What follows belongs to an exercise in optimizing a design on an open flow for small area; a production flow would make more cautious choices.
At most, simulation tests tie the RTL to the original design; equivalence was not proved.
Some runs may be left out. An edit can pass the tests and still lose a function that they never use.
Only the layout flow was run in run 2; the RTL was not checked for function there.

--- design.v ---
module keyunit (		
	input      clk   ,		  
	input      rstn  ,    
	input      key   ,       
	output reg shape         
	);
	parameter delay=99;  
	reg [6:0]t20ms;
	reg       t    ;
	reg [ 1:0]cm   ;
	always@(posedge clk or negedge rstn)     
		if(!rstn) t <= 1'b1;
		else t <= key;
	wire thl = t&&(!key);     
	wire tlh = (!t)&&key;     
	always@(posedge clk or negedge rstn)
		begin
			if(!rstn)begin
				shape <= 0;
				t20ms <= 0;
				cm    <= 0;
			end else case(cm)
				0:begin
					if(thl)begin   
						cm    <= 1;
						shape <= 0;
						t20ms <= 0;
					end else begin
						shape <= 0;
						t20ms <= 0;
						cm    <= 0;
					end 
				end
				1:begin
					if(t20ms == delay)begin     
						shape <= 0;
						t20ms <= 0;
						cm    <= 2;
					end else begin
						shape <= 0;
						t20ms <= t20ms+1;
						cm    <= 1;
					end
				end
				2:begin 
					if(tlh)begin   
						shape <= 0;
						t20ms <= 0;
						cm    <= 3;
					end else begin
						shape <= 0;
						t20ms <= 0;
						cm    <= 2;
					end
				end
				3:begin
					if(t20ms == delay)begin     
						shape <= 1;
						t20ms <= 0;
						cm    <= 0;
					end else begin
						shape <= 0;
						t20ms <= t20ms+1;
						cm    <= 3;
					end
				end
				default:begin
					shape <= 0;
					t20ms <= 0;
					cm    <= 0;
				end
			endcase
		end
endmodule
module clock (clk,set,reset,Less_in,Middle_in,Big_in,Sec,Min,Hour,sign_out,Less_uart,Middle_uart,Big_uart,uart_sign);
input set,reset,Less_in,Middle_in,Big_in,clk,uart_sign;
output reg sign_out;
output reg [6:0]Sec;
output reg [6:0] Min;
output reg [6:0] Hour;
input [6:0]Less_uart,Middle_uart,Big_uart;
reg [12:0] count;
wire flag;
reg clk2;
always@ (posedge clk,negedge reset)
begin
if (!reset)
begin
count <= 0;
clk2 <= 1'b0;
end
else
begin
if (count == 5000)
begin
count <= 1'b0;
clk2 <= 1'b1;
end
else 
begin
count <= count + 1;
clk2 <= 1'b0;
end
end
end 
assign flag = clk2;
always@ (posedge clk , negedge reset)
begin
if (!reset)
begin
Sec <= 6'd58;
Min <= 6'd58;
Hour <= 6'd23;
sign_out <= 1'b0;
end
else if (flag && !set)
begin
if(Sec == 59 && Min != 59 && Hour <=23)  
begin 
Min <= Min + 1;
Sec <= 0;
end
else if (Hour == 23 && Min == 59 && Sec == 59 )  
begin
Hour <= 0;
Min <= 0;
Sec <= 0;
sign_out <= 1'b1;
end
else if (Hour < 23 && Min == 59 && Sec == 59 )  
begin
Hour <= Hour + 1 ;
Min <= 0;
Sec <= 0;
end
else  
begin
Sec <= Sec + 1;
sign_out <= 1'b0;
end
end
else if(set && !uart_sign)
begin
if(Less_in == 1'b1 && Middle_in == 1'b0 && Big_in == 1'b0)
begin
if(Sec == 59) Sec <= 6'b0;
else Sec <= Sec + 1;
end
else if(Less_in == 1'b0 && Middle_in == 1'b1 && Big_in == 1'b0)
begin
if(Min == 59) Min <= 6'b0;
else Min <= Min + 1;
end
else if(Less_in == 1'b0 && Middle_in == 1'b0 && Big_in == 1'b1)
begin
if(Hour == 23) Hour <= 6'b0;
else Hour <= Hour + 1;
end
end
else if (set && uart_sign)
begin
Sec <= Less_uart;
Min <= Middle_uart;
Hour <= Big_uart;
end
end
endmodule
module claendar (clk,Less,Middle,Big,Day,Month,Year,sign_in,reset,set,Less_uart,Middle_uart,Big_uart,uart_sign);
input clk,Less,Middle,Big,sign_in,reset,set,uart_sign;
input [6:0]Less_uart,Middle_uart,Big_uart;
output reg [6:0]Year;
output reg [6:0]Day;
output reg [6:0]Month;
reg [0:0] x;
wire sign2;
reg flag;
reg [2:0] y;
always@ (posedge clk,negedge reset)
begin
if (!reset)
begin
x <= 0;
flag <= 1'b0;
end
else if (sign_in == 1'b1 && flag == 0)
begin
x <= 1'b1;
flag <= 1'b1;
end
else if (sign_in == 1'b1 && flag == 1) x <= 1'b0;
else if (sign_in == 1'b0 && flag == 1) flag <= 1'b0;
end
assign sign2 = x[0];
always@ (posedge clk,negedge reset)
begin
if (!reset) y <= 1;
else
case (Month)
7'd1 : y <= 1;
7'd2 : begin if (Year % 4 == 0)y <= 2;else y<=3; end
7'd3 : y <= 1;
7'd4 : y <= 4;
7'd5 : y <= 1;
7'd6 : y <= 4;
7'd7 : y <= 1;
7'd8 : y <= 1;
7'd9 : y <= 4;
7'd10 : y <= 1;
7'd11  : y <= 4;
7'd12 : y <= 1;
default y <= 0;
endcase
end
always@(posedge clk,negedge reset)
begin
if (!reset)
begin
Year <= 7'd24;
Day <= 7'd3;
Month <= 7'd3;
end
else if (set == 1 && uart_sign == 0)
begin
if (Less == 1'b1 && Middle == 1'b0 && Big == 1'b0)
begin
if (Day >= 30 && y==4) Day <= 1;
else if (Day >=31 && y==1) Day <= 1;
else if (Day >= 28 && y==3) Day <= 1;
else if (Day >= 29 && y==2) Day <= 1;
else Day <= Day + 1;
end
else if (Less == 1'b0 && Middle == 1'b1 && Big == 1'b0)
begin
if (Month >= 12)
begin
Month <= 7'd1;
end
else Month <= Month + 1;
end
else if (Less == 1'b0 && Middle ==1'b0 && Big == 1'b1) Year <= Year + 1;
end
else if (set == 1 && uart_sign == 1)
begin
Day <= Less_uart;
Month <= Middle_uart;
Year <= Big_uart;
end
else if (sign2 == 1)
begin
if (Day >= 30 && y==4) 
begin
Day <= 1;
Month <= Month + 1;
end
else if (Day >=31 && y==1) 
begin
Day <= 1;
Month <= Month +1;
end
else if (Day >= 28 && y==3)
begin
Day <= 1;
Month <= Month +1;
end
else if (Day >= 29 && y==2) 
begin
Day <= 1;
Month <= Month +1;
end
else if (Month >12)
begin
Year <= Year + 1;
Month <= 1'b1;
end
else Day <= Day + 1;
end
end
endmodule
module alarm (clk,set,reset,Sec,Min,Hour,Less_in,Big_in,Middle_in,stop,Sec_in,Min_in,Hour_in,music_out,Less_uart,Middle_uart,Big_uart,uart_sign);
input [6:0]Sec_in,Min_in,Hour_in;
input uart_sign;
input set,reset,Less_in,Big_in,Middle_in,clk,stop;
input [6:0] Less_uart,Middle_uart,Big_uart;
output reg [6:0]Sec;
output reg [6:0]Min;
output reg [6:0]Hour;
output reg music_out;
always@ (posedge clk,negedge reset) 
begin
if(!reset)
begin
Sec <= 6'd00;
Min <= 6'd59;
Hour <= 6'd23;
end
else if (set == 1 && uart_sign == 0)
begin
if (Less_in == 1'b1 && Middle_in == 1'b0 && Big_in == 1'b0)
begin
if (Sec >= 6'd59) Sec <= 6'd0;
else Sec <= Sec + 1;
end
else if (Less_in == 1'b0 && Middle_in == 1'b1 && Big_in == 1'b0)
begin
if (Min >= 6'd59) Min <= 6'd0;
else Min <= Min + 1;
end
else if (Less_in == 1'b0 && Middle_in == 1'b0 && Big_in == 1'b1)
begin
if (Hour >= 6'd23) Hour <= 6'd0;
else Hour <= Hour + 1;
end
end
else if (set == 1 && uart_sign == 1)
begin
Sec <= Less_uart;
Min <= Middle_uart;
Hour <=Big_uart;
end 
end
always@(posedge clk , negedge reset)
begin
if (!reset)
begin
music_out <= 1'b0;
end
else if (!stop)
begin
music_out <= 1'b0;
end
else if(Sec == Sec_in && Min == Min_in && Hour == Hour_in)
begin
music_out <= 1'b1;
end
end
endmodule
module baoshi (clk,reset,S_in,M_in,buzz,set_time);
input [6:0] S_in,M_in;
input set_time;
input clk,reset;
output reg buzz;
reg [5:0] count1,count2;
reg clk_1,clk_2;
always@ (posedge clk,negedge reset)
	begin
		if (!reset)
			begin
				count1 <= 0;
				clk_1 <= 1'b0;
			end
		else if (count1 == 62) 
			begin
				count1 <= 0;
				clk_1 <= ~clk_1;
			end
		else count1 <= count1 +  1;
	end
always@ (posedge clk,negedge reset)
	begin
		if (!reset)
			begin
				count2 <= 0;
				clk_2 <= 1'b0;
			end
		else if (count2 == 50 ) 
			begin
				count2 <= 0;
				clk_2 <= ~clk_2;
			end
		else count2 <= count2 +  1;
	end
always@ (posedge clk,negedge reset)
	begin
	if (!reset) buzz <= 1'b0;
	else if(set_time == 0)
	begin
		if(S_in == 50 && M_in ==59) buzz <= clk_2;
		else if(S_in == 52 && M_in ==59) buzz <= clk_2;
		else if(S_in == 54 && M_in ==59) buzz <= clk_2;
		else if(S_in == 56 && M_in ==59) buzz <= clk_2;
		else if(S_in == 58 && M_in ==59) buzz <= clk_2;
		else if(S_in == 0 && M_in ==0) buzz <= clk_1;
	end
	end
endmodule
module choosedisplay (clk,clock,calendar,set_time,set_clock,set_calendar,out,reset);
input clk,clock,calendar,set_time,set_clock,set_calendar,reset;
output reg [2:0]out;
reg [13:0] x;
reg flag;
always@ (posedge clk,negedge reset)
begin
if (!reset)
begin
flag <= 1'b0;
x <= 0;
out <= 3'b000;
end
else if (flag == 1'b1)
begin
if (x + 1 == 32'd15000)
begin
flag <= 1'b0;
x <= 0;
end
else x <= x + 1;
end
else if (calendar == 1'b0)
begin
out <= 3'b100;
flag <= 1'b1;
end
else if (clock == 1'b0)
begin
out <= 3'b010;
flag <= 1'b1;
end
else if (set_time == 1'b1) out <= 3'b000;
else if (set_calendar == 1'b1) out <= 3'b100;
else if (set_clock == 1'b1) out <= 3'b010;
else
begin
out <= 3'b000;
flag <= 1'b0;
end
end 
endmodule
module choosesend (
input [6:0]Less,
input [6:0]Middle,
input [6:0]Big,
input set_clock,
input set_ala,
input set_cla,
output [6:0]Less_clock,
output [6:0]Middle_clock,
output [6:0]Big_clock,
output [6:0]Less_cla,
output [6:0]Middle_cla,
output [6:0]Big_cla,
output [6:0]Less_ala,
output [6:0]Middle_ala,
output [6:0]Big_ala
);
assign Less_clock = Less;
assign Middle_clock = Middle;
assign Big_clock = Big;
assign Less_ala = Less;
assign Middle_ala = Middle;
assign Big_ala = Big;
assign Less_cla = Less;
assign Middle_cla = Middle;
assign Big_cla = Big;
endmodule
module distributor (clk,reset,Less_clock,Middle_clock,Big_clock,Less_cla,Middle_cla,Big_cla,Less_ala,Middle_ala,Big_ala,address,Less_out,Middle_out,Big_out);
input reset,clk;
input [6:0] Less_clock,Middle_clock,Big_clock,Less_cla,Middle_cla,Big_cla,Less_ala,Middle_ala,Big_ala;
output reg [6:0] Less_out,Middle_out,Big_out;
input [2:0]address;
always@ (posedge clk,negedge reset)
begin
if (!reset)
begin
Less_out <= 7'd0;
Middle_out <= 7'd0;
Big_out <= 7'd0;
end
else if (address == 3'b000)
begin
Less_out <= Less_clock;
Middle_out <= Middle_clock;
Big_out <= Big_clock;
end 
else if (address == 3'b010)
begin
Less_out <= Less_ala;
Middle_out <= Middle_ala;
Big_out <= Big_ala;
end 
else if (address == 3'b100)
begin
Less_out <= Less_cla;
Middle_out <= Middle_cla;
Big_out <= Big_cla;
end 
end 
endmodule
module display (clk,reset,L,M,B,DIG,Digitron_Out,stop,in);
input stop;
input[2:0]in;
input clk,reset;
input [6:0]L;
input [6:0]M;
input [6:0]B;
output reg [5:0]DIG;
output reg [7:0]Digitron_Out;
reg [4:0] x; reg [3:0] count;
reg clk_out;
always@ (posedge clk,negedge reset)
begin
if (!reset)
begin
x <= 0;
clk_out <= 1'b0;
end
else if (x == 24)
begin
clk_out <= ~clk_out;
x <= 0;
end
else x <= x + 1;
end
always@ (posedge clk,negedge reset)   
begin
if (!reset) DIG <= 6'b111110;
else if (x == 24 && !clk_out) DIG <= {DIG[0],DIG[5:1]};
end
always@ (posedge clk,negedge reset)
begin
if (!reset)
begin
count <= 0;
Digitron_Out <= 8'b00000000;
end
else if (L != 60 && !(stop ==0 && in == 3'b010))
begin
if (DIG[0]==0)
begin
count <= L%10;
case (count)
4'b0000 : {Digitron_Out[7:0]} <= 8'b00111111;
4'b0001 : {Digitron_Out[7:0]} <= 8'b00000110;
4'b0010 : {Digitron_Out[7:0]} <= 8'b01011011;
4'b0011 : {Digitron_Out[7:0]} <= 8'b01001111;
4'b0100 : {Digitron_Out[7:0]} <= 8'b01100110;
4'b0101 : {Digitron_Out[7:0]} <= 8'b01101101;
4'b0110 : {Digitron_Out[7:0]} <= 8'b01111101;
4'b0111 : {Digitron_Out[7:0]} <= 8'b00000111;
4'b1000 : {Digitron_Out[7:0]} <= 8'b01111111;
4'b1001 : {Digitron_Out[7:0]} <= 8'b01101111;
default;
endcase
end
else if (DIG[1]==0)
begin
count <= L/10;
case (count)
4'b0000 : {Digitron_Out[7:0]} <= 8'b00111111;
4'b0001 : {Digitron_Out[7:0]} <= 8'b00000110;
4'b0010 : {Digitron_Out[7:0]} <= 8'b01011011;
4'b0011 : {Digitron_Out[7:0]} <= 8'b01001111;
4'b0100 : {Digitron_Out[7:0]} <= 8'b01100110;
4'b0101 : {Digitron_Out[7:0]} <= 8'b01101101;
4'b0110 : {Digitron_Out[7:0]} <= 8'b01111101;
4'b0111 : {Digitron_Out[7:0]} <= 8'b00000111;
4'b1000 : {Digitron_Out[7:0]} <= 8'b01111111;
4'b1001 : {Digitron_Out[7:0]} <= 8'b01101111;
default;
endcase
end
else if (DIG[2]==0)
begin
count <= M%10;
case (count)
4'b0000 : {Digitron_Out[7:0]} <= 8'b10111111;
4'b0001 : {Digitron_Out[7:0]} <= 8'b10000110;
4'b0010 : {Digitron_Out[7:0]} <= 8'b11011011;
4'b0011 : {Digitron_Out[7:0]} <= 8'b11001111;
4'b0100 : {Digitron_Out[7:0]} <= 8'b11100110;
4'b0101 : {Digitron_Out[7:0]} <= 8'b11101101;
4'b0110 : {Digitron_Out[7:0]} <= 8'b11111101;
4'b0111 : {Digitron_Out[7:0]} <= 8'b10000111;
4'b1000 : {Digitron_Out[7:0]} <= 8'b11111111;
4'b1001 : {Digitron_Out[7:0]} <= 8'b11101111;
default;
endcase
end
else if (DIG[3]==0)
begin
count <= M/10;
case (count)
4'b0000 : {Digitron_Out[7:0]} <= 8'b00111111;
4'b0001 : {Digitron_Out[7:0]} <= 8'b00000110;
4'b0010 : {Digitron_Out[7:0]} <= 8'b01011011;
4'b0011 : {Digitron_Out[7:0]} <= 8'b01001111;
4'b0100 : {Digitron_Out[7:0]} <= 8'b01100110;
4'b0101 : {Digitron_Out[7:0]} <= 8'b01101101;
4'b0110 : {Digitron_Out[7:0]} <= 8'b01111101;
4'b0111 : {Digitron_Out[7:0]} <= 8'b00000111;
4'b1000 : {Digitron_Out[7:0]} <= 8'b01111111;
4'b1001 : {Digitron_Out[7:0]} <= 8'b01101111;
default;
endcase
end
else if (DIG[4]==0)
begin
count <= B%10;
case (count)
4'b0000 : {Digitron_Out[7:0]} <= 8'b10111111;
4'b0001 : {Digitron_Out[7:0]} <= 8'b10000110;
4'b0010 : {Digitron_Out[7:0]} <= 8'b11011011;
4'b0011 : {Digitron_Out[7:0]} <= 8'b11001111;
4'b0100 : {Digitron_Out[7:0]} <= 8'b11100110;
4'b0101 : {Digitron_Out[7:0]} <= 8'b11101101;
4'b0110 : {Digitron_Out[7:0]} <= 8'b11111101;
4'b0111 : {Digitron_Out[7:0]} <= 8'b10000111;
4'b1000 : {Digitron_Out[7:0]} <= 8'b11111111;
4'b1001 : {Digitron_Out[7:0]} <= 8'b11101111;
default;
endcase
end
else if (DIG[5]==0)
begin
count <= B/10;
case (count)
4'b0000 : {Digitron_Out[7:0]} <= 8'b00111111;
4'b0001 : {Digitron_Out[7:0]} <= 8'b00000110;
4'b0010 : {Digitron_Out[7:0]} <= 8'b01011011;
4'b0011 : {Digitron_Out[7:0]} <= 8'b01001111;
4'b0100 : {Digitron_Out[7:0]} <= 8'b01100110;
4'b0101 : {Digitron_Out[7:0]} <= 8'b01101101;
4'b0110 : {Digitron_Out[7:0]} <= 8'b01111101;
4'b0111 : {Digitron_Out[7:0]} <= 8'b00000111;
4'b1000 : {Digitron_Out[7:0]} <= 8'b01111111;
4'b1001 : {Digitron_Out[7:0]} <= 8'b01101111;
default;
endcase
end
end
else if (L == 60|| (stop ==0 && in == 3'b010))  
begin
Digitron_Out <= 8'b01000000;
end
end
endmodule 
module music (
  input key,
  input clk,
  input reset,
  output reg beep
);
  parameter C4 = 262;
  parameter D4 = 294;
  parameter E4 = 330;
  parameter F4 = 349;
  parameter G4 = 392;
  parameter A4 = 440;
  parameter B4 = 494;
  parameter C5 = 523;
  parameter D5 = 587;
  parameter E5 = 659;
  parameter F5 = 698;
  parameter G5 = 784;
  parameter A5 = 880;
  parameter B5 = 988;
  parameter C6 = 1047;
  parameter D6 = 1175;
  parameter E6 = 1319;
  parameter F6 = 1397;
  parameter G6 = 1568;
  parameter A6 = 1760;
  parameter B6 = 1976;
  parameter C7 = 2093;
  parameter D7 = 2349;
  parameter E7 = 2637;
  parameter F7 = 2794;
  parameter G7 = 3136;
  parameter A7 = 3520;
  parameter B7 = 3951;
  parameter D8 = 4699;
  parameter E8 = 5274;
  parameter C8 = 4186;
  parameter F8 = 5588;
  parameter R = 0;
  parameter WHOLE = 5000 / 4;
  parameter HALF = WHOLE / 2;
  parameter QUARTER = HALF / 2;
  parameter EIGHTH = QUARTER / 2;
  parameter SIXTEENTH = EIGHTH / 2;
  parameter THIRTYSECOND = SIXTEENTH / 2;
  reg [31:0] clk2;
  reg quarter;
  reg [11:0] counter2;
  reg [5:0] count1,count2,count3,count4,count5,count6,count7,count8,count9,count10,count11,count12,count13,count14,count15,count16,count17,count18,count19,count20,count21,count0,count22,count23,count24,count25,count26,count27,count28,count29,count30,count31;
  always@ (posedge clk,negedge reset)  
	begin
		if (!reset) begin clk2[0] <= 1'b0; count0 <= 0; end
		else if (count0 == 25000/C4-1) begin clk2[0] <= ~clk2[0]; count0 <= 0; end
		else count0 <= count0 + 1;
	end
  always@ (posedge clk,negedge reset)  
	begin
		if (!reset) begin clk2[1] <= 1'b0; count1 <= 0; end
		else if (count1 == 25000/D4-1) begin clk2[1] <= ~clk2[1]; count1 <= 0; end
		else count1 <= count1 + 1;
	end
  always@ (posedge clk,negedge reset)  
	begin
		if (!reset) begin clk2[2] <= 1'b0; count2 <= 0; end
		else if (count2 == 25000/E4-1) begin clk2[2] <= ~clk2[2]; count2 <= 0; end
		else count2 <= count2 + 1;
	end
  always@ (posedge clk,negedge reset)  
	begin
		if (!reset) begin clk2[3] <= 1'b0; count3 <= 0; end
		else if (count3 == 25000/F4-1) begin clk2[3] <= ~clk2[3]; count3 <= 0; end
		else count3 <= count3 + 1;
	end
  always@ (posedge clk,negedge reset)  
	begin
		if (!reset) begin clk2[4] <= 1'b0; count4 <= 0; end
		else if (count4 == 25000/G4-1) begin clk2[4] <= ~clk2[4]; count4 <= 0; end
		else count4 <= count4 + 1;
	end
  always@ (posedge clk,negedge reset)  
	begin
		if (!reset) begin clk2[5] <= 1'b0; count5 <= 0; end
		else if (count5 == 25000/A4-1) begin clk2[5] <= ~clk2[5]; count5 <= 0; end
		else count5 <= count5 + 1;
	end
  always@ (posedge clk,negedge reset)  
	begin
		if (!reset) begin clk2[6] <= 1'b0; count6 <= 0; end
		else if (count6 == 25000/B4-1) begin clk2[6] <= ~clk2[6]; count6 <= 0; end
		else count6 <= count6 + 1;
	end
  always@ (posedge clk,negedge reset)  
	begin
		if (!reset) begin clk2[7] <= 1'b0; count7 <= 0; end
		else if (count7 == 25000/C5-1) begin clk2[7] <= ~clk2[7]; count7 <= 0; end
		else count7 <= count7 + 1;
	end
  always@ (posedge clk,negedge reset)  
	begin
		if (!reset) begin clk2[8] <= 1'b0; count8 <= 0; end
		else if (count8 == 25000/D5-1) begin clk2[8] <= ~clk2[8]; count8 <= 0; end
		else count8 <= count8 + 1;
	end
  always@ (posedge clk,negedge reset)  
	begin
		if (!reset) begin clk2[9] <= 1'b0; count9 <= 0; end
		else if (count9 == 25000/E5-1) begin clk2[9] <= ~clk2[9]; count9 <= 0; end
		else count9 <= count9 + 1;
	end
  always@ (posedge clk,negedge reset)  
	begin
		if (!reset) begin clk2[10] <= 1'b0; count10 <= 0; end
		else if (count10 == 25000/F5-1) begin clk2[10] <= ~clk2[10]; count10 <= 0; end
		else count10 <= count10 + 1;
	end
  always@ (posedge clk,negedge reset)  
	begin
		if (!reset) begin clk2[11] <= 1'b0; count11 <= 0; end
		else if (count11 == 25000/G5-1) begin clk2[11] <= ~clk2[11]; count11 <= 0; end
		else count11 <= count11 + 1;
	end
  always@ (posedge clk,negedge reset)  
	begin
		if (!reset) begin clk2[12] <= 1'b0; count12 <= 0; end
		else if (count12 == 25000/A5-1) begin clk2[12] <= ~clk2[12]; count12 <= 0; end
		else count12 <= count12 + 1;
	end
  always@ (posedge clk,negedge reset)  
	begin
		if (!reset) begin clk2[13] <= 1'b0; count13 <= 0; end
		else if (count13 == 25000/B5-1) begin clk2[13] <= ~clk2[13]; count13 <= 0; end
		else count13 <= count13 + 1;
	end
  always@ (posedge clk,negedge reset)  
	begin
		if (!reset) begin clk2[14] <= 1'b0; count14 <= 0; end
		else if (count14 == 25000/C6-1) begin clk2[14] <= ~clk2[14]; count14 <= 0; end
		else count14 <= count14 + 1;
	end
  always@ (posedge clk,negedge reset)  
	begin
		if (!reset) begin clk2[15] <= 1'b0; count15 <= 0; end
		else if (count15 == 25000/D6-1) begin clk2[15] <= ~clk2[15]; count15 <= 0; end
		else count15 <= count15 + 1;
	end
  always@ (posedge clk,negedge reset)  
	begin
		if (!reset) begin clk2[16] <= 1'b0; count16 <= 0; end
		else if (count16 == 25000/E6-1) begin clk2[16] <= ~clk2[16]; count16 <= 0; end
		else count16 <= count16 + 1;
	end
  always@ (posedge clk,negedge reset)  
	begin
		if (!reset) begin clk2[17] <= 1'b0; count17 <= 0; end
		else if (count17 == 25000/F6-1) begin clk2[17] <= ~clk2[17]; count17 <= 0; end
		else count17 <= count17 + 1;
	end
  always@ (posedge clk,negedge reset)  
	begin
		if (!reset) begin clk2[18] <= 1'b0; count18 <= 0; end
		else if (count18 == 25000/G6-1) begin clk2[18] <= ~clk2[18]; count18 <= 0; end
		else count18 <= count18 + 1;
	end
  always@ (posedge clk,negedge reset)  
	begin
		if (!reset) begin clk2[19] <= 1'b0; count19 <= 0; end
		else if (count19 == 25000/A6-1) begin clk2[19] <= ~clk2[19]; count19 <= 0; end
		else count19 <= count19 + 1;
	end
  always@ (posedge clk,negedge reset)  
	begin
		if (!reset) begin clk2[20] <= 1'b0; count20 <= 0; end
		else if (count20 == 25000/B6-1) begin clk2[20] <= ~clk2[20]; count20 <= 0; end
		else count20 <= count20 + 1;
	end
  always@ (posedge clk,negedge reset)  
	begin
		if (!reset) begin clk2[21] <= 1'b0; count21 <= 0; end
		else if (count21 == 25000/C7-1) begin clk2[21] <= ~clk2[21]; count21 <= 0; end
		else count21 <= count21 + 1;
	end
  always@ (posedge clk,negedge reset)  
	begin
		if (!reset) begin clk2[22] <= 1'b0; count22 <= 0; end
		else if (count22 == 25000/D7-1) begin clk2[22] <= ~clk2[22]; count22 <= 0; end
		else count22 <= count22 + 1;
	end
  always@ (posedge clk,negedge reset)  
	begin
		if (!reset) begin clk2[23] <= 1'b0; count23 <= 0; end
		else if (count23 == 25000/E7-1) begin clk2[23] <= ~clk2[23]; count23 <= 0; end
		else count23 <= count23 + 1;
	end
  always@ (posedge clk,negedge reset)  
	begin
		if (!reset) begin clk2[24] <= 1'b0; count24 <= 0; end
		else if (count24 == 25000/F7-1) begin clk2[24] <= ~clk2[24]; count24 <= 0; end
		else count24 <= count24 + 1;
	end
  always@ (posedge clk,negedge reset)  
	begin
		if (!reset) begin clk2[25] <= 1'b0; count25 <= 0; end
		else if (count25 == 25000/G7-1) begin clk2[25] <= ~clk2[25]; count25 <= 0; end
		else count25 <= count25 + 1;
	end
  always@ (posedge clk,negedge reset)  
	begin
		if (!reset) begin clk2[26] <= 1'b0; count26 <= 0; end
		else if (count26 == 25000/A7-1) begin clk2[26] <= ~clk2[26]; count26 <= 0; end
		else count26 <= count26 + 1;
	end
  always@ (posedge clk,negedge reset)  
	begin
		if (!reset) begin clk2[27] <= 1'b0; count27 <= 0; end
		else if (count27 == 25000/B7-1) begin clk2[27] <= ~clk2[27]; count27 <= 0; end
		else count27 <= count27 + 1;
	end
  always@ (posedge clk,negedge reset)  
	begin
		if (!reset) begin clk2[28] <= 1'b0; count28 <= 0; end
		else if (count28 == 25000/D8-1) begin clk2[28] <= ~clk2[28]; count28 <= 0; end
		else count28 <= count28 + 1;
	end
  always@ (posedge clk,negedge reset)  
	begin
		if (!reset) begin clk2[29] <= 1'b0; count29 <= 0; end
		else if (count29 == 25000/E8-1) begin clk2[29] <= ~clk2[29]; count29 <= 0; end
		else count29 <= count29 + 1;
	end
  always@ (posedge clk,negedge reset)  
	begin
		if (!reset) begin clk2[30] <= 1'b0; count30 <= 0; end
		else if (count30 == 25000/C8-1) begin clk2[30] <= ~clk2[30]; count30 <= 0; end
		else count30 <= count30 + 1;
	end
  always@ (posedge clk,negedge reset)  
	begin
		if (!reset) begin clk2[31] <= 1'b0; count31 <= 0; end
		else if (count31 == 25000/F8-1) begin clk2[31] <= ~clk2[31]; count31 <= 0; end
		else count31 <= count31 + 1;
	end
  always@ (posedge clk,negedge reset)  
	begin 
		if (!reset)
			begin
				counter2 <= 0;
				quarter <= 1'b0;
			end
		else if (counter2 == 2747)
			begin
				counter2 <= 0;
				quarter <= 1'b1;
			end
		else
			begin
				counter2 <= counter2 + 1;
				quarter <= 1'b0;
			end
	end
  reg [6:0] flag;
	always@ (posedge clk,negedge reset)
		begin
			if (!reset) flag <= 97;
			else if (quarter) begin
			if (flag <= 0)  flag <= 97;
			else if (key == 1'b0) flag <= 97;
			else flag <= flag - 1;
			end
		end
	always@ (posedge clk,negedge reset)
		begin
		if (!reset) beep <= 1'b0;
		else if(key == 1'b1)begin
			case (flag)
				96 : beep <= clk2 [9];
				95 : beep <= clk2[11];
				94 : beep <= clk2[14];
				93 : beep <= clk2[16];
				92 : beep <= clk2[16];
				91 : beep <= clk2[16];
				90 : beep <= clk2[16];
				89 : beep <= clk2[17];
				88 : beep <= clk2[15];
				87 : beep <= clk2[15];
				86 : beep <= clk2[15];
				85 : beep <= clk2[15];
				84 : beep <= 0;
				83 : beep <= clk2[15];
				82 : beep <= clk2[15];
				81 : beep <= clk2[18];
				80 : beep <= clk2[13];
				79 : beep <= clk2[14];
				78 : beep <= clk2[14];
				77 : beep <= clk2[14];
				76 : beep <= clk2[14];
				75 : beep <= clk2[16];
				74 : beep <= clk2[17];
				73 : beep <= clk2[18];
				72 : beep <= clk2[14];
				71 : beep <= clk2[14];
				70 : beep <= clk2[14];
				69 : beep <= clk2[15];
				68 : beep <= clk2[15];
				67 : beep <= clk2[16];
				66 : beep <= clk2[16];
				65 : beep <= clk2[16];
				64 : beep <= clk2[16];
				63 : beep <= clk2[9];
				62 : beep <= clk2[11];
				61 : beep <= clk2[14];
				60 : beep <= clk2[16];
				59 : beep <= clk2[16];
				58 : beep <= clk2[16];
				57 : beep <= clk2[16];
				56 : beep <= clk2[17];
				55 : beep <= clk2[15];
				54 : beep <= clk2[15];
				53 : beep <= clk2[15];
				52 : beep <= clk2[15];
				51 : beep <= clk2[15];
				50 : beep <= clk2[15];
				49 : beep <= clk2[18];
				48 : beep <= clk2[13];
				47 : beep <= clk2[14];
				46 : beep <= clk2[14];
				45 : beep <= clk2[14];
				44 : beep <= clk2[14];
				43 : beep <= clk2[16];
				42 : beep <= clk2[17];
				41 : beep <= clk2[18];
				40 : beep <= clk2[14];
				39 : beep <= clk2[14];
				38 : beep <= clk2[14];
				37 : beep <= clk2[15];
				36 : beep <= clk2[15];
				35 : beep <= clk2[14];
				34 : beep <= clk2[14];
				33 : beep <= clk2[8];
				32 : beep <= clk2[10];
				31 : beep <= clk2[9];
				30 : beep <= clk2[9];
				29 : beep <= clk2[10];
				28 : beep <= clk2[11];
				27 : beep <= clk2[11];
				26 : beep <= clk2[11];
				25 : beep <= clk2[11];
				24 : beep <= clk2[11];
				23 : beep <= clk2[11];
				22 : beep <= clk2[12];
				21 : beep <= clk2[13];
				20 : beep <= clk2[14];
				19 : beep <= clk2[14];
				18 : beep <= clk2[14];
				17 : beep <= clk2[14];
				16 : beep <= clk2[14];  
				15 : beep <= clk2[14];
				14 : beep <= clk2[13];
				13 : beep <= clk2[15];
				12 : beep <= clk2[12];
				11 : beep <= clk2[12];
				10 : beep <= clk2[11];
				9  : beep <= clk2[11];
				8  : beep <= clk2[15];
				7  : beep <= clk2[15];
				6  : beep <= clk2[14];
				5  : beep <= clk2[16];
				4  : beep <= clk2[16];
				3  : beep <= clk2[16];
				2  : beep <= clk2[16];
				1  : beep <= clk2[16];
				0  : beep <= clk2[16];
				default;
				endcase 
		end
		end
  endmodule 
module receive (
input uart,
input clk,
input reset,
output reg [6:0]Less,
output reg [6:0]Middle,
output reg [6:0]Big
);
reg [47:0]led_out;
reg uart_d;  
reg [4:0] x;
reg clk_2;  
reg [6:0] cnt;
reg flag;
always@ (posedge clk,negedge reset)  
begin
if (!reset)
begin
x <= 0;
clk_2 <= 1'b0;
end
else if (x == 25)  
begin
x <= 1'b0;
clk_2 <= 1'b1;
end
else 
begin
x <= x + 1;
clk_2 <= 1'b0;
end 
end 
always@ (posedge clk,negedge reset)
begin
if (!reset)
begin
uart_d <= 1'b1;
flag <= 1'b0;
cnt <= 0;
led_out <= 48'd0;
Big <= 7'd0;
Middle <= 7'd0;
Less <= 7'd0;
end
else if (clk_2)
begin
uart_d <= uart;
if (uart_d == 1'b1 && uart == 1'b0)
begin 
flag <= 1'b1;
end 
else flag <= 1'b0;
if (flag==1'b1 && cnt == 1'b0)
begin
cnt <= cnt + 1;
end
else if (cnt >= 119) cnt <= 1'b0;
else if (cnt != 0 && cnt <= 118) cnt <= cnt + 1;
case (cnt)
1 : led_out[47] <= uart;
3 : led_out[46] <= uart;
5 : led_out[45] <= uart;
7 : led_out[44] <= uart;
9 : led_out[43] <= uart;
11 : led_out[42] <= uart;
13 : led_out[41] <= uart;
15 : led_out[40] <= uart;
21 : led_out[39] <= uart;
23 : led_out[38] <= uart;
25 : led_out[37] <= uart;
27 : led_out[36] <= uart;
29 : led_out[35] <= uart;
31 : led_out[34] <= uart;
33 : led_out[33] <= uart;
35 : led_out[32] <= uart;
41 : led_out[31] <= uart;
43 : led_out[30] <= uart;
45 : led_out[29] <= uart;
47 : led_out[28] <= uart;
49 : led_out[27] <= uart;
51 : led_out[26] <= uart;
53 : led_out[25] <= uart;
55 : led_out[24] <= uart;
61 : led_out[23] <= uart;
63 : led_out[22] <= uart;
65 : led_out[21] <= uart;
67 : led_out[20] <= uart;
69 : led_out[19] <= uart;
71 : led_out[18] <= uart;
73 : led_out[17] <= uart;
75 : led_out[16] <= uart;
81 : led_out[15] <= uart;
83 : led_out[14] <= uart;
85 : led_out[13] <= uart;
87 : led_out[12] <= uart;
89 : led_out[11] <= uart;
91 : led_out[10] <= uart;
93 : led_out[9] <= uart;
95 : led_out[8] <= uart;
101 : led_out[7] <= uart;
103 : led_out[6] <= uart;
105 : led_out[5] <= uart;
107 : led_out[4] <= uart;
109 : led_out[3] <= uart;
111 : led_out[2] <= uart;
113 : led_out[1] <= uart;
115 : led_out[0] <= uart;
default ;
endcase
if (cnt == 116)  
begin
Big <= {led_out[44],led_out[45],led_out[46],led_out[47]}*10 + {led_out[36],led_out[37],led_out[38],led_out[39]};
Middle <= {led_out[28],led_out[29],led_out[30],led_out[31]}*10 + {led_out[20],led_out[21],led_out[22],led_out[23]};
Less <= {led_out[12],led_out[13],led_out[14],led_out[15]}*10 + {led_out[4],led_out[5],led_out[6],led_out[7]};
end
end
end
endmodule
module send (
input clk,
input reset,
input [6:0]Sec,
input [6:0]Min,
input [6:0]Hour,
input [6:0]Day,
input [6:0]Month,
input [6:0]Year,
output  uart
);
reg [169:0]remember;
reg [5:0] x;
reg clk_2;
reg uart_wire;
wire [3:0] Min_low,Min_high,Hour_low,Hour_high,Day_low,Day_high,Month_low,Month_high,Year_low,Year_high;
assign Min_low = Min%10;
assign Min_high = Min/10;
assign Hour_low = Hour%10;
assign Hour_high = Hour/10;
assign Day_low = Day%10;
assign Day_high = Day/10;
assign Month_low = Month%10;
assign Month_high = Month/10;
assign Year_low = Year%10;
assign Year_high = Year/10;
always@ (posedge clk,negedge reset)  
begin
if (!reset)
remember <= 170'b0010011001_0000011001_0010011001_0001011001_0101101001_0000011001_0010011001_0101101001_0100011001_0101011001_0000001001_0010011001_0100011001_0010111001_0001011001_0101011001_0101100001;
else begin
remember[148:145] <= {Year_high[0],Year_high[1],Year_high[2],Year_high[3]};
remember[138:135] <= {Year_low[0],Year_low[1],Year_low[2],Year_low[3]};
remember[118:115] <= {Month_high[0],Month_high[1],Month_high[2],Month_high[3]};
remember[108:105] <= {Month_low[0],Month_low[1],Month_low[2],Month_low[3]};
remember[88:85] <= {Day_high[0],Day_high[1],Day_high[2],Day_high[3]};
remember[78:75] <= {Day_low[0],Day_low[1],Day_low[2],Day_low[3]};
remember[58:55] <= {Hour_high[0],Hour_high[1],Hour_high[2],Hour_high[3]};
remember[48:45] <= {Hour_low[0],Hour_low[1],Hour_low[2],Hour_low[3]};
remember[28:25] <= {Min_high[0],Min_high[1],Min_high[2],Min_high[3]};
remember[18:15] <= {Min_low[0],Min_low[1],Min_low[2],Min_low[3]};
end
end
always@ (posedge clk,negedge reset)  
begin
if (!reset)
begin
clk_2 <= 1'b0;
x <= 0;
end
else if (x == 51)
begin
clk_2 <= 1'b1;
x <= 1'b0;
end 
else 
begin
clk_2 <= 1'b0;
x <= x + 1;
end
end
reg [8:0] y;
reg flag;  
always@(posedge clk,negedge reset)
begin
if (!reset)
begin
y <= 339;
flag <= 1'b0;
uart_wire <= 1'b1;
end
else if (clk_2)
begin
if (Sec == 0) flag <= 0;
else if (y <= 0)
begin
y <= 339;
flag <= 1;
end
else if (y > 0 && flag == 0)
begin
y <= y - 1;
end
if (Sec == 0) uart_wire <= 1'b1;
else if(flag == 0 && y>169) uart_wire <= remember[y - 170];
else if (flag == 0 && y<=169) uart_wire <= remember[y];
end
end
assign uart =(y<=169)? uart_wire : 1'b1;
endmodule
module alarmclock (clk,set_time,set_clock,set_calendar,reset,Less_in,Middle_in,Big_in,DIG,Digitron_Out,buzz,stop,clock,calendar,uart,uart_sign,uart_out);
input clk,reset,Less_in,Middle_in,Big_in,stop,uart,uart_sign;
input set_time,set_clock,set_calendar;
input clock,calendar;
output wire uart_out;
output [5:0]DIG;
output [7:0]Digitron_Out;
wire [6:0] Sec,Min,Hour,Sec_out,Min_out,Hour_out,Less_out,Middle_out,Big_out,Day,Month,Year;
wire sign_out;
wire pressa,pressb,pressc;
output buzz;
wire music_out;
wire beep1,beep2;
wire [2:0]out;
wire [6:0]Less_uart,Middle_uart,Big_uart;
wire [6:0]Less_clock_uart, Middle_clock_uart,Big_clock_uart,Less_cla_uart,Middle_cla_uart,Big_cla_uart,Less_ala_uart,Middle_ala_uart,Big_ala_uart;
clock U1 (clk,set_time,reset,pressa,pressb,pressc,Sec,Min,Hour,sign_out,Less_clock_uart,Middle_clock_uart,Big_clock_uart,uart_sign);
display U2 (clk,reset,Less_out,Middle_out,Big_out,DIG,Digitron_Out,stop,out);
keyunit U3 (clk,reset,Less_in,pressa);
keyunit U10 (clk,reset,Middle_in,pressb);
keyunit U11 (clk,reset,Big_in,pressc);
baoshi U4 (clk,reset,Sec,Min,beep1,set_time);
claendar U5 (clk,pressa,pressb,pressc,Day,Month,Year,sign_out,reset,set_calendar,Less_cla_uart,Middle_cla_uart,Big_cla_uart,uart_sign);
alarm U7 (clk,set_clock,reset,Sec_out,Min_out,Hour_out,pressa,pressc,pressb,stop,Sec,Min,Hour,music_out,Less_ala_uart,Middle_ala_uart,Big_ala_uart,uart_sign);
music U6 (music_out,clk,reset,beep2);
distributor U8 (clk,reset,Sec,Min,Hour,Day,Month,Year,Sec_out,Min_out,Hour_out,out,Less_out,Middle_out,Big_out);
choosedisplay U9 (clk,clock,calendar,set_time,set_clock,set_calendar,out,reset);
receive U12 (uart,clk,reset,Less_uart,Middle_uart,Big_uart);
choosesend U13 (Less_uart,Middle_uart,Big_uart,set_time,set_clock,set_calendar,Less_clock_uart,Middle_clock_uart,Big_clock_uart,Less_cla_uart,Middle_cla_uart,Big_cla_uart,Less_ala_uart,Middle_ala_uart,Big_ala_uart);
send U14 (clk,reset,Sec,Min,Hour,Day,Month,Year, uart_out);
assign buzz = (music_out ==1'b1)? beep2:beep1;
endmodule
--- run.sh ---
#!/bin/bash
# synth_recipe.tcl (not shown) runs the flow's synth.tcl, then flattens the netlist and writes it again
# the make line also repeats each setting of config.mk as NAME=value (left out here)
make -C /OpenROAD-flow-scripts/flow DESIGN_CONFIG=/design/flow/config.mk WORK_HOME=/design/flow/orfs CLKGATE_MAP_FILE= SYNTH_SCRIPT=/design/flow/synth_recipe.tcl finish
--- config.mk ---
export PLATFORM = sky130hd
export DESIGN_NAME = alarmclock
export DESIGN_NICKNAME = alarmclock
export VERILOG_FILES = /design/flow/design.v
export SDC_FILE = /design/flow/constraint.sdc
export NUM_CORES = 4
export LEC_CHECK = 0
export ABC_AREA = 1
export CAP_MARGIN = 20
export CORE_MARGIN = 2
export CORE_UTILIZATION = 40
export SLEW_MARGIN = 20
--- constraint.sdc ---
create_clock -name core_clock -period 10.0 [get_ports {clk}]
set_input_delay 2.0000 -clock core_clock [delete_from_list [all_inputs] [get_ports {clk}]]
set_output_delay 2.0000 -clock core_clock [all_outputs]
set_load 0.01 [all_outputs]
**Run 1: the metal 1 layer**

Cells faint in the background.
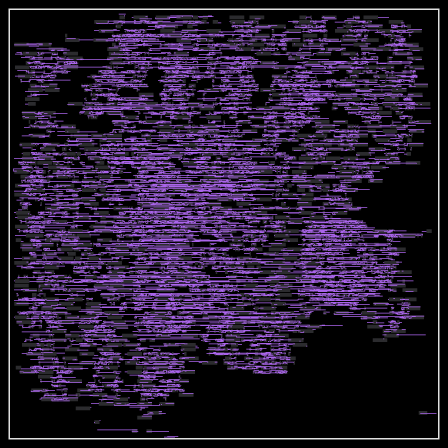
The wires run mostly horizontal. The layer carries 29.1 mm of wire. The longest straight run is 76.8 um. 3249 nets have wire on it.
DRT Wirelength: 62400 um
grt met1 use: 26.6%
DR vias: 21600

**Run 1: M2 wires**

Bar = 100 um.
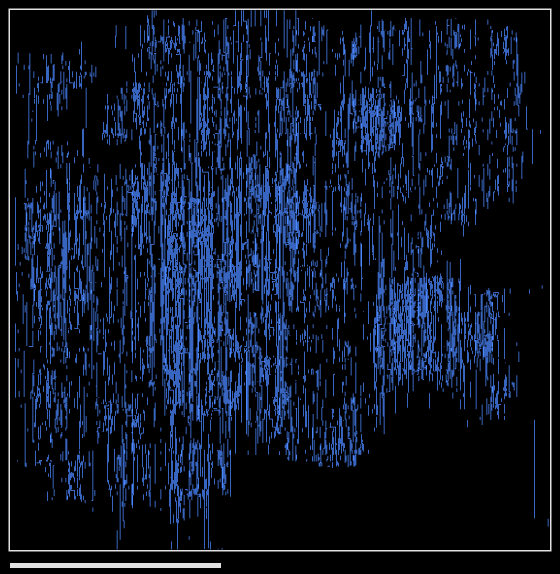
The layer carries 27.0 mm of wire. 2638 nets have wire on it. The wires run mostly vertical.
met2 GRT Util: 29.4%

**Run 1: signal wires on met3**

Bar = 100 um. Cells faint in the background.
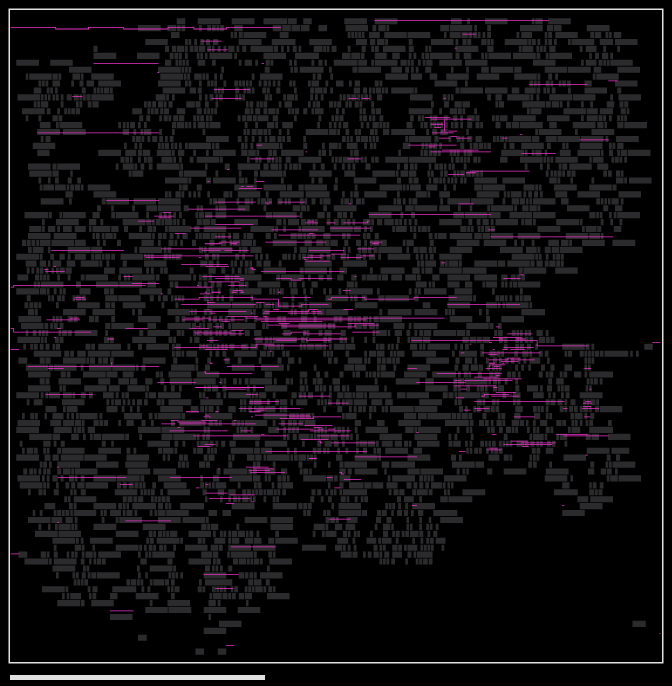
The longest straight run is 77.7 um. 222 nets have wire on it. The layer holds 5.7% of the routed length.
GRT met3 Usage: 3.00%

==> reports/qor.csv, run 1 <==
stage,metric,value,unit
finish,multi_input_area,12900,um2
synth,avgSynthCellArea,7.73,um2
drt,antenna_left,0,
drt,via_per_inst,5.14,
global_routing,grt_max_degree,145,
synth,synth_cells,3288,
timing,setup_tns,0,ns
finish,postLayoutCellArea,28400,um2
clocking,h-tree-depth,2,
finish,nets,3443,
clocking,cts_buffer_depth,3,
outcome,status,"complete, no violations",
clocking,clk_pin_slew,0.06,ns
timing,fmax,174,MHz
synth,synth_top_area_share,34.8,%
synth,synth.ff_latch_count,410,
timing,rsz0062_at_grt,no,
floorplanning,die_h,256,um
drt,wire_per_inst,14.9,um
synth,yosys_warnings,11,
place,hpwl,45700,um
place,placed_area,26500,um2
synth,ys_seq_area_share,40.7,%
synth,synthTopCellsByArea,"dfrtp_1 (35%), nand2_1 (8.8%), inv_1 (7.2%), dfstp_2 (5.9%), ha_1 (5.8%)",
drt,drt-met1-wl,29100,um
timing,fin_crit,5.75,ns
place,placed_cells,4101,
finish,area_delta_synth_final,11.6,%
finish,layoutNonFillerInstCount,4196,
finish,regArea,10300,um2
hold_path,hold_path.class,reg2reg,
floorplanning,dieArea,65500,um2
finish,drive_above_1_share,8.51,%
global_routing,grt-ovfl-total,0,
clocking,cts_setup_buffers,0,
floorplanning,core_area,63000,um2
timing,final-max-slew-violation-count,0,
floorplanning,num_rows,92,
finish,layout_common_cells,"nand2_1 (595), inv_1 (490), dfrtp_1 (353)",
run,maxCapViolCount,0,
global_routing,grt_pass1_wl,104000,um
timing,final_min_period_over_clock_period,57.5,%
floorplanning,die_x,256,um
critical_path,start_kind,flop,
synth,synth_edf_count,0,
timing,hold_violations,0,
critical_path,required,8.00,ns
place,gp_congestion,0.949,
synth,yosysTopAreaCell,dfrtp_1,
drt,drt_pass1_iterations,6,
timing,worst_pin_slew,1.09,ns
drt,drt_iter0_drc,1826,
place,io_buffers,28,
clocking,root_buffer,clkbuf_16,
clocking,cts_tree,built,
synth,netlist-cell-type-count,76,
drt,routed-wl-met2,27000,um
critical_path,end_kind,output port,
drt,top_layer,met5,
drt,met3WireLength,3550,um
timing,slew_headroom,26.8,%
floorplanning,ios,29,
synth,synth_area,25400,um2
synth,ys_dominant_reg_cell,dfrtp_1,
timing,fin_hold_ws,0.419,ns
clocking,cts_buffers,50,
critical_path,cp.arrival,3.75,ns
timing,setup_viol,0,
critical_path,path_class,reg2out,
timing,fin_skew,0.0226,ns
finish,utilization,45.0,%
finish,fill_cells,6313,
global_routing,grt_pass1_vias,20200,
drt,drc_errors,0,
clocking,insertion_delay,0.61,ns
synth,async_reset_ff_share,100,%
clocking,ctsResizeCount,0,
floorplanning,start_util,40.3,%
critical_path,critPathMaxFanout,25,
clocking,cts_hold_buf,0,
synth,syn-num-nets,3424,
clocking,cts.sinks,410,
finish,final_common_cell,nand2_1,
global_routing,antenna_found_initial,2,
global_routing,grt_util_all_layers,19.1,%
==> run 1: final timing paths <==
| check | from | end | slack, ns | depth (start not counted) |
|---|---|---|---|---|
| worst max register to register | U14.y[1] | U14.uart_wire | 5.98 | 20 |
| worst min-delay path | U1.Hour[0] | U14.remember[48] | 0.42 | 0 |
| worst min register to register | U1.Hour[0] | U14.remember[48] | 0.42 | 0 |
| min in group asynchronous | reset | U14.x[2] | 1.39 | 1 |
| max in group asynchronous | reset | U12.cnt[5] | 6.72 | 3 |
| worst max-delay path | U14.y[1] | uart_out | 4.25 | 11 |
==> run 1: critical path, stage by stage, from the launching register on <==
cell,delay [ns]
dfstp_2,0.76
inv_1,0.43
ha_1,0.37
or2_2,0.32
nand2_1,0.06
nand2_1,0.06
nand2_1,0.09
a21oi_1,0.10
inv_1,0.14
o21ai_0,0.18
nand2_1,0.10
clkdlybuf4s50_1,0.53
==> run 1: metal layers <==
layer,up-vias,GRT usage [%]
li1,10900,-
met1,9907,26.6
met2,570,29.4
met3,167,3.00
met4,4,8.20
met5,-,0
==> run 1: kinds of logic (layout without fill, tap and decap cells) <==
group | count (synthesis) | after routing | share of synthesized area, %
adder cells (fa/ha/maj) | 123 | 123 | 6.24
multiplexers | 14 | 14 | 0.557
XOR/XNOR | 139 | 139 | 4.88
other | 0 | 1 | 0
buffers and inverters | 583 | 644 | 8.73
AO/OA/AOI/OAI | 614 | 614 | 14.3
AND/OR/NAND/NOR | 1405 | 1405 | 24.6
flip-flops | 410 | 410 | 40.7
==> run 1: sequential cells by signal, summed over array words and instances (netlist names), 8 cells and up <==
register	cells
U6.clk2	11
U1.count	13
U6.counter2	12
U9.x	14
U14.remember	40
U14.y	9
U12.led_out	24
U2.Digitron_Out	8
==> run 1: cell usage after synthesis, drive strengths merged, types with 4 or more instances <==
| cell | number |
|---|---|
| a22oi | 22 |
| a31oi | 61 |
| dfstp | 57 |
| inv | 507 |
| nor3b | 22 |
| mux2i | 13 |
| o21ai | 227 |
| o21bai | 5 |
| nor4 | 15 |
| ha | 117 |
| o211ai | 20 |
| o2111ai | 11 |
| dfrtp | 353 |
| fa | 6 |
| clkinv | 7 |
| o311ai | 7 |
| nor2 | 368 |
| and3 | 6 |
| a211oi | 8 |
| o22ai | 49 |
| and2 | 7 |
| o31ai | 10 |
| nand4 | 44 |
| nand3b | 8 |
| nand2 | 622 |
| xnor2 | 31 |
| xor2 | 108 |
| clkbuf | 61 |
| nand3 | 198 |
| a221oi | 4 |
| nor3 | 86 |
| a21oi | 159 |
| or2 | 25 |
| buf | 8 |
==> run 1: through the flow <==
stage / worst slack (ns)
after floorplan: 5.85
after global placement: 4.94
after detailed placement: 4.88
after CTS: 4.24
after global routing: 4.01
final: 4.25
==> run 1: area by class of cell <==
type / instances / share of cell area [%]
Antenna cell: 1 / 0.00882
Clock buffer: 67 / 5.17
Clock inverter: 27 / 1.16
Inverter: 514 / 6.80
Multi-Input combinational cell: 2295 / 45.4
Sequential cell: 410 / 36.4
Tap cell: 846 / 3.73
Timing Repair Buffer: 36 / 1.31
**Run 1: signal wires on met4**

Cells faint in the background.
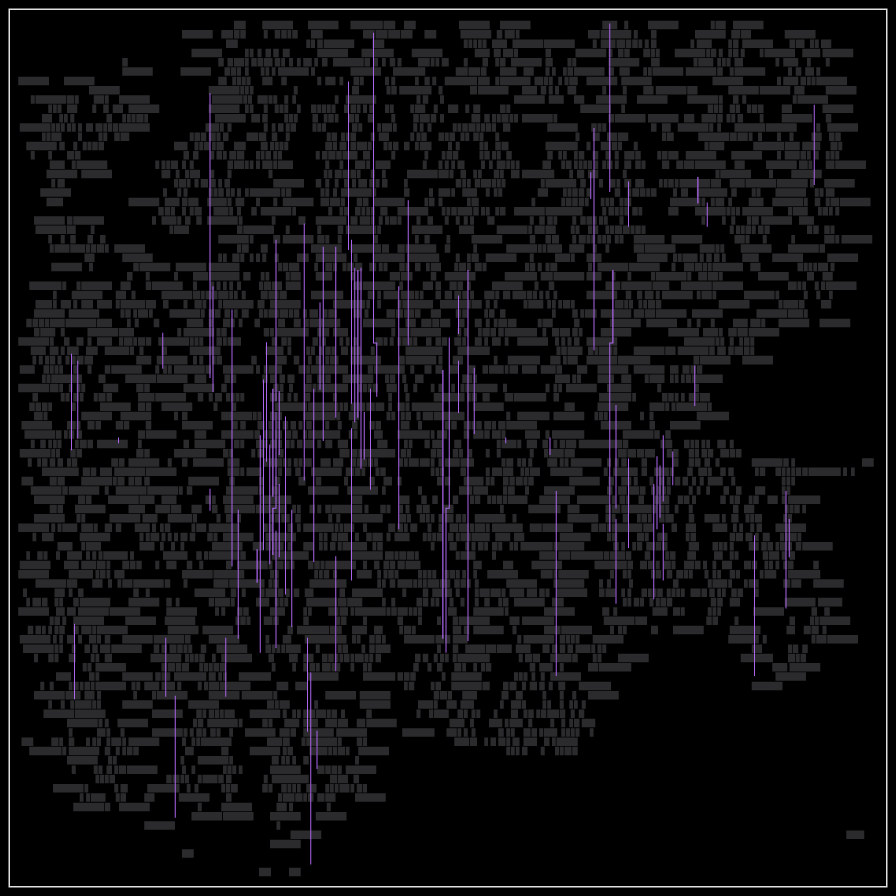

## Run 2: what changed since run 1
--- a/design.v
+++ b/design.v
@@ -7,3 +7,3 @@
 	parameter delay=99;  
-	reg [6:0]t20ms;
+	reg [19:0]t20ms;
 	reg       t    ;
@@ -81,3 +81,3 @@
 input [6:0]Less_uart,Middle_uart,Big_uart;
-reg [12:0] count;
+integer count;
 wire flag;
@@ -173,6 +173,6 @@
 output reg [6:0]Month;
-reg [0:0] x;
+integer x;
 wire sign2;
 reg flag;
-reg [2:0] y;
+integer y;
 always@ (posedge clk,negedge reset)
@@ -341,3 +341,3 @@
 output reg buzz;
-reg [5:0] count1,count2;
+integer count1,count2;
 reg clk_1,clk_2;
@@ -388,3 +388,3 @@
 output reg [2:0]out;
-reg [13:0] x;
+integer x;
 reg flag;
@@ -496,3 +496,3 @@
 output reg [7:0]Digitron_Out;
-reg [4:0] x; reg [3:0] count;
+integer x,count;
 reg clk_out;
@@ -682,4 +682,4 @@
   reg quarter;
-  reg [11:0] counter2;
-  reg [5:0] count1,count2,count3,count4,count5,count6,count7,count8,count9,count10,count11,count12,count13,count14,count15,count16,count17,count18,count19,count20,count21,count0,count22,count23,count24,count25,count26,count27,count28,count29,count30,count31;
+  integer counter2;
+  integer count1,count2,count3,count4,count5,count6,count7,count8,count9,count10,count11,count12,count13,count14,count15,count16,count17,count18,count19,count20,count21,count0,count22,count23,count24,count25,count26,count27,count28,count29,count30,count31;
   always@ (posedge clk,negedge reset)  
@@ -894,3 +894,3 @@
 	end
-  reg [6:0] flag;
+  integer flag;
 	always@ (posedge clk,negedge reset)
@@ -1021,5 +1021,5 @@
 reg uart_d;  
-reg [4:0] x;
+integer x;
 reg clk_2;  
-reg [6:0] cnt;
+integer cnt;  
 reg flag;
@@ -1141,3 +1141,3 @@
 reg [169:0]remember;
-reg [5:0] x;
+integer x;
 reg clk_2;
@@ -1190,3 +1190,3 @@
 end
-reg [8:0] y;
+integer y;
 reg flag;  
--- a/config.mk
+++ b/config.mk
@@ -7,3 +7,2 @@
 export LEC_CHECK = 0
-export ABC_AREA = 1
 export CAP_MARGIN = 20
**Run 2: signal wires on met4**

Cells faint in the background.
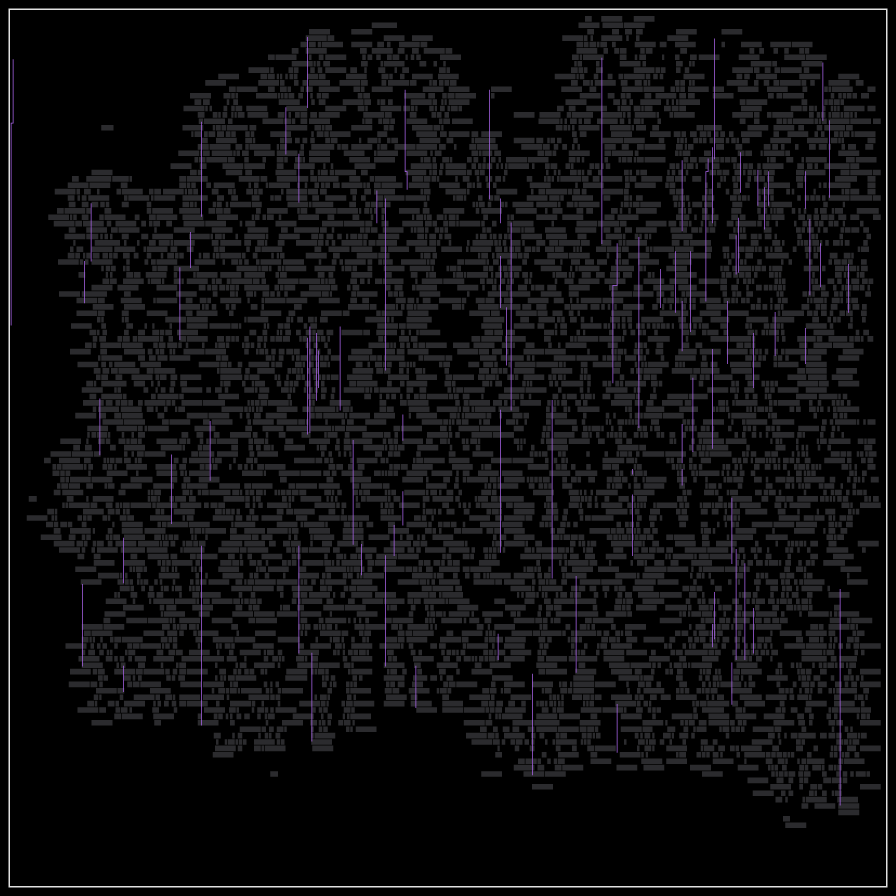
The layer holds 2.4% of the routed length. 39 nets have wire on it. The layer carries 2720 um of wire. The wires run mostly vertical.
DR vias: 40000
DRT Wirelength: 115000 um

==> run 2 against run 1 <==
  * Global-route usage fell by 2.4 points
  * Sequential cell count is 615 higher
  * Worst hold slack improved by 0.033 ns
  * Utilization fell by 0.50 points
  * Non-clock buffer count rose by 21
  * Worst setup slack worse by 0.10 ns
  * Critical path depth decreased by 4
  * Critical path type unchanged
==> reports/qor.csv, run 2 <==
stage,metric,value,unit,change
finish,area_delta_synth_final,10.9,%,
timing,hold_violations,0,,unchanged
floorplanning,ios,29,,unchanged
floorplanning,die_h,372,um,+45%
global_routing,grt_pass1_wl,196000,um,+89%
timing,fin_skew,0.0234,ns,+0.000791 ns
critical_path,rr_startpoint,U8.Less_out[5],,
critical_path,critPathMaxFanout,25,,unchanged
clocking,cts_setup_buffers,0,,unchanged
global_routing,antenna_found_initial,2,,unchanged
synth,synthTopCellsByArea,"dfrtp_1 (45%), xnor2_1 (8.6%), xor2_1 (3.9%), nor2_1 (3.6%), nand3_1 (3.3%)",,
finish,nets,5629,,+63%
critical_path,max_stage_delay,0.57,ns,-0.19 ns
finish,layout_common_cells,"dfrtp_1 (968), xnor2_1 (534), nor2_1 (523)",,
finish,largest_reg_flops,40,,unchanged
synth,ys_dominant_reg_cell,dfrtp_1,,
critical_path,cp.arrival,3.85,ns,+0.10 ns
hold_path,min_delay_path_depth,0,,unchanged
synth,yosys_warnings,11,,unchanged
clocking,root_buffer,clkbuf_16,,
critical_path,startpoint,U14.y[0],,
critical_path,crit_path_top_delay_cell,a211oi_4,,
timing,fin_crit,5.85,ns,+0.103 ns
drt,wire_per_inst,15.7,um,+5.2%
finish,final_common_cell,dfrtp_1,,
critical_path,cp_num_cells,7,,-4
place,gp_congestion,0.877,,-7.6%
global_routing,grt_util_all_layers,16.7,%,-2.4 points
clocking,cts_hold_buf,0,,unchanged
critical_path,end_kind,output port,,
timing,setup_ws,4.15,ns,-0.103 ns
finish,fill_cells,12800,,+100%
drt,via_per_inst,5.42,,+5.4%
global_routing,grt_max_degree,169,,+17%
synth,ys_seq_area_share,47.4,%,+6.7 points
finish,utilization,44.5,%,-0.50 points
critical_path,start_kind,flop,,
timing,final_min_period_over_clock_period,58.5,%,+1.0 points
clocking,cts.sinks,1025,,+150%
synth,synth_edf_count,0,,unchanged
drt,drt_pass1_iterations,5,,-1
critical_path,critPathTopFamily,compound AO/OA/AOI/OAI gates,,
place,hpwl,77400,um,+69%
critical_path,crit_chain,"inv_1, ha_1, and4bb_1, a211o_4, a211oi_4, o21bai_1, clkdlybuf4s50_1",,
clocking,cts_buffer_depth,3,,unchanged
place,dpl_worst_slack,4.91,ns,+0.0344 ns
critical_path,path_buf_inv,2,,-1
floorplanning,core_area,135000,um2,+110%
finish,postLayoutCellArea,60200,um2,+110%
synth,netlist-cell-type-count,113,,+49%
critical_path,reg2regPathDepth,17,,-15%
floorplanning,num_rows,135,,+47%
clocking,cts_tree,built,,
global_routing,grt_pass1_vias,38900,,+92%
timing,fmax,171,MHz,-1.8%
clocking,insertion_delay,0.72,ns,+0.11 ns
run,maxCapViolCount,0,,unchanged
floorplanning,dieArea,139000,um2,+110%
synth,avgSynthCellArea,9.80,um2,+27%
outcome,status,"complete, no violations",,
floorplanning,die_x,372,um,+45%
synth,syn-num-nets,5668,,+66%
timing,slew_headroom,35.1,%,+8.3 points
timing,setup_tns,0,ns,unchanged
drt,drc_errors,0,,unchanged
synth,synth_cells,5538,,+68%
finish,top_register,U14.remember,,
timing,worst_pin_slew,0.973,ns,-0.117 ns
floorplanning,start_util,40.2,%,-0.18 points
synth,synth.ff_latch_count,1025,,+150%
global_routing,grt-ovfl-total,0,,unchanged
synth,async_reset_ff_share,100,%,unchanged
timing,setup_viol,0,,unchanged
clocking,h-tree-depth,3,,+1
critical_path,cp-endpoint,uart_out,,
timing,rsz0062_at_grt,no,,
synth,yosysTopAreaCell,dfrtp_1,,
clocking,clk_pin_slew,0.07,ns,about the same
synth,synth_area,54300,um2,+110%
drt,antenna_left,0,,unchanged
synth,synth_top_area_share,44.6,%,+9.9 points
critical_path,path_class,reg2out,,
finish,drive_above_1_share,7.58,%,-0.93 points
clocking,cts_buffers,112,,+120%
place,io_buffers,28,,unchanged
synth,synth_commonest_cells,"dfrtp_1 (968), xnor2_1 (534), nor2_1 (525)",,
critical_path,required,8.00,ns,about the same
synth,synth.most_common_cell,dfrtp_1,,
place,placed_area,56100,um2,+110%
drt,drt_iter0_drc,2629,,+44%
clocking,ctsResizeCount,0,,unchanged
critical_path,worstReg2RegEnd,U2.count[21],,
critical_path,r2r_slack,5.45,ns,-0.53 ns
timing,final-max-slew-violation-count,0,,unchanged
hold_path,hold_path.class,reg2reg,,
**Run 2: M2 wires**

Bar = 100 um.
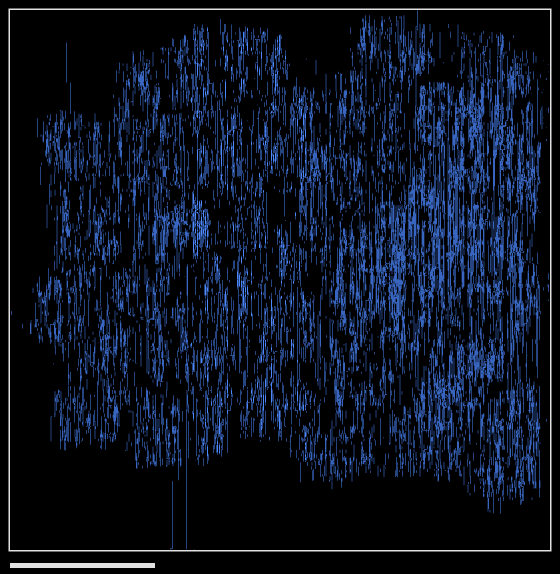
The wires run mostly vertical. The longest straight run is 95.9 um. The layer holds 45% of the routed length. The layer carries 52.5 mm of wire.
met2 GRT Util: 26.6%

==> run 2: logic make-up (layout without fill, tap and decap cells) <==
kind of cell	count (synthesis)	count (layout)	synth area share, %
muxes	94	94	2.33
adders and majority gates	132	132	3.06
xor gates and xnor gates	775	775	12.5
buffers and inverters	367	425	2.82
and+or+nand+nor	2366	2366	22.6
DFF	1025	1025	47.4
AOI/OAI and AO/OA	779	779	9.29
other	0	2	0
==> run 2: worst min-delay path by stage <==
stage                   startpoint                to  slack, ns
floorplan                U5.Day[0]  U14.remember[78]       0.39
global placement    U6.counter2[0]    U6.counter2[0]       0.44
detailed placement      U1.Hour[0]  U14.remember[48]       0.45
CTS                      U5.Day[0]  U14.remember[78]       0.46
global route             U5.Day[0]  U14.remember[78]       0.46
finish                   U5.Day[0]  U14.remember[78]       0.45
==> run 2: per-layer routing <==
| metal | GRT usage [%] | wire, um |
|---|---|---|
| met1 | 23.6 | 55200 |
| met2 | 26.6 | 52500 |
| met3 | 2.62 | 5060 |
| met4 | 4.43 | 2720 |
| met5 | 0 | 0 |
==> run 2: worst reg2reg max path: stages (launching register included) <==
cell and delay (ns):
dfrtp_1 0.50, nor2_1 0.18, inv_1 0.11, ha_1 0.42, nand2b_1 0.23, o21ai_0 0.22, o21ai_0 0.29, maj3_1 0.47
mux2_2 0.32, nand2_1 0.09, xnor2_1 0.10, ha_1 0.23, o221ai_1 0.19, nand3_1 0.14, nor4_1 0.41, a31oi_1 0.17
o31ai_1 0.19, o21a_1 0.21
==> run 2: stage by stage <==
stage               hold WS (ns)  std cells
detailed placement         0.446       7165
global route               0.459       7377
global placement           0.444       7165
finish                     0.453       7379
CTS                        0.456       7376
floorplan                  0.393       5538
==> run 2: layout make-up <==
cell class                      instances  area [um2]  area share (%)
Timing Repair Buffer                   57         561           0.931
Clock buffer                          171        3350            5.56
Inverter                              157         589           0.979
Antenna cell                            2        5.00         0.00832
Tap cell                             1781        2230            3.70
Multi-Input combinational cell       4146       27000            44.9
Sequential cell                      1025       25700            42.7
Clock inverter                         40         701            1.16
**Run 2: the metal 1 layer**

Cells faint in the background.
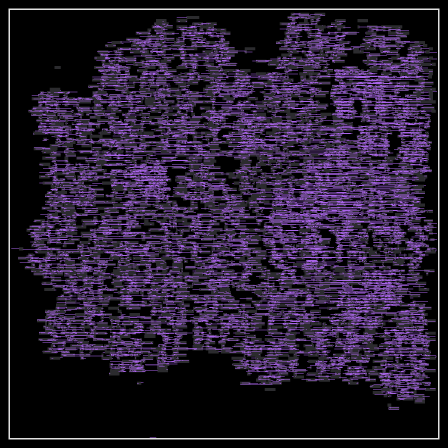

==> run 3: a larger rewrite; changed files in full <==
==> design.v <==
module keyunit (
	input      clk   ,
	input      rstn  ,
	input      key   ,       
	output reg shape         
	);
	reg [6:0] t20ms;
	reg       t    ;
	reg [1:0] cm   ;
	wire done = t20ms == 7'd99;
	always@(posedge clk or negedge rstn)     
		if(!rstn) t <= 1'b1;
		else t <= key;
	always@(posedge clk or negedge rstn)
		if(!rstn) begin
			shape <= 0;
			t20ms <= 0;
			cm    <= 0;
		end else begin
			shape <= cm == 2'd3 && done;
			t20ms <= (cm[0] && !done) ? t20ms + 1'b1 : 7'd0;
			case (cm)
				2'd0: if (t && !key) cm <= 2'd1;
				2'd1: if (done) cm <= 2'd2;
				2'd2: if (!t && key) cm <= 2'd3;
				2'd3: if (done) cm <= 2'd0;
			endcase
		end
endmodule
module timebase (
  input  clk,
  input  reset,
  output ev_sec,      
  output ev_rx,       
  output ev_tx,       
  output ev_q,        
  output ev_x24,      
  output scan,        
  output [10:0] tone, 
  output bs_long,     
  output bs_short     
);
  reg started;
  reg [1:0] c4;
  reg [1:0] c3a, c3b;
  reg [2:0] c5a, c5b;
  reg [2:0] c7;
  reg [3:0] c13;
  reg [4:0] c17, c23, c31;
  reg [5:0] c37;
  reg [7:0] c229;
  reg [10:0] c1667;
  reg t42, t35, t28, t21, t18, t15, t63, t51;
  wire m3  = c3a == 2'd2;
  wire m9  = m3 && c3b == 2'd2;
  wire m5  = c5a == 3'd4;
  wire m25 = m5 && c5b == 3'd4;
  wire m7  = c7 == 3'd6;
  wire m13 = c13 == 4'd12;
  wire m17 = c17 == 5'd16;
  wire m23 = c23 == 5'd22;
  wire m31 = c31 == 5'd30;
  wire m37 = c37 == 6'd36;
  wire m229 = c229 == 8'd228;
  wire m1667 = c1667 == 11'd1666;
  always @(posedge clk, negedge reset)
    if (!reset) begin
      started <= 1'b0;
      c4 <= 0; c3a <= 0; c3b <= 0; c5a <= 0; c5b <= 0; c7 <= 0; c13 <= 0;
      c17 <= 0; c23 <= 0; c31 <= 0; c37 <= 0; c229 <= 0; c1667 <= 0;
      t42 <= 0; t35 <= 0; t28 <= 0; t21 <= 0; t18 <= 0; t15 <= 0; t63 <= 0; t51 <= 0;
    end else begin
      started <= 1'b1;
      c4 <= c4 + 1'b1;
      c3a <= m3 ? 2'd0 : c3a + 1'b1;
      if (m3) c3b <= (c3b == 2'd2) ? 2'd0 : c3b + 1'b1;
      c5a <= m5 ? 3'd0 : c5a + 1'b1;
      if (m5) c5b <= (c5b == 3'd4) ? 3'd0 : c5b + 1'b1;
      c7 <= m7 ? 3'd0 : c7 + 1'b1;
      c13 <= m13 ? 4'd0 : c13 + 1'b1;
      c17 <= m17 ? 5'd0 : c17 + 1'b1;
      c23 <= m23 ? 5'd0 : c23 + 1'b1;
      c31 <= m31 ? 5'd0 : c31 + 1'b1;
      c37 <= m37 ? 6'd0 : c37 + 1'b1;
      c229 <= m229 ? 8'd0 : c229 + 1'b1;
      c1667 <= m1667 ? 11'd0 : c1667 + 1'b1;
      t42 <= t42 ^ (c4[0] && m3 && m7);
      t35 <= t35 ^ (m5 && m7);
      t28 <= t28 ^ (c4 == 2'd3 && m7);
      t21 <= t21 ^ (m3 && m7);
      t18 <= t18 ^ (c4[0] && m9);
      t15 <= t15 ^ (m3 && m5);
      t63 <= t63 ^ (m9 && m7);
      t51 <= t51 ^ (m3 && m17);
    end
  assign ev_sec = started && c3a == 2'd0 && c1667 == 11'd0;
  assign ev_rx  = started && !c4[0] && c13 == 4'd0;
  assign ev_tx  = started && c4 == 2'd0 && c13 == 4'd0;
  assign ev_q   = started && c4 == 2'd0 && c3a == 2'd0 && c229 == 8'd0;
  assign ev_x24 = m25;
  assign scan = c5a[0] ^ c5b[0] ^ c4[0];
  assign tone = {t15, c17[0] ^ c4[0], t18, t21, c23[0] ^ c4[0], scan, t28,
                 c31[0] ^ c4[0], t35, c37[0] ^ c4[0], t42};
  assign bs_long = t63;
  assign bs_short = t51;
endmodule
module clock (clk,set,reset,Less_in,Middle_in,Big_in,Sec,Min,Hour,sign_out,Less_uart,Middle_uart,Big_uart,uart_sign,flag);
input set,reset,Less_in,Middle_in,Big_in,clk,uart_sign,flag;
output reg sign_out;
output reg [6:0]Sec;
output reg [6:0] Min;
output reg [6:0] Hour;
input [6:0]Less_uart,Middle_uart,Big_uart;
always@ (posedge clk , negedge reset)
begin
if (!reset)
begin
Sec <= 7'd58;
Min <= 7'd58;
Hour <= 7'd23;
sign_out <= 1'b0;
end
else if (flag && !set)
begin
if(Sec == 59 && Min != 59 && Hour <=23)  
begin
Min <= Min + 1'b1;
Sec <= 0;
end
else if (Hour == 23 && Min == 59 && Sec == 59 )  
begin
Hour <= 0;
Min <= 0;
Sec <= 0;
sign_out <= 1'b1;
end
else if (Hour < 23 && Min == 59 && Sec == 59 )  
begin
Hour <= Hour + 1'b1;
Min <= 0;
Sec <= 0;
end
else  
begin
Sec <= Sec + 1'b1;
sign_out <= 1'b0;
end
end
else if(set && !uart_sign)
begin
if(Less_in && !Middle_in && !Big_in)
Sec <= (Sec == 59) ? 7'd0 : Sec + 1'b1;
else if(!Less_in && Middle_in && !Big_in)
Min <= (Min == 59) ? 7'd0 : Min + 1'b1;
else if(!Less_in && !Middle_in && Big_in)
Hour <= (Hour == 23) ? 7'd0 : Hour + 1'b1;
end
else if (set && uart_sign)
begin
Sec <= Less_uart;
Min <= Middle_uart;
Hour <= Big_uart;
end
end
endmodule
module claendar (clk,Less,Middle,Big,Day,Month,Year,sign_in,reset,set,Less_uart,Middle_uart,Big_uart,uart_sign);
input clk,Less,Middle,Big,sign_in,reset,set,uart_sign;
input [6:0]Less_uart,Middle_uart,Big_uart;
output reg [6:0]Year;
output reg [6:0]Day;
output reg [6:0]Month;
reg x;
reg flag;
reg v, f, l;
always@ (posedge clk,negedge reset)
begin
if (!reset)
begin
x <= 1'b0;
flag <= 1'b0;
end
else
begin
flag <= sign_in;
x <= sign_in ? !flag : x;
end
end
always@ (posedge clk,negedge reset)
begin
if (!reset) begin v <= 1'b1; f <= 1'b0; l <= 1'b1; end
else
case (Month)
7'd1, 7'd3, 7'd5, 7'd7, 7'd8, 7'd10, 7'd12 : begin v <= 1'b1; f <= 1'b0; l <= 1'b1; end
7'd4, 7'd6, 7'd9, 7'd11 : begin v <= 1'b1; f <= 1'b0; l <= 1'b0; end
7'd2 : begin v <= 1'b1; f <= 1'b1; l <= (Year[1:0] == 2'b00); end
default begin v <= 1'b0; f <= 1'b0; l <= 1'b0; end
endcase
end
wire last = v && Day >= {2'b00, 5'd28} + {f ? 2'd0 : 2'd2} + l;
always@(posedge clk,negedge reset)
begin
if (!reset)
begin
Year <= 7'd24;
Day <= 7'd3;
Month <= 7'd3;
end
else if (set && !uart_sign)
begin
if (Less && !Middle && !Big)
Day <= last ? 7'd1 : Day + 1'b1;
else if (!Less && Middle && !Big)
Month <= (Month >= 12) ? 7'd1 : Month + 1'b1;
else if (!Less && !Middle && Big)
Year <= Year + 1'b1;
end
else if (set && uart_sign)
begin
Day <= Less_uart;
Month <= Middle_uart;
Year <= Big_uart;
end
else if (x)
begin
if (last)
begin
Day <= 7'd1;
Month <= Month + 1'b1;
end
else if (Month > 12)
begin
Year <= Year + 1'b1;
Month <= 7'd1;
end
else Day <= Day + 1'b1;
end
end
endmodule
module alarm (clk,set,reset,Sec,Min,Hour,Less_in,Big_in,Middle_in,stop,Sec_in,Min_in,Hour_in,music_out,Less_uart,Middle_uart,Big_uart,uart_sign);
input [6:0]Sec_in,Min_in,Hour_in;
input uart_sign;
input set,reset,Less_in,Big_in,Middle_in,clk,stop;
input [6:0] Less_uart,Middle_uart,Big_uart;
output reg [6:0]Sec;
output reg [6:0]Min;
output reg [6:0]Hour;
output reg music_out;
always@ (posedge clk,negedge reset)
begin
if(!reset)
begin
Sec <= 7'd0;
Min <= 7'd59;
Hour <= 7'd23;
end
else if (set && !uart_sign)
begin
if (Less_in && !Middle_in && !Big_in)
Sec <= (Sec >= 59) ? 7'd0 : Sec + 1'b1;
else if (!Less_in && Middle_in && !Big_in)
Min <= (Min >= 59) ? 7'd0 : Min + 1'b1;
else if (!Less_in && !Middle_in && Big_in)
Hour <= (Hour >= 23) ? 7'd0 : Hour + 1'b1;
end
else if (set && uart_sign)
begin
Sec <= Less_uart;
Min <= Middle_uart;
Hour <= Big_uart;
end
end
always@(posedge clk , negedge reset)
begin
if (!reset) music_out <= 1'b0;
else if (!stop) music_out <= 1'b0;
else if (Sec == Sec_in && Min == Min_in && Hour == Hour_in) music_out <= 1'b1;
end
endmodule
module baoshi (clk,reset,S_in,M_in,buzz,set_time,clk_1,clk_2);
input [6:0] S_in,M_in;
input set_time;
input clk,reset;
input clk_1,clk_2;    
output reg buzz;
always@ (posedge clk,negedge reset)
	begin
	if (!reset) buzz <= 1'b0;
	else if(set_time == 0)
	begin
		if (M_in == 59 && (S_in == 50 || S_in == 52 || S_in == 54 || S_in == 56 || S_in == 58)) buzz <= clk_2;
		else if (S_in == 0 && M_in == 0) buzz <= clk_1;
	end
	end
endmodule
module choosedisplay (clk,clock,calendar,set_time,set_clock,set_calendar,cal,ala,reset);
input clk,clock,calendar,set_time,set_clock,set_calendar,reset;
output reg cal, ala;    
reg [13:0] x;
reg flag;
always@ (posedge clk,negedge reset)
begin
if (!reset)
begin
flag <= 1'b0;
x <= 14'd0;
cal <= 1'b0;
ala <= 1'b0;
end
else if (flag)
begin
if (x == 14'd14999)
begin
flag <= 1'b0;
x <= 14'd0;
end
else x <= x + 1'b1;
end
else if (!calendar) begin cal <= 1'b1; ala <= 1'b0; flag <= 1'b1; end
else if (!clock) begin cal <= 1'b0; ala <= 1'b1; flag <= 1'b1; end
else if (set_time) begin cal <= 1'b0; ala <= 1'b0; end
else if (set_calendar) begin cal <= 1'b1; ala <= 1'b0; end
else if (set_clock) begin cal <= 1'b0; ala <= 1'b1; end
else begin cal <= 1'b0; ala <= 1'b0; end
end
endmodule
module choosesend (
input [6:0]Less,
input [6:0]Middle,
input [6:0]Big,
output [6:0]Less_o,
output [6:0]Middle_o,
output [6:0]Big_o
);
assign Less_o = Less;
assign Middle_o = Middle;
assign Big_o = Big;
endmodule
module dec2 (input [6:0] v, output [3:0] q, output [3:0] r);
  wire       q3 = v >= 7'd80;
  wire [6:0] v1 = q3 ? v - 7'd80 : v;
  wire       q2 = v1 >= 7'd40;
  wire [5:0] v2 = q2 ? v1 - 7'd40 : v1;
  wire       q1 = v2 >= 6'd20;
  wire [4:0] v3 = q1 ? v2 - 6'd20 : v2;
  wire       q0 = v3 >= 5'd10;
  wire [3:0] v4 = q0 ? v3 - 5'd10 : v3;
  assign q = {q3, q2, q1, q0};
  assign r = v4;
endmodule
module display (clk,reset,
  Sec,Min,Hour,aSec,aMin,aHour,Day,Month,Year,cal,ala,
  ev_x24,scan,DIG,Digitron_Out,stop);
input clk,reset,stop;
input [6:0] Sec,Min,Hour,aSec,aMin,aHour,Day,Month,Year;
input cal, ala;
input ev_x24, scan;
output reg [5:0]DIG;
output reg [7:0]Digitron_Out;
reg [3:0] count;
reg [3:0] P;
reg L60;
wire [5:0] DIG_n = (ev_x24 && !scan) ? {DIG[0],DIG[5:1]} : DIG;
wire [6:0] Ls = cal ? Day   : ala ? aSec  : Sec;
wire [6:0] Ms = cal ? Month : ala ? aMin  : Min;
wire [6:0] Bs = cal ? Year  : ala ? aHour : Hour;
wire [6:0] v = (!DIG_n[0] || !DIG_n[1]) ? Ls : (!DIG_n[2] || !DIG_n[3]) ? Ms : Bs;
wire hi = !DIG_n[1] || !DIG_n[3] || !DIG_n[5];
wire [3:0] q, r;
dec2 conv (.v(v), .q(q), .r(r));
wire cond = !L60 && !(!stop && ala);
wire dp = !DIG[2] || !DIG[4];
always@ (posedge clk,negedge reset)
begin
if (!reset)
begin
DIG <= 6'b111110;
P <= 4'd0;
L60 <= 1'b0;
count <= 4'd0;
Digitron_Out <= 8'b00000000;
end
else
begin
DIG <= DIG_n;
P <= hi ? q : r;
L60 <= Ls == 7'd60;
if (cond)
begin
count <= P;
case (count)
4'd0 : Digitron_Out <= {dp, 7'b0111111};
4'd1 : Digitron_Out <= {dp, 7'b0000110};
4'd2 : Digitron_Out <= {dp, 7'b1011011};
4'd3 : Digitron_Out <= {dp, 7'b1001111};
4'd4 : Digitron_Out <= {dp, 7'b1100110};
4'd5 : Digitron_Out <= {dp, 7'b1101101};
4'd6 : Digitron_Out <= {dp, 7'b1111101};
4'd7 : Digitron_Out <= {dp, 7'b0000111};
4'd8 : Digitron_Out <= {dp, 7'b1111111};
4'd9 : Digitron_Out <= {dp, 7'b1101111};
default;
endcase
end
else Digitron_Out <= 8'b01000000;  
end
end
endmodule
module music (
  input key,
  input clk,
  input reset,
  input quarter,
  input [10:0] tone,
  output reg beep
);
  reg [6:0] flag;
  always@ (posedge clk,negedge reset)
    if (!reset) flag <= 7'd97;
    else if (quarter) flag <= (flag == 7'd0 || !key) ? 7'd97 : flag - 1'b1;
  always@ (posedge clk,negedge reset)
    if (!reset) beep <= 1'b0;
    else if (key)
      case (flag)
      7'd0: beep <= tone[8];
      7'd1: beep <= tone[8];
      7'd2: beep <= tone[8];
      7'd3: beep <= tone[8];
      7'd4: beep <= tone[8];
      7'd5: beep <= tone[8];
      7'd6: beep <= tone[6];
      7'd7: beep <= tone[7];
      7'd8: beep <= tone[7];
      7'd9: beep <= tone[3];
      7'd10: beep <= tone[3];
      7'd11: beep <= tone[4];
      7'd12: beep <= tone[4];
      7'd13: beep <= tone[7];
      7'd14: beep <= tone[5];
      7'd15: beep <= tone[6];
      7'd16: beep <= tone[6];
      7'd17: beep <= tone[6];
      7'd18: beep <= tone[6];
      7'd19: beep <= tone[6];
      7'd20: beep <= tone[6];
      7'd21: beep <= tone[5];
      7'd22: beep <= tone[4];
      7'd23: beep <= tone[3];
      7'd24: beep <= tone[3];
      7'd25: beep <= tone[3];
      7'd26: beep <= tone[3];
      7'd27: beep <= tone[3];
      7'd28: beep <= tone[3];
      7'd29: beep <= tone[2];
      7'd30: beep <= tone[1];
      7'd31: beep <= tone[1];
      7'd32: beep <= tone[2];
      7'd33: beep <= tone[0];
      7'd34: beep <= tone[6];
      7'd35: beep <= tone[6];
      7'd36: beep <= tone[7];
      7'd37: beep <= tone[7];
      7'd38: beep <= tone[6];
      7'd39: beep <= tone[6];
      7'd40: beep <= tone[6];
      7'd41: beep <= tone[10];
      7'd42: beep <= tone[9];
      7'd43: beep <= tone[8];
      7'd44: beep <= tone[6];
      7'd45: beep <= tone[6];
      7'd46: beep <= tone[6];
      7'd47: beep <= tone[6];
      7'd48: beep <= tone[5];
      7'd49: beep <= tone[10];
      7'd50: beep <= tone[7];
      7'd51: beep <= tone[7];
      7'd52: beep <= tone[7];
      7'd53: beep <= tone[7];
      7'd54: beep <= tone[7];
      7'd55: beep <= tone[7];
      7'd56: beep <= tone[9];
      7'd57: beep <= tone[8];
      7'd58: beep <= tone[8];
      7'd59: beep <= tone[8];
      7'd60: beep <= tone[8];
      7'd61: beep <= tone[6];
      7'd62: beep <= tone[3];
      7'd63: beep <= tone[1];
      7'd64: beep <= tone[8];
      7'd65: beep <= tone[8];
      7'd66: beep <= tone[8];
      7'd67: beep <= tone[8];
      7'd68: beep <= tone[7];
      7'd69: beep <= tone[7];
      7'd70: beep <= tone[6];
      7'd71: beep <= tone[6];
      7'd72: beep <= tone[6];
      7'd73: beep <= tone[10];
      7'd74: beep <= tone[9];
      7'd75: beep <= tone[8];
      7'd76: beep <= tone[6];
      7'd77: beep <= tone[6];
      7'd78: beep <= tone[6];
      7'd79: beep <= tone[6];
      7'd80: beep <= tone[5];
      7'd81: beep <= tone[10];
      7'd82: beep <= tone[7];
      7'd83: beep <= tone[7];
      7'd84: beep <= 1'b0;
      7'd85: beep <= tone[7];
      7'd86: beep <= tone[7];
      7'd87: beep <= tone[7];
      7'd88: beep <= tone[7];
      7'd89: beep <= tone[9];
      7'd90: beep <= tone[8];
      7'd91: beep <= tone[8];
      7'd92: beep <= tone[8];
      7'd93: beep <= tone[8];
      7'd94: beep <= tone[6];
      7'd95: beep <= tone[3];
      7'd96: beep <= tone[1];
      default;
      endcase
endmodule
module receive (
input uart,
input clk,
input reset,
input clk_2,           
output reg [6:0]Less,
output reg [6:0]Middle,
output reg [6:0]Big
);
reg [3:0] bh, bl, mh, ml, lh, ll;
reg uart_d;
reg [6:0] cnt;
reg flag;
always@ (posedge clk,negedge reset)
begin
if (!reset)
begin
uart_d <= 1'b1;
flag <= 1'b0;
cnt <= 7'd0;
bh <= 4'd0; bl <= 4'd0; mh <= 4'd0; ml <= 4'd0; lh <= 4'd0; ll <= 4'd0;
Big <= 7'd0;
Middle <= 7'd0;
Less <= 7'd0;
end
else if (clk_2)
begin
uart_d <= uart;
flag <= uart_d && !uart;
if (cnt == 7'd0) cnt <= {6'd0, flag};
else if (cnt >= 7'd119) cnt <= 7'd0;
else cnt <= cnt + 1'b1;
case (cnt)
1 : bh[0] <= uart;
3 : bh[1] <= uart;
5 : bh[2] <= uart;
7 : bh[3] <= uart;
21 : bl[0] <= uart;
23 : bl[1] <= uart;
25 : bl[2] <= uart;
27 : bl[3] <= uart;
41 : mh[0] <= uart;
43 : mh[1] <= uart;
45 : mh[2] <= uart;
47 : mh[3] <= uart;
61 : ml[0] <= uart;
63 : ml[1] <= uart;
65 : ml[2] <= uart;
67 : ml[3] <= uart;
81 : lh[0] <= uart;
83 : lh[1] <= uart;
85 : lh[2] <= uart;
87 : lh[3] <= uart;
101 : ll[0] <= uart;
103 : ll[1] <= uart;
105 : ll[2] <= uart;
107 : ll[3] <= uart;
default ;
endcase
if (cnt == 7'd116)  
begin
Big <= bh * 7'd10 + bl;
Middle <= mh * 7'd10 + ml;
Less <= lh * 7'd10 + ll;
end
end
end
endmodule
module send (
input clk,
input reset,
input clk_2,              
input [6:0]Sec,
input [6:0]Min,
input [6:0]Hour,
input [6:0]Day,
input [6:0]Month,
input [6:0]Year,
output reg uart
);
reg half;
reg [4:0] c;
reg [3:0] b;
reg flag;    
reg nb;      
reg [6:0] val;
reg isdig, hi;
reg [7:0] ch;
always @* begin
  isdig = 1'b1; hi = 1'b0; val = Min; ch = 8'h00;
  case (c)
    5'd16: begin isdig = 1'b0; ch = 8'h32; end
    5'd15: begin isdig = 1'b0; ch = 8'h30; end
    5'd14: begin val = Year; hi = 1'b1; end
    5'd13: begin val = Year; end
    5'd12: begin isdig = 1'b0; ch = 8'h2d; end
    5'd11: begin val = Month; hi = 1'b1; end
    5'd10: begin val = Month; end
    5'd9:  begin isdig = 1'b0; ch = 8'h2d; end
    5'd8:  begin val = Day; hi = 1'b1; end
    5'd7:  begin val = Day; end
    5'd6:  begin isdig = 1'b0; ch = 8'h20; end
    5'd5:  begin val = Hour; hi = 1'b1; end
    5'd4:  begin val = Hour; end
    5'd3:  begin isdig = 1'b0; ch = 8'h3a; end
    5'd2:  begin val = Min; hi = 1'b1; end
    5'd1:  begin val = Min; end
    default: begin isdig = 1'b0; ch = 8'h0d; end
  endcase
end
wire [3:0] q, r;
dec2 conv (.v(val), .q(q), .r(r));
wire [7:0] chr = isdig ? {4'h3, hi ? q : r} : ch;
wire fbit = (b == 4'd9) ? 1'b0 : (b == 4'd0) ? 1'b1 : chr[4'd8 - b];
wire y0 = !half && c == 5'd0 && b == 4'd0;
wire show = !half || (c == 5'd0 && b == 4'd0);    
always@(posedge clk,negedge reset)
begin
if (!reset)
begin
half <= 1'b1; c <= 5'd16; b <= 4'd9;
flag <= 1'b0;
nb <= 1'b0;
uart <= 1'b1;
end
else
begin
nb <= fbit;
if (clk_2)
begin
uart <= (Sec != 7'd0 && !y0 && show) ? nb : 1'b1;
if (Sec == 7'd0) flag <= 1'b0;
else if (y0)
begin
half <= 1'b1; c <= 5'd16; b <= 4'd9;
flag <= 1'b1;
end
else if (!flag)
begin
if (b != 4'd0) b <= b - 1'b1;
else
begin
b <= 4'd9;
if (c != 5'd0) c <= c - 1'b1;
else begin c <= 5'd16; half <= 1'b0; end
end
end
end
end
end
endmodule
module alarmclock (clk,set_time,set_clock,set_calendar,reset,Less_in,Middle_in,Big_in,DIG,Digitron_Out,buzz,stop,clock,calendar,uart,uart_sign,uart_out);
input clk,reset,Less_in,Middle_in,Big_in,stop,uart,uart_sign;
input set_time,set_clock,set_calendar;
input clock,calendar;
output wire uart_out;
output [5:0]DIG;
output [7:0]Digitron_Out;
output buzz;
wire [6:0] Sec,Min,Hour,aSec,aMin,aHour,Day,Month,Year;
wire [6:0] Less_uart,Middle_uart,Big_uart,Less_r,Middle_r,Big_r;
wire sign_out;
wire pressa,pressb,pressc;
wire music_out;
wire beep1,beep2;
wire cal, ala;
wire ev_sec, ev_rx, ev_tx, ev_q, ev_x24, scan, bs_long, bs_short;
wire [10:0] tone;
timebase TB (.clk(clk), .reset(reset), .ev_sec(ev_sec), .ev_rx(ev_rx), .ev_tx(ev_tx), .ev_q(ev_q),
  .ev_x24(ev_x24), .scan(scan), .tone(tone), .bs_long(bs_long), .bs_short(bs_short));
clock U1 (clk,set_time,reset,pressa,pressb,pressc,Sec,Min,Hour,sign_out,Less_uart,Middle_uart,Big_uart,uart_sign,ev_sec);
display U2 (.clk(clk), .reset(reset), .Sec(Sec), .Min(Min), .Hour(Hour), .aSec(aSec), .aMin(aMin), .aHour(aHour),
  .Day(Day), .Month(Month), .Year(Year), .cal(cal), .ala(ala), .ev_x24(ev_x24), .scan(scan),
  .DIG(DIG), .Digitron_Out(Digitron_Out), .stop(stop));
keyunit U3 (clk,reset,Less_in,pressa);
keyunit U10 (clk,reset,Middle_in,pressb);
keyunit U11 (clk,reset,Big_in,pressc);
baoshi U4 (clk,reset,Sec,Min,beep1,set_time,bs_long,bs_short);
claendar U5 (clk,pressa,pressb,pressc,Day,Month,Year,sign_out,reset,set_calendar,Less_uart,Middle_uart,Big_uart,uart_sign);
alarm U7 (clk,set_clock,reset,aSec,aMin,aHour,pressa,pressc,pressb,stop,Sec,Min,Hour,music_out,Less_uart,Middle_uart,Big_uart,uart_sign);
music U6 (.key(music_out), .clk(clk), .reset(reset), .quarter(ev_q), .tone(tone), .beep(beep2));
choosedisplay U9 (clk,clock,calendar,set_time,set_clock,set_calendar,cal,ala,reset);
receive U12 (.uart(uart), .clk(clk), .reset(reset), .clk_2(ev_rx), .Less(Less_r), .Middle(Middle_r), .Big(Big_r));
choosesend U13 (Less_r,Middle_r,Big_r,Less_uart,Middle_uart,Big_uart);
send U14 (.clk(clk), .reset(reset), .clk_2(ev_tx), .Sec(Sec), .Min(Min), .Hour(Hour), .Day(Day), .Month(Month), .Year(Year), .uart(uart_out));
assign buzz = music_out ? beep2 : beep1;
endmodule
==> config.mk <==
export PLATFORM = sky130hd
export DESIGN_NAME = alarmclock
export DESIGN_NICKNAME = alarmclock
export VERILOG_FILES = /design/flow/design.v
export SDC_FILE = /design/flow/constraint.sdc
export NUM_CORES = 4
export LEC_CHECK = 0
export ABC_AREA = 1
export CAP_MARGIN = 20
export CORE_MARGIN = 2
export CORE_UTILIZATION = 60
export SLEW_MARGIN = 20
**Run 3: the metal 1 layer**

Cells faint in the background.
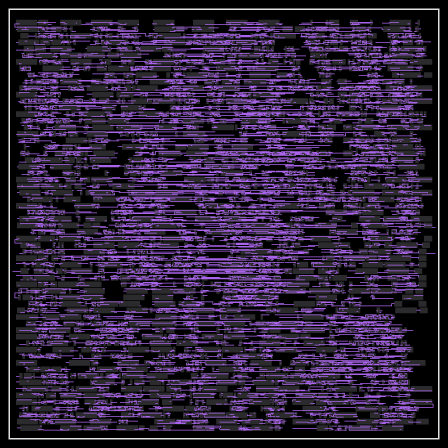
2385 nets have wire on it. The wires run mostly horizontal. The longest straight run is 51.1 um. The layer holds 43% of the routed length. The layer carries 20.4 mm of wire.
DRT Wirelength: 47000 um
DR vias: 16300
grt met1 use: 41.0%

==> run 3 against run 2 <==
  * Wire length shrank 59%
  * Via count decreased by 59%
  * Sequential cell count is 738 lower
  * Still clean
  * Worst hold slack got worse by 0.028 ns
  * Worst setup slack improved by 1.2 ns
  * Utilization is 23 points higher
  * Critical path depth increased by 22
==> reports/qor.csv, run 3 <==
stage,metric,value,unit,change
outcome,status,"complete, no violations",,
synth,yosysTopAreaCell,dfrtp_1,,
clocking,ctsResizeCount,0,,unchanged
clocking,root_buffer,clkbuf_16,,
timing,final-max-slew-violation-count,0,,unchanged
floorplanning,ios,29,,unchanged
synth,async_reset_ff_share,100,%,unchanged
synth,synth_commonest_cells,"nand2_1 (457), inv_1 (336), nor2_1 (265)",,
finish,largest_reg_flops,14,,-65%
finish,top_register,U9.x,,
finish,area_delta_synth_final,9.77,%,
finish,regArea,7240,um2,-72%
timing,final_min_period_over_clock_period,46.1,%,-12 points
synth,synth_edf_count,0,,unchanged
synth,ys_dominant_reg_cell,dfrtp_1,,
drt,drt_iter0_drc,1472,,-44%
clocking,cts_buffers,31,,-72%
synth,synth_cells,2385,,-57%
timing,setup_tns,0,ns,unchanged
global_routing,grt_pass1_wl,78200,um,-60%
clocking,cts_hold_buf,0,,unchanged
synth,synth_top_area_share,33.2,%,-11 points
floorplanning,die_x,178,um,-52%
clocking,h-tree-depth,1,,-2
place,dpl_worst_slack,5.03,ns,+0.113 ns
synth,syn-num-nets,2504,,-56%
synth,netlist-cell-type-count,67,,-41%
finish,drive_above_1_share,8.44,%,+0.86 points
critical_path,path_class,reg2reg,,
timing,worst_pin_slew,1.09,ns,+0.113 ns
timing,fin_hold_ws,0.425,ns,-0.0282 ns
critical_path,start_kind,flop,,
run,maxCapViolCount,0,,unchanged
finish,final_common_cell,nand2_1,,
global_routing,grt-ovfl-total,0,,unchanged
timing,fin_crit,4.61,ns,-1.24 ns
hold_path,hold_path.class,reg2reg,,
hold_path,hold_path_startpoint,U5.flag,,
clocking,clk_pin_slew,0.06,ns,about the same
place,io_buffers,28,,unchanged
floorplanning,die_h,178,um,-52%
timing,setup_ws,5.39,ns,+1.24 ns
floorplanning,start_util,61.1,%,+21 points
critical_path,end_kind,flop,,
timing,fin_skew,0.0115,ns,-0.0119 ns
critical_path,max_stage_delay,0.69,ns,+0.12 ns
drt,drt_pass1_iterations,6,,+1
timing,slew_headroom,27.6,%,-7.5 points
floorplanning,dieArea,31700,um2,-77%
critical_path,rr_startpoint,U9.cal,,
drt,wire_per_inst,16.6,um,+6.0%
place,hpwl,35600,um,-54%
floorplanning,core_area,29700,um2,-78%
critical_path,required,10.45,ns,+2.45 ns
clocking,cts.sinks,287,,-72%
global_routing,grt_pass1_vias,15900,,-59%
drt,antenna_left,0,,unchanged
timing,setup_viol,0,,unchanged
global_routing,grt_util_all_layers,30.4,%,+14 points
finish,multi_input_area,9410,um2,-65%
critical_path,cp.arrival,5.06,ns,+1.21 ns
drt,via_per_inst,5.76,,+6.3%
finish,utilization,67.1,%,+23 points
place,gp_congestion,0.977,,+11%
timing,fmax,217,MHz,+27%
synth,synth_area,18200,um2,-67%
timing,hold_violations,0,,unchanged
synth,synth.most_common_cell,nand2_1,,
finish,fill_cells,2529,,-80%
critical_path,crit_path_top_delay_cell,clkinv_1,,
clocking,insertion_delay,0.57,ns,-0.15 ns
drt,drc_errors,0,,unchanged
finish,diodes,0,,-2
global_routing,grt_max_degree,85,,-50%
critical_path,critPathMaxFanout,28,,+12%
floorplanning,num_rows,63,,-53%
clocking,cts_setup_buffers,0,,unchanged
global_routing,antenna_found_initial,0,,-2
critical_path,startpoint,U9.cal,,
clocking,cts_buffer_depth,3,,unchanged
synth,synthTopCellsByArea,"dfrtp_1 (33%), nand2_1 (9.4%), inv_1 (6.9%), ha_1 (6.9%), dfstp_2 (6.7%)",,
clocking,cts_tree,built,,
**Run 3: signal wires on met3**

Bar = 50 um. Cells faint in the background.
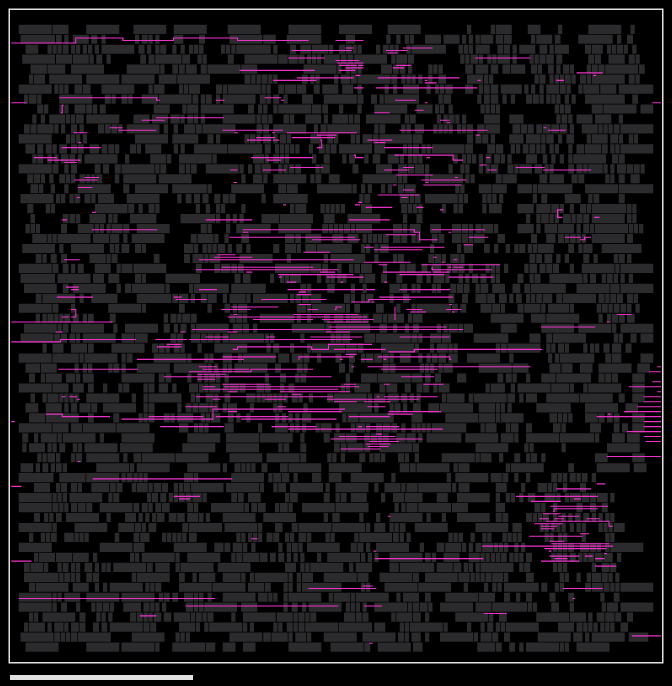
The longest straight run is 73.6 um. The wires run mostly horizontal.
GRT met3 Usage: 4.31%

==> run 3: changes by cell type in the layout (fill, tap and decap cells not counted), moves of 62 or more <==
cell	change
nand4_1	-155
a21oi_1	-62
and4_1	-64
nand3_1	-222
and3_1	-152
xnor2_1	-512
xor2_1	-194
dfrtp_1	-727
nor2_1	-258
clkbuf_16	-83
inv_1	+180
nor4_1	-126
==> run 3: path summary, 6_finish.rpt <==
kind / endpoint / slack, ns / depth (start not counted)
min in group asynchronous: TB.c37[4] / 1.36 / 1
worst min-delay path: U5.x / 0.42 / 1
max in group asynchronous: U12.mh[2] / 7.32 / 2
worst min register to register: U5.x / 0.42 / 1
worst max register to register: U2.P[1] / 5.39 / 29
worst max-delay path: U2.P[1] / 5.39 / 29
==> run 3: final cells by class <==
class                      instances  share of cell area, %
tap                              390                   2.45
sequential                       287                   36.3
timing repair buffer              34                   1.68
multi-input combinational       1697                   47.2
clock inverter                    16                  0.847
inverter                         365                   6.93
clock buffer                      42                   4.60
==> run 3: metrics by stage <==
| stage | cells | instance area, um2 |
|---|---|---|
| after floorplan | 2385 | 18200 |
| after global placement | 2772 | 18800 |
| after detailed placement | 2772 | 18800 |
| after CTS | 2830 | 19900 |
| after global routing | 2831 | 19900 |
| final | 2831 | 19900 |
==> run 3: logic make-up after synthesis <==
| group | count (synthesis) | share of synthesized area [%] |
|---|---|---|
| adder cells (fa/ha/maj) | 106 | 7.55 |
| other | 1 | 0.0206 |
| AND/OR/NAND/NOR | 1061 | 26.0 |
| flip-flops | 287 | 39.9 |
| XOR/XNOR | 68 | 3.28 |
| buffers and inverters | 401 | 8.42 |
| AO/OA/AOI/OAI | 459 | 14.7 |
| multiplexers | 2 | 0.124 |
==> run 3: critical path, delay by kind of cell (launching register included) <==
family,cells,cell delay [ns]
and+or+nand+nor,20,1.92
AOI/OAI and AO/OA,3,0.56
buffers and inverters,3,0.79
DFF,1,0.63
adders and majority gates,3,0.58
==> run 3: metal layers <==
layer | track usage (%) | wire length (um) | vias up
met4 | 10.4 | 1660 | 0
met1 | 41.0 | 20400 | 7650
met5 | 0 | 0 | -
met2 | 50.6 | 21700 | 590
met3 | 4.31 | 3300 | 122
li1 | - | - | 7944
**Run 3: M2 wires**

Bar = 50 um.
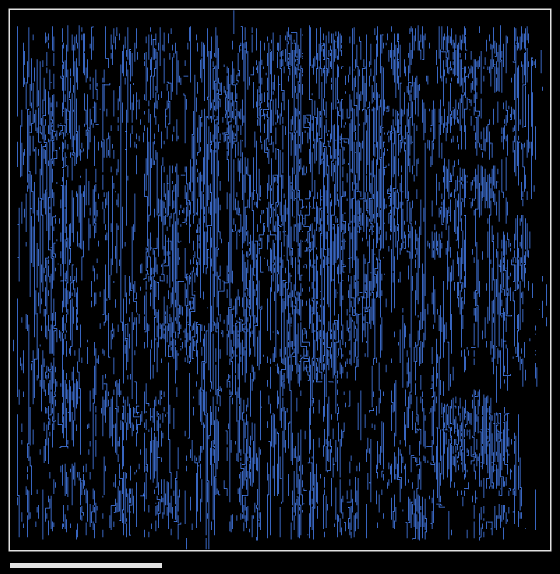

## Run 4: what changed since run 3
--- a/design.v
+++ b/design.v
@@ -9,3 +9,3 @@
 	reg [1:0] cm   ;
-	wire done = t20ms == 7'd99;
+	wire done = t20ms[0] && t20ms[1] && t20ms[2] && !t20ms[3] && !t20ms[4] && !t20ms[5] && !t20ms[6];
 	always@(posedge clk or negedge rstn)     
@@ -20,3 +20,3 @@
 			shape <= cm == 2'd3 && done;
-			t20ms <= (cm[0] && !done) ? t20ms + 1'b1 : 7'd0;
+			t20ms <= (cm[0] && !done) ? {t20ms[5:0], ~^{t20ms[0], t20ms[6]}} : 7'd0;
 			case (cm)
@@ -29,79 +29,2 @@
 endmodule
-module timebase (
-  input  clk,
-  input  reset,
-  output ev_sec,      
-  output ev_rx,       
-  output ev_tx,       
-  output ev_q,        
-  output ev_x24,      
-  output scan,        
-  output [10:0] tone, 
-  output bs_long,     
-  output bs_short     
-);
-  reg started;
-  reg [1:0] c4;
-  reg [1:0] c3a, c3b;
-  reg [2:0] c5a, c5b;
-  reg [2:0] c7;
-  reg [3:0] c13;
-  reg [4:0] c17, c23, c31;
-  reg [5:0] c37;
-  reg [7:0] c229;
-  reg [10:0] c1667;
-  reg t42, t35, t28, t21, t18, t15, t63, t51;
-  wire m3  = c3a == 2'd2;
-  wire m9  = m3 && c3b == 2'd2;
-  wire m5  = c5a == 3'd4;
-  wire m25 = m5 && c5b == 3'd4;
-  wire m7  = c7 == 3'd6;
-  wire m13 = c13 == 4'd12;
-  wire m17 = c17 == 5'd16;
-  wire m23 = c23 == 5'd22;
-  wire m31 = c31 == 5'd30;
-  wire m37 = c37 == 6'd36;
-  wire m229 = c229 == 8'd228;
-  wire m1667 = c1667 == 11'd1666;
-  always @(posedge clk, negedge reset)
-    if (!reset) begin
-      started <= 1'b0;
-      c4 <= 0; c3a <= 0; c3b <= 0; c5a <= 0; c5b <= 0; c7 <= 0; c13 <= 0;
-      c17 <= 0; c23 <= 0; c31 <= 0; c37 <= 0; c229 <= 0; c1667 <= 0;
-      t42 <= 0; t35 <= 0; t28 <= 0; t21 <= 0; t18 <= 0; t15 <= 0; t63 <= 0; t51 <= 0;
-    end else begin
-      started <= 1'b1;
-      c4 <= c4 + 1'b1;
-      c3a <= m3 ? 2'd0 : c3a + 1'b1;
-      if (m3) c3b <= (c3b == 2'd2) ? 2'd0 : c3b + 1'b1;
-      c5a <= m5 ? 3'd0 : c5a + 1'b1;
-      if (m5) c5b <= (c5b == 3'd4) ? 3'd0 : c5b + 1'b1;
-      c7 <= m7 ? 3'd0 : c7 + 1'b1;
-      c13 <= m13 ? 4'd0 : c13 + 1'b1;
-      c17 <= m17 ? 5'd0 : c17 + 1'b1;
-      c23 <= m23 ? 5'd0 : c23 + 1'b1;
-      c31 <= m31 ? 5'd0 : c31 + 1'b1;
-      c37 <= m37 ? 6'd0 : c37 + 1'b1;
-      c229 <= m229 ? 8'd0 : c229 + 1'b1;
-      c1667 <= m1667 ? 11'd0 : c1667 + 1'b1;
-      t42 <= t42 ^ (c4[0] && m3 && m7);
-      t35 <= t35 ^ (m5 && m7);
-      t28 <= t28 ^ (c4 == 2'd3 && m7);
-      t21 <= t21 ^ (m3 && m7);
-      t18 <= t18 ^ (c4[0] && m9);
-      t15 <= t15 ^ (m3 && m5);
-      t63 <= t63 ^ (m9 && m7);
-      t51 <= t51 ^ (m3 && m17);
-    end
-  assign ev_sec = started && c3a == 2'd0 && c1667 == 11'd0;
-  assign ev_rx  = started && !c4[0] && c13 == 4'd0;
-  assign ev_tx  = started && c4 == 2'd0 && c13 == 4'd0;
-  assign ev_q   = started && c4 == 2'd0 && c3a == 2'd0 && c229 == 8'd0;
-  assign ev_x24 = m25;
-  assign scan = c5a[0] ^ c5b[0] ^ c4[0];
-  assign tone = {t15, c17[0] ^ c4[0], t18, t21, c23[0] ^ c4[0], scan, t28,
-                 c31[0] ^ c4[0], t35, c37[0] ^ c4[0], t42};
-  assign bs_long = t63;
-  assign bs_short = t51;
-endmodule
 module clock (clk,set,reset,Less_in,Middle_in,Big_in,Sec,Min,Hour,sign_out,Less_uart,Middle_uart,Big_uart,uart_sign,flag);
@@ -297,4 +220,5 @@
 output reg cal, ala;    
-reg [13:0] x;
+reg [13:0] x;           
 reg flag;
+wire done = !x[0] && !x[1] && x[3] && !x[4] && !x[5] && x[6] && x[7] && x[8] && !x[9] && !x[10] && x[11] && x[12] && !x[13];  
 always@ (posedge clk,negedge reset)
@@ -308,10 +232,8 @@
 end
-else if (flag)
+else
 begin
-if (x == 14'd14999)
+x <= (flag && !done) ? {x[12:0], ~^{x[0], x[1], x[9], x[13]}} : 14'd0;
+if (flag)
 begin
-flag <= 1'b0;
-x <= 14'd0;
-end
-else x <= x + 1'b1;
+if (done) flag <= 1'b0;
 end
@@ -324,2 +246,3 @@
 end
+end
 endmodule
@@ -337,2 +260,96 @@
 endmodule
+  module timebase (
+    input  clk,
+    input  reset,
+    output ev_sec,      
+    output ev_rx,       
+    output ev_tx,       
+    output ev_q,        
+    output ev_x24,      
+    output scan,        
+    output [10:0] tone, 
+    output bs_long,     
+    output bs_short     
+  );
+    reg started;
+    reg [1:0] c4;
+    reg [1:0] c3a;
+  reg [1:0] c3b;
+  reg [2:0] c5a;
+  reg [2:0] c5b;
+  reg [2:0] c7;
+  reg [3:0] c13;
+  reg [4:0] c17;
+  reg [4:0] c23;
+  reg [4:0] c31;
+  reg [5:0] c37;
+  reg [7:0] c229;
+  reg [10:0] c1667;
+  reg t42, t37, t35, t31, t28, t25, t23, t21, t18, t17, t15, t63, t51;
+    wire m3  = (c3a[1]);
+    wire m9  = m3 && (c3b[1]);
+    wire m5  = (c5a[0] && !c5a[1]);
+    wire m25 = m5 && (c5b[0] && !c5b[1]);
+    wire m7  = (!c7[0] && !c7[1] && c7[2]);
+    wire m17 = (c17[0] && c17[1] && c17[2] && !c17[3]);
+    wire m23 = (c23[0] && c23[1] && !c23[2] && !c23[3]);
+    wire m31 = (!c31[0] && !c31[1] && !c31[2] && !c31[3] && c31[4]);
+    wire m37 = (!c37[1] && !c37[2] && !c37[3] && !c37[4]);
+    always @(posedge clk, negedge reset)
+      if (!reset) begin
+        started <= 1'b0;
+        c4 <= 2'd0;
+        c3a <= 2'd0;
+      c3b <= 2'd0;
+      c5a <= 3'd3;
+      c5b <= 3'd3;
+      c7 <= 3'd0;
+      c13 <= 4'd4;
+      c17 <= 5'd15;
+      c23 <= 5'd6;
+      c31 <= 5'd0;
+      c37 <= 6'd2;
+      c229 <= 8'd197;
+      c1667 <= 11'd1784;
+      t42 <= 0; t37 <= 0; t35 <= 0; t31 <= 0; t28 <= 0; t25 <= 0; t23 <= 0;
+        t21 <= 0; t18 <= 0; t17 <= 0; t15 <= 0; t63 <= 0; t51 <= 0;
+      end else begin
+        started <= 1'b1;
+        c4 <= c4 + 1'b1;
+        c3a <= {c3a[0:0], ~^{c3a[0], c3a[1]}};
+      if (m3) c3b <= {c3b[0:0], ~^{c3b[0], c3b[1]}};
+      c5a <= {c5a[1:0], ~^{c5a[0], c5a[2]} ^ (c5a[0] && !c5a[1])};
+      if (m5) c5b <= {c5b[1:0], ~^{c5b[0], c5b[2]} ^ (c5b[0] && !c5b[1])};
+      c7 <= {c7[1:0], ~^{c7[0], c7[2]}};
+      c13 <= {c13[2:0], ~^{c13[0], c13[3]} ^ (!c13[0] && c13[1] && !c13[2])};
+      c17 <= {c17[3:0], ~^{c17[0], c17[4]} ^ (c17[0] && c17[1] && c17[2] && !c17[3])};
+      c23 <= {c23[3:0], ~^{c23[1], c23[4]} ^ (c23[0] && c23[1] && !c23[2] && !c23[3])};
+      c31 <= {c31[3:0], ~^{c31[1], c31[4]}};
+      c37 <= {c37[4:0], ~^{c37[0], c37[5]} ^ (!c37[1] && !c37[2] && !c37[3] && !c37[4])};
+      c229 <= {c229[6:0], ~^{c229[0], c229[1], c229[6], c229[7]} ^ (!c229[0] && c229[1] && !c229[2] && !c229[3] && !c229[4] && c229[5] && c229[6])};
+      c1667 <= {c1667[9:0], ~^{c1667[1], c1667[10]} ^ (!c1667[0] && !c1667[1] && c1667[2] && c1667[3] && c1667[4] && c1667[5] && c1667[6] && !c1667[7] && c1667[8])};
+      t42 <= t42 ^ (c4[0] && m3 && m7);
+        t37 <= t37 ^ m37;
+        t35 <= t35 ^ (m5 && m7);
+        t31 <= t31 ^ m31;
+        t28 <= t28 ^ (c4 == 2'd3 && m7);
+        t25 <= t25 ^ m25;
+        t23 <= t23 ^ m23;
+        t21 <= t21 ^ (m3 && m7);
+        t18 <= t18 ^ (c4[0] && m9);
+        t17 <= t17 ^ m17;
+        t15 <= t15 ^ (m3 && m5);
+        t63 <= t63 ^ (m9 && m7);
+        t51 <= t51 ^ (m3 && m17);
+      end
+    assign ev_sec = started && (!c3a[0] && !c3a[1]) && (!c1667[0] && !c1667[2] && c1667[3] && c1667[4] && c1667[5] && c1667[6] && c1667[7] && !c1667[8] && c1667[9]);
+    assign ev_rx  = started && !c4[0] && (!c13[1] && c13[2] && !c13[3]);
+    assign ev_tx  = started && c4 == 2'd0 && (!c13[1] && c13[2] && !c13[3]);
+    assign ev_q   = started && c4 == 2'd0 && (!c3a[0] && !c3a[1]) && (!c229[1] && c229[2] && !c229[3] && !c229[4] && !c229[5] && c229[6] && c229[7]);
+    assign ev_x24 = m25;
+    assign scan = t25;
+    assign tone = {t15, t17, t18, t21, t23, t25, t28, t31, t35, t37, t42};
+    assign bs_long = t63;
+    assign bs_short = t51;
+  endmodule
 module dec2 (input [6:0] v, output [3:0] q, output [3:0] r);
@@ -356,3 +373,3 @@
 input ev_x24, scan;
-output reg [5:0]DIG;
+output [5:0]DIG;
 output reg [7:0]Digitron_Out;
@@ -361,3 +378,9 @@
 reg L60;
-wire [5:0] DIG_n = (ev_x24 && !scan) ? {DIG[0],DIG[5:1]} : DIG;
+reg [2:0] js;
+wire [2:0] js_n = (ev_x24 && !scan) ? {js[1:0], !js[2]} : js;
+function [5:0] digsel(input [2:0] s);
+  digsel = {s[0] && !s[1], s[1] && !s[2], s[2] && s[0], s[1] && !s[0], s[2] && !s[1], !s[2] && !s[0]};
+endfunction
+assign DIG = ~digsel(js);
+wire [5:0] DIG_n = ~digsel(js_n);
 wire [6:0] Ls = cal ? Day   : ala ? aSec  : Sec;
@@ -375,3 +398,3 @@
 begin
-DIG <= 6'b111110;
+js <= 3'b000;
 P <= 4'd0;
@@ -383,3 +406,3 @@
 begin
-DIG <= DIG_n;
+js <= js_n;
 P <= hi ? q : r;
@@ -532,3 +555,3 @@
 );
-reg [3:0] bh, bl, mh, ml, lh, ll;
+reg [23:0] sr;
 reg uart_d;
@@ -536,2 +559,7 @@
 reg flag;
+reg take;
+always @* case (cnt)
+  7'd1, 7'd3, 7'd5, 7'd7, 7'd21, 7'd23, 7'd25, 7'd27, 7'd41, 7'd43, 7'd45, 7'd47, 7'd61, 7'd63, 7'd65, 7'd67, 7'd81, 7'd83, 7'd85, 7'd87, 7'd101, 7'd103, 7'd105, 7'd107: take = 1'b1;
+  default: take = 1'b0;
+endcase
 always@ (posedge clk,negedge reset)
@@ -543,3 +571,3 @@
 cnt <= 7'd0;
-bh <= 4'd0; bl <= 4'd0; mh <= 4'd0; ml <= 4'd0; lh <= 4'd0; ll <= 4'd0;
+sr <= 24'd0;
 Big <= 7'd0;
@@ -555,34 +583,8 @@
 else cnt <= cnt + 1'b1;
-case (cnt)
-1 : bh[0] <= uart;
-3 : bh[1] <= uart;
-5 : bh[2] <= uart;
-7 : bh[3] <= uart;
-21 : bl[0] <= uart;
-23 : bl[1] <= uart;
-25 : bl[2] <= uart;
-27 : bl[3] <= uart;
-41 : mh[0] <= uart;
-43 : mh[1] <= uart;
-45 : mh[2] <= uart;
-47 : mh[3] <= uart;
-61 : ml[0] <= uart;
-63 : ml[1] <= uart;
-65 : ml[2] <= uart;
-67 : ml[3] <= uart;
-81 : lh[0] <= uart;
-83 : lh[1] <= uart;
-85 : lh[2] <= uart;
-87 : lh[3] <= uart;
-101 : ll[0] <= uart;
-103 : ll[1] <= uart;
-105 : ll[2] <= uart;
-107 : ll[3] <= uart;
-default ;
-endcase
+if (take) sr <= {sr[22:0], uart};
 if (cnt == 7'd116)  
 begin
-Big <= bh * 7'd10 + bl;
-Middle <= mh * 7'd10 + ml;
-Less <= lh * 7'd10 + ll;
+Big <= {sr[20],sr[21],sr[22],sr[23]} * 7'd10 + {sr[16],sr[17],sr[18],sr[19]};
+Middle <= {sr[12],sr[13],sr[14],sr[15]} * 7'd10 + {sr[8],sr[9],sr[10],sr[11]};
+Less <= {sr[4],sr[5],sr[6],sr[7]} * 7'd10 + {sr[0],sr[1],sr[2],sr[3]};
 end
==> flow/run.sh (new file) <==
#!/bin/bash
# Own flow: the standard layout (standard.sh, all ORFS steps and settings unchanged),
# except that synthesis maps the logic with the area-oriented ABC script
# flow/abc_area2.script instead of ORFS's abc_area.script. Everything else in
# synthesis (front end, -nofsm -noshare, flip-flop mapping, flatten, renames) is
# synth_recipe.tcl's, so the registers are the standard synthesis's.
set -euo pipefail
W=$(pwd)
F=$W/flow
# copy of ORFS synth.tcl whose abc call uses our script
sed 's|^  log_cmd abc {\*}\$abc_args|  set abc_args [lreplace $abc_args 1 1 $::env(OWN_ABC_SCRIPT)]\n  log_cmd abc {*}$abc_args|' \
  "$FLOW_HOME/scripts/synth.tcl" > "$W/own_synth_core.tcl"
grep -q OWN_ABC_SCRIPT "$W/own_synth_core.tcl"
# synth_recipe.tcl, sourcing that copy
sed "s|^source \$::env(SCRIPTS_DIR)/synth.tcl|source $W/own_synth_core.tcl|" synth_recipe.tcl > "$W/own_synth.tcl"
grep -q own_synth_core.tcl "$W/own_synth.tcl"
# standard.sh with that synthesis script
sed -E "s|SYNTH_SCRIPT=[^ ]+|SYNTH_SCRIPT=$W/own_synth.tcl|" standard.sh > "$W/own_standard.sh"
grep -q own_synth.tcl "$W/own_standard.sh"
export OWN_ABC_SCRIPT=$F/abc_area2.script
bash "$W/own_standard.sh" > "$W/own_flow.log" 2>&1
==> flow/abc_area2.script (new file) <==
strash
scorr
dc2
dch -f
amap -m
topo
==> standard.sh (new file) <==
#!/bin/bash
# synth_recipe.tcl (not shown) runs the flow's synth.tcl, then flattens the netlist and writes it again
# the make line also repeats each setting of config.mk as NAME=value (left out here)
make -C /OpenROAD-flow-scripts/flow DESIGN_CONFIG=/design/flow/config.mk WORK_HOME=/design/flow/orfs CLKGATE_MAP_FILE= SYNTH_SCRIPT=/design/flow/synth_recipe.tcl "${@:-finish}"
--- a/config.mk
+++ b/config.mk
@@ -10,3 +10,3 @@
 export CORE_MARGIN = 2
-export CORE_UTILIZATION = 60
+export CORE_UTILIZATION = 70
 export SLEW_MARGIN = 20
removed: run.sh
**Run 4: M2 wires**

Bar = 50 um.
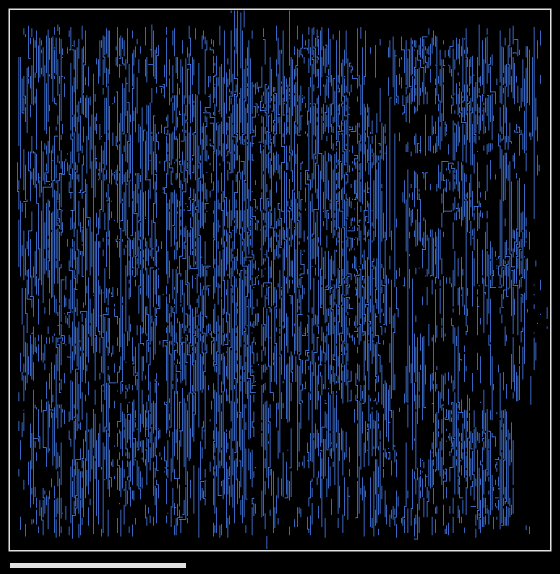
The layer carries 20.0 mm of wire. The layer holds 47% of the routed length. 1709 nets have wire on it.
DRT Wirelength: 42600 um
met2 GRT Util: 59.6%

==> run 4 against run 3 <==
  * Sequential cell count increased by 2
  * Largest cell class is now flip-flops and latches
  * Clock skew increased by 0.0069 ns
  * Highest routed layer unchanged
  * Sequential share of layout area increased by 5.6 points
  * Still clean on timing, DRC and antenna
  * Final area decreased by 13%
  * Critical path depth increased by 3
==> reports/qor.csv, run 4 <==
stage,metric,value,unit,change
floorplanning,core_area,21800,um2,-27%
clocking,root_buffer,clkbuf_16,,
synth,netlist-cell-type-count,53,,-21%
finish,area_delta_synth_final,11.8,%,
place,io_buffers,28,,unchanged
synth,yosys_warnings,11,,
drt,top_layer,met4,,
floorplanning,num_rows,54,,-14%
finish,diodes,0,,unchanged
finish,top_register,U12.sr,,
finish,final_common_cell,clkinv_1,,
clocking,h-tree-depth,1,,unchanged
drt,routed-wl-met2,20000,um,-7.5%
critical_path,required,10.49,ns,+0.04 ns
global_routing,antenna_found_initial,0,,unchanged
place,gp_congestion,1.03,,+5.8%
clocking,cts_hold_buf,0,,unchanged
finish,largestRegisters,"U12.sr x24, U9.x x14, TB.c1667 x11",,
synth,synth.ff_latch_count,289,,
synth,synth.most_common_cell,clkinv_1,,
finish,fill_cells,1359,,-46%
place,hpwl,30300,um,-15%
critical_path,crit_path_top_delay_cell,dfstp_2,,
synth,synth_edf_count,0,,unchanged
drt,drc_errors,0,,unchanged
finish,largest_reg_flops,24,,+10
clocking,cts_setup_buffers,0,,unchanged
clocking,cts_buffers,29,,-6.5%
synth,yosysTopAreaCell,dfrtp_1,,
finish,layout_common_cells,"clkinv_1 (306), nor2_1 (254), dfrtp_1 (225)",,
drt,drt-met1-wl,16600,um,-18%
global_routing,grt_util_all_layers,36.4,%,+6.0 points
floorplanning,die_x,153,um,-14%
critical_path,end_kind,flop,,
clocking,cts.sinks,289,,+0.70%
timing,slew_headroom,33.7,%,+6.1 points
synth,synth_cells,1786,,-25%
floorplanning,ios,29,,unchanged
synth,async_reset_ff_share,100,%,unchanged
run,maxCapViolCount,0,,unchanged
timing,fin_crit,7.62,ns,+3.01 ns
place,placed_area,16300,um2,-13%
floorplanning,dieArea,23500,um2,-26%
finish,utilization,79.9,%,+13 points
global_routing,grt-ovfl-total,0,,unchanged
synth,synth_top_area_share,36.1,%,+2.9 points
critical_path,path_class,reg2reg,,
drt,via_per_inst,6.60,,+15%
floorplanning,die_h,153,um,-14%
place,dpl_worst_slack,2.52,ns,-2.51 ns
critical_path,critPathMaxFanout,15,,-46%
drt,antenna_left,0,,unchanged
critical_path,start_kind,flop,,
critical_path,crit_top_cell,clkinv_1,,
synth,synth_commonest_cells,"clkinv_1 (306), nor2_1 (254), dfrtp_1 (225)",,
timing,fmax,131,MHz,-40%
synth,synthTopCellsByArea,"dfrtp_1 (36%), dfstp_2 (11%), clkinv_1 (7.4%), ha_1 (6.5%), nor2_1 (6.1%)",,
timing,rsz0062_at_grt,no,,
finish,postLayoutCellArea,17400,um2,-13%
global_routing,grt_pass1_wl,69800,um,-11%
finish,nets,1959,,
timing,setup_tns,0,ns,unchanged
clocking,insertion_delay,0.57,ns,about the same
timing,fin_skew,0.0184,ns,+0.00685 ns
clocking,cts_buffer_depth,3,,unchanged
timing,setup_viol,0,,unchanged
clocking,ctsResizeCount,0,,unchanged
timing,worst_pin_slew,0.984,ns,-0.102 ns
synth,synth_area,15600,um2,-14%
critical_path,cp.arrival,8.11,ns,+3.05 ns
global_routing,grt_max_degree,145,,+71%
outcome,status,"complete, no violations",,
synth,syn-num-nets,1886,,-25%
drt,drt_pass1_iterations,7,,+1
hold_path,hold_path.class,reg2reg,,
clocking,cts_tree,built,,
critical_path,max_stage_delay,0.54,ns,-0.15 ns
drt,wire_per_inst,19.7,um,+19%
floorplanning,start_util,71.5,%,+10 points
timing,hold_violations,0,,unchanged
synth,ys_dominant_reg_cell,dfrtp_1,,
timing,final_min_period_over_clock_period,76.2,%,+30 points
drt,met3WireLength,3900,um,+18%
synth,avgSynthCellArea,8.74,um2,
clocking,clk_pin_slew,0.06,ns,about the same
drt,drt_iter0_drc,1982,,+35%
global_routing,grt_pass1_vias,13800,,-13%
timing,final-max-slew-violation-count,0,,unchanged
timing,setup_ws,2.38,ns,-3.01 ns
synth,ys_seq_area_share,46.9,%,
finish,drive_above_1_share,6.91,%,-1.5 points
**Run 4: signal wires on met3**

Bar = 50 um. Cells faint in the background.
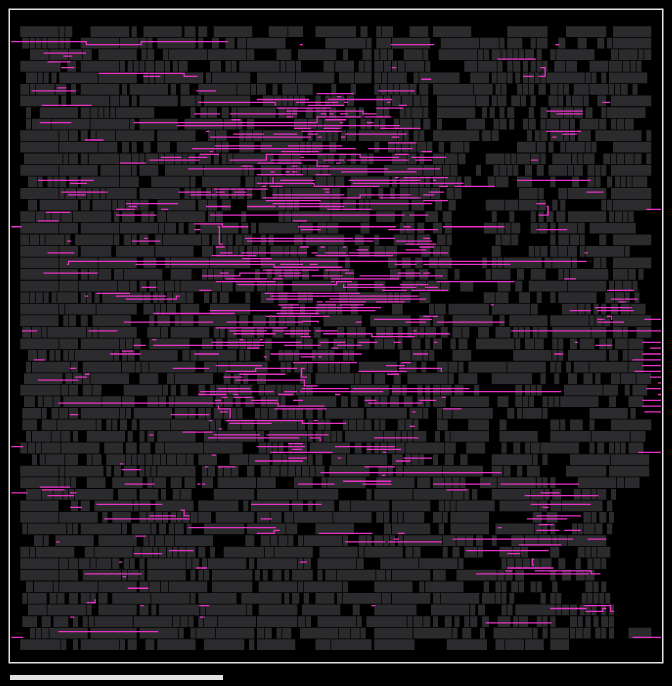
The wires run mostly horizontal. The layer carries 3900 um of wire. 300 nets have wire on it. The longest straight run is 122 um.
DR vias: 14300
GRT met3 Usage: 5.05%

==> run 4: cell types whose count changed in the layout (fill, tap and decap cells not counted), moves of 24 or more <==
cell	previous run	this run
a211oi_1	6	32
a221oi_1	2	33
clkinv_1	7	306
inv_1	336	0
nand2_1	457	111
nand2_2	24	0
nand3_1	133	17
nor2b_1	0	27
o21ai_0	194	117
o22ai_1	19	129
xor2_1	46	3
==> run 4: layer usage <==
metal	global-route usage [%]	up-vias
met4	15.5	0
met5	0	-
met3	5.05	169
li1	-	6565
met1	49.3	6739
met2	59.6	801
==> run 4: worst paths after layout <==
path / to / startpoint / cells after the start / slack (ns)
hold reg to reg: TB.c1667[6] / TB.c1667[5] / 0 / 0.37
setup / recovery: U2.P[2] / TB.c5a[0] / 32 / 2.38
setup reg to reg: U2.P[2] / TB.c5a[0] / 32 / 2.38
hold / removal: TB.c1667[6] / TB.c1667[5] / 0 / 0.37
max in group asynchronous: U11.t20ms[6] / reset / 3 / 6.87
min in group asynchronous: TB.c37[5] / reset / 1 / 1.37
==> run 4: critical path: cells and delay by family (launching register included) <==
family                   cells  cell delay, ns
adder cells (fa/ha/maj)      4            0.95
flip-flops                   1            0.54
buffers and inverters        8            1.66
AND/OR/NAND/NOR              5            0.71
AO/OA/AOI/OAI               15            3.71
==> run 4: per-stage QoR <==
step,std cells,hold WS (ns)
2_1_floorplan,1786,0.346
3_3_place_gp,2106,0.350
3_5_place_dp,2106,0.358
4_1_cts,2160,0.367
5_1_grt,2162,0.373
6_report,2162,0.369
==> run 4: final cells by class <==
type,count,area (um2),share of cell area [%]
inverter,306,1150,6.59
sequential,289,7310,41.9
clock inverter,15,243,1.39
multi-input combinational,1191,7140,41.0
clock buffer,39,833,4.78
tap,280,350,2.01
timing repair buffer,42,408,2.34
==> run 4: cell families after synthesis <==
group	share of synthesized area (%)
other	0.0240
XOR/XNOR	0.281
buffers and inverters	7.36
adder cells (fa/ha/maj)	7.26
AND/OR/NAND/NOR	14.8
flip-flops	46.9
AO/OA/AOI/OAI	23.3
multiplexers	0.0722
**Run 4: signal wires on met4**

Cells faint in the background.
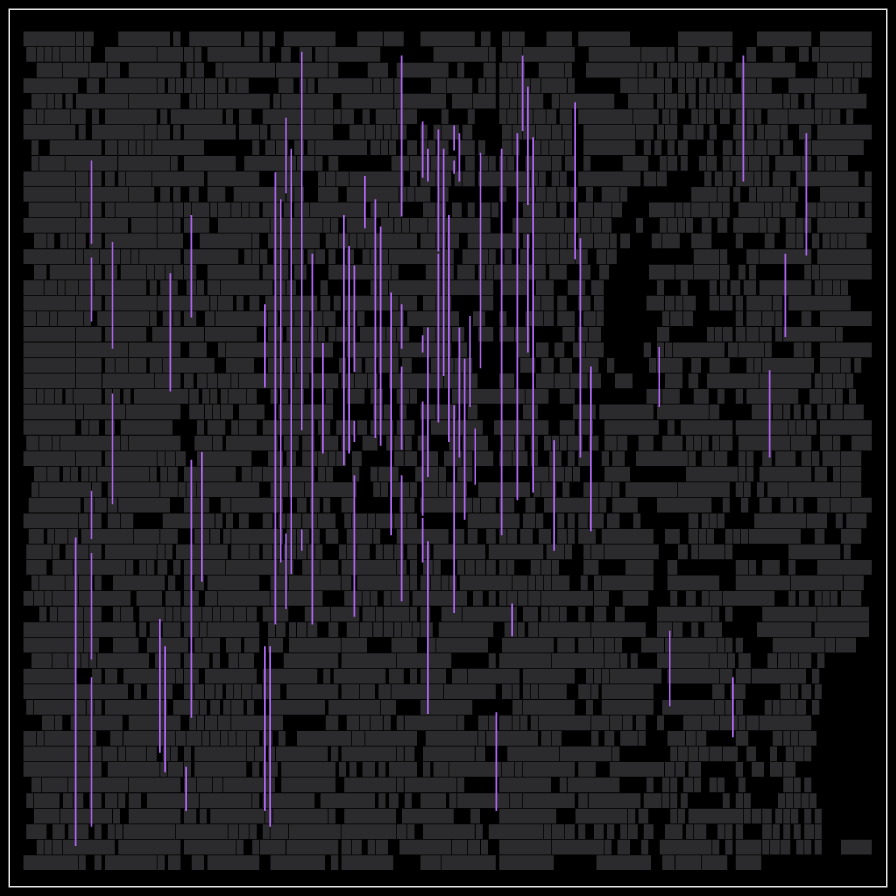

## Run 5: what changed since run 4
==> run.sh (new file) <==
#!/bin/bash
# synth_recipe.tcl (not shown) runs the flow's synth.tcl, then flattens the netlist and writes it again
# the make line also repeats each setting of config.mk as NAME=value (left out here)
make -C /OpenROAD-flow-scripts/flow DESIGN_CONFIG=/design/flow/config.mk WORK_HOME=/design/flow/orfs CLKGATE_MAP_FILE= SYNTH_SCRIPT=/design/flow/synth_recipe.tcl finish
removed: flow/run.sh
removed: flow/abc_area2.script
removed: standard.sh
**Run 5: signal wires on met4**

Cells faint in the background.
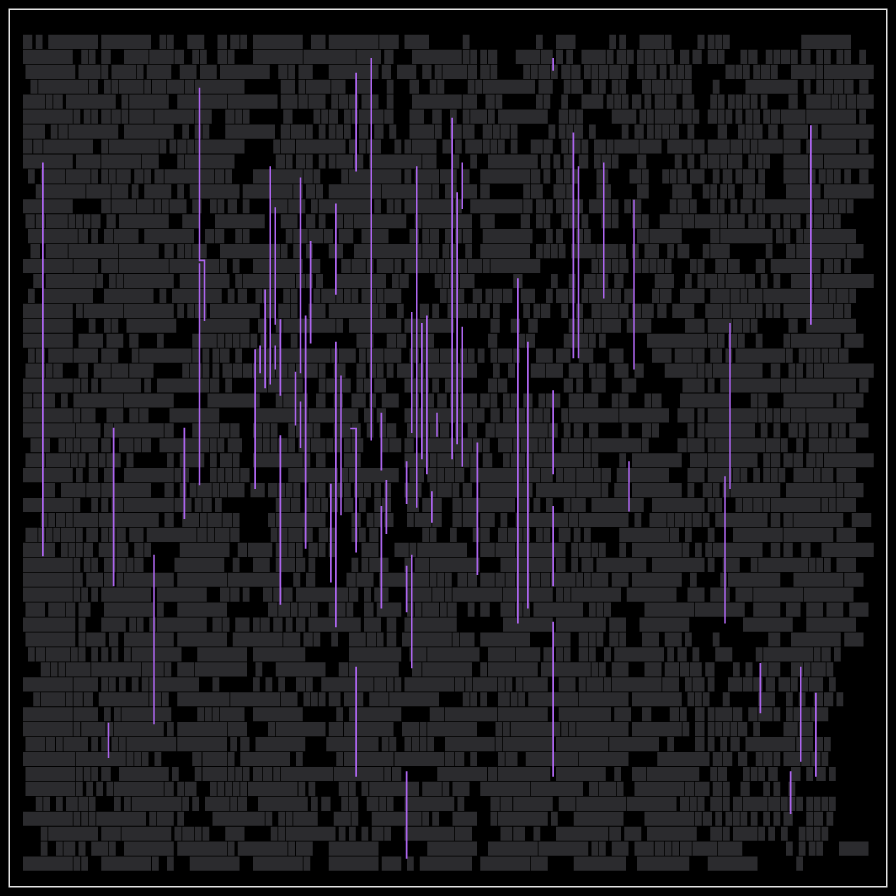
The layer carries 1600 um of wire. The longest straight run is 71.4 um. The layer holds 3.7% of the routed length.
DRT Wirelength: 42900 um
DR vias: 14900

**Run 5: the metal 1 layer**

Cells faint in the background.
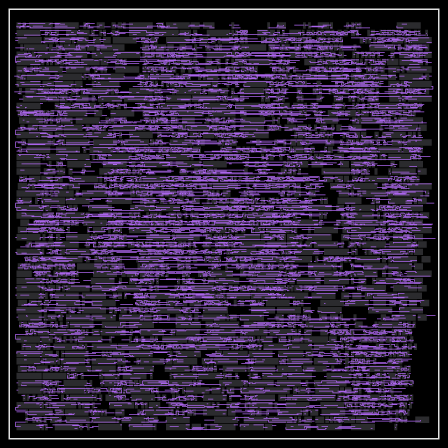
The longest straight run is 41.1 um. The layer carries 17800 um of wire. The wires run mostly horizontal.
grt met1 use: 45.8%

==> run 5 against run 4 <==
  * Non-clock buffer count down 7
  * Worst hold slack worse by 0.0030 ns
  * Still clean on timing, DRC and antenna
  * Utilization decreased by 1.3 points
==> reports/qor.csv, run 5 <==
stage,metric,value,unit,change
floorplanning,start_util,71.7,%,+0.17 points
drt,drt_iter0_drc,1844,,-7.0%
timing,setup_viol,0,,unchanged
finish,layout_common_cells,"nand2_1 (398), inv_1 (307), nor2_1 (227)",,
drt,drt-met1-wl,17800,um,+7.2%
floorplanning,die_h,159,um,+4.0%
clocking,cts.sinks,289,,unchanged
timing,fin_hold_ws,0.366,ns,-0.00301 ns
synth,async_reset_ff_share,100,%,unchanged
synth,yosys_warnings,11,,unchanged
finish,final_common_cell,nand2_1,,
floorplanning,dieArea,25400,um2,+8.2%
clocking,root_buffer,clkbuf_16,,
synth,yosysTopAreaCell,dfrtp_1,,
place,placed_cells,2430,,+15%
synth,synth_commonest_cells,"nand2_1 (398), inv_1 (307), nor2_1 (227)",,
critical_path,cp.arrival,5.64,ns,-2.47 ns
drt,met3WireLength,3180,um,-18%
drt,drc_errors,0,,unchanged
synth,synth.ff_latch_count,289,,unchanged
finish,layoutNonFillerInstCount,2488,,+15%
synth,synth.most_common_cell,nand2_1,,
synth,avgSynthCellArea,8.00,um2,-8.4%
drt,routed-wl-met2,20300,um,+1.4%
global_routing,grt_pass1_vias,14400,,+4.4%
floorplanning,core_area,23600,um2,+8.2%
place,gp_congestion,1.02,,-1.5%
global_routing,grt-ovfl-total,0,,unchanged
critical_path,startpoint,TB.c5a[0],,
timing,slew_headroom,32.7,%,-1.0 points
synth,netlist-cell-type-count,68,,+28%
clocking,cts_hold_buf,0,,unchanged
synth,ys_dominant_reg_cell,dfrtp_1,,
timing,final_min_period_over_clock_period,51.8,%,-24 points
clocking,clk_pin_slew,0.06,ns,about the same
global_routing,grt_util_all_layers,33.7,%,-2.7 points
critical_path,max_stage_delay,0.54,ns,about the same
drt,wire_per_inst,17.3,um,-12%
timing,fmax,193,MHz,+47%
synth,synth_top_area_share,33.3,%,-2.8 points
synth,synth_area,16900,um2,+8.5%
finish,diodes,0,,unchanged
drt,top_layer,met4,,
timing,final-max-slew-violation-count,0,,unchanged
clocking,cts_buffer_depth,3,,unchanged
critical_path,required,10.46,ns,-0.03 ns
hold_path,hold_path_startpoint,TB.c17[2],,
finish,nets,2244,,+15%
place,hpwl,30400,um,+0.39%
synth,synthTopCellsByArea,"dfrtp_1 (33%), dfstp_2 (9.9%), nand2_1 (8.8%), inv_1 (6.8%), ha_1 (6.0%)",,
critical_path,rr_startpoint,TB.c5a[0],,
clocking,cts_buffers,31,,+6.9%
finish,area_delta_synth_final,9.74,%,
run,maxCapViolCount,0,,unchanged
outcome,status,"complete, no violations",,
synth,syn-num-nets,2215,,+17%
timing,hold_violations,0,,unchanged
drt,via_per_inst,5.99,,-9.2%
clocking,ctsResizeCount,0,,unchanged
synth,ys_seq_area_share,43.2,%,-3.7 points
critical_path,path_class,reg2reg,,
clocking,h-tree-depth,1,,unchanged
place,io_buffers,28,,unchanged
drt,antenna_left,0,,unchanged
hold_path,hold_path.class,reg2reg,,
timing,rsz0062_at_grt,no,,
finish,drive_above_1_share,9.54,%,+2.6 points
critical_path,end_kind,flop,,
critical_path,start_kind,flop,,
drt,drt_pass1_iterations,8,,+1
timing,setup_tns,0,ns,unchanged
==> run 5: cell count changes in the layout (fill, tap and decap cells not counted), sizes merged, moves of 29 or more <==
cell | previous run | this run
inv | 2 | 322
o21ai | 120 | 183
clkinv | 312 | 11
o22ai | 129 | 16
a221oi | 33 | 4
xor2 | 3 | 56
nand3 | 17 | 106
nand2 | 111 | 429
==> run 5: critical path, delay by kind of cell, from the launching register on <==
kind,cells,cell delay (ns)
AND/OR/NAND/NOR,19,1.94
adder cells (fa/ha/maj),4,0.89
AO/OA/AOI/OAI,5,0.89
flip-flops,1,0.54
XOR/XNOR,2,0.47
buffers and inverters,5,0.32
==> run 5: worst paths after layout <==
path                       slack, ns  cells after the start    endpoint
setup / recovery                4.82                     35     U2.P[2]
hold / removal                  0.37                      0   TB.c17[3]
setup reg to reg                4.82                     35     U2.P[2]
hold reg to reg                 0.37                      0   TB.c17[3]
max in group asynchronous       7.09                      2  U12.sr[11]
min in group asynchronous       1.48                      1  U6.flag[2]
==> run 5: cells by family after synthesis <==
family / count (synthesis) / synth area share [%]
other cells: 1 / 0.0222
simple gates: 856 / 22.0
mux: 6 / 0.399
compound gates: 431 / 15.3
flops: 289 / 43.2
fa+ha+maj: 87 / 6.70
buf+inv: 365 / 8.20
xor+xnor: 80 / 4.18
==> run 5: metal layers <==
metal / GRT usage (%) / vias up
li1: - / 7014
met1: 45.8 / 7090
met2: 56.2 / 665
met3: 4.85 / 144
met4: 11.2 / 0
met5: 0 / -
==> run 5: stage by stage <==
step | utilization (%) | instance area (um2) | setup slack, ns
floorplan | - | 16900 | 5.57
global placement | 74.2 | 17500 | 5.09
detailed placement | 74.2 | 17500 | 4.86
CTS | 78.7 | 18600 | 4.82
global route | 78.7 | 18600 | 4.27
finish | 78.7 | 18600 | 4.82
==> run 5: final cells by class <==
type	instances	area, um2
Clock buffer	44	875
Clock inverter	14	181
Fill cell	1638	5040
Inverter	326	1230
Multi-Input combinational cell	1461	8230
Sequential cell	289	7310
Tap cell	319	399
Timing Repair Buffer	35	350
**Run 5: signal wires on met3**

Bar = 50 um. Cells faint in the background.
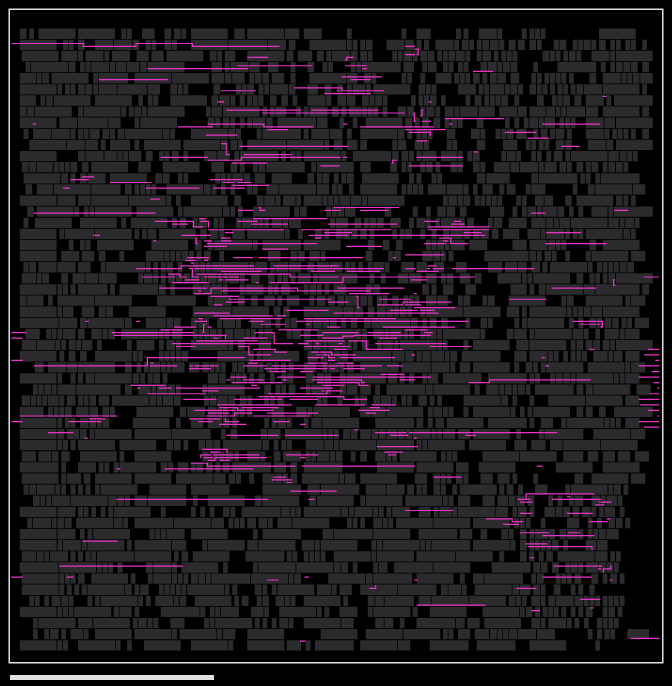

## Run 6: what changed since run 5
--- a/design.v
+++ b/design.v
@@ -555,10 +555,23 @@
 );
-reg [23:0] sr;
 reg uart_d;
-reg [6:0] cnt;
 reg flag;
-reg take;
-always @* case (cnt)
-  7'd1, 7'd3, 7'd5, 7'd7, 7'd21, 7'd23, 7'd25, 7'd27, 7'd41, 7'd43, 7'd45, 7'd47, 7'd61, 7'd63, 7'd65, 7'd67, 7'd81, 7'd83, 7'd85, 7'd87, 7'd101, 7'd103, 7'd105, 7'd107: take = 1'b1;
-  default: take = 1'b0;
+reg [2:0] ch;
+reg [4:0] s;
+reg [6:0] acc, preB, preM;
+wire take = s[0] && !s[3] && !s[4];       
+wire s19 = s[4] && s[1] && s[0];
+wire s8 = s[3] && !s[2] && !s[1] && !s[0];
+wire s16 = s[4] && !s[1] && !s[0];
+wire idle = ch == 3'd0 && s == 5'd0;
+wire first = !ch[0] && s[2:1] == 2'd0;     
+reg [6:0] add;
+always @* case ({ch[0], s[2:1]})
+  3'b000: add = 7'd10;
+  3'b001: add = 7'd20;
+  3'b010: add = 7'd40;
+  3'b011: add = 7'd80;
+  3'b100: add = 7'd1;
+  3'b101: add = 7'd2;
+  3'b110: add = 7'd4;
+  default: add = 7'd8;
 endcase
@@ -570,4 +583,7 @@
 flag <= 1'b0;
-cnt <= 7'd0;
-sr <= 24'd0;
+ch <= 3'd0;
+s <= 5'd0;
+acc <= 7'd0;
+preB <= 7'd0;
+preM <= 7'd0;
 Big <= 7'd0;
@@ -580,11 +596,13 @@
 flag <= uart_d && !uart;
-if (cnt == 7'd0) cnt <= {6'd0, flag};
-else if (cnt >= 7'd119) cnt <= 7'd0;
-else cnt <= cnt + 1'b1;
-if (take) sr <= {sr[22:0], uart};
-if (cnt == 7'd116)  
+if (idle) s <= {4'd0, flag};
+else if (s19) begin s <= 5'd0; ch <= (ch == 3'd5) ? 3'd0 : ch + 1'b1; end
+else s <= s + 1'b1;
+if (take) acc <= (first ? 7'd0 : acc) + (uart ? add : 7'd0);
+if (s8 && ch == 3'd1) preB <= acc;
+if (s8 && ch == 3'd3) preM <= acc;
+if (ch == 3'd5 && s16)  
 begin
-Big <= {sr[20],sr[21],sr[22],sr[23]} * 7'd10 + {sr[16],sr[17],sr[18],sr[19]};
-Middle <= {sr[12],sr[13],sr[14],sr[15]} * 7'd10 + {sr[8],sr[9],sr[10],sr[11]};
-Less <= {sr[4],sr[5],sr[6],sr[7]} * 7'd10 + {sr[0],sr[1],sr[2],sr[3]};
+Big <= preB;
+Middle <= preM;
+Less <= acc;
 end
==> flow/run.sh (new file) <==
#!/bin/bash
# Own flow: the standard layout (standard.sh: all ORFS steps, the platform's power grid and
# tap cells, port buffers), with two changes:
#  - synthesis maps the logic with the area-oriented ABC script flow/abc_area2.script instead of
#    ORFS's abc_area.script. Everything else in synthesis (front end, -nofsm -noshare, flip-flop
#    mapping, flatten, renames) is synth_recipe.tcl's, so the registers are the standard synthesis's;
#  - clock tree synthesis runs without dummy loads and with the clustering in flow/cts.mk.
# Each tool's output is in own_flow.log and in ORFS's logs under orfs/logs.
set -euo pipefail
W=$(pwd)
F=$W/flow
# copy of ORFS synth.tcl whose abc call uses our script
sed 's|^  log_cmd abc {\*}\$abc_args|  set abc_args [lreplace $abc_args 1 1 $::env(OWN_ABC_SCRIPT)]\n  log_cmd abc {*}$abc_args|' \
  "$FLOW_HOME/scripts/synth.tcl" > "$W/own_synth_core.tcl"
grep -q OWN_ABC_SCRIPT "$W/own_synth_core.tcl"
# synth_recipe.tcl, sourcing that copy
sed "s|^source \$::env(SCRIPTS_DIR)/synth.tcl|source $W/own_synth_core.tcl|" synth_recipe.tcl > "$W/own_synth.tcl"
grep -q own_synth_core.tcl "$W/own_synth.tcl"
# The standard flow's config.mk plus our clock tree settings
{ echo "include $W/config.mk"; cat "$F/cts.mk"; } > "$W/own_config.mk"
# standard.sh with that synthesis script and config
sed -E -e "s|SYNTH_SCRIPT=[^ ]+|SYNTH_SCRIPT=$W/own_synth.tcl|" -e "s|DESIGN_CONFIG=[^ ]+|DESIGN_CONFIG=$W/own_config.mk|" \
  standard.sh > "$W/own_standard.sh"
grep -q own_synth.tcl "$W/own_standard.sh"
grep -q own_config.mk "$W/own_standard.sh"
export OWN_ABC_SCRIPT=$F/abc_area2.script
bash "$W/own_standard.sh" > "$W/own_flow.log" 2>&1
==> flow/abc_area2.script (new file) <==
strash
scorr
dc2
dch -f
amap -m
topo
==> flow/cts.mk (new file) <==
export CTS_ARGS = -sink_clustering_enable -repair_clock_nets -dont_use_dummy_load
==> standard.sh (new file) <==
#!/bin/bash
# synth_recipe.tcl (not shown) runs the flow's synth.tcl, then flattens the netlist and writes it again
# the make line also repeats each setting of config.mk as NAME=value (left out here)
make -C /OpenROAD-flow-scripts/flow DESIGN_CONFIG=/design/flow/config.mk WORK_HOME=/design/flow/orfs CLKGATE_MAP_FILE= SYNTH_SCRIPT=/design/flow/synth_recipe.tcl "${@:-finish}"
removed: run.sh
**Run 6: signal wires on met3**

Bar = 50 um. Cells faint in the background.
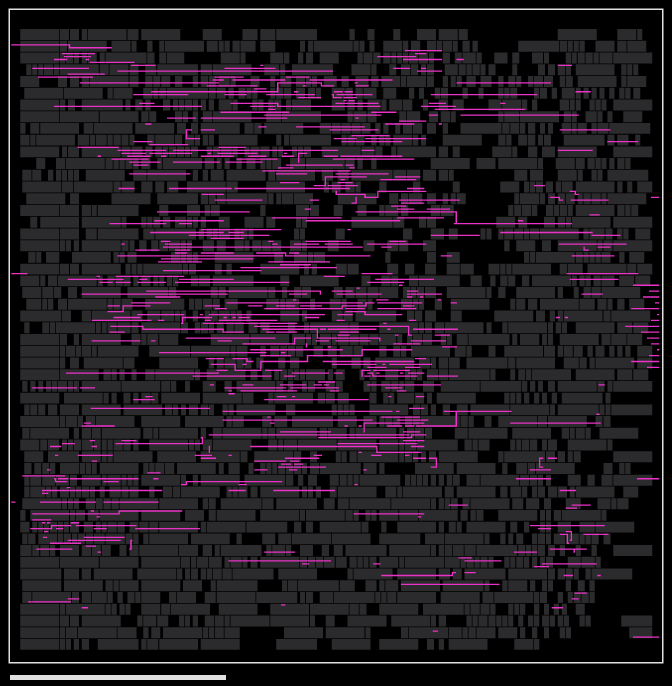
The layer holds 9.1% of the routed length. The layer carries 3940 um of wire.
DRT Wirelength: 43300 um
GRT met3 Usage: 6.93%

==> run 6 against run 5 <==
  * Utilization about the same
  * Global-route usage increased by 5.1 points
  * Synthesized cell count decreased by 18%
  * Wire length increased by 0.80%
  * Sequential cell count decreased by 2
  * Non-clock buffer count increased by 5
  * Worst setup slack got worse by 2.7 ns
  * Sequential share of layout area increased by 4.3 points
  * Highest routed layer unchanged
  * Die area decreased by 10%
==> reports/qor.csv, run 6 <==
stage,metric,value,unit,change
global_routing,antenna_found_initial,0,,
finish,fill_cells,1377,,-16%
drt,drc_errors,0,,unchanged
synth,synth_cells,1742,,
synth,synth_area,15200,um2,-10%
critical_path,end_kind,flop,,
drt,via_per_inst,6.72,,+12%
floorplanning,core_area,21200,um2,-10%
timing,worst_pin_slew,1.04,ns,
synth,synth_top_area_share,36.8,%,+3.5 points
critical_path,max_stage_delay,0.57,ns,+0.03 ns
hold_path,hold_path.class,reg2reg,,
place,hpwl,30800,um,+1.4%
critical_path,required,10.45,ns,about the same
floorplanning,dieArea,22900,um2,-10%
outcome,status,"complete, no violations",,
global_routing,grt_max_degree,159,,
synth,ys_seq_area_share,47.9,%,+4.7 points
clocking,ctsResizeCount,0,,unchanged
timing,final-max-slew-violation-count,0,,unchanged
clocking,h-tree-depth,1,,unchanged
finish,largestRegisters,"U9.x x14, TB.c1667 x11",,
clocking,root_buffer,clkbuf_16,,
timing,rsz0062_at_grt,no,,
critical_path,path_class,reg2reg,,
timing,fin_crit,7.93,ns,
clocking,cts_setup_buffers,0,,
floorplanning,num_rows,53,,
timing,final_min_period_over_clock_period,79.3,%,+27 points
floorplanning,start_util,71.7,%,about the same
clocking,cts.sinks,287,,-0.69%
timing,hold_violations,0,,unchanged
synth,synth.ff_latch_count,287,,-0.69%
synth,yosysTopAreaCell,dfrtp_1,,
critical_path,critPathMaxFanout,15,,
drt,drt_iter0_drc,1641,,-11%
synth,avgSynthCellArea,8.71,um2,+8.8%
drt,antenna_left,0,,unchanged
clocking,clk_pin_slew,0.06,ns,about the same
clocking,insertion_delay,0.57,ns,
place,io_buffers,28,,unchanged
synth,syn-num-nets,1825,,-18%
critical_path,critPathTopFamily,compound AO/OA/AOI/OAI gates,,
global_routing,grt_pass1_vias,13800,,-4.4%
timing,setup_tns,0,ns,unchanged
place,placed_cells,2057,,-15%
synth,synthTopCellsByArea,"dfrtp_1 (37%), dfstp_2 (11%), clkinv_1 (7.1%), nor2_1 (5.8%), ha_1 (5.7%)",,
synth,yosys_warnings,11,,unchanged
finish,drive_above_1_share,5.85,%,-3.7 points
timing,setup_viol,0,,unchanged
critical_path,path_buf_inv,8,,+3
finish,nets,1896,,-16%
floorplanning,die_h,151,um,-5.2%
critical_path,crit_path_top_delay_cell,o311ai_0,,
critical_path,cp.arrival,8.38,ns,+2.74 ns
finish,layoutNonFillerInstCount,2086,,-16%
global_routing,grt_util_all_layers,38.8,%,+5.1 points
drt,drt_pass1_iterations,7,,-1
finish,diodes,0,,unchanged
global_routing,grt-ovfl-total,0,,unchanged
floorplanning,ios,29,,
critical_path,crit_top_cell,clkinv_1,,
drt,wire_per_inst,20.7,um,+20%
floorplanning,die_x,151,um,
place,gp_congestion,1.07,,+5.4%
finish,largest_reg_flops,14,,
finish,top_register,U9.x,,
clocking,cts_hold_buf,0,,unchanged
global_routing,grt_pass1_wl,69900,um,
finish,final_common_cell,clkinv_1,,
clocking,cts_buffers,29,,-6.5%
timing,fmax,126,MHz,-35%
synth,ys_dominant_reg_cell,dfrtp_1,,
clocking,cts_tree,built,,
finish,layout_common_cells,"clkinv_1 (286), nor2_1 (234), dfrtp_1 (223)",,
run,maxCapViolCount,0,,unchanged
synth,async_reset_ff_share,100,%,unchanged
synth,synth_commonest_cells,"clkinv_1 (286), nor2_1 (234), dfrtp_1 (223)",,
synth,synth.most_common_cell,clkinv_1,,
timing,slew_headroom,30.5,%,-2.3 points
clocking,cts_buffer_depth,3,,unchanged
timing,fin_skew,0.0527,ns,
synth,netlist-cell-type-count,56,,-18%
critical_path,start_kind,flop,,
synth,synth_edf_count,0,,
finish,area_delta_synth_final,9.61,%,
**Run 6: signal wires on met4**

Cells faint in the background.
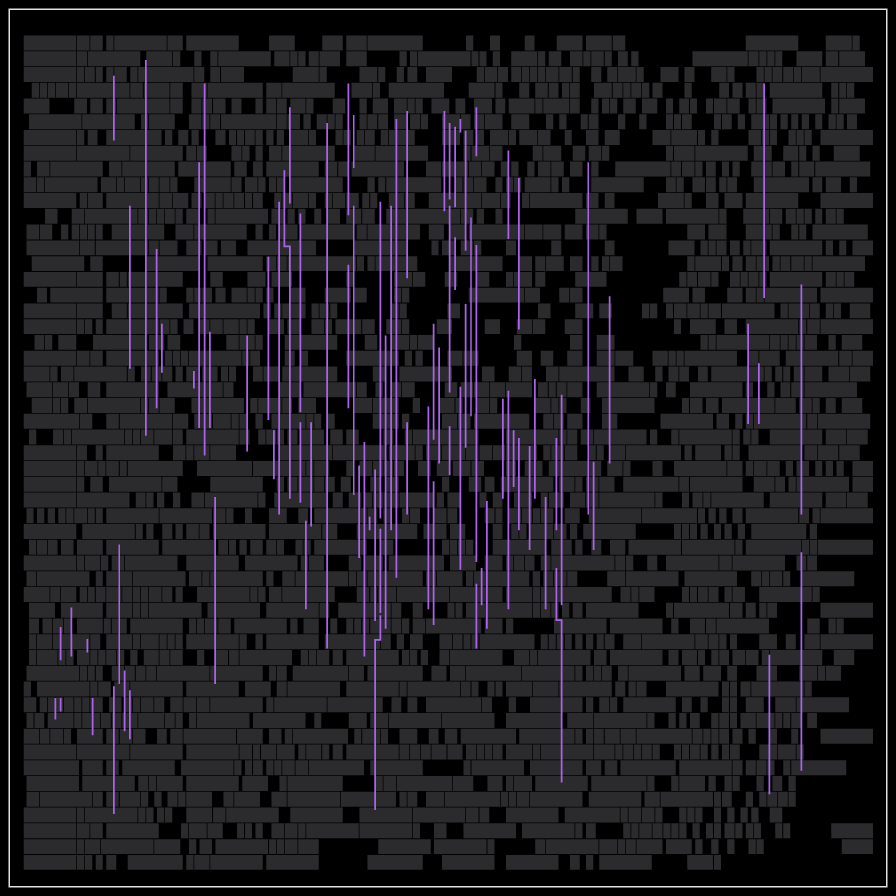
74 nets have wire on it. The layer carries 2200 um of wire.
DR vias: 14000

==> run 6: kinds of logic after synthesis <==
logic type,Yosys count,synth area share (%)
adder cells (fa/ha/maj),70,5.82
buffers and inverters,286,7.08
XOR/XNOR,2,0.115
other,1,0.0247
AND/OR/NAND/NOR,536,15.7
flip-flops,287,47.9
AO/OA/AOI/OAI,560,23.4
==> run 6: per-layer routing <==
layer	global-route usage, %	wire [um]
met1	50.7	16700
met2	63.6	20500
met3	6.93	3940
met4	18.0	2200
met5	0	0
==> run 6: worst reg2reg max path, delay by kind of cell, from the launching register on <==
kind	cells	cell delay [ns]
flops	1	0.54
buf+inv	8	1.59
simple gates	7	0.91
fa+ha+maj	4	1.04
compound gates	14	3.79
==> run 6: area by class of cell <==
cell class / count / area (um2) / share of cell area [%]
clock buffers: 29 / 726 / 4.36
inverters: 286 / 1070 / 6.46
multi-input cells: 1169 / 6840 / 41.1
flip-flops and latches: 287 / 7260 / 43.7
well taps: 275 / 344 / 2.07
repair buffers: 40 / 388 / 2.33
==> run 6: worst paths after layout <==
path / start / end / slack (ns) / cells past startpoint
setup / recovery: TB.c5a[0] / U2.P[2] / 2.07 / 33
hold / removal: TB.c23[0] / TB.c23[1] / 0.33 / 0
setup reg to reg: TB.c5a[0] / U2.P[2] / 2.07 / 33
hold reg to reg: TB.c23[0] / TB.c23[1] / 0.33 / 0
max in group asynchronous: reset / U12.ch[1] / 7.13 / 2
min in group asynchronous: reset / TB.c31[2] / 1.54 / 1
==> run 6: through the flow <==
step | worst slack [ns] | utilization [%] | hold slack [ns] | area (um2)
6_report | 2.07 | 78.6 | 0.330 | 16600
4_1_cts | 2.19 | 78.6 | 0.330 | 16600
3_5_place_dp | 2.30 | 75.2 | 0.362 | 15900
3_3_place_gp | 2.87 | 75.2 | 0.351 | 15900
5_1_grt | 1.26 | 78.6 | 0.341 | 16600
2_1_floorplan | 2.83 | - | 0.346 | 15200
**Run 6: M2 wires**

Bar = 50 um.
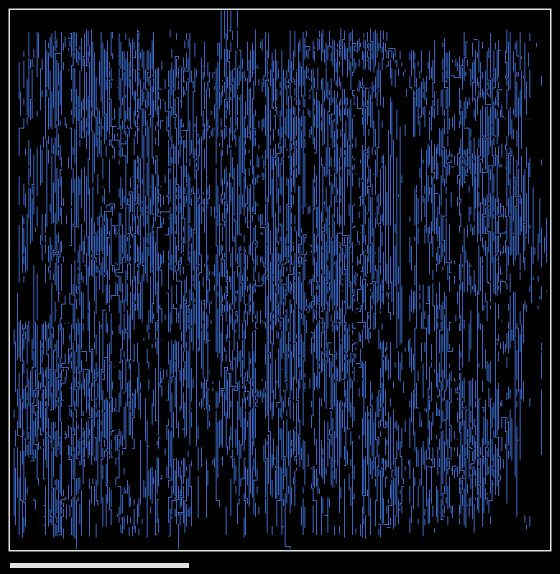

## Run 7: what changed since run 6
==> flow/cts.mk (replaced) <==
export CTS_ARGS = -sink_clustering_enable -repair_clock_nets -dont_use_dummy_load -buf_list sky130_fd_sc_hd__clkbuf_16 -sink_clustering_size 20 -sink_clustering_max_diameter 60
**Run 7: M2 wires**

Bar = 50 um.
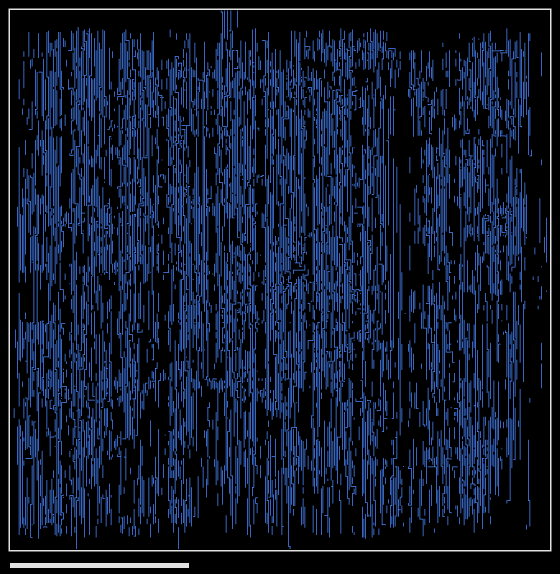
The longest straight run is 64.6 um. The wires run mostly vertical. The layer carries 20.2 mm of wire. 1605 nets have wire on it. The layer holds 47% of the routed length.
DR vias: 13900
DRT Wirelength: 43000 um
met2 GRT Util: 63.3%

==> run 7 against run 6 <==
  * Still clean on timing, DRC and antenna
  * Count of clock-buffer cells in the layout decreased by 3
  * Final cell count shrank 0.14%
  * Maximum frequency decreased by 0.95%
  * Clock skew grew 0.033 ns
  * Non-clock buffer count did not move
  * Final area is 0.45% lower
  * Critical endpoint unchanged
  * Worst setup slack lost 0.076 ns
  * Global-route usage shrank 0.46 points
  * Critical path depth stayed put
==> reports/qor.csv, run 7 <==
stage,metric,value,unit,change
critical_path,worstReg2RegEnd,U2.P[2],,
finish,largest_reg_flops,14,,unchanged
floorplanning,num_rows,53,,unchanged
synth,synth_top_area_share,36.8,%,unchanged
timing,hold_violations,0,,unchanged
critical_path,reg2regPathDepth,33,,unchanged
hold_path,min_delay_path_depth,0,,unchanged
floorplanning,start_util,71.7,%,unchanged
drt,antenna_left,0,,unchanged
hold_path,hold_path.class,reg2reg,,
outcome,status,"complete, no violations",,
synth,yosysTopAreaCell,dfrtp_1,,
global_routing,grt_max_degree,159,,unchanged
floorplanning,core_area,21200,um2,unchanged
timing,rsz0062_at_grt,no,,
timing,worst_pin_slew,1.12,ns,+0.0801 ns
timing,final_min_period_over_clock_period,80.1,%,+0.76 points
drt,drc_errors,0,,unchanged
synth,synth_cells,1742,,unchanged
synth,synth.most_common_cell,clkinv_1,,
drt,via_per_inst,6.69,,-0.47%
floorplanning,ios,29,,unchanged
hold_path,hold_path_startpoint,TB.c1667[9],,
global_routing,grt_pass1_wl,69200,um,-1.1%
clocking,clk_pin_slew,0.08,ns,+0.02 ns
synth,netlist-cell-type-count,56,,unchanged
finish,largestRegisters,"U9.x x14, TB.c1667 x11",,
clocking,cts_buffers,26,,-10%
drt,drt_iter0_drc,1848,,+13%
finish,regArea,7260,um2,unchanged
global_routing,grt-ovfl-total,0,,unchanged
finish,final_common_cell,clkinv_1,,
synth,yosys_warnings,11,,unchanged
clocking,ctsResizeCount,0,,unchanged
critical_path,start_kind,flop,,
hold_path,hold_end,TB.c1667[10],,
critical_path,path_class,reg2reg,,
critical_path,crit_path_top_delay_cell,o311ai_0,,
timing,setup_tns,0,ns,unchanged
synth,synth_edf_count,0,,unchanged
clocking,cts_buffer_depth,3,,unchanged
critical_path,r2r_slack,1.99,ns,-0.08 ns
run,maxCapViolCount,0,,unchanged
finish,nets,1893,,-0.16%
synth,synth_commonest_cells,"clkinv_1 (286), nor2_1 (234), dfrtp_1 (223)",,
place,hpwl,30800,um,unchanged
floorplanning,die_h,151,um,unchanged
clocking,cts_tree,built,,
synth,avgSynthCellArea,8.71,um2,unchanged
timing,final-max-slew-violation-count,0,,unchanged
clocking,cts_hold_buf,0,,unchanged
critical_path,end_kind,flop,,
synth,ys_seq_area_share,47.9,%,unchanged
drt,drt_pass1_iterations,9,,+2
floorplanning,dieArea,22900,um2,unchanged
finish,drive_above_1_share,5.70,%,-0.16 points
critical_path,max_stage_delay,0.59,ns,+0.02 ns
synth,syn-num-nets,1825,,unchanged
synth,synth_area,15200,um2,unchanged
critical_path,critPathMaxFanout,15,,unchanged
finish,multi_input_area,6840,um2,unchanged
global_routing,antenna_found_initial,0,,unchanged
critical_path,crit_top_cell,clkinv_1,,
place,io_buffers,28,,unchanged
synth,async_reset_ff_share,100,%,unchanged
clocking,root_buffer,clkbuf_16,,
clocking,h-tree-depth,1,,unchanged
clocking,insertion_delay,0.57,ns,about the same
critical_path,cp.arrival,8.44,ns,+0.06 ns
timing,setup_viol,0,,unchanged
synth,synth.ff_latch_count,287,,unchanged
floorplanning,die_x,151,um,unchanged
synth,ys_dominant_reg_cell,dfrtp_1,,
critical_path,required,10.44,ns,about the same
**Run 7: signal wires on met3**

Bar = 50 um. Cells faint in the background.
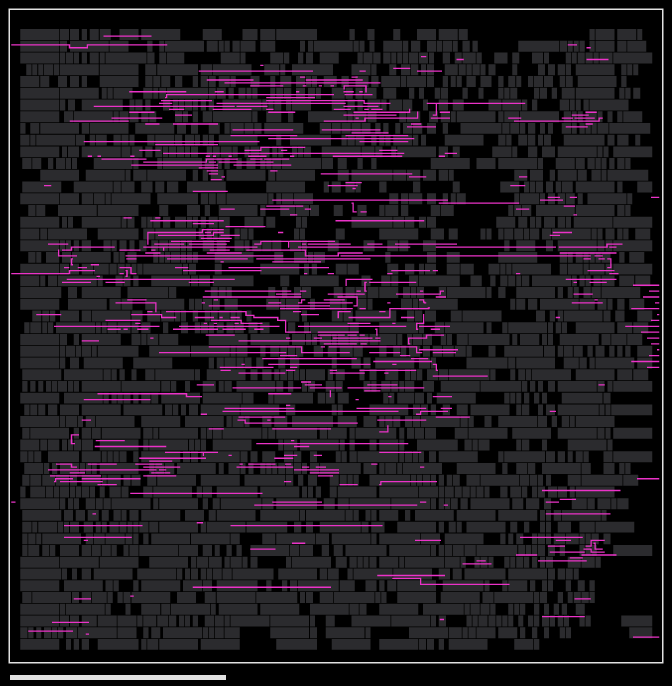
The wires run mostly horizontal. 284 nets have wire on it. The layer carries 3570 um of wire. The layer holds 8.3% of the routed length. The longest straight run is 57.7 um.
GRT met3 Usage: 6.20%

==> run 7: cell count changes in the layout (fill, tap and decap cells not counted), sizes merged <==
cell    delta
clkbuf     -3
==> run 7: layout make-up <==
| class | instances | area share [%] |
|---|---|---|
| Sequential cell | 287 | 43.9 |
| Multi-Input combinational cell | 1169 | 41.3 |
| Inverter | 286 | 6.48 |
| Clock buffer | 26 | 3.93 |
| Timing Repair Buffer | 40 | 2.34 |
| Tap cell | 275 | 2.08 |
==> run 7: layer usage <==
layer / wire [um] / part of all wire (%)
met5: 0 / 0
met3: 3570 / 8.3
met2: 20200 / 47
met4: 2210 / 5.1
met1: 17000 / 40
==> run 7: kinds of logic after synthesis <==
family	share of synthesized area (%)
other	0.0247
adders and majority gates	5.82
DFF	47.9
buffers and inverters	7.08
xor gates and xnor gates	0.115
and+or+nand+nor	15.7
AOI/OAI and AO/OA	23.4
==> run 7: critical path: cells and delay by family, from the launching register on <==
| kind | cells | cell delay [ns] |
|---|---|---|
| compound gates | 14 | 3.85 |
| flops | 1 | 0.55 |
| buf+inv | 8 | 1.57 |
| fa+ha+maj | 4 | 1.04 |
| simple gates | 7 | 0.90 |
==> run 7: metrics by stage <==
| stage | setup slack, ns | instances | hold slack (ns) | instance area, um2 |
|---|---|---|---|---|
| finish | 1.99 | 2083 | 0.341 | 16600 |
| global route | 1.23 | 2083 | 0.340 | 16600 |
| CTS | 2.14 | 2083 | 0.339 | 16600 |
| detailed placement | 2.30 | 2057 | 0.362 | 15900 |
| global placement | 2.87 | 2057 | 0.351 | 15900 |
| floorplan | 2.83 | 1742 | 0.346 | 15200 |
==> run 7: worst max path at each step <==
stage	start	endpoint	depth (start not counted)
floorplan	TB.c5a[0]	U2.P[2]	30
detailed placement	TB.c5a[0]	U2.P[2]	33
global route	TB.c5a[0]	U2.P[2]	34
global placement	TB.c5a[0]	U2.P[2]	33
CTS	TB.c5a[0]	U2.P[2]	33
finish	TB.c5a[0]	U2.P[2]	33
**Run 7: the metal 1 layer**

Cells faint in the background.
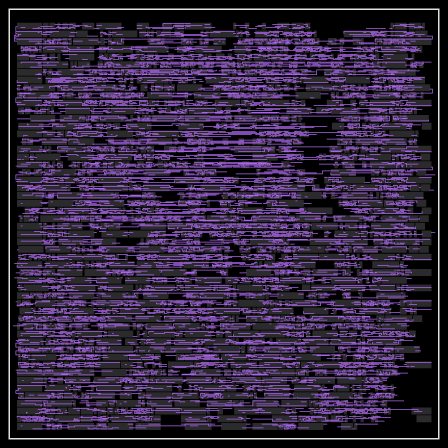

## Run 8: what changed since run 7
==> flow/cts.mk (replaced) <==
export CTS_ARGS = -sink_clustering_enable -repair_clock_nets -dont_use_dummy_load -buf_list sky130_fd_sc_hd__clkbuf_16 -sink_clustering_size 30 -sink_clustering_max_diameter 80
**Run 8: the metal 1 layer**

Cells faint in the background.
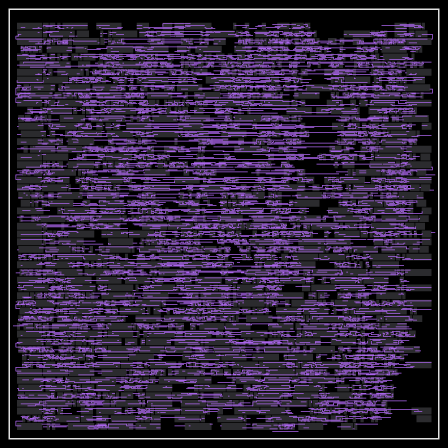
The longest straight run is 42.3 um. The layer carries 16200 um of wire. The layer holds 40% of the routed length. 1773 nets have wire on it. The wires run mostly horizontal.
grt met1 use: 49.4%
DRT Wirelength: 41100 um
DR vias: 13700

**Run 8: signal wires on met3**

Bar = 50 um. Cells faint in the background.
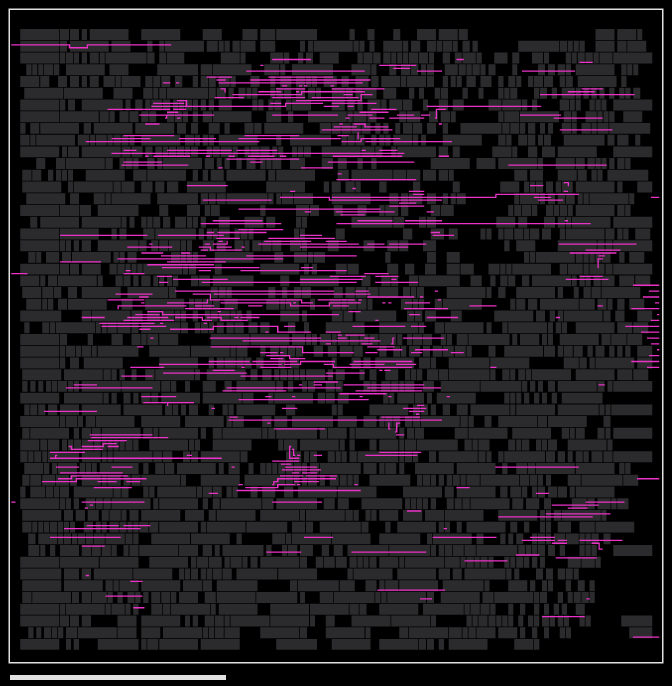
The layer holds 8.7% of the routed length. The layer carries 3570 um of wire. The longest straight run is 67.6 um. 273 nets have wire on it. The wires run mostly horizontal.
GRT met3 Usage: 6.08%

==> run 8 against run 7 <==
  * Synthesized cell count unchanged
  * Maximum frequency up 1.5%
  * First-iteration DRC count down 17%
  * Final area down 1.8%
  * Die area unchanged
  * Count of clock-buffer cells in the layout down 12
  * Critical path type unchanged
  * Critical endpoint unchanged
  * Highest routed layer unchanged
==> reports/qor.csv, run 8 <==
stage,metric,value,unit,change
drt,drt_pass1_iterations,8,,-1
critical_path,cp_num_cells,33,,unchanged
synth,yosysTopAreaCell,dfrtp_1,,
finish,top_register,U9.x,,
finish,nets,1881,,-0.63%
drt,antenna_left,0,,unchanged
synth,synth_fa_ha_area_share,5.82,%,unchanged
global_routing,top_usage_layer,met2,,
timing,slew_headroom,29.5,%,
critical_path,end_kind,flop,,
critical_path,start_kind,flop,,
clocking,root_buffer,clkbuf_16,,
synth,synth_commonest_cells,"clkinv_1 (286), nor2_1 (234), dfrtp_1 (223)",,
finish,largest_reg_flops,14,,unchanged
synth,yosys.area_share.xor_xnor,0.115,%,unchanged
clocking,h-tree-depth,1,,unchanged
drt,drc_errors,0,,unchanged
floorplanning,die_h,151,um,unchanged
floorplanning,die_x,151,um,unchanged
critical_path,reg2regPathDepth,33,,unchanged
finish,layout_common_cells,"clkinv_1 (286), nor2_1 (234), dfrtp_1 (223)",,
synth,synth_top_family_by_area,compound AO/OA/AOI/OAI gates,,
timing,fmax,127,MHz,
synth,netlist-cell-type-count,56,,unchanged
synth,ys_dominant_reg_cell,dfrtp_1,,
timing,setup_viol,0,,unchanged
place,io_buffers,28,,unchanged
critical_path,critPathTopFamily,compound AO/OA/AOI/OAI gates,,
clocking,cts_buffer_depth,3,,unchanged
finish,area_delta_synth_final,7.13,%,
synth,synth_top_area_share,36.8,%,unchanged
timing,fin_hold_ws,0.334,ns,-0.00712 ns
synth,synthTopCellsByArea,"dfrtp_1 (37%), dfstp_2 (11%), clkinv_1 (7.1%), nor2_1 (5.8%), ha_1 (5.7%)",,
floorplanning,num_rows,53,,unchanged
synth,synth_compound_area_share,23.4,%,unchanged
finish,drive_above_1_share,5.07,%,-0.63 points
finish,diodes,0,,
timing,fin_crit,7.89,ns,
synth,ys_seq_area_share,47.9,%,unchanged
synth,avgSynthCellArea,8.71,um2,unchanged
synth,synth_edf_count,0,,unchanged
drt,via_per_inst,6.61,,-1.1%
floorplanning,start_util,71.7,%,unchanged
finish,final_common_cell,clkinv_1,,
critical_path,max_stage_delay,0.56,ns,-0.03 ns
synth,synth.ff_latch_count,287,,unchanged
finish,postLayoutCellArea,16300,um2,-1.8%
clocking,cts_setup_buffers,0,,
drt,wire_per_inst,19.8,um,
critical_path,crit_top_cell,clkinv_1,,
run,maxCapViolCount,0,,unchanged
synth,synth-simple-area-share,15.7,%,unchanged
clocking,cts_hold_buf,0,,unchanged
global_routing,use_met2,60.4,%,-2.9 points
critical_path,crit_path_top_delay_cell,dfstp_2,,
global_routing,antenna_found_initial,0,,unchanged
critical_path,cp.arrival,8.30,ns,-0.14 ns
clocking,cts_tree,built,,
place,gp_congestion,1.07,,
synth,yosys_warnings,11,,unchanged
critical_path,path_class,reg2reg,,
timing,fin_skew,0.0462,ns,
place,placed_area,15900,um2,unchanged
synth,synth.most_common_cell,clkinv_1,,
timing,setup_ws,2.11,ns,+0.121 ns
synth,synth_area,15200,um2,unchanged
floorplanning,core_area,21200,um2,unchanged
timing,final_min_period_over_clock_period,78.9,%,-1.2 points
clocking,cts_buffers,14,,-46%
finish,largestRegisters,"U9.x x14, TB.c1667 x11",,
synth,syn-num-nets,1825,,unchanged
floorplanning,dieArea,22900,um2,unchanged
timing,hold_violations,0,,unchanged
clocking,insertion_delay,0.51,ns,-0.06 ns
clocking,cts.sinks,287,,
place,dpl_worst_slack,2.30,ns,unchanged
synth,async_reset_ff_share,100,%,unchanged
global_routing,grt_pass1_wl,67100,um,-3.0%
timing,final-max-slew-violation-count,0,,unchanged
hold_path,min_delay_path_depth,0,,unchanged
place,hpwl,30800,um,unchanged
critical_path,critPathMaxFanout,15,,unchanged
outcome,status,"complete, no violations",,
synth,synth_cells,1742,,unchanged
timing,setup_tns,0,ns,unchanged
clocking,clk_pin_slew,0.11,ns,+0.03 ns
critical_path,required,10.41,ns,-0.03 ns
timing,rsz0062_at_grt,no,,
clocking,ctsResizeCount,0,,unchanged
global_routing,grt-ovfl-total,0,,unchanged
drt,drt_iter0_drc,1528,,-17%
global_routing,grt_util_all_layers,37.0,%,
synth,synthMuxAreaShare,0,%,unchanged
global_routing,grt_pass1_vias,13400,,
floorplanning,ios,29,,unchanged
hold_path,hold_path.class,reg2reg,,
timing,worst_pin_slew,1.05,ns,-0.0767 ns
global_routing,grt_max_degree,159,,unchanged
critical_path,path_buf_inv,8,,unchanged
run 8: cell types whose count changed in the layout (fill, tap and decap cells not counted), sizes merged:
| cell | delta |
|---|---|
| clkbuf | -12 |
run 8: layer usage:
metal / vias to the layer above / wire length [um]
met5: - / 0
met4: 0 / 1920
met3: 157 / 3570
met2: 709 / 19400
met1: 6498 / 16200
li1: 6331 / -
run 8: area by class of cell:
class	count	area [um2]
tap	275	344
inverter	286	1070
timing repair buffer	40	388
sequential	287	7260
multi-input combinational	1169	6840
fill	1454	4900
clock buffer	14	350
run 8: worst paths after layout:
check                                from             to  slack [ns]
worst max-delay path            TB.c5a[0]        U2.P[2]        2.11
worst min-delay path            TB.c17[0]      TB.c17[1]        0.33
worst max register to register  TB.c5a[0]        U2.P[2]        2.11
worst min register to register  TB.c17[0]      TB.c17[1]        0.33
max in group asynchronous           reset  U12.Middle[1]        7.12
min in group asynchronous           reset      TB.c31[2]        1.60
run 8: cells by family (layout without fill, tap and decap cells):
family | Yosys count | in the layout
buffers and inverters | 286 | 340
AO/OA/AOI/OAI | 560 | 560
flip-flops | 287 | 287
adder cells (fa/ha/maj) | 70 | 70
other | 1 | 1
AND/OR/NAND/NOR | 536 | 536
XOR/XNOR | 2 | 2
run 8: per-stage QoR:
stage | util [%] | instances
floorplan | - | 1742
global placement | 75.2 | 2057
detailed placement | 75.2 | 2057
CTS | 76.8 | 2071
global route | 76.8 | 2071
finish | 76.8 | 2071
run 8: worst reg2reg max path, delay by kind of cell (launching register included):
| family | cells | cell delay (ns) |
|---|---|---|
| compound gates | 14 | 3.74 |
| buf+inv | 8 | 1.57 |
| fa+ha+maj | 4 | 1.02 |
| simple gates | 7 | 0.90 |
| flops | 1 | 0.56 |
**Run 8: M2 wires**

Bar = 50 um.
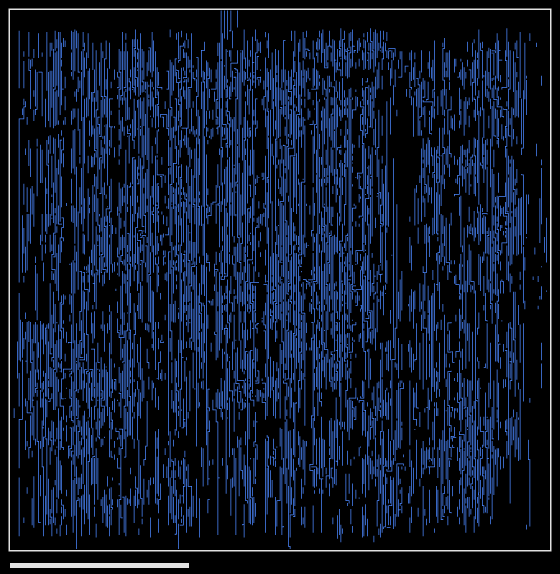

## Run 9: what changed since run 8
==> flow/cts.mk (replaced) <==
export CTS_ARGS = -sink_clustering_enable -repair_clock_nets -dont_use_dummy_load -buf_list sky130_fd_sc_hd__clkbuf_8 -sink_clustering_size 18 -sink_clustering_max_diameter 60
**Run 9: M2 wires**

Bar = 50 um.
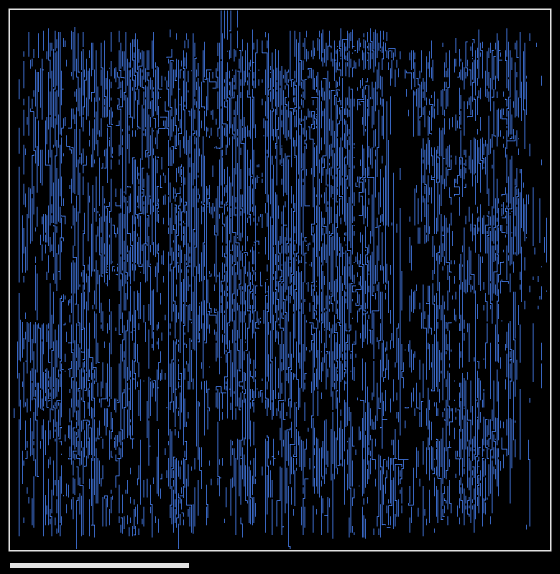
The wires run mostly vertical. The longest straight run is 63.6 um. The layer carries 19000 um of wire. 1599 nets have wire on it.
DRT Wirelength: 41100 um
DR vias: 13700
met2 GRT Util: 60.2%

==> run 9 against run 8 <==
  * Register-to-register slack improved by 0.02 ns
  * First-iteration DRC count fell by 1.9%
  * Sequential share of layout area barely moved
  * Final cell count rose by 0.58%
  * Critical endpoint unchanged
  * Global-route usage barely moved
  * Sequential cell count did not move
  * Critical path type unchanged
  * Via count barely moved
  * Utilization barely moved
==> reports/qor.csv, run 9 <==
stage,metric,value,unit,change
timing,setup_tns,0,ns,unchanged
synth,synth_edf_count,0,,unchanged
drt,drt_iter0_drc,1499,,-1.9%
finish,diodes,0,,unchanged
outcome,status,"complete, no violations",,
timing,slew_headroom,27.9,%,-1.6 points
finish,drive_above_1_share,5.70,%,+0.63 points
global_routing,grt_pass1_vias,13300,,-0.86%
floorplanning,core_area,21200,um2,unchanged
floorplanning,die_x,151,um,unchanged
critical_path,crit_path_top_delay_cell,dfstp_2,,
clocking,h-tree-depth,1,,unchanged
clocking,cts_tree,built,,
timing,worst_pin_slew,1.07,ns,+0.0231 ns
drt,drc_errors,0,,unchanged
critical_path,max_stage_delay,0.56,ns,about the same
clocking,cts_buffer_depth,3,,unchanged
finish,fill_cells,1458,,+0.28%
synth,synthTopCellsByArea,"dfrtp_1 (37%), dfstp_2 (11%), clkinv_1 (7.1%), nor2_1 (5.8%), ha_1 (5.7%)",,
timing,fmax,127,MHz,+0.19%
synth,netlist-cell-type-count,56,,unchanged
clocking,cts.sinks,287,,unchanged
synth,synth.most_common_cell,clkinv_1,,
timing,rsz0062_at_grt,no,,
synth,synth_area,15200,um2,unchanged
run,maxCapViolCount,0,,unchanged
synth,syn-num-nets,1825,,unchanged
drt,antenna_left,0,,unchanged
timing,fin_crit,7.87,ns,-0.0151 ns
synth,synth_cells,1742,,unchanged
critical_path,start_kind,flop,,
timing,fin_skew,0.119,ns,+0.0725 ns
clocking,ctsResizeCount,0,,unchanged
synth,ys_seq_area_share,47.9,%,unchanged
critical_path,required,10.47,ns,+0.06 ns
timing,final-max-slew-violation-count,0,,unchanged
clocking,clk_pin_slew,0.11,ns,about the same
critical_path,crit_top_cell,clkinv_1,,
floorplanning,dieArea,22900,um2,unchanged
synth,avgSynthCellArea,8.71,um2,unchanged
floorplanning,ios,29,,unchanged
synth,async_reset_ff_share,100,%,unchanged
critical_path,path_class,reg2reg,,
clocking,cts_hold_buf,0,,unchanged
critical_path,critPathMaxFanout,15,,unchanged
finish,top_register,U9.x,,
global_routing,grt-ovfl-total,0,,unchanged
synth,synth_commonest_cells,"clkinv_1 (286), nor2_1 (234), dfrtp_1 (223)",,
clocking,cts_buffers,26,,+12
global_routing,grt_pass1_wl,66900,um,-0.27%
floorplanning,die_h,151,um,unchanged
finish,largest_reg_flops,14,,unchanged
synth,synth.ff_latch_count,287,,unchanged
global_routing,antenna_found_initial,0,,unchanged
clocking,insertion_delay,0.62,ns,+0.11 ns
finish,largestRegisters,"U9.x x14, TB.c1667 x11",,
global_routing,grt_max_degree,159,,unchanged
critical_path,cp.arrival,8.34,ns,+0.04 ns
finish,nets,1893,,+0.64%
drt,wire_per_inst,19.7,um,-0.62%
synth,yosys_warnings,11,,unchanged
finish,layout_common_cells,"clkinv_1 (286), nor2_1 (234), dfrtp_1 (223)",,
synth,ys_dominant_reg_cell,dfrtp_1,,
place,io_buffers,28,,unchanged
global_routing,grt_util_all_layers,37.0,%,about the same
drt,via_per_inst,6.57,,-0.62%
synth,synth_top_area_share,36.8,%,unchanged
timing,final_min_period_over_clock_period,78.7,%,-0.15 points
timing,hold_violations,0,,unchanged
floorplanning,start_util,71.7,%,unchanged
floorplanning,num_rows,53,,unchanged
timing,setup_viol,0,,unchanged
critical_path,critPathTopFamily,compound AO/OA/AOI/OAI gates,,
finish,final_common_cell,clkinv_1,,
finish,area_delta_synth_final,7.18,%,about the same
hold_path,hold_path.class,reg2reg,,
clocking,root_buffer,clkbuf_8,,
place,hpwl,30800,um,unchanged
clocking,cts_setup_buffers,0,,unchanged
drt,drt_pass1_iterations,7,,-1
critical_path,end_kind,flop,,
critical_path,path_buf_inv,8,,unchanged
synth,yosysTopAreaCell,dfrtp_1,,
place,gp_congestion,1.07,,unchanged
**Run 9: signal wires on met4**

Cells faint in the background.
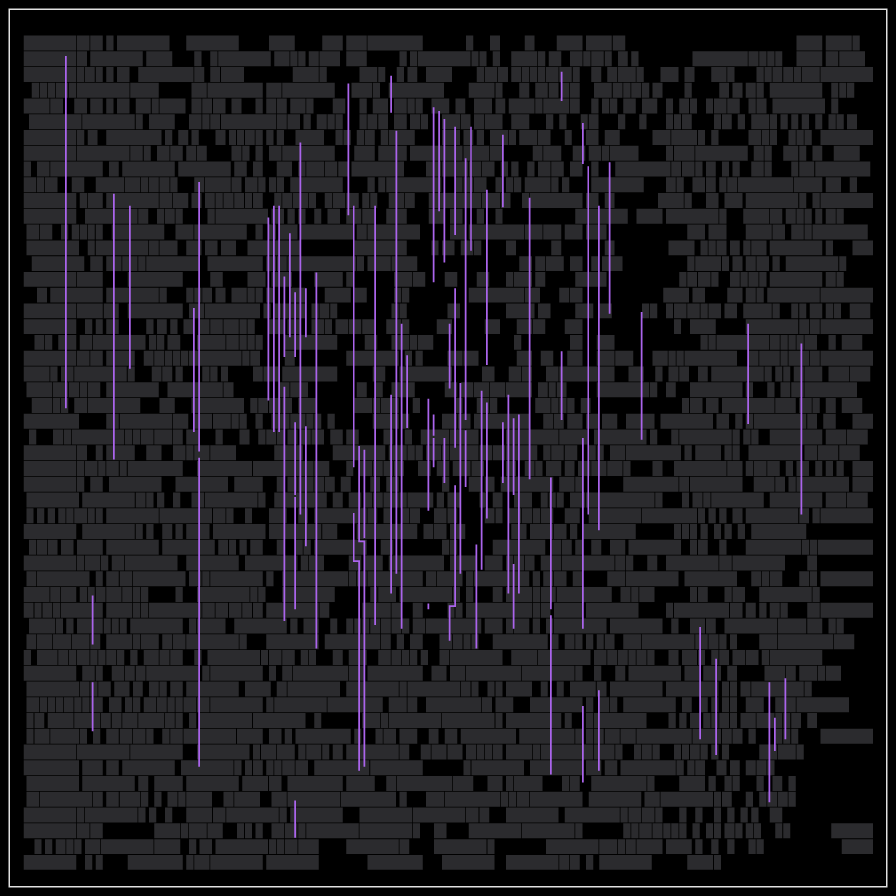
The wires run mostly vertical. The layer holds 5.0% of the routed length.

## run 9: cell counts after synthesis
Identical to the previous run, type by type.
## run 9: worst paths after layout
path / start / endpoint / slack [ns] / cells past startpoint
max: TB.c5a[0] / U2.P[2] / 2.13 / 33
min: TB.c23[0] / TB.c23[1] / 0.33 / 0
max reg2reg: TB.c5a[0] / U2.P[2] / 2.13 / 33
min reg2reg: TB.c23[0] / TB.c23[1] / 0.33 / 0
max in group asynchronous: reset / U12.preB[5] / 7.17 / 2
min in group asynchronous: reset / TB.c31[0] / 1.53 / 1
## run 9: layer usage
layer | track usage, % | up-vias | wire, um
met5 | 0 | - | 0
met1 | 49.6 | 6450 | 16400
met3 | 5.81 | 176 | 3590
met2 | 60.2 | 723 | 19000
met4 | 16.0 | 0 | 2060
li1 | - | 6340 | -
## run 9: layout make-up
class / instances / area [um2] / share of cell area (%)
Sequential cell: 287 / 7260 / 44.7
Timing Repair Buffer: 40 / 388 / 2.39
Multi-Input combinational cell: 1169 / 6840 / 42.0
Clock buffer: 26 / 358 / 2.20
Inverter: 286 / 1070 / 6.60
Tap cell: 275 / 344 / 2.12
## run 9: worst register-to-register path: cells and delay by family, from the launching register on
family | cells | cell delay (ns)
AO/OA/AOI/OAI | 14 | 3.72
buffers and inverters | 8 | 1.59
adder cells (fa/ha/maj) | 4 | 1.02
AND/OR/NAND/NOR | 7 | 0.92
flip-flops | 1 | 0.56
## run 9: stage by stage
stage	instance area (um2)	util (%)	setup WS, ns	instances	hold WS [ns]
floorplan	15200	-	2.83	1742	0.346
global placement	15900	75.2	2.87	2057	0.351
detailed placement	15900	75.2	2.30	2057	0.362
CTS	16300	76.9	2.21	2083	0.334
global route	16300	76.9	1.28	2083	0.340
finish	16300	76.9	2.13	2083	0.329
## run 9: logic make-up (layout without fill, tap and decap cells)
group                      Yosys count  in the layout  share of synthesized area [%]
adders and majority gates           70             70                           5.82
xor gates and xnor gates             2              2                          0.115
and+or+nand+nor                    536            536                           15.7
buffers and inverters              286            352                           7.08
AOI/OAI and AO/OA                  560            560                           23.4
DFF                                287            287                           47.9
other                                1              1                         0.0247
**Run 9: signal wires on met3**

Bar = 50 um. Cells faint in the background.
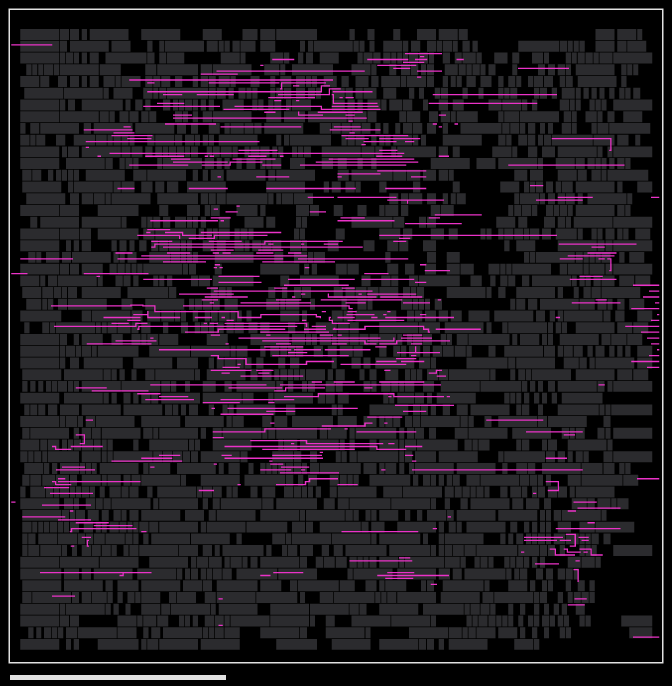

## Run 10: what changed since run 9
--- a/flow/run.sh
+++ b/flow/run.sh
@@ -6,3 +6,4 @@
 #    mapping, flatten, renames) is synth_recipe.tcl's, so the registers are the standard synthesis's;
-#  - clock tree synthesis runs without dummy loads and with the clustering in flow/cts.mk.
+#  - clock tree synthesis runs without dummy loads and with the clustering in flow/cts.mk, and
+#    the port buffers (one on every input and output, as standard) are buf_1 cells (flow/cts.mk).
 # Each tool's output is in own_flow.log and in ORFS's logs under orfs/logs.
==> flow/abc_area2.script (replaced) <==
strash
scorr
dc2
&get -n
&deepsyn -T 60
&put
dch -f
amap -m
topo
==> flow/cts.mk (replaced) <==
export CTS_ARGS = -sink_clustering_enable -repair_clock_nets -dont_use_dummy_load -buf_list sky130_fd_sc_hd__clkbuf_16 -sink_clustering_size 24 -sink_clustering_max_diameter 70
export BUFFER_PORTS_ARGS = -inputs -outputs -buffer_cell sky130_fd_sc_hd__buf_1
**Run 10: signal wires on met3**

Bar = 50 um. Cells faint in the background.
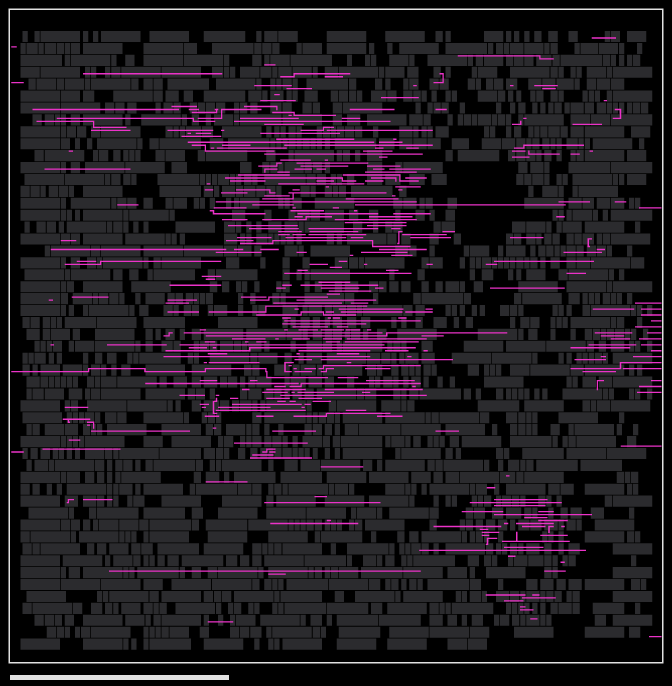
The layer holds 8.9% of the routed length. 240 nets have wire on it. The longest straight run is 70.8 um.
GRT met3 Usage: 6.45%
DR vias: 12900
DRT Wirelength: 38900 um

==> run 10 against run 9 <==
  * Wire length is 5.2% lower
  * Count of clock-buffer cells in the layout fell by 9
  * Worst setup slack better by 0.36 ns
  * Sequential share of layout area increased by 1.9 points
  * Clock skew shrank 0.060 ns
  * Highest routed layer unchanged
  * Worst hold slack gained 0.015 ns
  * Register-to-register slack better by 0.36 ns
  * Sequential cell count unchanged
==> reports/qor.csv, run 10 <==
stage,metric,value,unit,change
clocking,cts_buffers,17,,-35%
clocking,cts_tree,built,,
drt,wire_per_inst,19.9,um,+0.71%
hold_path,min_delay_path_depth,0,,unchanged
synth,yosys_warnings,11,,unchanged
clocking,root_buffer,clkbuf_16,,
drt,via_per_inst,6.58,,+0.16%
global_routing,grt_util_all_layers,35.6,%,-1.4 points
critical_path,cp.arrival,7.86,ns,-0.48 ns
global_routing,grt_max_degree,162,,+1.9%
timing,fmax,133,MHz,+4.8%
place,dpl_worst_slack,2.74,ns,+0.445 ns
clocking,ctsResizeCount,0,,unchanged
finish,postLayoutCellArea,15600,um2,-4.0%
finish,area_delta_synth_final,6.30,%,
timing,setup_viol,0,,unchanged
floorplanning,die_x,149,um,-1.6%
finish,top_register,U9.x,,
synth,async_reset_ff_share,100,%,unchanged
timing,fin_hold_ws,0.344,ns,+0.0147 ns
global_routing,grt_pass1_wl,62800,um,-6.1%
run,maxCapViolCount,0,,unchanged
critical_path,path_buf_inv,9,,+1
synth,synth_top_area_share,38.0,%,+1.2 points
clocking,cts_setup_buffers,0,,unchanged
clocking,cts_buffer_depth,3,,unchanged
timing,fin_crit,7.51,ns,-0.363 ns
timing,final_min_period_over_clock_period,75.1,%,-3.6 points
clocking,insertion_delay,0.53,ns,-0.09 ns
critical_path,end_kind,flop,,
finish,largestRegisters,"U9.x x14, TB.c1667 x11",,
floorplanning,die_h,149,um,-1.6%
synth,netlist-cell-type-count,57,,+1.8%
timing,slew_headroom,27.7,%,-0.22 points
global_routing,grt_pass1_vias,12500,,-6.3%
synth,yosysTopAreaCell,dfrtp_1,,
critical_path,start_kind,flop,,
place,gp_congestion,1.02,,-4.6%
critical_path,crit_path_top_delay_cell,dfstp_2,,
synth,synth_area,14700,um2,-3.2%
clocking,h-tree-depth,1,,unchanged
finish,final_common_cell,clkinv_1,,
critical_path,worstReg2RegEnd,U2.P[1],,
place,placed_area,15200,um2,-4.5%
timing,final-max-slew-violation-count,0,,unchanged
critical_path,r2r_slack,2.49,ns,+0.36 ns
timing,setup_ws,2.49,ns,+0.363 ns
hold_path,hold_path.class,reg2reg,,
timing,hold_violations,0,,unchanged
critical_path,crit_top_cell,clkinv_1,,
drt,drc_errors,0,,unchanged
timing,fin_skew,0.0591,ns,-0.0596 ns
place,hpwl,28500,um,-7.7%
synth,ys_seq_area_share,49.4,%,+1.6 points
synth,synth_commonest_cells,"clkinv_1 (273), nor2_1 (235), dfrtp_1 (223)",,
critical_path,max_stage_delay,0.54,ns,-0.02 ns
critical_path,rr_startpoint,TB.c5a[0],,
global_routing,grt-ovfl-total,0,,unchanged
synth,avgSynthCellArea,8.96,um2,+2.8%
critical_path,required,10.35,ns,-0.12 ns
finish,nets,1775,,-6.2%
floorplanning,dieArea,22200,um2,-3.1%
finish,diodes,0,,unchanged
synth,synth.ff_latch_count,287,,unchanged
floorplanning,start_util,71.9,%,+0.17 points
clocking,cts_hold_buf,0,,unchanged
synth,synth.most_common_cell,clkinv_1,,
synth,synth_cells,1640,,-5.9%
drt,antenna_left,0,,unchanged
clocking,cts.sinks,287,,unchanged
timing,rsz0062_at_grt,no,,
timing,setup_tns,0,ns,unchanged
floorplanning,ios,29,,unchanged
synth,ys_dominant_reg_cell,dfrtp_1,,
critical_path,reg2regPathDepth,32,,-3.0%
outcome,status,"complete, no violations",,
drt,drt_pass1_iterations,12,,+5
timing,worst_pin_slew,1.08,ns,+0.00632 ns
**Run 10: M2 wires**

Bar = 50 um.
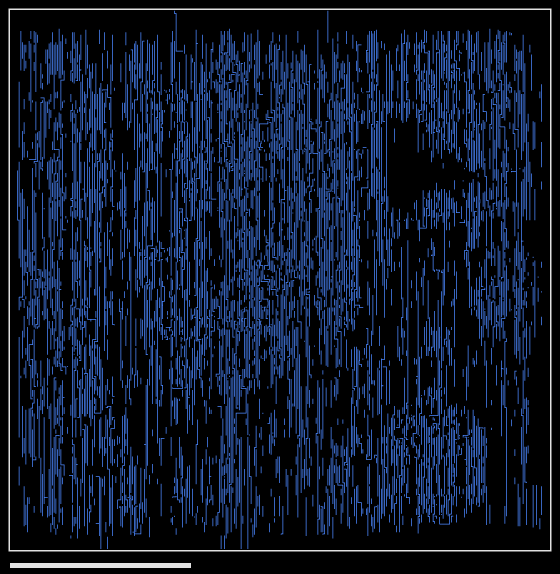
The layer carries 18200 um of wire. The longest straight run is 53.7 um. The layer holds 47% of the routed length. 1538 nets have wire on it. The wires run mostly vertical.
met2 GRT Util: 58.0%

[run 10: area by class of cell]
type | instances | area, um2
Clock buffer | 17 | 425
Fill cell | 1423 | 4820
Inverter | 273 | 1020
Multi-Input combinational cell | 1080 | 6400
Sequential cell | 287 | 7260
Tap cell | 270 | 338
Timing Repair Buffer | 33 | 159
[run 10: worst max path at each step]
stage | endpoint | startpoint | depth (start not counted) | slack (ns)
5_1_grt | U2.P[1] | TB.c5a[0] | 32 | 1.78
6_report | U2.P[1] | TB.c5a[0] | 32 | 2.49
3_5_place_dp | U2.P[1] | TB.c5a[0] | 32 | 2.74
3_3_place_gp | U2.P[1] | TB.c5a[0] | 32 | 3.30
2_1_floorplan | U2.P[1] | TB.c5a[0] | 32 | 3.93
4_1_cts | U2.P[1] | TB.c5a[0] | 32 | 2.66
[run 10: cells by family after synthesis]
logic type,share of synthesized area (%)
and+or+nand+nor,16.3
buffers and inverters,6.98
DFF,49.4
adders and majority gates,6.01
AOI/OAI and AO/OA,20.9
other,0.0255
muxes,0.0682
xor gates and xnor gates,0.239
[run 10: stage by stage]
stage | std cells | utilization [%]
final | 1960 | 76.4
after global routing | 1960 | 76.4
after CTS | 1960 | 76.4
after detailed placement | 1943 | 74.3
after global placement | 1943 | 74.3
after floorplan | 1640 | -
[run 10: routing by layer]
layer	GRT usage [%]	vias to the layer above	share of wire [%]
met4	14.6	0	4.6
met2	58.0	646	47
met3	6.45	162	8.9
met5	0	-	0
met1	47.6	6152	40
li1	-	5941	-
**Run 10: signal wires on met4**

Cells faint in the background.
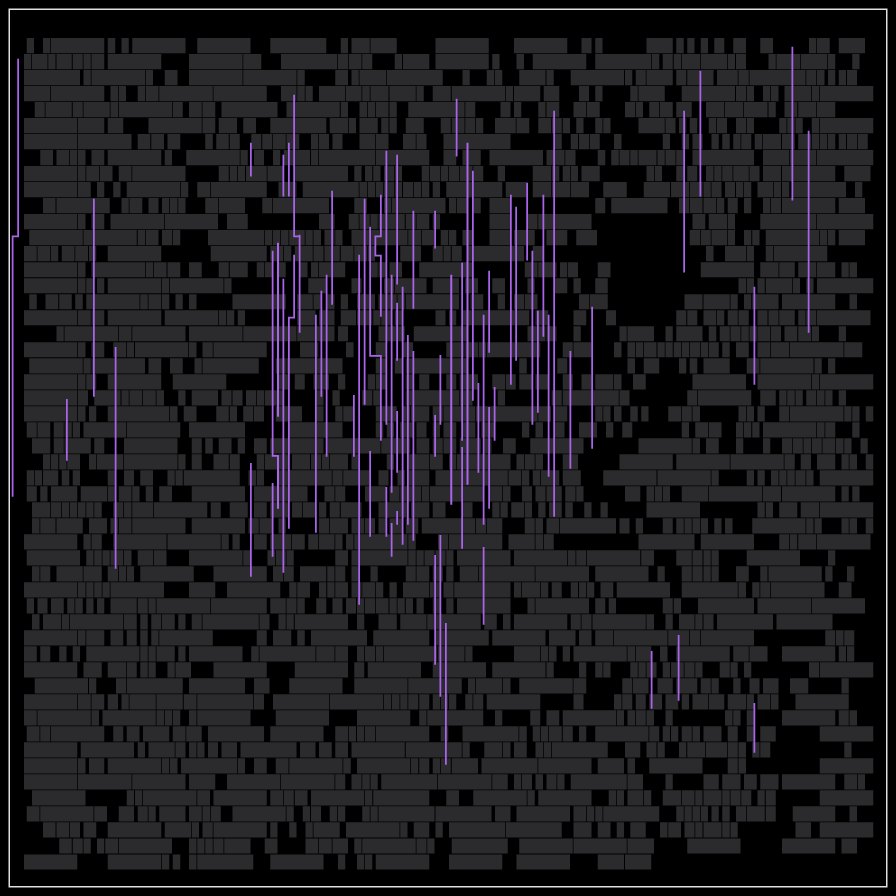

## Run 11: what changed since run 10
==> flow/cts.mk (replaced) <==
export CTS_ARGS = -sink_clustering_enable -repair_clock_nets -dont_use_dummy_load -buf_list sky130_fd_sc_hd__clkbuf_8 -sink_clustering_size 14 -sink_clustering_max_diameter 50
export BUFFER_PORTS_ARGS = -inputs -outputs -buffer_cell sky130_fd_sc_hd__buf_1
**Run 11: signal wires on met4**

Cells faint in the background.
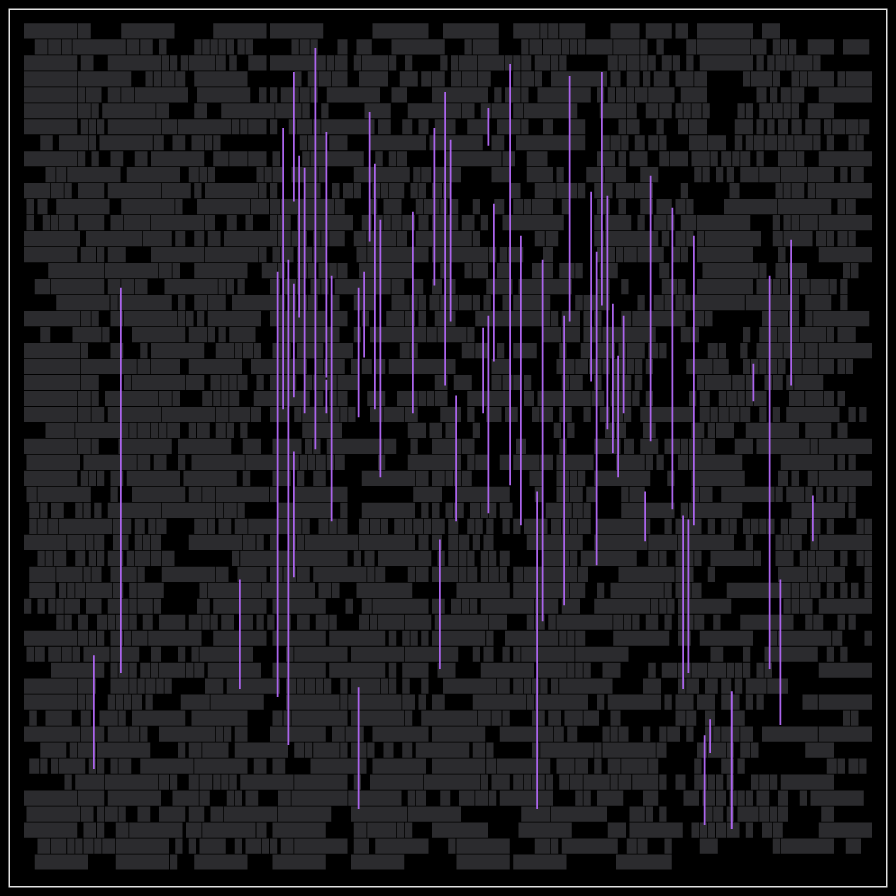
The longest straight run is 82.3 um. The wires run mostly vertical. The layer carries 1950 um of wire. The layer holds 5.0% of the routed length.
DRT Wirelength: 38800 um
DR vias: 12900

==> run 11 against run 10 <==
  * Via count is 0.26% higher
  * Worst hold slack better by 0.015 ns
  * Wire length is 0.40% lower
  * Largest cell class unchanged
==> reports/qor.csv, run 11 <==
stage,metric,value,unit,change
outcome,status,"complete, no violations",,
place,dpl_worst_slack,2.54,ns,-0.198 ns
global_routing,grt-ovfl-total,0,,unchanged
synth,synthTopCellsByArea,"dfrtp_1 (38%), dfstp_2 (11%), clkinv_1 (7.0%), nor2_1 (6.4%), ha_1 (5.9%)",,
hold_path,hold_path.class,reg2reg,,
synth,ys_seq_area_share,49.3,%,-0.15 points
clocking,cts_tree,built,,
run,maxCapViolCount,0,,unchanged
synth,synth_cells,1658,,+1.1%
clocking,cts.sinks,287,,unchanged
synth,avgSynthCellArea,8.89,um2,-0.79%
critical_path,start_kind,flop,,
place,gp_congestion,1.03,,+1.1%
floorplanning,dieArea,22200,um2,+0.29%
finish,multi_input_area,6440,um2,+0.57%
critical_path,crit_path_top_delay_cell,a2111oi_1,,
finish,nets,1808,,+1.9%
floorplanning,ios,29,,unchanged
synth,yosys_warnings,11,,unchanged
finish,area_delta_synth_final,6.32,%,about the same
timing,fin_crit,7.51,ns,+0.00599 ns
timing,final-max-slew-violation-count,0,,unchanged
floorplanning,die_h,149,um,+0.14%
drt,drt_pass1_iterations,9,,-3
critical_path,r2r_slack,2.49,ns,about the same
critical_path,end_kind,flop,,
synth,ys_dominant_reg_cell,dfrtp_1,,
timing,fin_skew,0.0633,ns,+0.00421 ns
global_routing,grt_max_degree,189,,+17%
synth,synth.most_common_cell,clkinv_1,,
finish,utilization,75.2,%,-1.2 points
finish,diodes,0,,unchanged
synth,async_reset_ff_share,100,%,unchanged
synth,synth.ff_latch_count,287,,unchanged
timing,setup_viol,0,,unchanged
critical_path,worstReg2RegEnd,U2.P[1],,
clocking,cts_setup_buffers,0,,unchanged
place,hpwl,28300,um,-0.72%
finish,top_register,U9.x,,
critical_path,reg2regPathDepth,32,,unchanged
global_routing,grt_util_all_layers,35.3,%,-0.22 points
critical_path,required,10.38,ns,+0.03 ns
global_routing,grt_pass1_vias,12300,,-1.6%
timing,fin_hold_ws,0.359,ns,+0.0148 ns
synth,synth_commonest_cells,"clkinv_1 (276), nor2_1 (251), dfrtp_1 (223)",,
critical_path,crit_top_cell,clkinv_1,,
timing,worst_pin_slew,1.04,ns,-0.0324 ns
timing,hold_violations,0,,unchanged
floorplanning,die_x,149,um,+0.14%
clocking,h-tree-depth,1,,unchanged
floorplanning,start_util,70.7,%,-1.1 points
timing,setup_tns,0,ns,unchanged
global_routing,grt_pass1_wl,62200,um,-0.88%
synth,yosysTopAreaCell,dfrtp_1,,
finish,final_common_cell,clkinv_1,,
drt,wire_per_inst,19.4,um,-2.3%
clocking,ctsResizeCount,0,,unchanged
finish,fill_cells,1494,,+5.0%
finish,regArea,7260,um2,unchanged
clocking,cts_buffer_depth,3,,unchanged
timing,final_min_period_over_clock_period,75.1,%,about the same
timing,rsz0062_at_grt,no,,
clocking,cts_hold_buf,0,,unchanged
timing,slew_headroom,30.4,%,+2.7 points
drt,via_per_inst,6.47,,-1.6%
synth,synth_top_area_share,37.9,%,-0.11 points
**Run 11: signal wires on met3**

Bar = 50 um. Cells faint in the background.
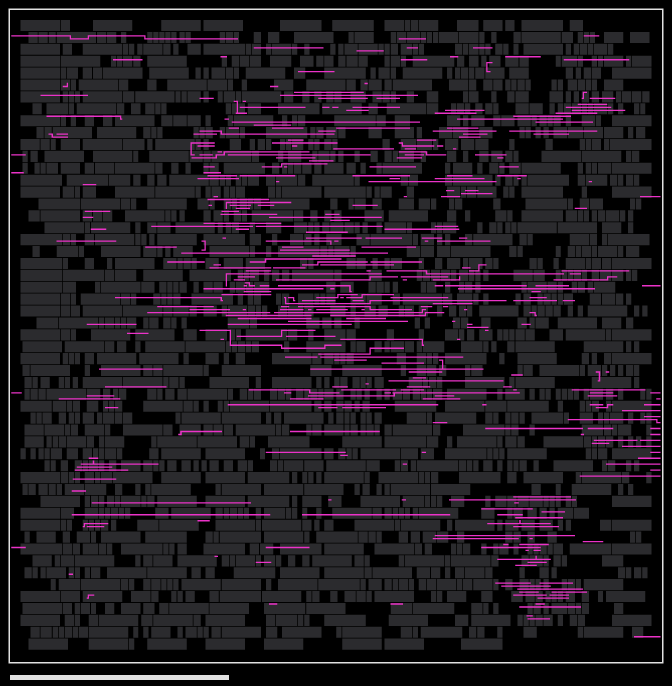
252 nets have wire on it. The layer carries 3320 um of wire.
GRT met3 Usage: 6.33%

==> run 11: cell types whose count changed in the layout (fill, tap and decap cells not counted), sizes merged, moves of 5 or more <==
cell	previous run	this run
a2111oi	2	7
a21oi	97	91
a221oi	7	12
a22oi	10	15
and3	10	4
clkbuf	18	30
nand2	112	119
nor2	235	251
nor3	51	56
==> run 11: metrics by stage <==
| stage | instances | cell area [um2] |
|---|---|---|
| CTS | 1998 | 15700 |
| finish | 1998 | 15700 |
| global route | 1998 | 15700 |
| detailed placement | 1969 | 15300 |
| floorplan | 1658 | 14700 |
| global placement | 1969 | 15300 |
==> run 11: cells by family (layout without fill, tap and decap cells) <==
family	count (synthesis)	in the layout	share of synthesized area, %
other	1	1	0.0255
AO/OA/AOI/OAI	466	466	20.8
XOR/XNOR	3	3	0.178
multiplexers	1	1	0.0764
flip-flops	287	287	49.3
adder cells (fa/ha/maj)	70	70	6.00
buffers and inverters	276	341	7.03
AND/OR/NAND/NOR	554	554	16.6
==> run 11: area by class of cell <==
| type | count | area share, % |
|---|---|---|
| sequential | 287 | 46.4 |
| inverter | 276 | 6.61 |
| clock buffer | 29 | 2.55 |
| timing repair buffer | 36 | 1.16 |
| multi-input combinational | 1095 | 41.1 |
| tap | 275 | 2.20 |
==> run 11: worst max-delay path by stage <==
stage          endpoint  cells past startpoint       from
3_5_place_dp    U2.P[1]                     32  TB.c5a[0]
3_3_place_gp    U2.P[2]                     32  TB.c5a[0]
5_1_grt         U2.P[1]                     32  TB.c5a[0]
2_1_floorplan   U2.P[2]                     32  TB.c5a[0]
6_report        U2.P[1]                     32  TB.c5a[0]
4_1_cts         U2.P[1]                     32  TB.c5a[0]
==> run 11: metal layers <==
layer / vias up / wire length [um] / global-route usage [%]
li1: 5987 / - / -
met4: 0 / 1950 / 15.9
met3: 125 / 3320 / 6.33
met5: - / 0 / 0
met1: 6197 / 15600 / 48.1
met2: 626 / 17800 / 56.0
==> run 11: worst max-delay path, delay by kind of cell, from the launching register on <==
kind | cells | cell delay (ns)
simple gates | 6 | 1.40
compound gates | 14 | 3.26
flops | 1 | 0.54
fa+ha+maj | 4 | 0.91
buf+inv | 8 | 1.20
**Run 11: the metal 1 layer**

Cells faint in the background.
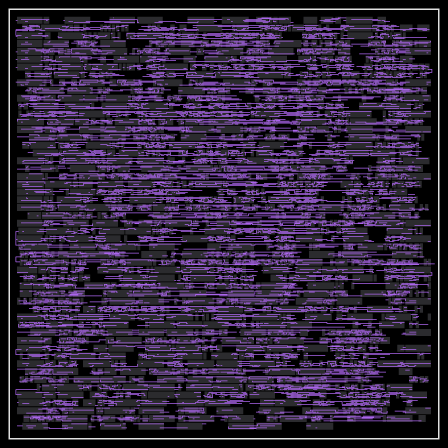

## Run 12: what changed since run 11
--- a/flow/run.sh
+++ b/flow/run.sh
@@ -2,8 +2,9 @@
 # Own flow: the standard layout (standard.sh: all ORFS steps, the platform's power grid and
-# tap cells, port buffers), with two changes:
+# tap cells, a buffer on every port), with these changes:
 #  - synthesis maps the logic with the area-oriented ABC script flow/abc_area2.script instead of
-#    ORFS's abc_area.script. Everything else in synthesis (front end, -nofsm -noshare, flip-flop
-#    mapping, flatten, renames) is synth_recipe.tcl's, so the registers are the standard synthesis's;
-#  - clock tree synthesis runs without dummy loads and with the clustering in flow/cts.mk, and
-#    the port buffers (one on every input and output, as standard) are buf_1 cells (flow/cts.mk).
+#    ORFS's abc_area.script, and leaves adders to ABC (no half/full adder cell mapping first).
+#    Everything else in synthesis (front end, -nofsm -noshare, flip-flop mapping, flatten,
+#    renames) is synth_recipe.tcl's, so the registers are the standard synthesis's;
+#  - clock tree synthesis runs without dummy loads and with the clustering in flow/own.mk;
+#  - the port buffers are buf_1 cells (flow/own.mk).
 # Each tool's output is in own_flow.log and in ORFS's logs under orfs/logs.
@@ -19,4 +20,4 @@
 grep -q own_synth_core.tcl "$W/own_synth.tcl"
-# The standard flow's config.mk plus our clock tree settings
-{ echo "include $W/config.mk"; cat "$F/cts.mk"; } > "$W/own_config.mk"
+# The standard flow's config.mk plus our settings
+{ echo "include $W/config.mk"; cat "$F/own.mk"; } > "$W/own_config.mk"
 # standard.sh with that synthesis script and config
==> flow/own.mk (new file) <==
# clock tree: no dummy loads, clkbuf_8 buffers, clusters of at most 14 sinks within 50 um
export CTS_ARGS = -sink_clustering_enable -repair_clock_nets -dont_use_dummy_load -buf_list sky130_fd_sc_hd__clkbuf_8 -sink_clustering_size 14 -sink_clustering_max_diameter 50
# one buffer on every input and output port, as standard, but a buf_1
export BUFFER_PORTS_ARGS = -inputs -outputs -buffer_cell sky130_fd_sc_hd__buf_1
# adders are left to ABC instead of being mapped to half/full adder cells first
export ADDER_MAP_FILE =
removed: flow/cts.mk
**Run 12: the metal 1 layer**

Cells faint in the background.
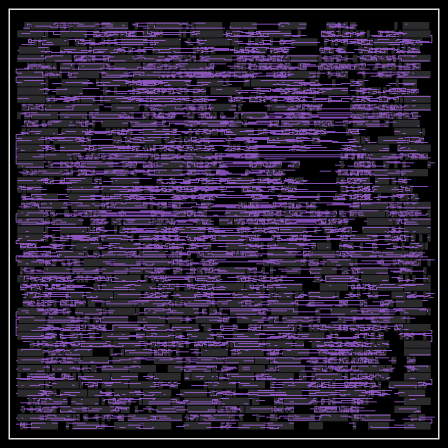
The longest straight run is 57.0 um. The layer holds 41% of the routed length.
DRT Wirelength: 34300 um
DR vias: 11700
grt met1 use: 47.3%

**Run 12: signal wires on met4**

Cells faint in the background.
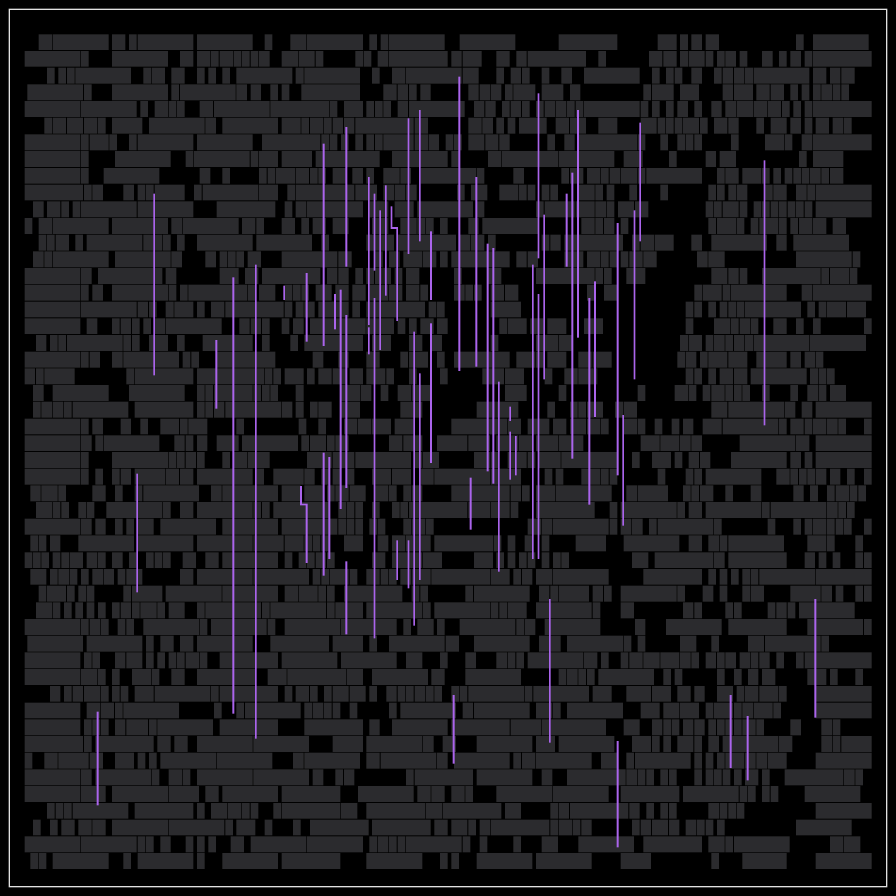
The wires run mostly vertical. 50 nets have wire on it. The longest straight run is 76.8 um.

==> run 12 against run 11 <==
  * First-iteration DRC count down 2.0%
  * Wire length down 11%
==> reports/qor.csv, run 12 <==
stage,metric,value,unit,change
outcome,status,"complete, no violations",,
synth,synth.ff_latch_count,287,,unchanged
global_routing,grt_max_degree,162,,-14%
finish,postLayoutCellArea,14300,um2,-8.7%
clocking,cts_buffers,28,,
finish,nets,1599,,-12%
timing,slew_headroom,34.4,%,+3.9 points
synth,synthTopCellsByArea,"dfrtp_1 (42%), dfstp_2 (13%), nor2_1 (8.4%), clkinv_1 (7.1%), a21oi_1 (3.6%)",,
synth,synth_area,13400,um2,
clocking,cts_hold_buf,0,,unchanged
hold_path,min_delay_path_depth,0,,
drt,drt_iter0_drc,1214,,
timing,final-max-slew-violation-count,0,,unchanged
drt,drc_errors,0,,
critical_path,cp.arrival,6.12,ns,
finish,fill_cells,1312,,-12%
global_routing,antenna_found_initial,0,,
critical_path,worstReg2RegEnd,U2.P[2],,
critical_path,max_stage_delay,0.54,ns,
clocking,h-tree-depth,1,,unchanged
finish,utilization,76.2,%,+0.96 points
timing,hold_violations,0,,unchanged
critical_path,cp_num_cells,24,,-25%
floorplanning,num_rows,50,,
hold_path,hold_end,TB.c5a[1],,
finish,diodes,0,,unchanged
timing,fin_crit,5.65,ns,-1.87 ns
hold_path,hold_path.class,reg2reg,,
floorplanning,core_area,18800,um2,
place,io_buffers,28,,
clocking,cts_setup_buffers,0,,unchanged
finish,regArea,7260,um2,unchanged
global_routing,grt_util_all_layers,34.4,%,-0.90 points
finish,drive_above_1_share,6.31,%,
timing,setup_tns,0,ns,unchanged
finish,area_delta_synth_final,6.34,%,about the same
floorplanning,die_h,143,um,-4.3%
clocking,root_buffer,clkbuf_8,,
finish,multi_input_area,5230,um2,-19%
synth,yosysTopAreaCell,dfrtp_1,,
critical_path,rr_startpoint,TB.c5a[0],,
synth,yosys_warnings,11,,unchanged
finish,top_register,U9.x,,
critical_path,critPathTopFamily,compound AO/OA/AOI/OAI gates,,
synth,synth.most_common_cell,nor2_1,,
floorplanning,start_util,71.6,%,+0.89 points
critical_path,critPathMaxFanout,7,,
critical_path,reg2regPathDepth,24,,-25%
finish,final_common_cell,nor2_1,,
clocking,clk_pin_slew,0.09,ns,
floorplanning,ios,29,,unchanged
synth,synth_top_area_share,41.5,%,+3.6 points
timing,rsz0062_at_grt,no,,
critical_path,path_class,reg2reg,,
synth,synth_cells,1521,,-8.3%
floorplanning,die_x,143,um,-4.3%
synth,avgSynthCellArea,8.84,um2,-0.51%
global_routing,grt_pass1_vias,11100,,-9.3%
clocking,insertion_delay,0.60,ns,
critical_path,required,10.47,ns,+0.09 ns
synth,netlist-cell-type-count,56,,
synth,synth_edf_count,0,,
run,maxCapViolCount,0,,unchanged
critical_path,start_kind,flop,,
timing,setup_viol,0,,unchanged
finish,layout_common_cells,"nor2_1 (300), clkinv_1 (253), dfrtp_1 (223)",,
finish,largestRegisters,"U9.x x14, TB.c1667 x11",,
clocking,cts_tree,built,,
timing,worst_pin_slew,0.985,ns,-0.0592 ns
place,gp_congestion,1.04,,+0.45%
drt,via_per_inst,6.44,,-0.52%
critical_path,crit_chain,"nor2b_1, clkinv_1, nor3_1, nand2_1, o22ai_1, clkinv_1, nor2_1, nand2_1, o32a_1, o21ai_0, nor2_1, nor2_1, clkinv_1, o21ai_0, nand2_1, clkinv_1, nand2_1, a31o_1, a221oi_1, a211oi_1, o21a_1, a31oi_1, a31oi_1, o22ai_1",,
drt,drt_pass1_iterations,10,,+1
timing,final_min_period_over_clock_period,56.5,%,-19 points
floorplanning,dieArea,20300,um2,-8.5%
critical_path,end_kind,flop,,
critical_path,crit_path_top_delay_cell,dfstp_2,,
place,placed_area,13900,um2,-8.8%
timing,fin_skew,0.0765,ns,+0.0132 ns
timing,fmax,177,MHz,
finish,largest_reg_flops,14,,
global_routing,grt_pass1_wl,55300,um,-11%
drt,antenna_left,0,,
clocking,cts.sinks,287,,unchanged
synth,synth_commonest_cells,"nor2_1 (300), clkinv_1 (253), dfrtp_1 (223)",,
clocking,cts_buffer_depth,3,,unchanged
critical_path,r2r_slack,4.35,ns,+1.87 ns
synth,ys_seq_area_share,54.0,%,+4.7 points
critical_path,path_buf_inv,4,,-4
synth,ys_dominant_reg_cell,dfrtp_1,,
clocking,ctsResizeCount,0,,unchanged
global_routing,grt-ovfl-total,0,,unchanged
hold_path,hold_path_startpoint,TB.c5a[0],,
place,hpwl,25800,um,-8.6%
synth,syn-num-nets,1534,,
synth,async_reset_ff_share,100,%,unchanged
drt,wire_per_inst,18.9,um,-2.6%
-- run 12: area by class of cell --
cell class	count	share of cell area (%)
Clock buffer	28	2.70
Inverter	253	6.64
Multi-Input combinational cell	981	36.6
Sequential cell	287	50.8
Tap cell	234	2.05
Timing Repair Buffer	35	1.22
-- run 12: worst max-delay path by stage --
stage                    from      end  slack [ns]
CTS                 TB.c5a[0]  U2.P[2]        4.48
finish              TB.c5a[0]  U2.P[2]        4.35
global placement    TB.c5a[0]  U2.P[2]        4.88
detailed placement  TB.c5a[0]  U2.P[2]        4.52
floorplan           TB.c5a[0]  U2.P[2]        5.35
global route        TB.c5a[0]  U2.P[2]        3.68
-- run 12: per-stage QoR --
step / worst slack, ns / instances / hold WS, ns
after floorplan: 5.35 / 1521 / 0.345
after global placement: 4.88 / 1790 / 0.349
after global routing: 3.68 / 1818 / 0.369
final: 4.35 / 1818 / 0.358
after detailed placement: 4.52 / 1790 / 0.359
after CTS: 4.48 / 1818 / 0.365
-- run 12: kinds of logic after synthesis --
logic type / count (synthesis) / share of synthesized area, %
flip-flops: 287 / 54.0
AO/OA/AOI/OAI: 425 / 20.8
buffers and inverters: 253 / 7.06
AND/OR/NAND/NOR: 553 / 17.9
other: 1 / 0.0279
XOR/XNOR: 2 / 0.130
-- run 12: metal layers --
| metal | part of all wire, % | wire [um] | track usage, % |
|---|---|---|---|
| met1 | 41 | 14100 | 47.3 |
| met2 | 45 | 15500 | 53.8 |
| met3 | 9.3 | 3200 | 7.97 |
| met4 | 4.3 | 1480 | 13.7 |
| met5 | 0 | 0 | 0 |
-- run 12: worst register-to-register path, delay by kind of cell (launching register included) --
| family | cells | cell delay (ns) |
|---|---|---|
| AO/OA/AOI/OAI | 11 | 2.62 |
| buffers and inverters | 4 | 0.68 |
| flip-flops | 1 | 0.54 |
| AND/OR/NAND/NOR | 9 | 1.72 |
**Run 12: signal wires on met3**

Bar = 50 um. Cells faint in the background.
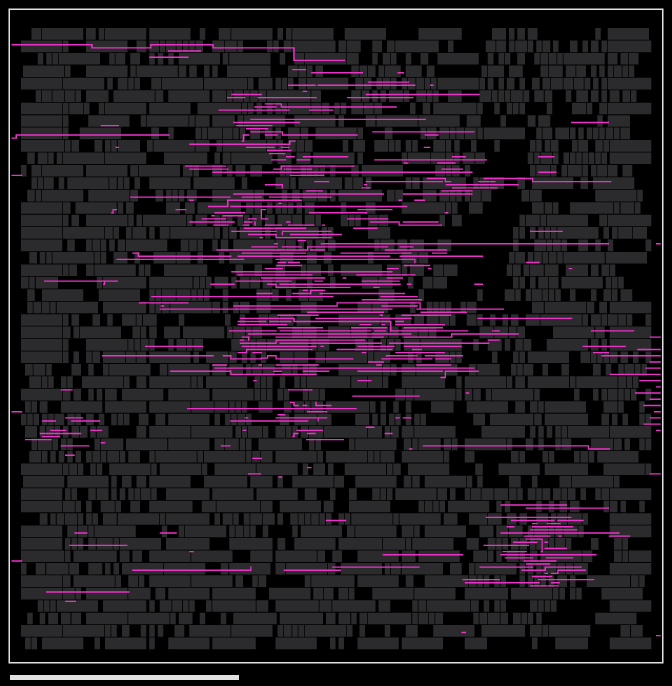

## Run 13: what changed since run 12
--- a/design.v
+++ b/design.v
@@ -8,4 +8,6 @@
 	reg       t    ;
-	reg [1:0] cm   ;
-	wire done = t20ms[0] && t20ms[1] && t20ms[2] && !t20ms[3] && !t20ms[4] && !t20ms[5] && !t20ms[6];
+	reg       rel  ;
+	wire busy  = |t20ms;
+	wire done  = !t20ms[0] && t20ms[1] && t20ms[2] && t20ms[3] && !t20ms[4] && !t20ms[5] && !t20ms[6];
+	wire start = rel ? (!t && key) : (t && !key);    
 	always@(posedge clk or negedge rstn)     
@@ -17,12 +19,7 @@
 			t20ms <= 0;
-			cm    <= 0;
+			rel   <= 0;
 		end else begin
-			shape <= cm == 2'd3 && done;
-			t20ms <= (cm[0] && !done) ? {t20ms[5:0], ~^{t20ms[0], t20ms[6]}} : 7'd0;
-			case (cm)
-				2'd0: if (t && !key) cm <= 2'd1;
-				2'd1: if (done) cm <= 2'd2;
-				2'd2: if (!t && key) cm <= 2'd3;
-				2'd3: if (done) cm <= 2'd0;
-			endcase
+			shape <= rel && done;
+			t20ms <= ((busy || start) && !done) ? {t20ms[5:0], ~^{t20ms[0], t20ms[6]}} : 7'd0;
+			if (done) rel <= !rel;
 		end
@@ -374,3 +371,3 @@
 output [5:0]DIG;
-output reg [7:0]Digitron_Out;
+output [7:0]Digitron_Out;
 reg [3:0] count;
@@ -394,2 +391,20 @@
 wire dp = !DIG[2] || !DIG[4];
+reg [3:0] sc;
+reg sdp;
+reg [6:0] seg;
+always @* case (sc)
+4'd0 : seg = 7'b0111111;
+4'd1 : seg = 7'b0000110;
+4'd2 : seg = 7'b1011011;
+4'd3 : seg = 7'b1001111;
+4'd4 : seg = 7'b1100110;
+4'd5 : seg = 7'b1101101;
+4'd6 : seg = 7'b1111101;
+4'd7 : seg = 7'b0000111;
+4'd8 : seg = 7'b1111111;
+4'd9 : seg = 7'b1101111;
+4'd15: seg = 7'b1000000;
+default: seg = 7'b0000000;
+endcase
+assign Digitron_Out = {sdp, seg};
 always@ (posedge clk,negedge reset)
@@ -402,3 +417,4 @@
 count <= 4'd0;
-Digitron_Out <= 8'b00000000;
+sc <= 4'd14;
+sdp <= 1'b0;
 end
@@ -412,17 +428,5 @@
 count <= P;
-case (count)
-4'd0 : Digitron_Out <= {dp, 7'b0111111};
-4'd1 : Digitron_Out <= {dp, 7'b0000110};
-4'd2 : Digitron_Out <= {dp, 7'b1011011};
-4'd3 : Digitron_Out <= {dp, 7'b1001111};
-4'd4 : Digitron_Out <= {dp, 7'b1100110};
-4'd5 : Digitron_Out <= {dp, 7'b1101101};
-4'd6 : Digitron_Out <= {dp, 7'b1111101};
-4'd7 : Digitron_Out <= {dp, 7'b0000111};
-4'd8 : Digitron_Out <= {dp, 7'b1111111};
-4'd9 : Digitron_Out <= {dp, 7'b1101111};
-default;
-endcase
+if (count <= 4'd9) begin sc <= count; sdp <= dp; end    
 end
-else Digitron_Out <= 8'b01000000;  
+else begin sc <= 4'd15; sdp <= 1'b0; end  
 end
**Run 13: signal wires on met3**

Bar = 50 um. Cells faint in the background.
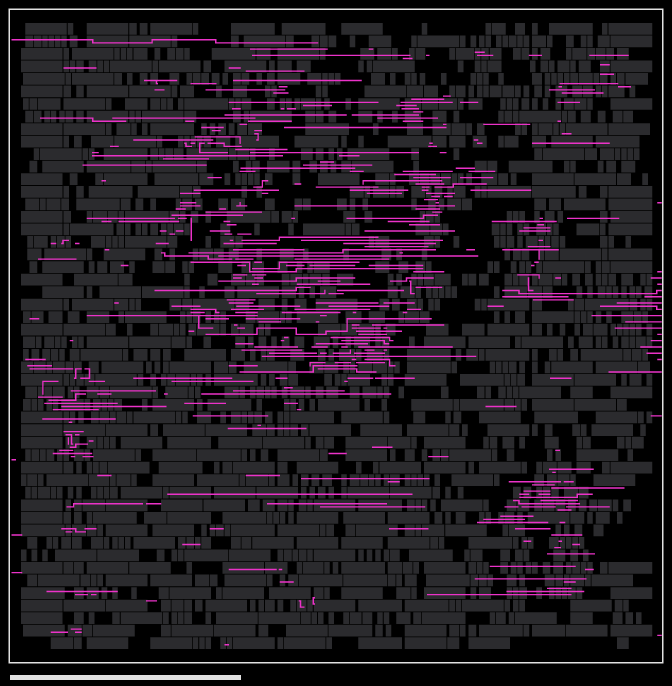
259 nets have wire on it. The layer carries 3260 um of wire.
DRT Wirelength: 36400 um
GRT met3 Usage: 5.77%
DR vias: 11800

**Run 13: the metal 1 layer**

Cells faint in the background.
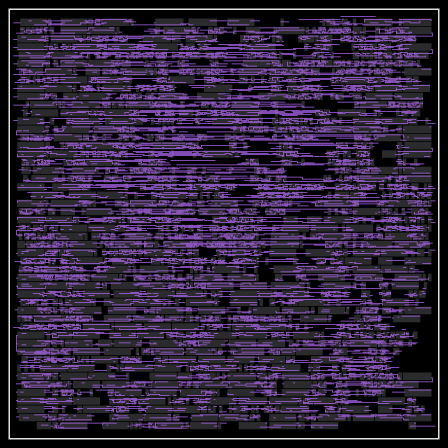
The layer holds 40% of the routed length. The layer carries 14700 um of wire. The longest straight run is 46.0 um. The wires run mostly horizontal. 1503 nets have wire on it.
grt met1 use: 50.5%

==> run 13 against run 12 <==
  * Clock skew barely moved
  * Register-to-register slack improved by 0.80 ns
  * Global-route usage up 2.2 points
  * First-iteration DRC count grew 8.3%
  * Final cell count fell by 2.2%
  * Count of clock-buffer cells in the layout decreased by 1
  * Worst setup slack better by 0.80 ns
  * Worst hold slack worse by 0.037 ns
  * Final area down 2.0%
  * Highest routed layer unchanged
==> reports/qor.csv, run 13 <==
stage,metric,value,unit,change
clocking,cts_buffers,27,,-3.6%
synth,synth_cells,1495,,-1.7%
clocking,ctsResizeCount,0,,unchanged
place,gp_congestion,1.05,,+0.93%
synth,synth.ff_latch_count,281,,-2.1%
synth,syn-num-nets,1508,,-1.7%
critical_path,crit_chain,"nor2b_1, clkinv_1, nor3_1, nand2_1, o22ai_1, clkinv_1, nor2_1, clkinv_1, nand2_1, o22a_1, o221ai_1, nor4_1, clkinv_1, nor2_1, clkinv_1, o22ai_1, clkinv_1, o22ai_1, o21ai_0, o32ai_1",,
global_routing,grt_util_all_layers,36.7,%,+2.2 points
critical_path,worstReg2RegEnd,U2.P[3],,
synth,synth_area,13200,um2,-1.7%
timing,fin_skew,0.0765,ns,-0.00000160 ns
clocking,root_buffer,clkbuf_8,,
critical_path,r2r_slack,5.15,ns,+0.80 ns
synth,ys_seq_area_share,53.8,%,-0.19 points
drt,drt_iter0_drc,1315,,+8.3%
finish,nets,1559,,-2.5%
global_routing,grt-ovfl-total,0,,unchanged
timing,setup_viol,0,,unchanged
timing,rsz0062_at_grt,no,,
critical_path,required,10.46,ns,about the same
synth,yosys_warnings,11,,unchanged
synth,avgSynthCellArea,8.84,um2,about the same
timing,final_min_period_over_clock_period,48.5,%,-8.0 points
finish,layout_common_cells,"nor2_1 (289), clkinv_1 (246), dfrtp_1 (214)",,
critical_path,crit_path_top_delay_cell,dfstp_2,,
timing,slew_headroom,32.8,%,-1.5 points
critical_path,path_buf_inv,6,,+2
critical_path,max_stage_delay,0.56,ns,+0.02 ns
finish,largest_reg_flops,14,,unchanged
timing,fmax,206,MHz,+16%
global_routing,grt_pass1_vias,11200,,+0.83%
finish,postLayoutCellArea,14000,um2,-2.0%
synth,yosysTopAreaCell,dfrtp_1,,
synth,synthTopCellsByArea,"dfrtp_1 (41%), dfstp_2 (13%), nor2_1 (8.2%), clkinv_1 (7.0%), a21oi_1 (3.4%)",,
clocking,cts_setup_buffers,0,,unchanged
hold_path,min_delay_path_depth,0,,unchanged
hold_path,hold_end,TB.c17[3],,
finish,largestRegisters,"U9.x x14, TB.c1667 x11, TB.c229 x8",,
run,maxCapViolCount,0,,unchanged
timing,final-max-slew-violation-count,0,,unchanged
critical_path,reg2regPathDepth,20,,-17%
place,hpwl,26800,um,+4.0%
critical_path,path_class,reg2reg,,
finish,diodes,0,,unchanged
synth,ys_dominant_reg_cell,dfrtp_1,,
critical_path,critPathTopFamily,compound AO/OA/AOI/OAI gates,,
critical_path,cp.arrival,5.31,ns,-0.81 ns
place,io_buffers,28,,unchanged
synth,netlist-cell-type-count,52,,-7.1%
finish,final_common_cell,nor2_1,,
synth,synth_commonest_cells,"nor2_1 (289), clkinv_1 (246), dfrtp_1 (214)",,
global_routing,grt_pass1_wl,57900,um,+4.6%
critical_path,critPathMaxFanout,8,,+1
floorplanning,dieArea,20000,um2,-1.6%
clocking,h-tree-depth,1,,unchanged
clocking,cts_buffer_depth,3,,unchanged
floorplanning,core_area,18600,um2,-0.67%
hold_path,hold_path.class,reg2reg,,
finish,area_delta_synth_final,5.94,%,
synth,synth.most_common_cell,nor2_1,,
floorplanning,die_x,141,um,-0.81%
drt,drc_errors,0,,unchanged
global_routing,antenna_found_initial,0,,unchanged
synth,synth_top_area_share,40.5,%,-1.0 points
floorplanning,num_rows,50,,unchanged
synth,async_reset_ff_share,100,%,unchanged
timing,fin_crit,4.85,ns,-0.799 ns
hold_path,hold_path_startpoint,TB.c17[2],,
finish,drive_above_1_share,6.54,%,+0.23 points
timing,hold_violations,0,,unchanged
clocking,cts_hold_buf,0,,unchanged
timing,worst_pin_slew,1.00,ns,+0.0195 ns
critical_path,rr_startpoint,TB.c5a[0],,
drt,antenna_left,0,,unchanged
finish,top_register,U9.x,,
critical_path,crit_top_cell,clkinv_1,,
drt,drt_pass1_iterations,10,,unchanged
critical_path,start_kind,flop,,
outcome,status,"complete, no violations",,
clocking,clk_pin_slew,0.09,ns,about the same
clocking,cts_tree,built,,
critical_path,end_kind,flop,,
drt,via_per_inst,6.63,,+3.0%
timing,fin_hold_ws,0.321,ns,-0.0366 ns
synth,synth_edf_count,0,,unchanged
clocking,insertion_delay,0.61,ns,about the same
floorplanning,start_util,70.9,%,-0.72 points
drt,wire_per_inst,20.5,um,+8.5%
clocking,cts.sinks,281,,-2.1%
floorplanning,ios,29,,unchanged
global_routing,grt_max_degree,185,,+14%
place,placed_area,13600,um2,-2.1%
timing,setup_tns,0,ns,unchanged
floorplanning,die_h,141,um,-0.81%
==> run 13: changes by cell type in the layout (fill, tap and decap cells not counted), moves of 6 or more <==
| cell | change |
|---|---|
| nor2_1 | -11 |
| a31oi_1 | -14 |
| a21oi_1 | -7 |
| or3_1 | -8 |
| a222oi_1 | +11 |
| nand3_1 | -6 |
| nor4_1 | +12 |
| dfrtp_1 | -9 |
| clkinv_1 | -7 |
| nor3_1 | +13 |
| o21ai_0 | +8 |
==> run 13: cell families (layout without fill, tap and decap cells) <==
kind of cell | count (synthesis) | count (layout) | share of synthesized area (%)
compound gates | 416 | 416 | 21.0
other cells | 1 | 1 | 0.0284
buf+inv | 256 | 305 | 7.30
flops | 281 | 281 | 53.8
simple gates | 541 | 541 | 17.8
==> run 13: worst reg2reg max path, cell delays in order, from the launching register on <==
cell      delay, ns
dfstp_2        0.56
nor2b_1        0.17
clkinv_1       0.20
nor3_1         0.27
nand2_1        0.17
o22ai_1        0.32
clkinv_1       0.18
nor2_1         0.24
clkinv_1       0.15
nand2_1        0.17
o22a_1         0.17
o221ai_1       0.11
nor4_1         0.35
clkinv_1       0.15
nor2_1         0.22
clkinv_1       0.14
o22ai_1        0.26
clkinv_1       0.14
o22ai_1        0.28
o21ai_0        0.19
o32ai_1        0.30
==> run 13: final cells by class <==
class	instances	area, um2
sequential	281	7120
inverter	246	923
clock buffer	27	372
timing repair buffer	32	151
multi-input combinational	958	5150
fill	1309	4640
tap	234	293
==> run 13: worst max-delay path by stage <==
stage | startpoint | end | slack [ns] | cells past startpoint
6_report | TB.c5a[0] | U2.P[3] | 5.15 | 20
5_1_grt | TB.c5a[0] | U2.P[3] | 4.56 | 20
4_1_cts | TB.c5a[0] | U2.P[3] | 5.26 | 20
3_5_place_dp | uart_sign | U5.Year[6] | 4.93 | 16
3_3_place_gp | uart_sign | U5.Year[6] | 4.97 | 16
2_1_floorplan | set_time | U1.Sec[5] | 5.66 | 12
==> run 13: per-stage QoR <==
stage                     utilization (%)  setup slack [ns]  instances
after global routing                 75.1              4.56       1778
after detailed placement             73.1              4.93       1751
after global placement               73.1              4.97       1751
final                                75.1              5.15       1778
after CTS                            75.1              5.26       1778
after floorplan                         -              5.66       1495
==> run 13: layer usage <==
| layer | track usage (%) | vias to the layer above | share of wire [%] |
|---|---|---|---|
| met4 | 14.2 | 0 | 4.4 |
| met2 | 59.6 | 681 | 46 |
| li1 | - | 5375 | - |
| met3 | 5.77 | 140 | 8.9 |
| met5 | 0 | - | 0 |
| met1 | 50.5 | 5600 | 40 |
**Run 13: M2 wires**

Bar = 50 um.
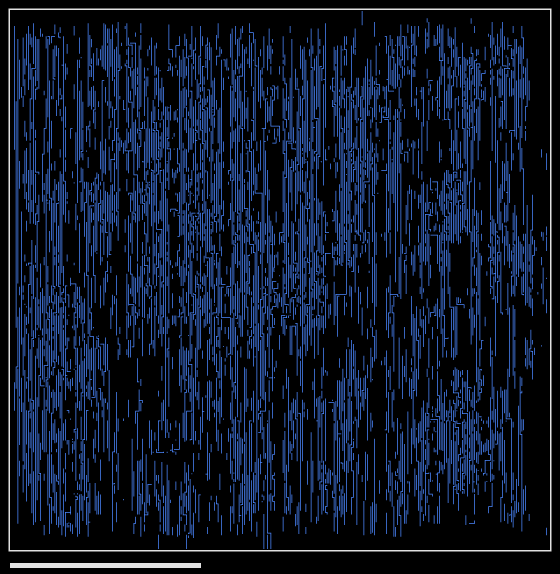

## Run 14: what changed since run 13
--- a/design.v
+++ b/design.v
@@ -424,3 +424,3 @@
 P <= hi ? q : r;
-L60 <= Ls == 7'd60;
+L60 <= cal ? Day == 7'd60 : ala ? aSec == 7'd60 : Sec == 7'd60;
 if (cond)
@@ -442,6 +442,6 @@
 );
-  reg [6:0] flag;
+  reg [6:0] i;
   always@ (posedge clk,negedge reset)
-    if (!reset) flag <= 7'd97;
-    else if (quarter) flag <= (flag == 7'd0 || !key) ? 7'd97 : flag - 1'b1;
+    if (!reset) i <= 7'd0;
+    else if (quarter) i <= (i == 7'd97 || !key) ? 7'd0 : i + 1'b1;
   always@ (posedge clk,negedge reset)
@@ -449,21 +449,20 @@
     else if (key)
-      case (flag)
-      7'd0: beep <= tone[8];
-      7'd1: beep <= tone[8];
-      7'd2: beep <= tone[8];
-      7'd3: beep <= tone[8];
+      case (i)
+      7'd1: beep <= tone[1];
+      7'd2: beep <= tone[3];
+      7'd3: beep <= tone[6];
       7'd4: beep <= tone[8];
       7'd5: beep <= tone[8];
-      7'd6: beep <= tone[6];
-      7'd7: beep <= tone[7];
-      7'd8: beep <= tone[7];
-      7'd9: beep <= tone[3];
-      7'd10: beep <= tone[3];
-      7'd11: beep <= tone[4];
-      7'd12: beep <= tone[4];
-      7'd13: beep <= tone[7];
-      7'd14: beep <= tone[5];
-      7'd15: beep <= tone[6];
-      7'd16: beep <= tone[6];
-      7'd17: beep <= tone[6];
+      7'd6: beep <= tone[8];
+      7'd7: beep <= tone[8];
+      7'd8: beep <= tone[9];
+      7'd9: beep <= tone[7];
+      7'd10: beep <= tone[7];
+      7'd11: beep <= tone[7];
+      7'd12: beep <= tone[7];
+      7'd13: beep <= 1'b0;
+      7'd14: beep <= tone[7];
+      7'd15: beep <= tone[7];
+      7'd16: beep <= tone[10];
+      7'd17: beep <= tone[5];
       7'd18: beep <= tone[6];
@@ -471,58 +470,58 @@
       7'd20: beep <= tone[6];
-      7'd21: beep <= tone[5];
-      7'd22: beep <= tone[4];
-      7'd23: beep <= tone[3];
-      7'd24: beep <= tone[3];
-      7'd25: beep <= tone[3];
-      7'd26: beep <= tone[3];
-      7'd27: beep <= tone[3];
-      7'd28: beep <= tone[3];
-      7'd29: beep <= tone[2];
-      7'd30: beep <= tone[1];
-      7'd31: beep <= tone[1];
-      7'd32: beep <= tone[2];
-      7'd33: beep <= tone[0];
-      7'd34: beep <= tone[6];
-      7'd35: beep <= tone[6];
-      7'd36: beep <= tone[7];
-      7'd37: beep <= tone[7];
-      7'd38: beep <= tone[6];
-      7'd39: beep <= tone[6];
-      7'd40: beep <= tone[6];
-      7'd41: beep <= tone[10];
-      7'd42: beep <= tone[9];
-      7'd43: beep <= tone[8];
-      7'd44: beep <= tone[6];
-      7'd45: beep <= tone[6];
-      7'd46: beep <= tone[6];
-      7'd47: beep <= tone[6];
-      7'd48: beep <= tone[5];
-      7'd49: beep <= tone[10];
-      7'd50: beep <= tone[7];
-      7'd51: beep <= tone[7];
-      7'd52: beep <= tone[7];
-      7'd53: beep <= tone[7];
-      7'd54: beep <= tone[7];
-      7'd55: beep <= tone[7];
-      7'd56: beep <= tone[9];
-      7'd57: beep <= tone[8];
-      7'd58: beep <= tone[8];
-      7'd59: beep <= tone[8];
-      7'd60: beep <= tone[8];
-      7'd61: beep <= tone[6];
-      7'd62: beep <= tone[3];
-      7'd63: beep <= tone[1];
-      7'd64: beep <= tone[8];
-      7'd65: beep <= tone[8];
-      7'd66: beep <= tone[8];
-      7'd67: beep <= tone[8];
-      7'd68: beep <= tone[7];
-      7'd69: beep <= tone[7];
-      7'd70: beep <= tone[6];
-      7'd71: beep <= tone[6];
-      7'd72: beep <= tone[6];
-      7'd73: beep <= tone[10];
-      7'd74: beep <= tone[9];
-      7'd75: beep <= tone[8];
-      7'd76: beep <= tone[6];
+      7'd21: beep <= tone[6];
+      7'd22: beep <= tone[8];
+      7'd23: beep <= tone[9];
+      7'd24: beep <= tone[10];
+      7'd25: beep <= tone[6];
+      7'd26: beep <= tone[6];
+      7'd27: beep <= tone[6];
+      7'd28: beep <= tone[7];
+      7'd29: beep <= tone[7];
+      7'd30: beep <= tone[8];
+      7'd31: beep <= tone[8];
+      7'd32: beep <= tone[8];
+      7'd33: beep <= tone[8];
+      7'd34: beep <= tone[1];
+      7'd35: beep <= tone[3];
+      7'd36: beep <= tone[6];
+      7'd37: beep <= tone[8];
+      7'd38: beep <= tone[8];
+      7'd39: beep <= tone[8];
+      7'd40: beep <= tone[8];
+      7'd41: beep <= tone[9];
+      7'd42: beep <= tone[7];
+      7'd43: beep <= tone[7];
+      7'd44: beep <= tone[7];
+      7'd45: beep <= tone[7];
+      7'd46: beep <= tone[7];
+      7'd47: beep <= tone[7];
+      7'd48: beep <= tone[10];
+      7'd49: beep <= tone[5];
+      7'd50: beep <= tone[6];
+      7'd51: beep <= tone[6];
+      7'd52: beep <= tone[6];
+      7'd53: beep <= tone[6];
+      7'd54: beep <= tone[8];
+      7'd55: beep <= tone[9];
+      7'd56: beep <= tone[10];
+      7'd57: beep <= tone[6];
+      7'd58: beep <= tone[6];
+      7'd59: beep <= tone[6];
+      7'd60: beep <= tone[7];
+      7'd61: beep <= tone[7];
+      7'd62: beep <= tone[6];
+      7'd63: beep <= tone[6];
+      7'd64: beep <= tone[0];
+      7'd65: beep <= tone[2];
+      7'd66: beep <= tone[1];
+      7'd67: beep <= tone[1];
+      7'd68: beep <= tone[2];
+      7'd69: beep <= tone[3];
+      7'd70: beep <= tone[3];
+      7'd71: beep <= tone[3];
+      7'd72: beep <= tone[3];
+      7'd73: beep <= tone[3];
+      7'd74: beep <= tone[3];
+      7'd75: beep <= tone[4];
+      7'd76: beep <= tone[5];
       7'd77: beep <= tone[6];
@@ -530,19 +529,20 @@
       7'd79: beep <= tone[6];
-      7'd80: beep <= tone[5];
-      7'd81: beep <= tone[10];
-      7'd82: beep <= tone[7];
-      7'd83: beep <= tone[7];
-      7'd84: beep <= 1'b0;
-      7'd85: beep <= tone[7];
-      7'd86: beep <= tone[7];
-      7'd87: beep <= tone[7];
-      7'd88: beep <= tone[7];
-      7'd89: beep <= tone[9];
-      7'd90: beep <= tone[8];
-      7'd91: beep <= tone[8];
+      7'd80: beep <= tone[6];
+      7'd81: beep <= tone[6];
+      7'd82: beep <= tone[6];
+      7'd83: beep <= tone[5];
+      7'd84: beep <= tone[7];
+      7'd85: beep <= tone[4];
+      7'd86: beep <= tone[4];
+      7'd87: beep <= tone[3];
+      7'd88: beep <= tone[3];
+      7'd89: beep <= tone[7];
+      7'd90: beep <= tone[7];
+      7'd91: beep <= tone[6];
       7'd92: beep <= tone[8];
       7'd93: beep <= tone[8];
-      7'd94: beep <= tone[6];
-      7'd95: beep <= tone[3];
-      7'd96: beep <= tone[1];
+      7'd94: beep <= tone[8];
+      7'd95: beep <= tone[8];
+      7'd96: beep <= tone[8];
+      7'd97: beep <= tone[8];
       default;
@@ -628,3 +628,4 @@
 reg half;
-reg [4:0] c;
+reg [2:0] g;
+reg [1:0] j;
 reg [3:0] b;
@@ -633,32 +634,27 @@
 reg [6:0] val;
-reg isdig, hi;
-reg [7:0] ch;
-always @* begin
-  isdig = 1'b1; hi = 1'b0; val = Min; ch = 8'h00;
-  case (c)
-    5'd16: begin isdig = 1'b0; ch = 8'h32; end
-    5'd15: begin isdig = 1'b0; ch = 8'h30; end
-    5'd14: begin val = Year; hi = 1'b1; end
-    5'd13: begin val = Year; end
-    5'd12: begin isdig = 1'b0; ch = 8'h2d; end
-    5'd11: begin val = Month; hi = 1'b1; end
-    5'd10: begin val = Month; end
-    5'd9:  begin isdig = 1'b0; ch = 8'h2d; end
-    5'd8:  begin val = Day; hi = 1'b1; end
-    5'd7:  begin val = Day; end
-    5'd6:  begin isdig = 1'b0; ch = 8'h20; end
-    5'd5:  begin val = Hour; hi = 1'b1; end
-    5'd4:  begin val = Hour; end
-    5'd3:  begin isdig = 1'b0; ch = 8'h3a; end
-    5'd2:  begin val = Min; hi = 1'b1; end
-    5'd1:  begin val = Min; end
-    default: begin isdig = 1'b0; ch = 8'h0d; end
-  endcase
-end
+always @* case (g)
+  3'd0: val = Min;
+  3'd1: val = Hour;
+  3'd2: val = Day;
+  3'd3: val = Month;
+  default: val = Year;
+endcase
+reg [7:0] ch;    
+always @* case ({g, j[0]})
+  4'b0000: ch = 8'h0d;    
+  4'b0010: ch = 8'h3a;    
+  4'b0100: ch = 8'h20;    
+  4'b0110: ch = 8'h2d;    
+  4'b1000: ch = 8'h2d;    
+  4'b1010: ch = 8'h30;    
+  default: ch = 8'h32;    
+endcase
+wire isdig = j != 2'd0 && g != 3'd5;
 wire [3:0] q, r;
 dec2 conv (.v(val), .q(q), .r(r));
-wire [7:0] chr = isdig ? {4'h3, hi ? q : r} : ch;
+wire [7:0] chr = isdig ? {4'h3, j[1] ? q : r} : ch;
 wire fbit = (b == 4'd9) ? 1'b0 : (b == 4'd0) ? 1'b1 : chr[4'd8 - b];
-wire y0 = !half && c == 5'd0 && b == 4'd0;
-wire show = !half || (c == 5'd0 && b == 4'd0);    
+wire c0 = g == 3'd0 && j == 2'd0;
+wire y0 = !half && c0 && b == 4'd0;
+wire show = !half || (c0 && b == 4'd0);    
 always@(posedge clk,negedge reset)
@@ -667,3 +663,3 @@
 begin
-half <= 1'b1; c <= 5'd16; b <= 4'd9;
+half <= 1'b1; g <= 3'd5; j <= 2'd1; b <= 4'd9;
 flag <= 1'b0;
@@ -681,3 +677,3 @@
 begin
-half <= 1'b1; c <= 5'd16; b <= 4'd9;
+half <= 1'b1; g <= 3'd5; j <= 2'd1; b <= 4'd9;
 flag <= 1'b1;
@@ -690,4 +686,5 @@
 b <= 4'd9;
-if (c != 5'd0) c <= c - 1'b1;
-else begin c <= 5'd16; half <= 1'b0; end
+if (j != 2'd0) j <= j - 1'b1;
+else if (g != 3'd0) begin j <= 2'd2; g <= g - 1'b1; end
+else begin g <= 3'd5; j <= 2'd1; half <= 1'b0; end
 end
==> flow/abc_area2.script (replaced) <==
strash
scorr
dc2
&get -n
&deepsyn -T 60
&put
dch -f
amap -m -F 2 -A 8
topo
**Run 14: M2 wires**

Bar = 50 um.
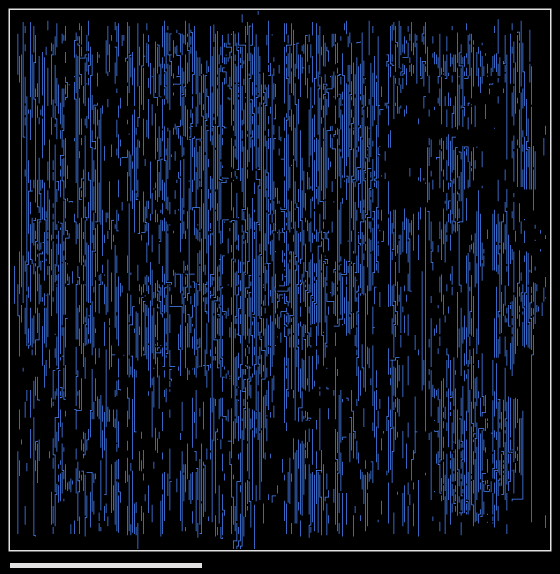
The layer carries 15400 um of wire. The layer holds 46% of the routed length. The wires run mostly vertical. The longest straight run is 60.5 um.
DR vias: 11300
DRT Wirelength: 33500 um

==> run 14 against run 13 <==
  * Synthesized cell count is 1.4% lower
  * Worst setup slack got worse by 0.72 ns
  * Highest routed layer unchanged
  * Final cell count down 1.1%
  * Via count shrank 4.2%
  * Final area shrank 0.85%
==> reports/qor.csv, run 14 <==
stage,metric,value,unit,change
synth,synth_cells,1474,,-1.4%
critical_path,path_class,reg2reg,,
timing,slew_headroom,36.4,%,+3.6 points
floorplanning,dieArea,19800,um2,-1.0%
timing,fmax,180,MHz,-13%
critical_path,crit_path_top_delay_cell,dfstp_2,,
clocking,cts_buffer_depth,3,,unchanged
timing,fin_crit,5.56,ns,+0.716 ns
global_routing,grt-ovfl-total,0,,unchanged
synth,ys_dominant_reg_cell,dfrtp_1,,
clocking,cts_tree,built,,
critical_path,path_buf_inv,3,,-3
finish,layout_common_cells,"clkinv_1 (242), nor2_1 (239), dfrtp_1 (215)",,
clocking,h-tree-depth,1,,unchanged
drt,drc_errors,0,,unchanged
place,dpl_worst_slack,4.60,ns,-0.326 ns
finish,largestRegisters,"U9.x x14, TB.c1667 x11, TB.c229 x8",,
finish,diodes,0,,unchanged
finish,postLayoutCellArea,13900,um2,-0.85%
synth,async_reset_ff_share,100,%,unchanged
drt,via_per_inst,6.43,,-3.1%
timing,rsz0062_at_grt,no,,
global_routing,grt_util_all_layers,34.4,%,-2.2 points
place,placed_cells,1730,,-1.2%
timing,hold_violations,0,,unchanged
timing,setup_viol,0,,unchanged
critical_path,critPathMaxFanout,7,,-1
timing,setup_ws,4.44,ns,-0.716 ns
finish,nets,1540,,-1.2%
clocking,cts_setup_buffers,0,,unchanged
synth,ys_seq_area_share,54.4,%,+0.55 points
global_routing,antenna_found_initial,0,,unchanged
finish,final_common_cell,clkinv_1,,
clocking,cts_hold_buf,0,,unchanged
run,maxCapViolCount,0,,unchanged
finish,area_delta_synth_final,6.14,%,
synth,synth_area,13100,um2,-1.0%
critical_path,start_kind,flop,,
timing,fin_skew,0.0745,ns,-0.00198 ns
place,hpwl,25000,um,-7.0%
hold_path,hold_path_startpoint,TB.c37[1],,
floorplanning,ios,29,,unchanged
finish,fill_cells,1346,,+2.8%
critical_path,max_stage_delay,0.55,ns,about the same
global_routing,grt_pass1_wl,54500,um,-5.8%
critical_path,critPathTopFamily,compound AO/OA/AOI/OAI gates,,
critical_path,rr_startpoint,TB.c5a[0],,
synth,syn-num-nets,1487,,-1.4%
synth,synth.most_common_cell,clkinv_1,,
global_routing,grt_pass1_vias,11000,,-1.7%
floorplanning,start_util,70.7,%,-0.26 points
drt,antenna_left,0,,unchanged
synth,yosys_warnings,11,,unchanged
synth,synthTopCellsByArea,"dfrtp_1 (41%), dfstp_2 (13%), clkinv_1 (6.9%), nor2_1 (6.9%), o21ai_0 (4.6%)",,
critical_path,r2r_slack,4.44,ns,-0.72 ns
outcome,status,"complete, no violations",,
place,gp_congestion,1.08,,+3.2%
critical_path,crit_chain,"nor2b_1, clkinv_1, nor2_1, clkinv_1, nor2b_1, nand2_1, o22ai_1, clkinv_1, o22ai_1, o22ai_1, nor4_1, and2_0, o21ai_0, nor2_1, nor2_1, o21ai_0, o22ai_1, or3_1, a31oi_1, a21oi_1, o32ai_1",,
floorplanning,die_x,141,um,-0.50%
critical_path,cp.arrival,6.01,ns,+0.70 ns
global_routing,grt_max_degree,178,,-3.8%
critical_path,crit_top_cell,o22ai_1,,
place,io_buffers,28,,unchanged
critical_path,required,10.45,ns,about the same
synth,yosysTopAreaCell,dfrtp_1,,
synth,avgSynthCellArea,8.88,um2,+0.38%
drt,wire_per_inst,19.0,um,-7.1%
hold_path,hold_end,TB.c37[2],,
timing,setup_tns,0,ns,unchanged
timing,final-max-slew-violation-count,0,,unchanged
floorplanning,num_rows,50,,unchanged
drt,drt_pass1_iterations,8,,-2
synth,synth_top_area_share,41.1,%,+0.61 points
critical_path,end_kind,flop,,
synth,netlist-cell-type-count,57,,+9.6%
timing,final_min_period_over_clock_period,55.6,%,+7.2 points
synth,synth_edf_count,0,,unchanged
drt,drt_iter0_drc,1087,,-17%
finish,drive_above_1_share,6.56,%,+0.016 points
critical_path,reg2regPathDepth,21,,+5.0%
finish,top_register,U9.x,,
critical_path,worstReg2RegEnd,U2.P[3],,
synth,synth_commonest_cells,"clkinv_1 (242), nor2_1 (239), dfrtp_1 (215)",,
critical_path,cp_num_cells,21,,+5.0%
place,placed_area,13500,um2,-1.0%
floorplanning,die_h,141,um,-0.50%
clocking,cts_buffers,29,,+7.4%
finish,largest_reg_flops,14,,unchanged
clocking,cts.sinks,281,,unchanged
clocking,clk_pin_slew,0.09,ns,about the same
clocking,root_buffer,clkbuf_8,,
hold_path,hold_path.class,reg2reg,,
hold_path,min_delay_path_depth,0,,unchanged
timing,worst_pin_slew,0.945,ns,-0.0591 ns
floorplanning,core_area,18500,um2,-0.67%
clocking,ctsResizeCount,0,,unchanged
synth,synth.ff_latch_count,281,,unchanged
clocking,insertion_delay,0.59,ns,-0.02 ns
finish,layoutNonFillerInstCount,1759,,-1.1%
**Run 14: signal wires on met4**

Cells faint in the background.
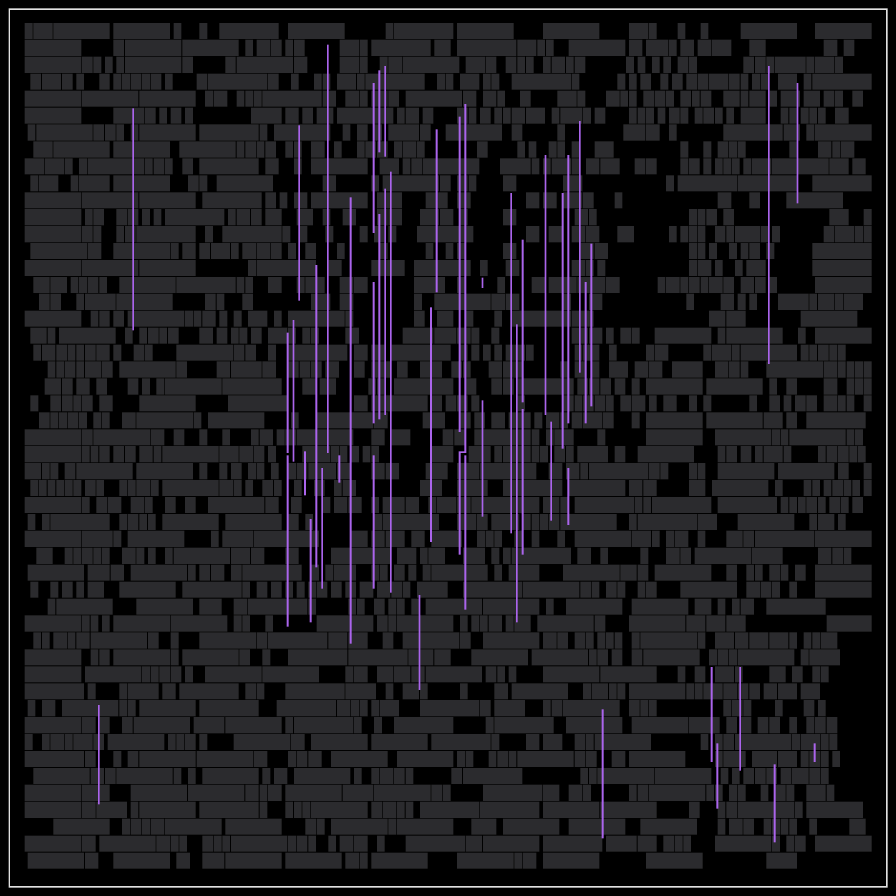
The longest straight run is 71.4 um. The layer carries 1390 um of wire.

[run 14: cell types whose count changed in the layout (fill, tap and decap cells not counted), moves of 6 or more]
| cell | delta |
|---|---|
| a221oi_1 | -10 |
| o21ai_0 | +36 |
| nor3_1 | -9 |
| a222oi_1 | -9 |
| o22ai_1 | +34 |
| nor2_1 | -50 |
| o32ai_1 | -23 |
| o31ai_1 | -7 |
| or3_1 | +6 |
| a21oi_1 | +17 |
| o22a_1 | +8 |
[run 14: per-stage QoR]
| step | util (%) | hold slack, ns |
|---|---|---|
| 4_1_cts | 75.0 | 0.361 |
| 5_1_grt | 75.0 | 0.368 |
| 3_5_place_dp | 72.8 | 0.357 |
| 6_report | 75.0 | 0.361 |
| 2_1_floorplan | - | 0.345 |
| 3_3_place_gp | 72.8 | 0.349 |
[run 14: metal layers]
| metal | part of all wire, % | up-vias | global-route usage (%) |
|---|---|---|---|
| met3 | 8.7 | 110 | 6.69 |
| li1 | - | 5322 | - |
| met5 | 0 | - | 0 |
| met2 | 46 | 528 | 55.0 |
| met4 | 4.1 | 0 | 14.5 |
| met1 | 41 | 5345 | 46.9 |
[run 14: cells by family (layout without fill, tap and decap cells)]
family	Yosys count	count (layout)	synth area share, %
AND/OR/NAND/NOR	476	476	15.9
AO/OA/AOI/OAI	463	463	22.3
flip-flops	281	281	54.4
buffers and inverters	252	303	7.26
other	1	1	0.0287
XOR/XNOR	1	1	0.0669
[run 14: cell type report]
cell class                 instances  area (um2)  area share, %
inverter                         242         908           6.54
multi-input combinational        941        5020           36.2
tap                              234         293           2.11
sequential                       281        7110           51.2
timing repair buffer              32         151           1.09
clock buffer                      29         399           2.87
[run 14: worst max path at each step]
stage	from	to	slack [ns]
finish	TB.c5a[0]	U2.P[3]	4.44
global route	TB.c5a[0]	U2.P[3]	3.64
CTS	TB.c5a[0]	U2.P[3]	4.47
detailed placement	TB.c5a[0]	U2.P[3]	4.60
global placement	TB.c5a[0]	U2.P[1]	4.81
floorplan	TB.c5a[0]	U2.P[1]	5.34
**Run 14: the metal 1 layer**

Cells faint in the background.
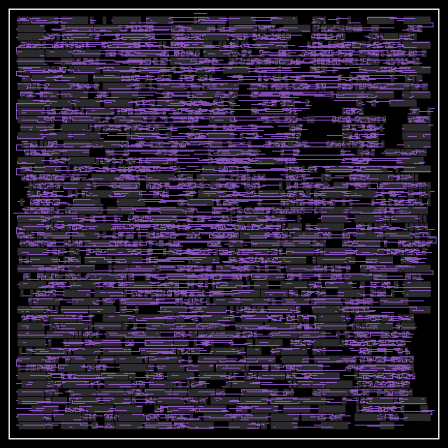

## Run 15: what changed since run 14
==> flow/own.mk (replaced) <==
# clock tree: no dummy loads, clkbuf_4 buffers, clusters of at most 10 sinks within 40 um
export CTS_ARGS = -sink_clustering_enable -repair_clock_nets -dont_use_dummy_load -buf_list sky130_fd_sc_hd__clkbuf_4 -sink_clustering_size 10 -sink_clustering_max_diameter 40
# one buffer on every input and output port, as standard, but a buf_1
export BUFFER_PORTS_ARGS = -inputs -outputs -buffer_cell sky130_fd_sc_hd__buf_1
# adders are left to ABC instead of being mapped to half/full adder cells first
export ADDER_MAP_FILE =
**Run 15: the metal 1 layer**

Cells faint in the background.
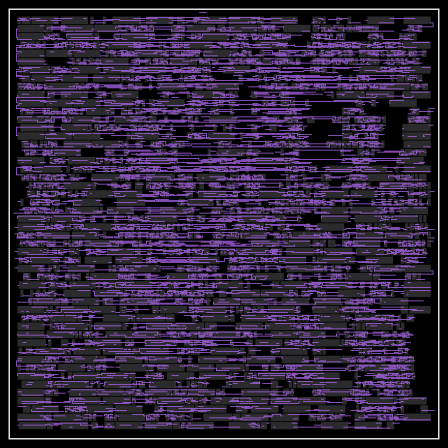
The longest straight run is 40.9 um. The wires run mostly horizontal. The layer carries 13900 um of wire. The layer holds 41% of the routed length.
grt met1 use: 47.5%
DR vias: 11400
DRT Wirelength: 33600 um

==> run 15 against run 14 <==
  * First-iteration DRC count rose by 2.4%
  * Wire length rose by 0.29%
  * Highest routed layer unchanged
  * Worst hold slack improved by 0.0078 ns
==> reports/qor.csv, run 15 <==
stage,metric,value,unit,change
clocking,clk_pin_slew,0.10,ns,about the same
floorplanning,ios,29,,unchanged
synth,synth_cells,1474,,unchanged
timing,final-max-slew-violation-count,0,,unchanged
clocking,root_buffer,clkbuf_4,,
timing,slew_headroom,39.0,%,+2.5 points
place,gp_congestion,1.08,,unchanged
finish,utilization,74.4,%,-0.56 points
floorplanning,num_rows,50,,unchanged
clocking,cts_tree,built,,
place,placed_cells,1730,,unchanged
floorplanning,die_h,141,um,unchanged
critical_path,end_kind,flop,,
drt,drt_iter0_drc,1113,,+2.4%
clocking,cts_buffer_depth,3,,unchanged
synth,ys_seq_area_share,54.4,%,unchanged
synth,synth.ff_latch_count,281,,unchanged
finish,top_register,U9.x,,
place,io_buffers,28,,unchanged
clocking,cts.sinks,281,,unchanged
timing,worst_pin_slew,0.910,ns,-0.0350 ns
synth,synth_top_area_share,41.1,%,unchanged
critical_path,start_kind,flop,,
hold_path,min_delay_path_depth,0,,unchanged
synth,async_reset_ff_share,100,%,unchanged
drt,drt_pass1_iterations,10,,+2
timing,fmax,179,MHz,-0.15%
synth,synth_area,13100,um2,unchanged
run,maxCapViolCount,0,,unchanged
drt,via_per_inst,6.47,,+0.62%
synth,synth_edf_count,0,,unchanged
finish,nets,1550,,+0.65%
floorplanning,die_x,141,um,unchanged
timing,hold_violations,0,,unchanged
timing,fin_crit,5.57,ns,+0.00819 ns
synth,yosys_warnings,11,,unchanged
clocking,h-tree-depth,2,,+1
finish,final_common_cell,clkinv_1,,
synth,yosysTopAreaCell,dfrtp_1,,
critical_path,critPathMaxFanout,7,,unchanged
clocking,cts_setup_buffers,0,,unchanged
floorplanning,dieArea,19800,um2,unchanged
global_routing,grt-ovfl-total,0,,unchanged
timing,final_min_period_over_clock_period,55.7,%,+0.082 points
finish,largestRegisters,"U9.x x14, TB.c1667 x11, TB.c229 x8",,
synth,ys_dominant_reg_cell,dfrtp_1,,
finish,layout_common_cells,"clkinv_1 (242), nor2_1 (239), dfrtp_1 (215)",,
outcome,status,"complete, no violations",,
synth,syn-num-nets,1487,,unchanged
synth,synth_commonest_cells,"clkinv_1 (242), nor2_1 (239), dfrtp_1 (215)",,
hold_path,hold_path.class,reg2reg,,
global_routing,grt_pass1_vias,11000,,-0.22%
clocking,insertion_delay,0.67,ns,+0.08 ns
critical_path,cp.arrival,6.11,ns,+0.10 ns
drt,drc_errors,0,,unchanged
global_routing,grt_pass1_wl,54700,um,+0.33%
critical_path,path_class,reg2reg,,
finish,layoutNonFillerInstCount,1770,,+0.63%
critical_path,required,10.54,ns,+0.09 ns
floorplanning,core_area,18500,um2,unchanged
synth,netlist-cell-type-count,57,,unchanged
drt,antenna_left,0,,unchanged
floorplanning,start_util,70.7,%,unchanged
synth,synth.most_common_cell,clkinv_1,,
finish,largest_reg_flops,14,,unchanged
place,hpwl,25000,um,unchanged
clocking,cts_hold_buf,0,,unchanged
global_routing,antenna_found_initial,1,,+1
timing,setup_tns,0,ns,unchanged
timing,fin_skew,0.0595,ns,-0.0150 ns
global_routing,grt_util_all_layers,34.8,%,+0.34 points
finish,drive_above_1_share,7.17,%,+0.61 points
timing,rsz0062_at_grt,no,,
synth,synthTopCellsByArea,"dfrtp_1 (41%), dfstp_2 (13%), clkinv_1 (6.9%), nor2_1 (6.9%), o21ai_0 (4.6%)",,
clocking,ctsResizeCount,0,,unchanged
critical_path,r2r_slack,4.43,ns,about the same
timing,setup_viol,0,,unchanged
global_routing,grt_max_degree,178,,unchanged
drt,wire_per_inst,19.0,um,-0.33%
synth,avgSynthCellArea,8.88,um2,unchanged
finish,area_delta_synth_final,5.35,%,
critical_path,reg2regPathDepth,21,,unchanged
clocking,cts_buffers,39,,+34%
**Run 15: M2 wires**

Bar = 50 um.
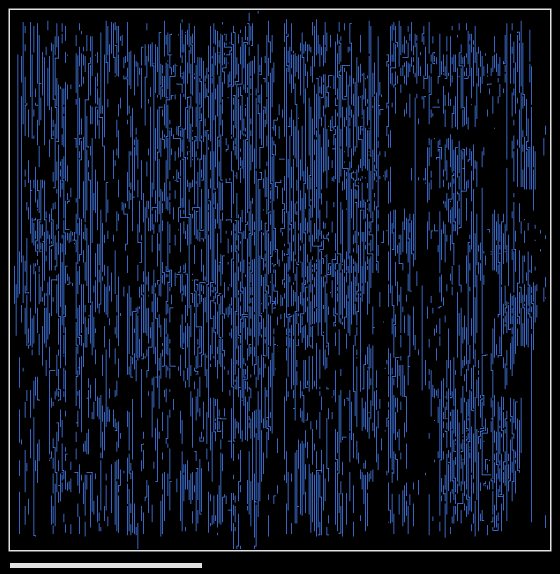
The wires run mostly vertical. The layer carries 15600 um of wire.
met2 GRT Util: 55.0%

## run 15: cell types whose count changed in the layout (fill, tap and decap cells not counted)
| cell | change |
|---|---|
| diode_2 | +1 |
| clkbuf_8 | -29 |
| clkbuf_4 | +39 |
## run 15: cell families after synthesis
kind of cell | after synthesis | share of synthesized area, %
simple gates | 476 | 15.9
compound gates | 463 | 22.3
xor+xnor | 1 | 0.0669
buf+inv | 252 | 7.26
flops | 281 | 54.4
other cells | 1 | 0.0287
## run 15: metrics by stage
step | worst slack, ns | cell area, um2 | hold slack, ns
after floorplan | 5.34 | 13100 | 0.345
after global placement | 4.81 | 13500 | 0.349
after detailed placement | 4.60 | 13500 | 0.357
after CTS | 4.49 | 13800 | 0.356
after global routing | 3.65 | 13800 | 0.334
final | 4.43 | 13800 | 0.369
## run 15: path summary, 6_finish.rpt
check                            from    endpoint
max                         TB.c5a[0]     U2.P[3]
min                        TB.c229[1]  TB.c229[2]
max reg2reg                 TB.c5a[0]     U2.P[3]
min reg2reg                TB.c229[1]  TB.c229[2]
max in group asynchronous       reset  U5.Year[6]
min in group asynchronous       reset     U6.i[5]
## run 15: critical path, stage by stage, from the launching register on
cell	delay [ns]
dfstp_2	0.55
nor2b_1	0.30
clkinv_1	0.21
nor2_1	0.17
clkinv_1	0.12
nor2b_1	0.15
nand2_1	0.14
o22ai_1	0.39
clkinv_1	0.29
o22ai_1	0.46
o22ai_1	0.16
nor4_1	0.51
and2_0	0.35
o21ai_0	0.16
nor2_1	0.14
nor2_1	0.05
o21ai_0	0.14
o22ai_1	0.17
or3_1	0.32
a31oi_1	0.27
a21oi_1	0.14
o32ai_1	0.27
## run 15: layout make-up
type                    instances  area (um2)
fillers                      1361        4730
repair buffers                 32         151
multi-input cells             941        5020
inverters                     242         908
diodes                          1        2.50
well taps                     234         293
clock buffers                  39         293
flip-flops and latches        281        7110
## run 15: layer usage
metal	track usage (%)	up-vias	routed length, um
li1	-	5355	-
met1	47.5	5422	13900
met2	55.0	561	15600
met3	7.34	108	2840
met4	14.6	0	1290
met5	0	-	0

==> port drivers added, routing unchanged <==
The flow's constraints put no driver on any port. The routed layouts listed below were extracted and timed again, unchanged, in two steps.
Step 1 sets driving cells, clkbuf_16 on the clock port and buf_2 on the other inputs (assumed; they add their load-dependent delay and slew).
Step 2 times the ports against the registers' clock, not the clock port: input delays grow and output delays shrink by t, the midpoint of the rising clock arrivals with the driver on.
Slacks: ideal / step 1 / step 2; pairs: ideal / step 1.
run	t, ns	slack for setup (ns)	clock arrival spread, ns	worst data-port slew with drivers (ns)
run 1	0.651	4.252 / 4.193 / 4.845	0.029 / 0.029	0.07
run 2	0.778	4.149 / 4.078 / 4.857	0.031 / 0.031	0.14
run 3	0.613	5.391 / 5.391 / 5.189	0.016 / 0.016	0.05
run 4	0.609	2.381 / 2.381 / 2.381	0.021 / 0.021	0.05
run 5	0.623	4.820 / 4.820 / 4.638	0.018 / 0.018	0.05
run 6	0.594	2.070 / 2.070 / 2.070	0.054 / 0.054	0.05
run 7	0.575	1.993 / 1.993 / 1.993	0.087 / 0.088	0.05
run 8	0.537	2.114 / 2.114 / 2.114	0.054 / 0.053	0.05
run 9	0.606	2.129 / 2.129 / 2.129	0.119 / 0.118	0.05
run 10	0.545	2.493 / 2.493 / 2.493	0.061 / 0.061	0.06
run 11	0.607	2.487 / 2.487 / 2.487	0.063 / 0.063	0.03
run 12	0.607	4.352 / 4.352 / 4.352	0.080 / 0.080	0.05
run 13	0.605	5.151 / 5.151 / 4.799	0.098 / 0.098	0.07
run 14	0.607	4.436 / 4.436 / 4.436	0.078 / 0.078	0.04
run 15	0.682	4.427 / 4.427 / 4.427	0.061 / 0.062	0.05
After both steps setup and hold are still met in every run listed. The setup slack of run 13, which loses most, moves by 0.000 ns with the drivers and by -0.352 ns with both steps.
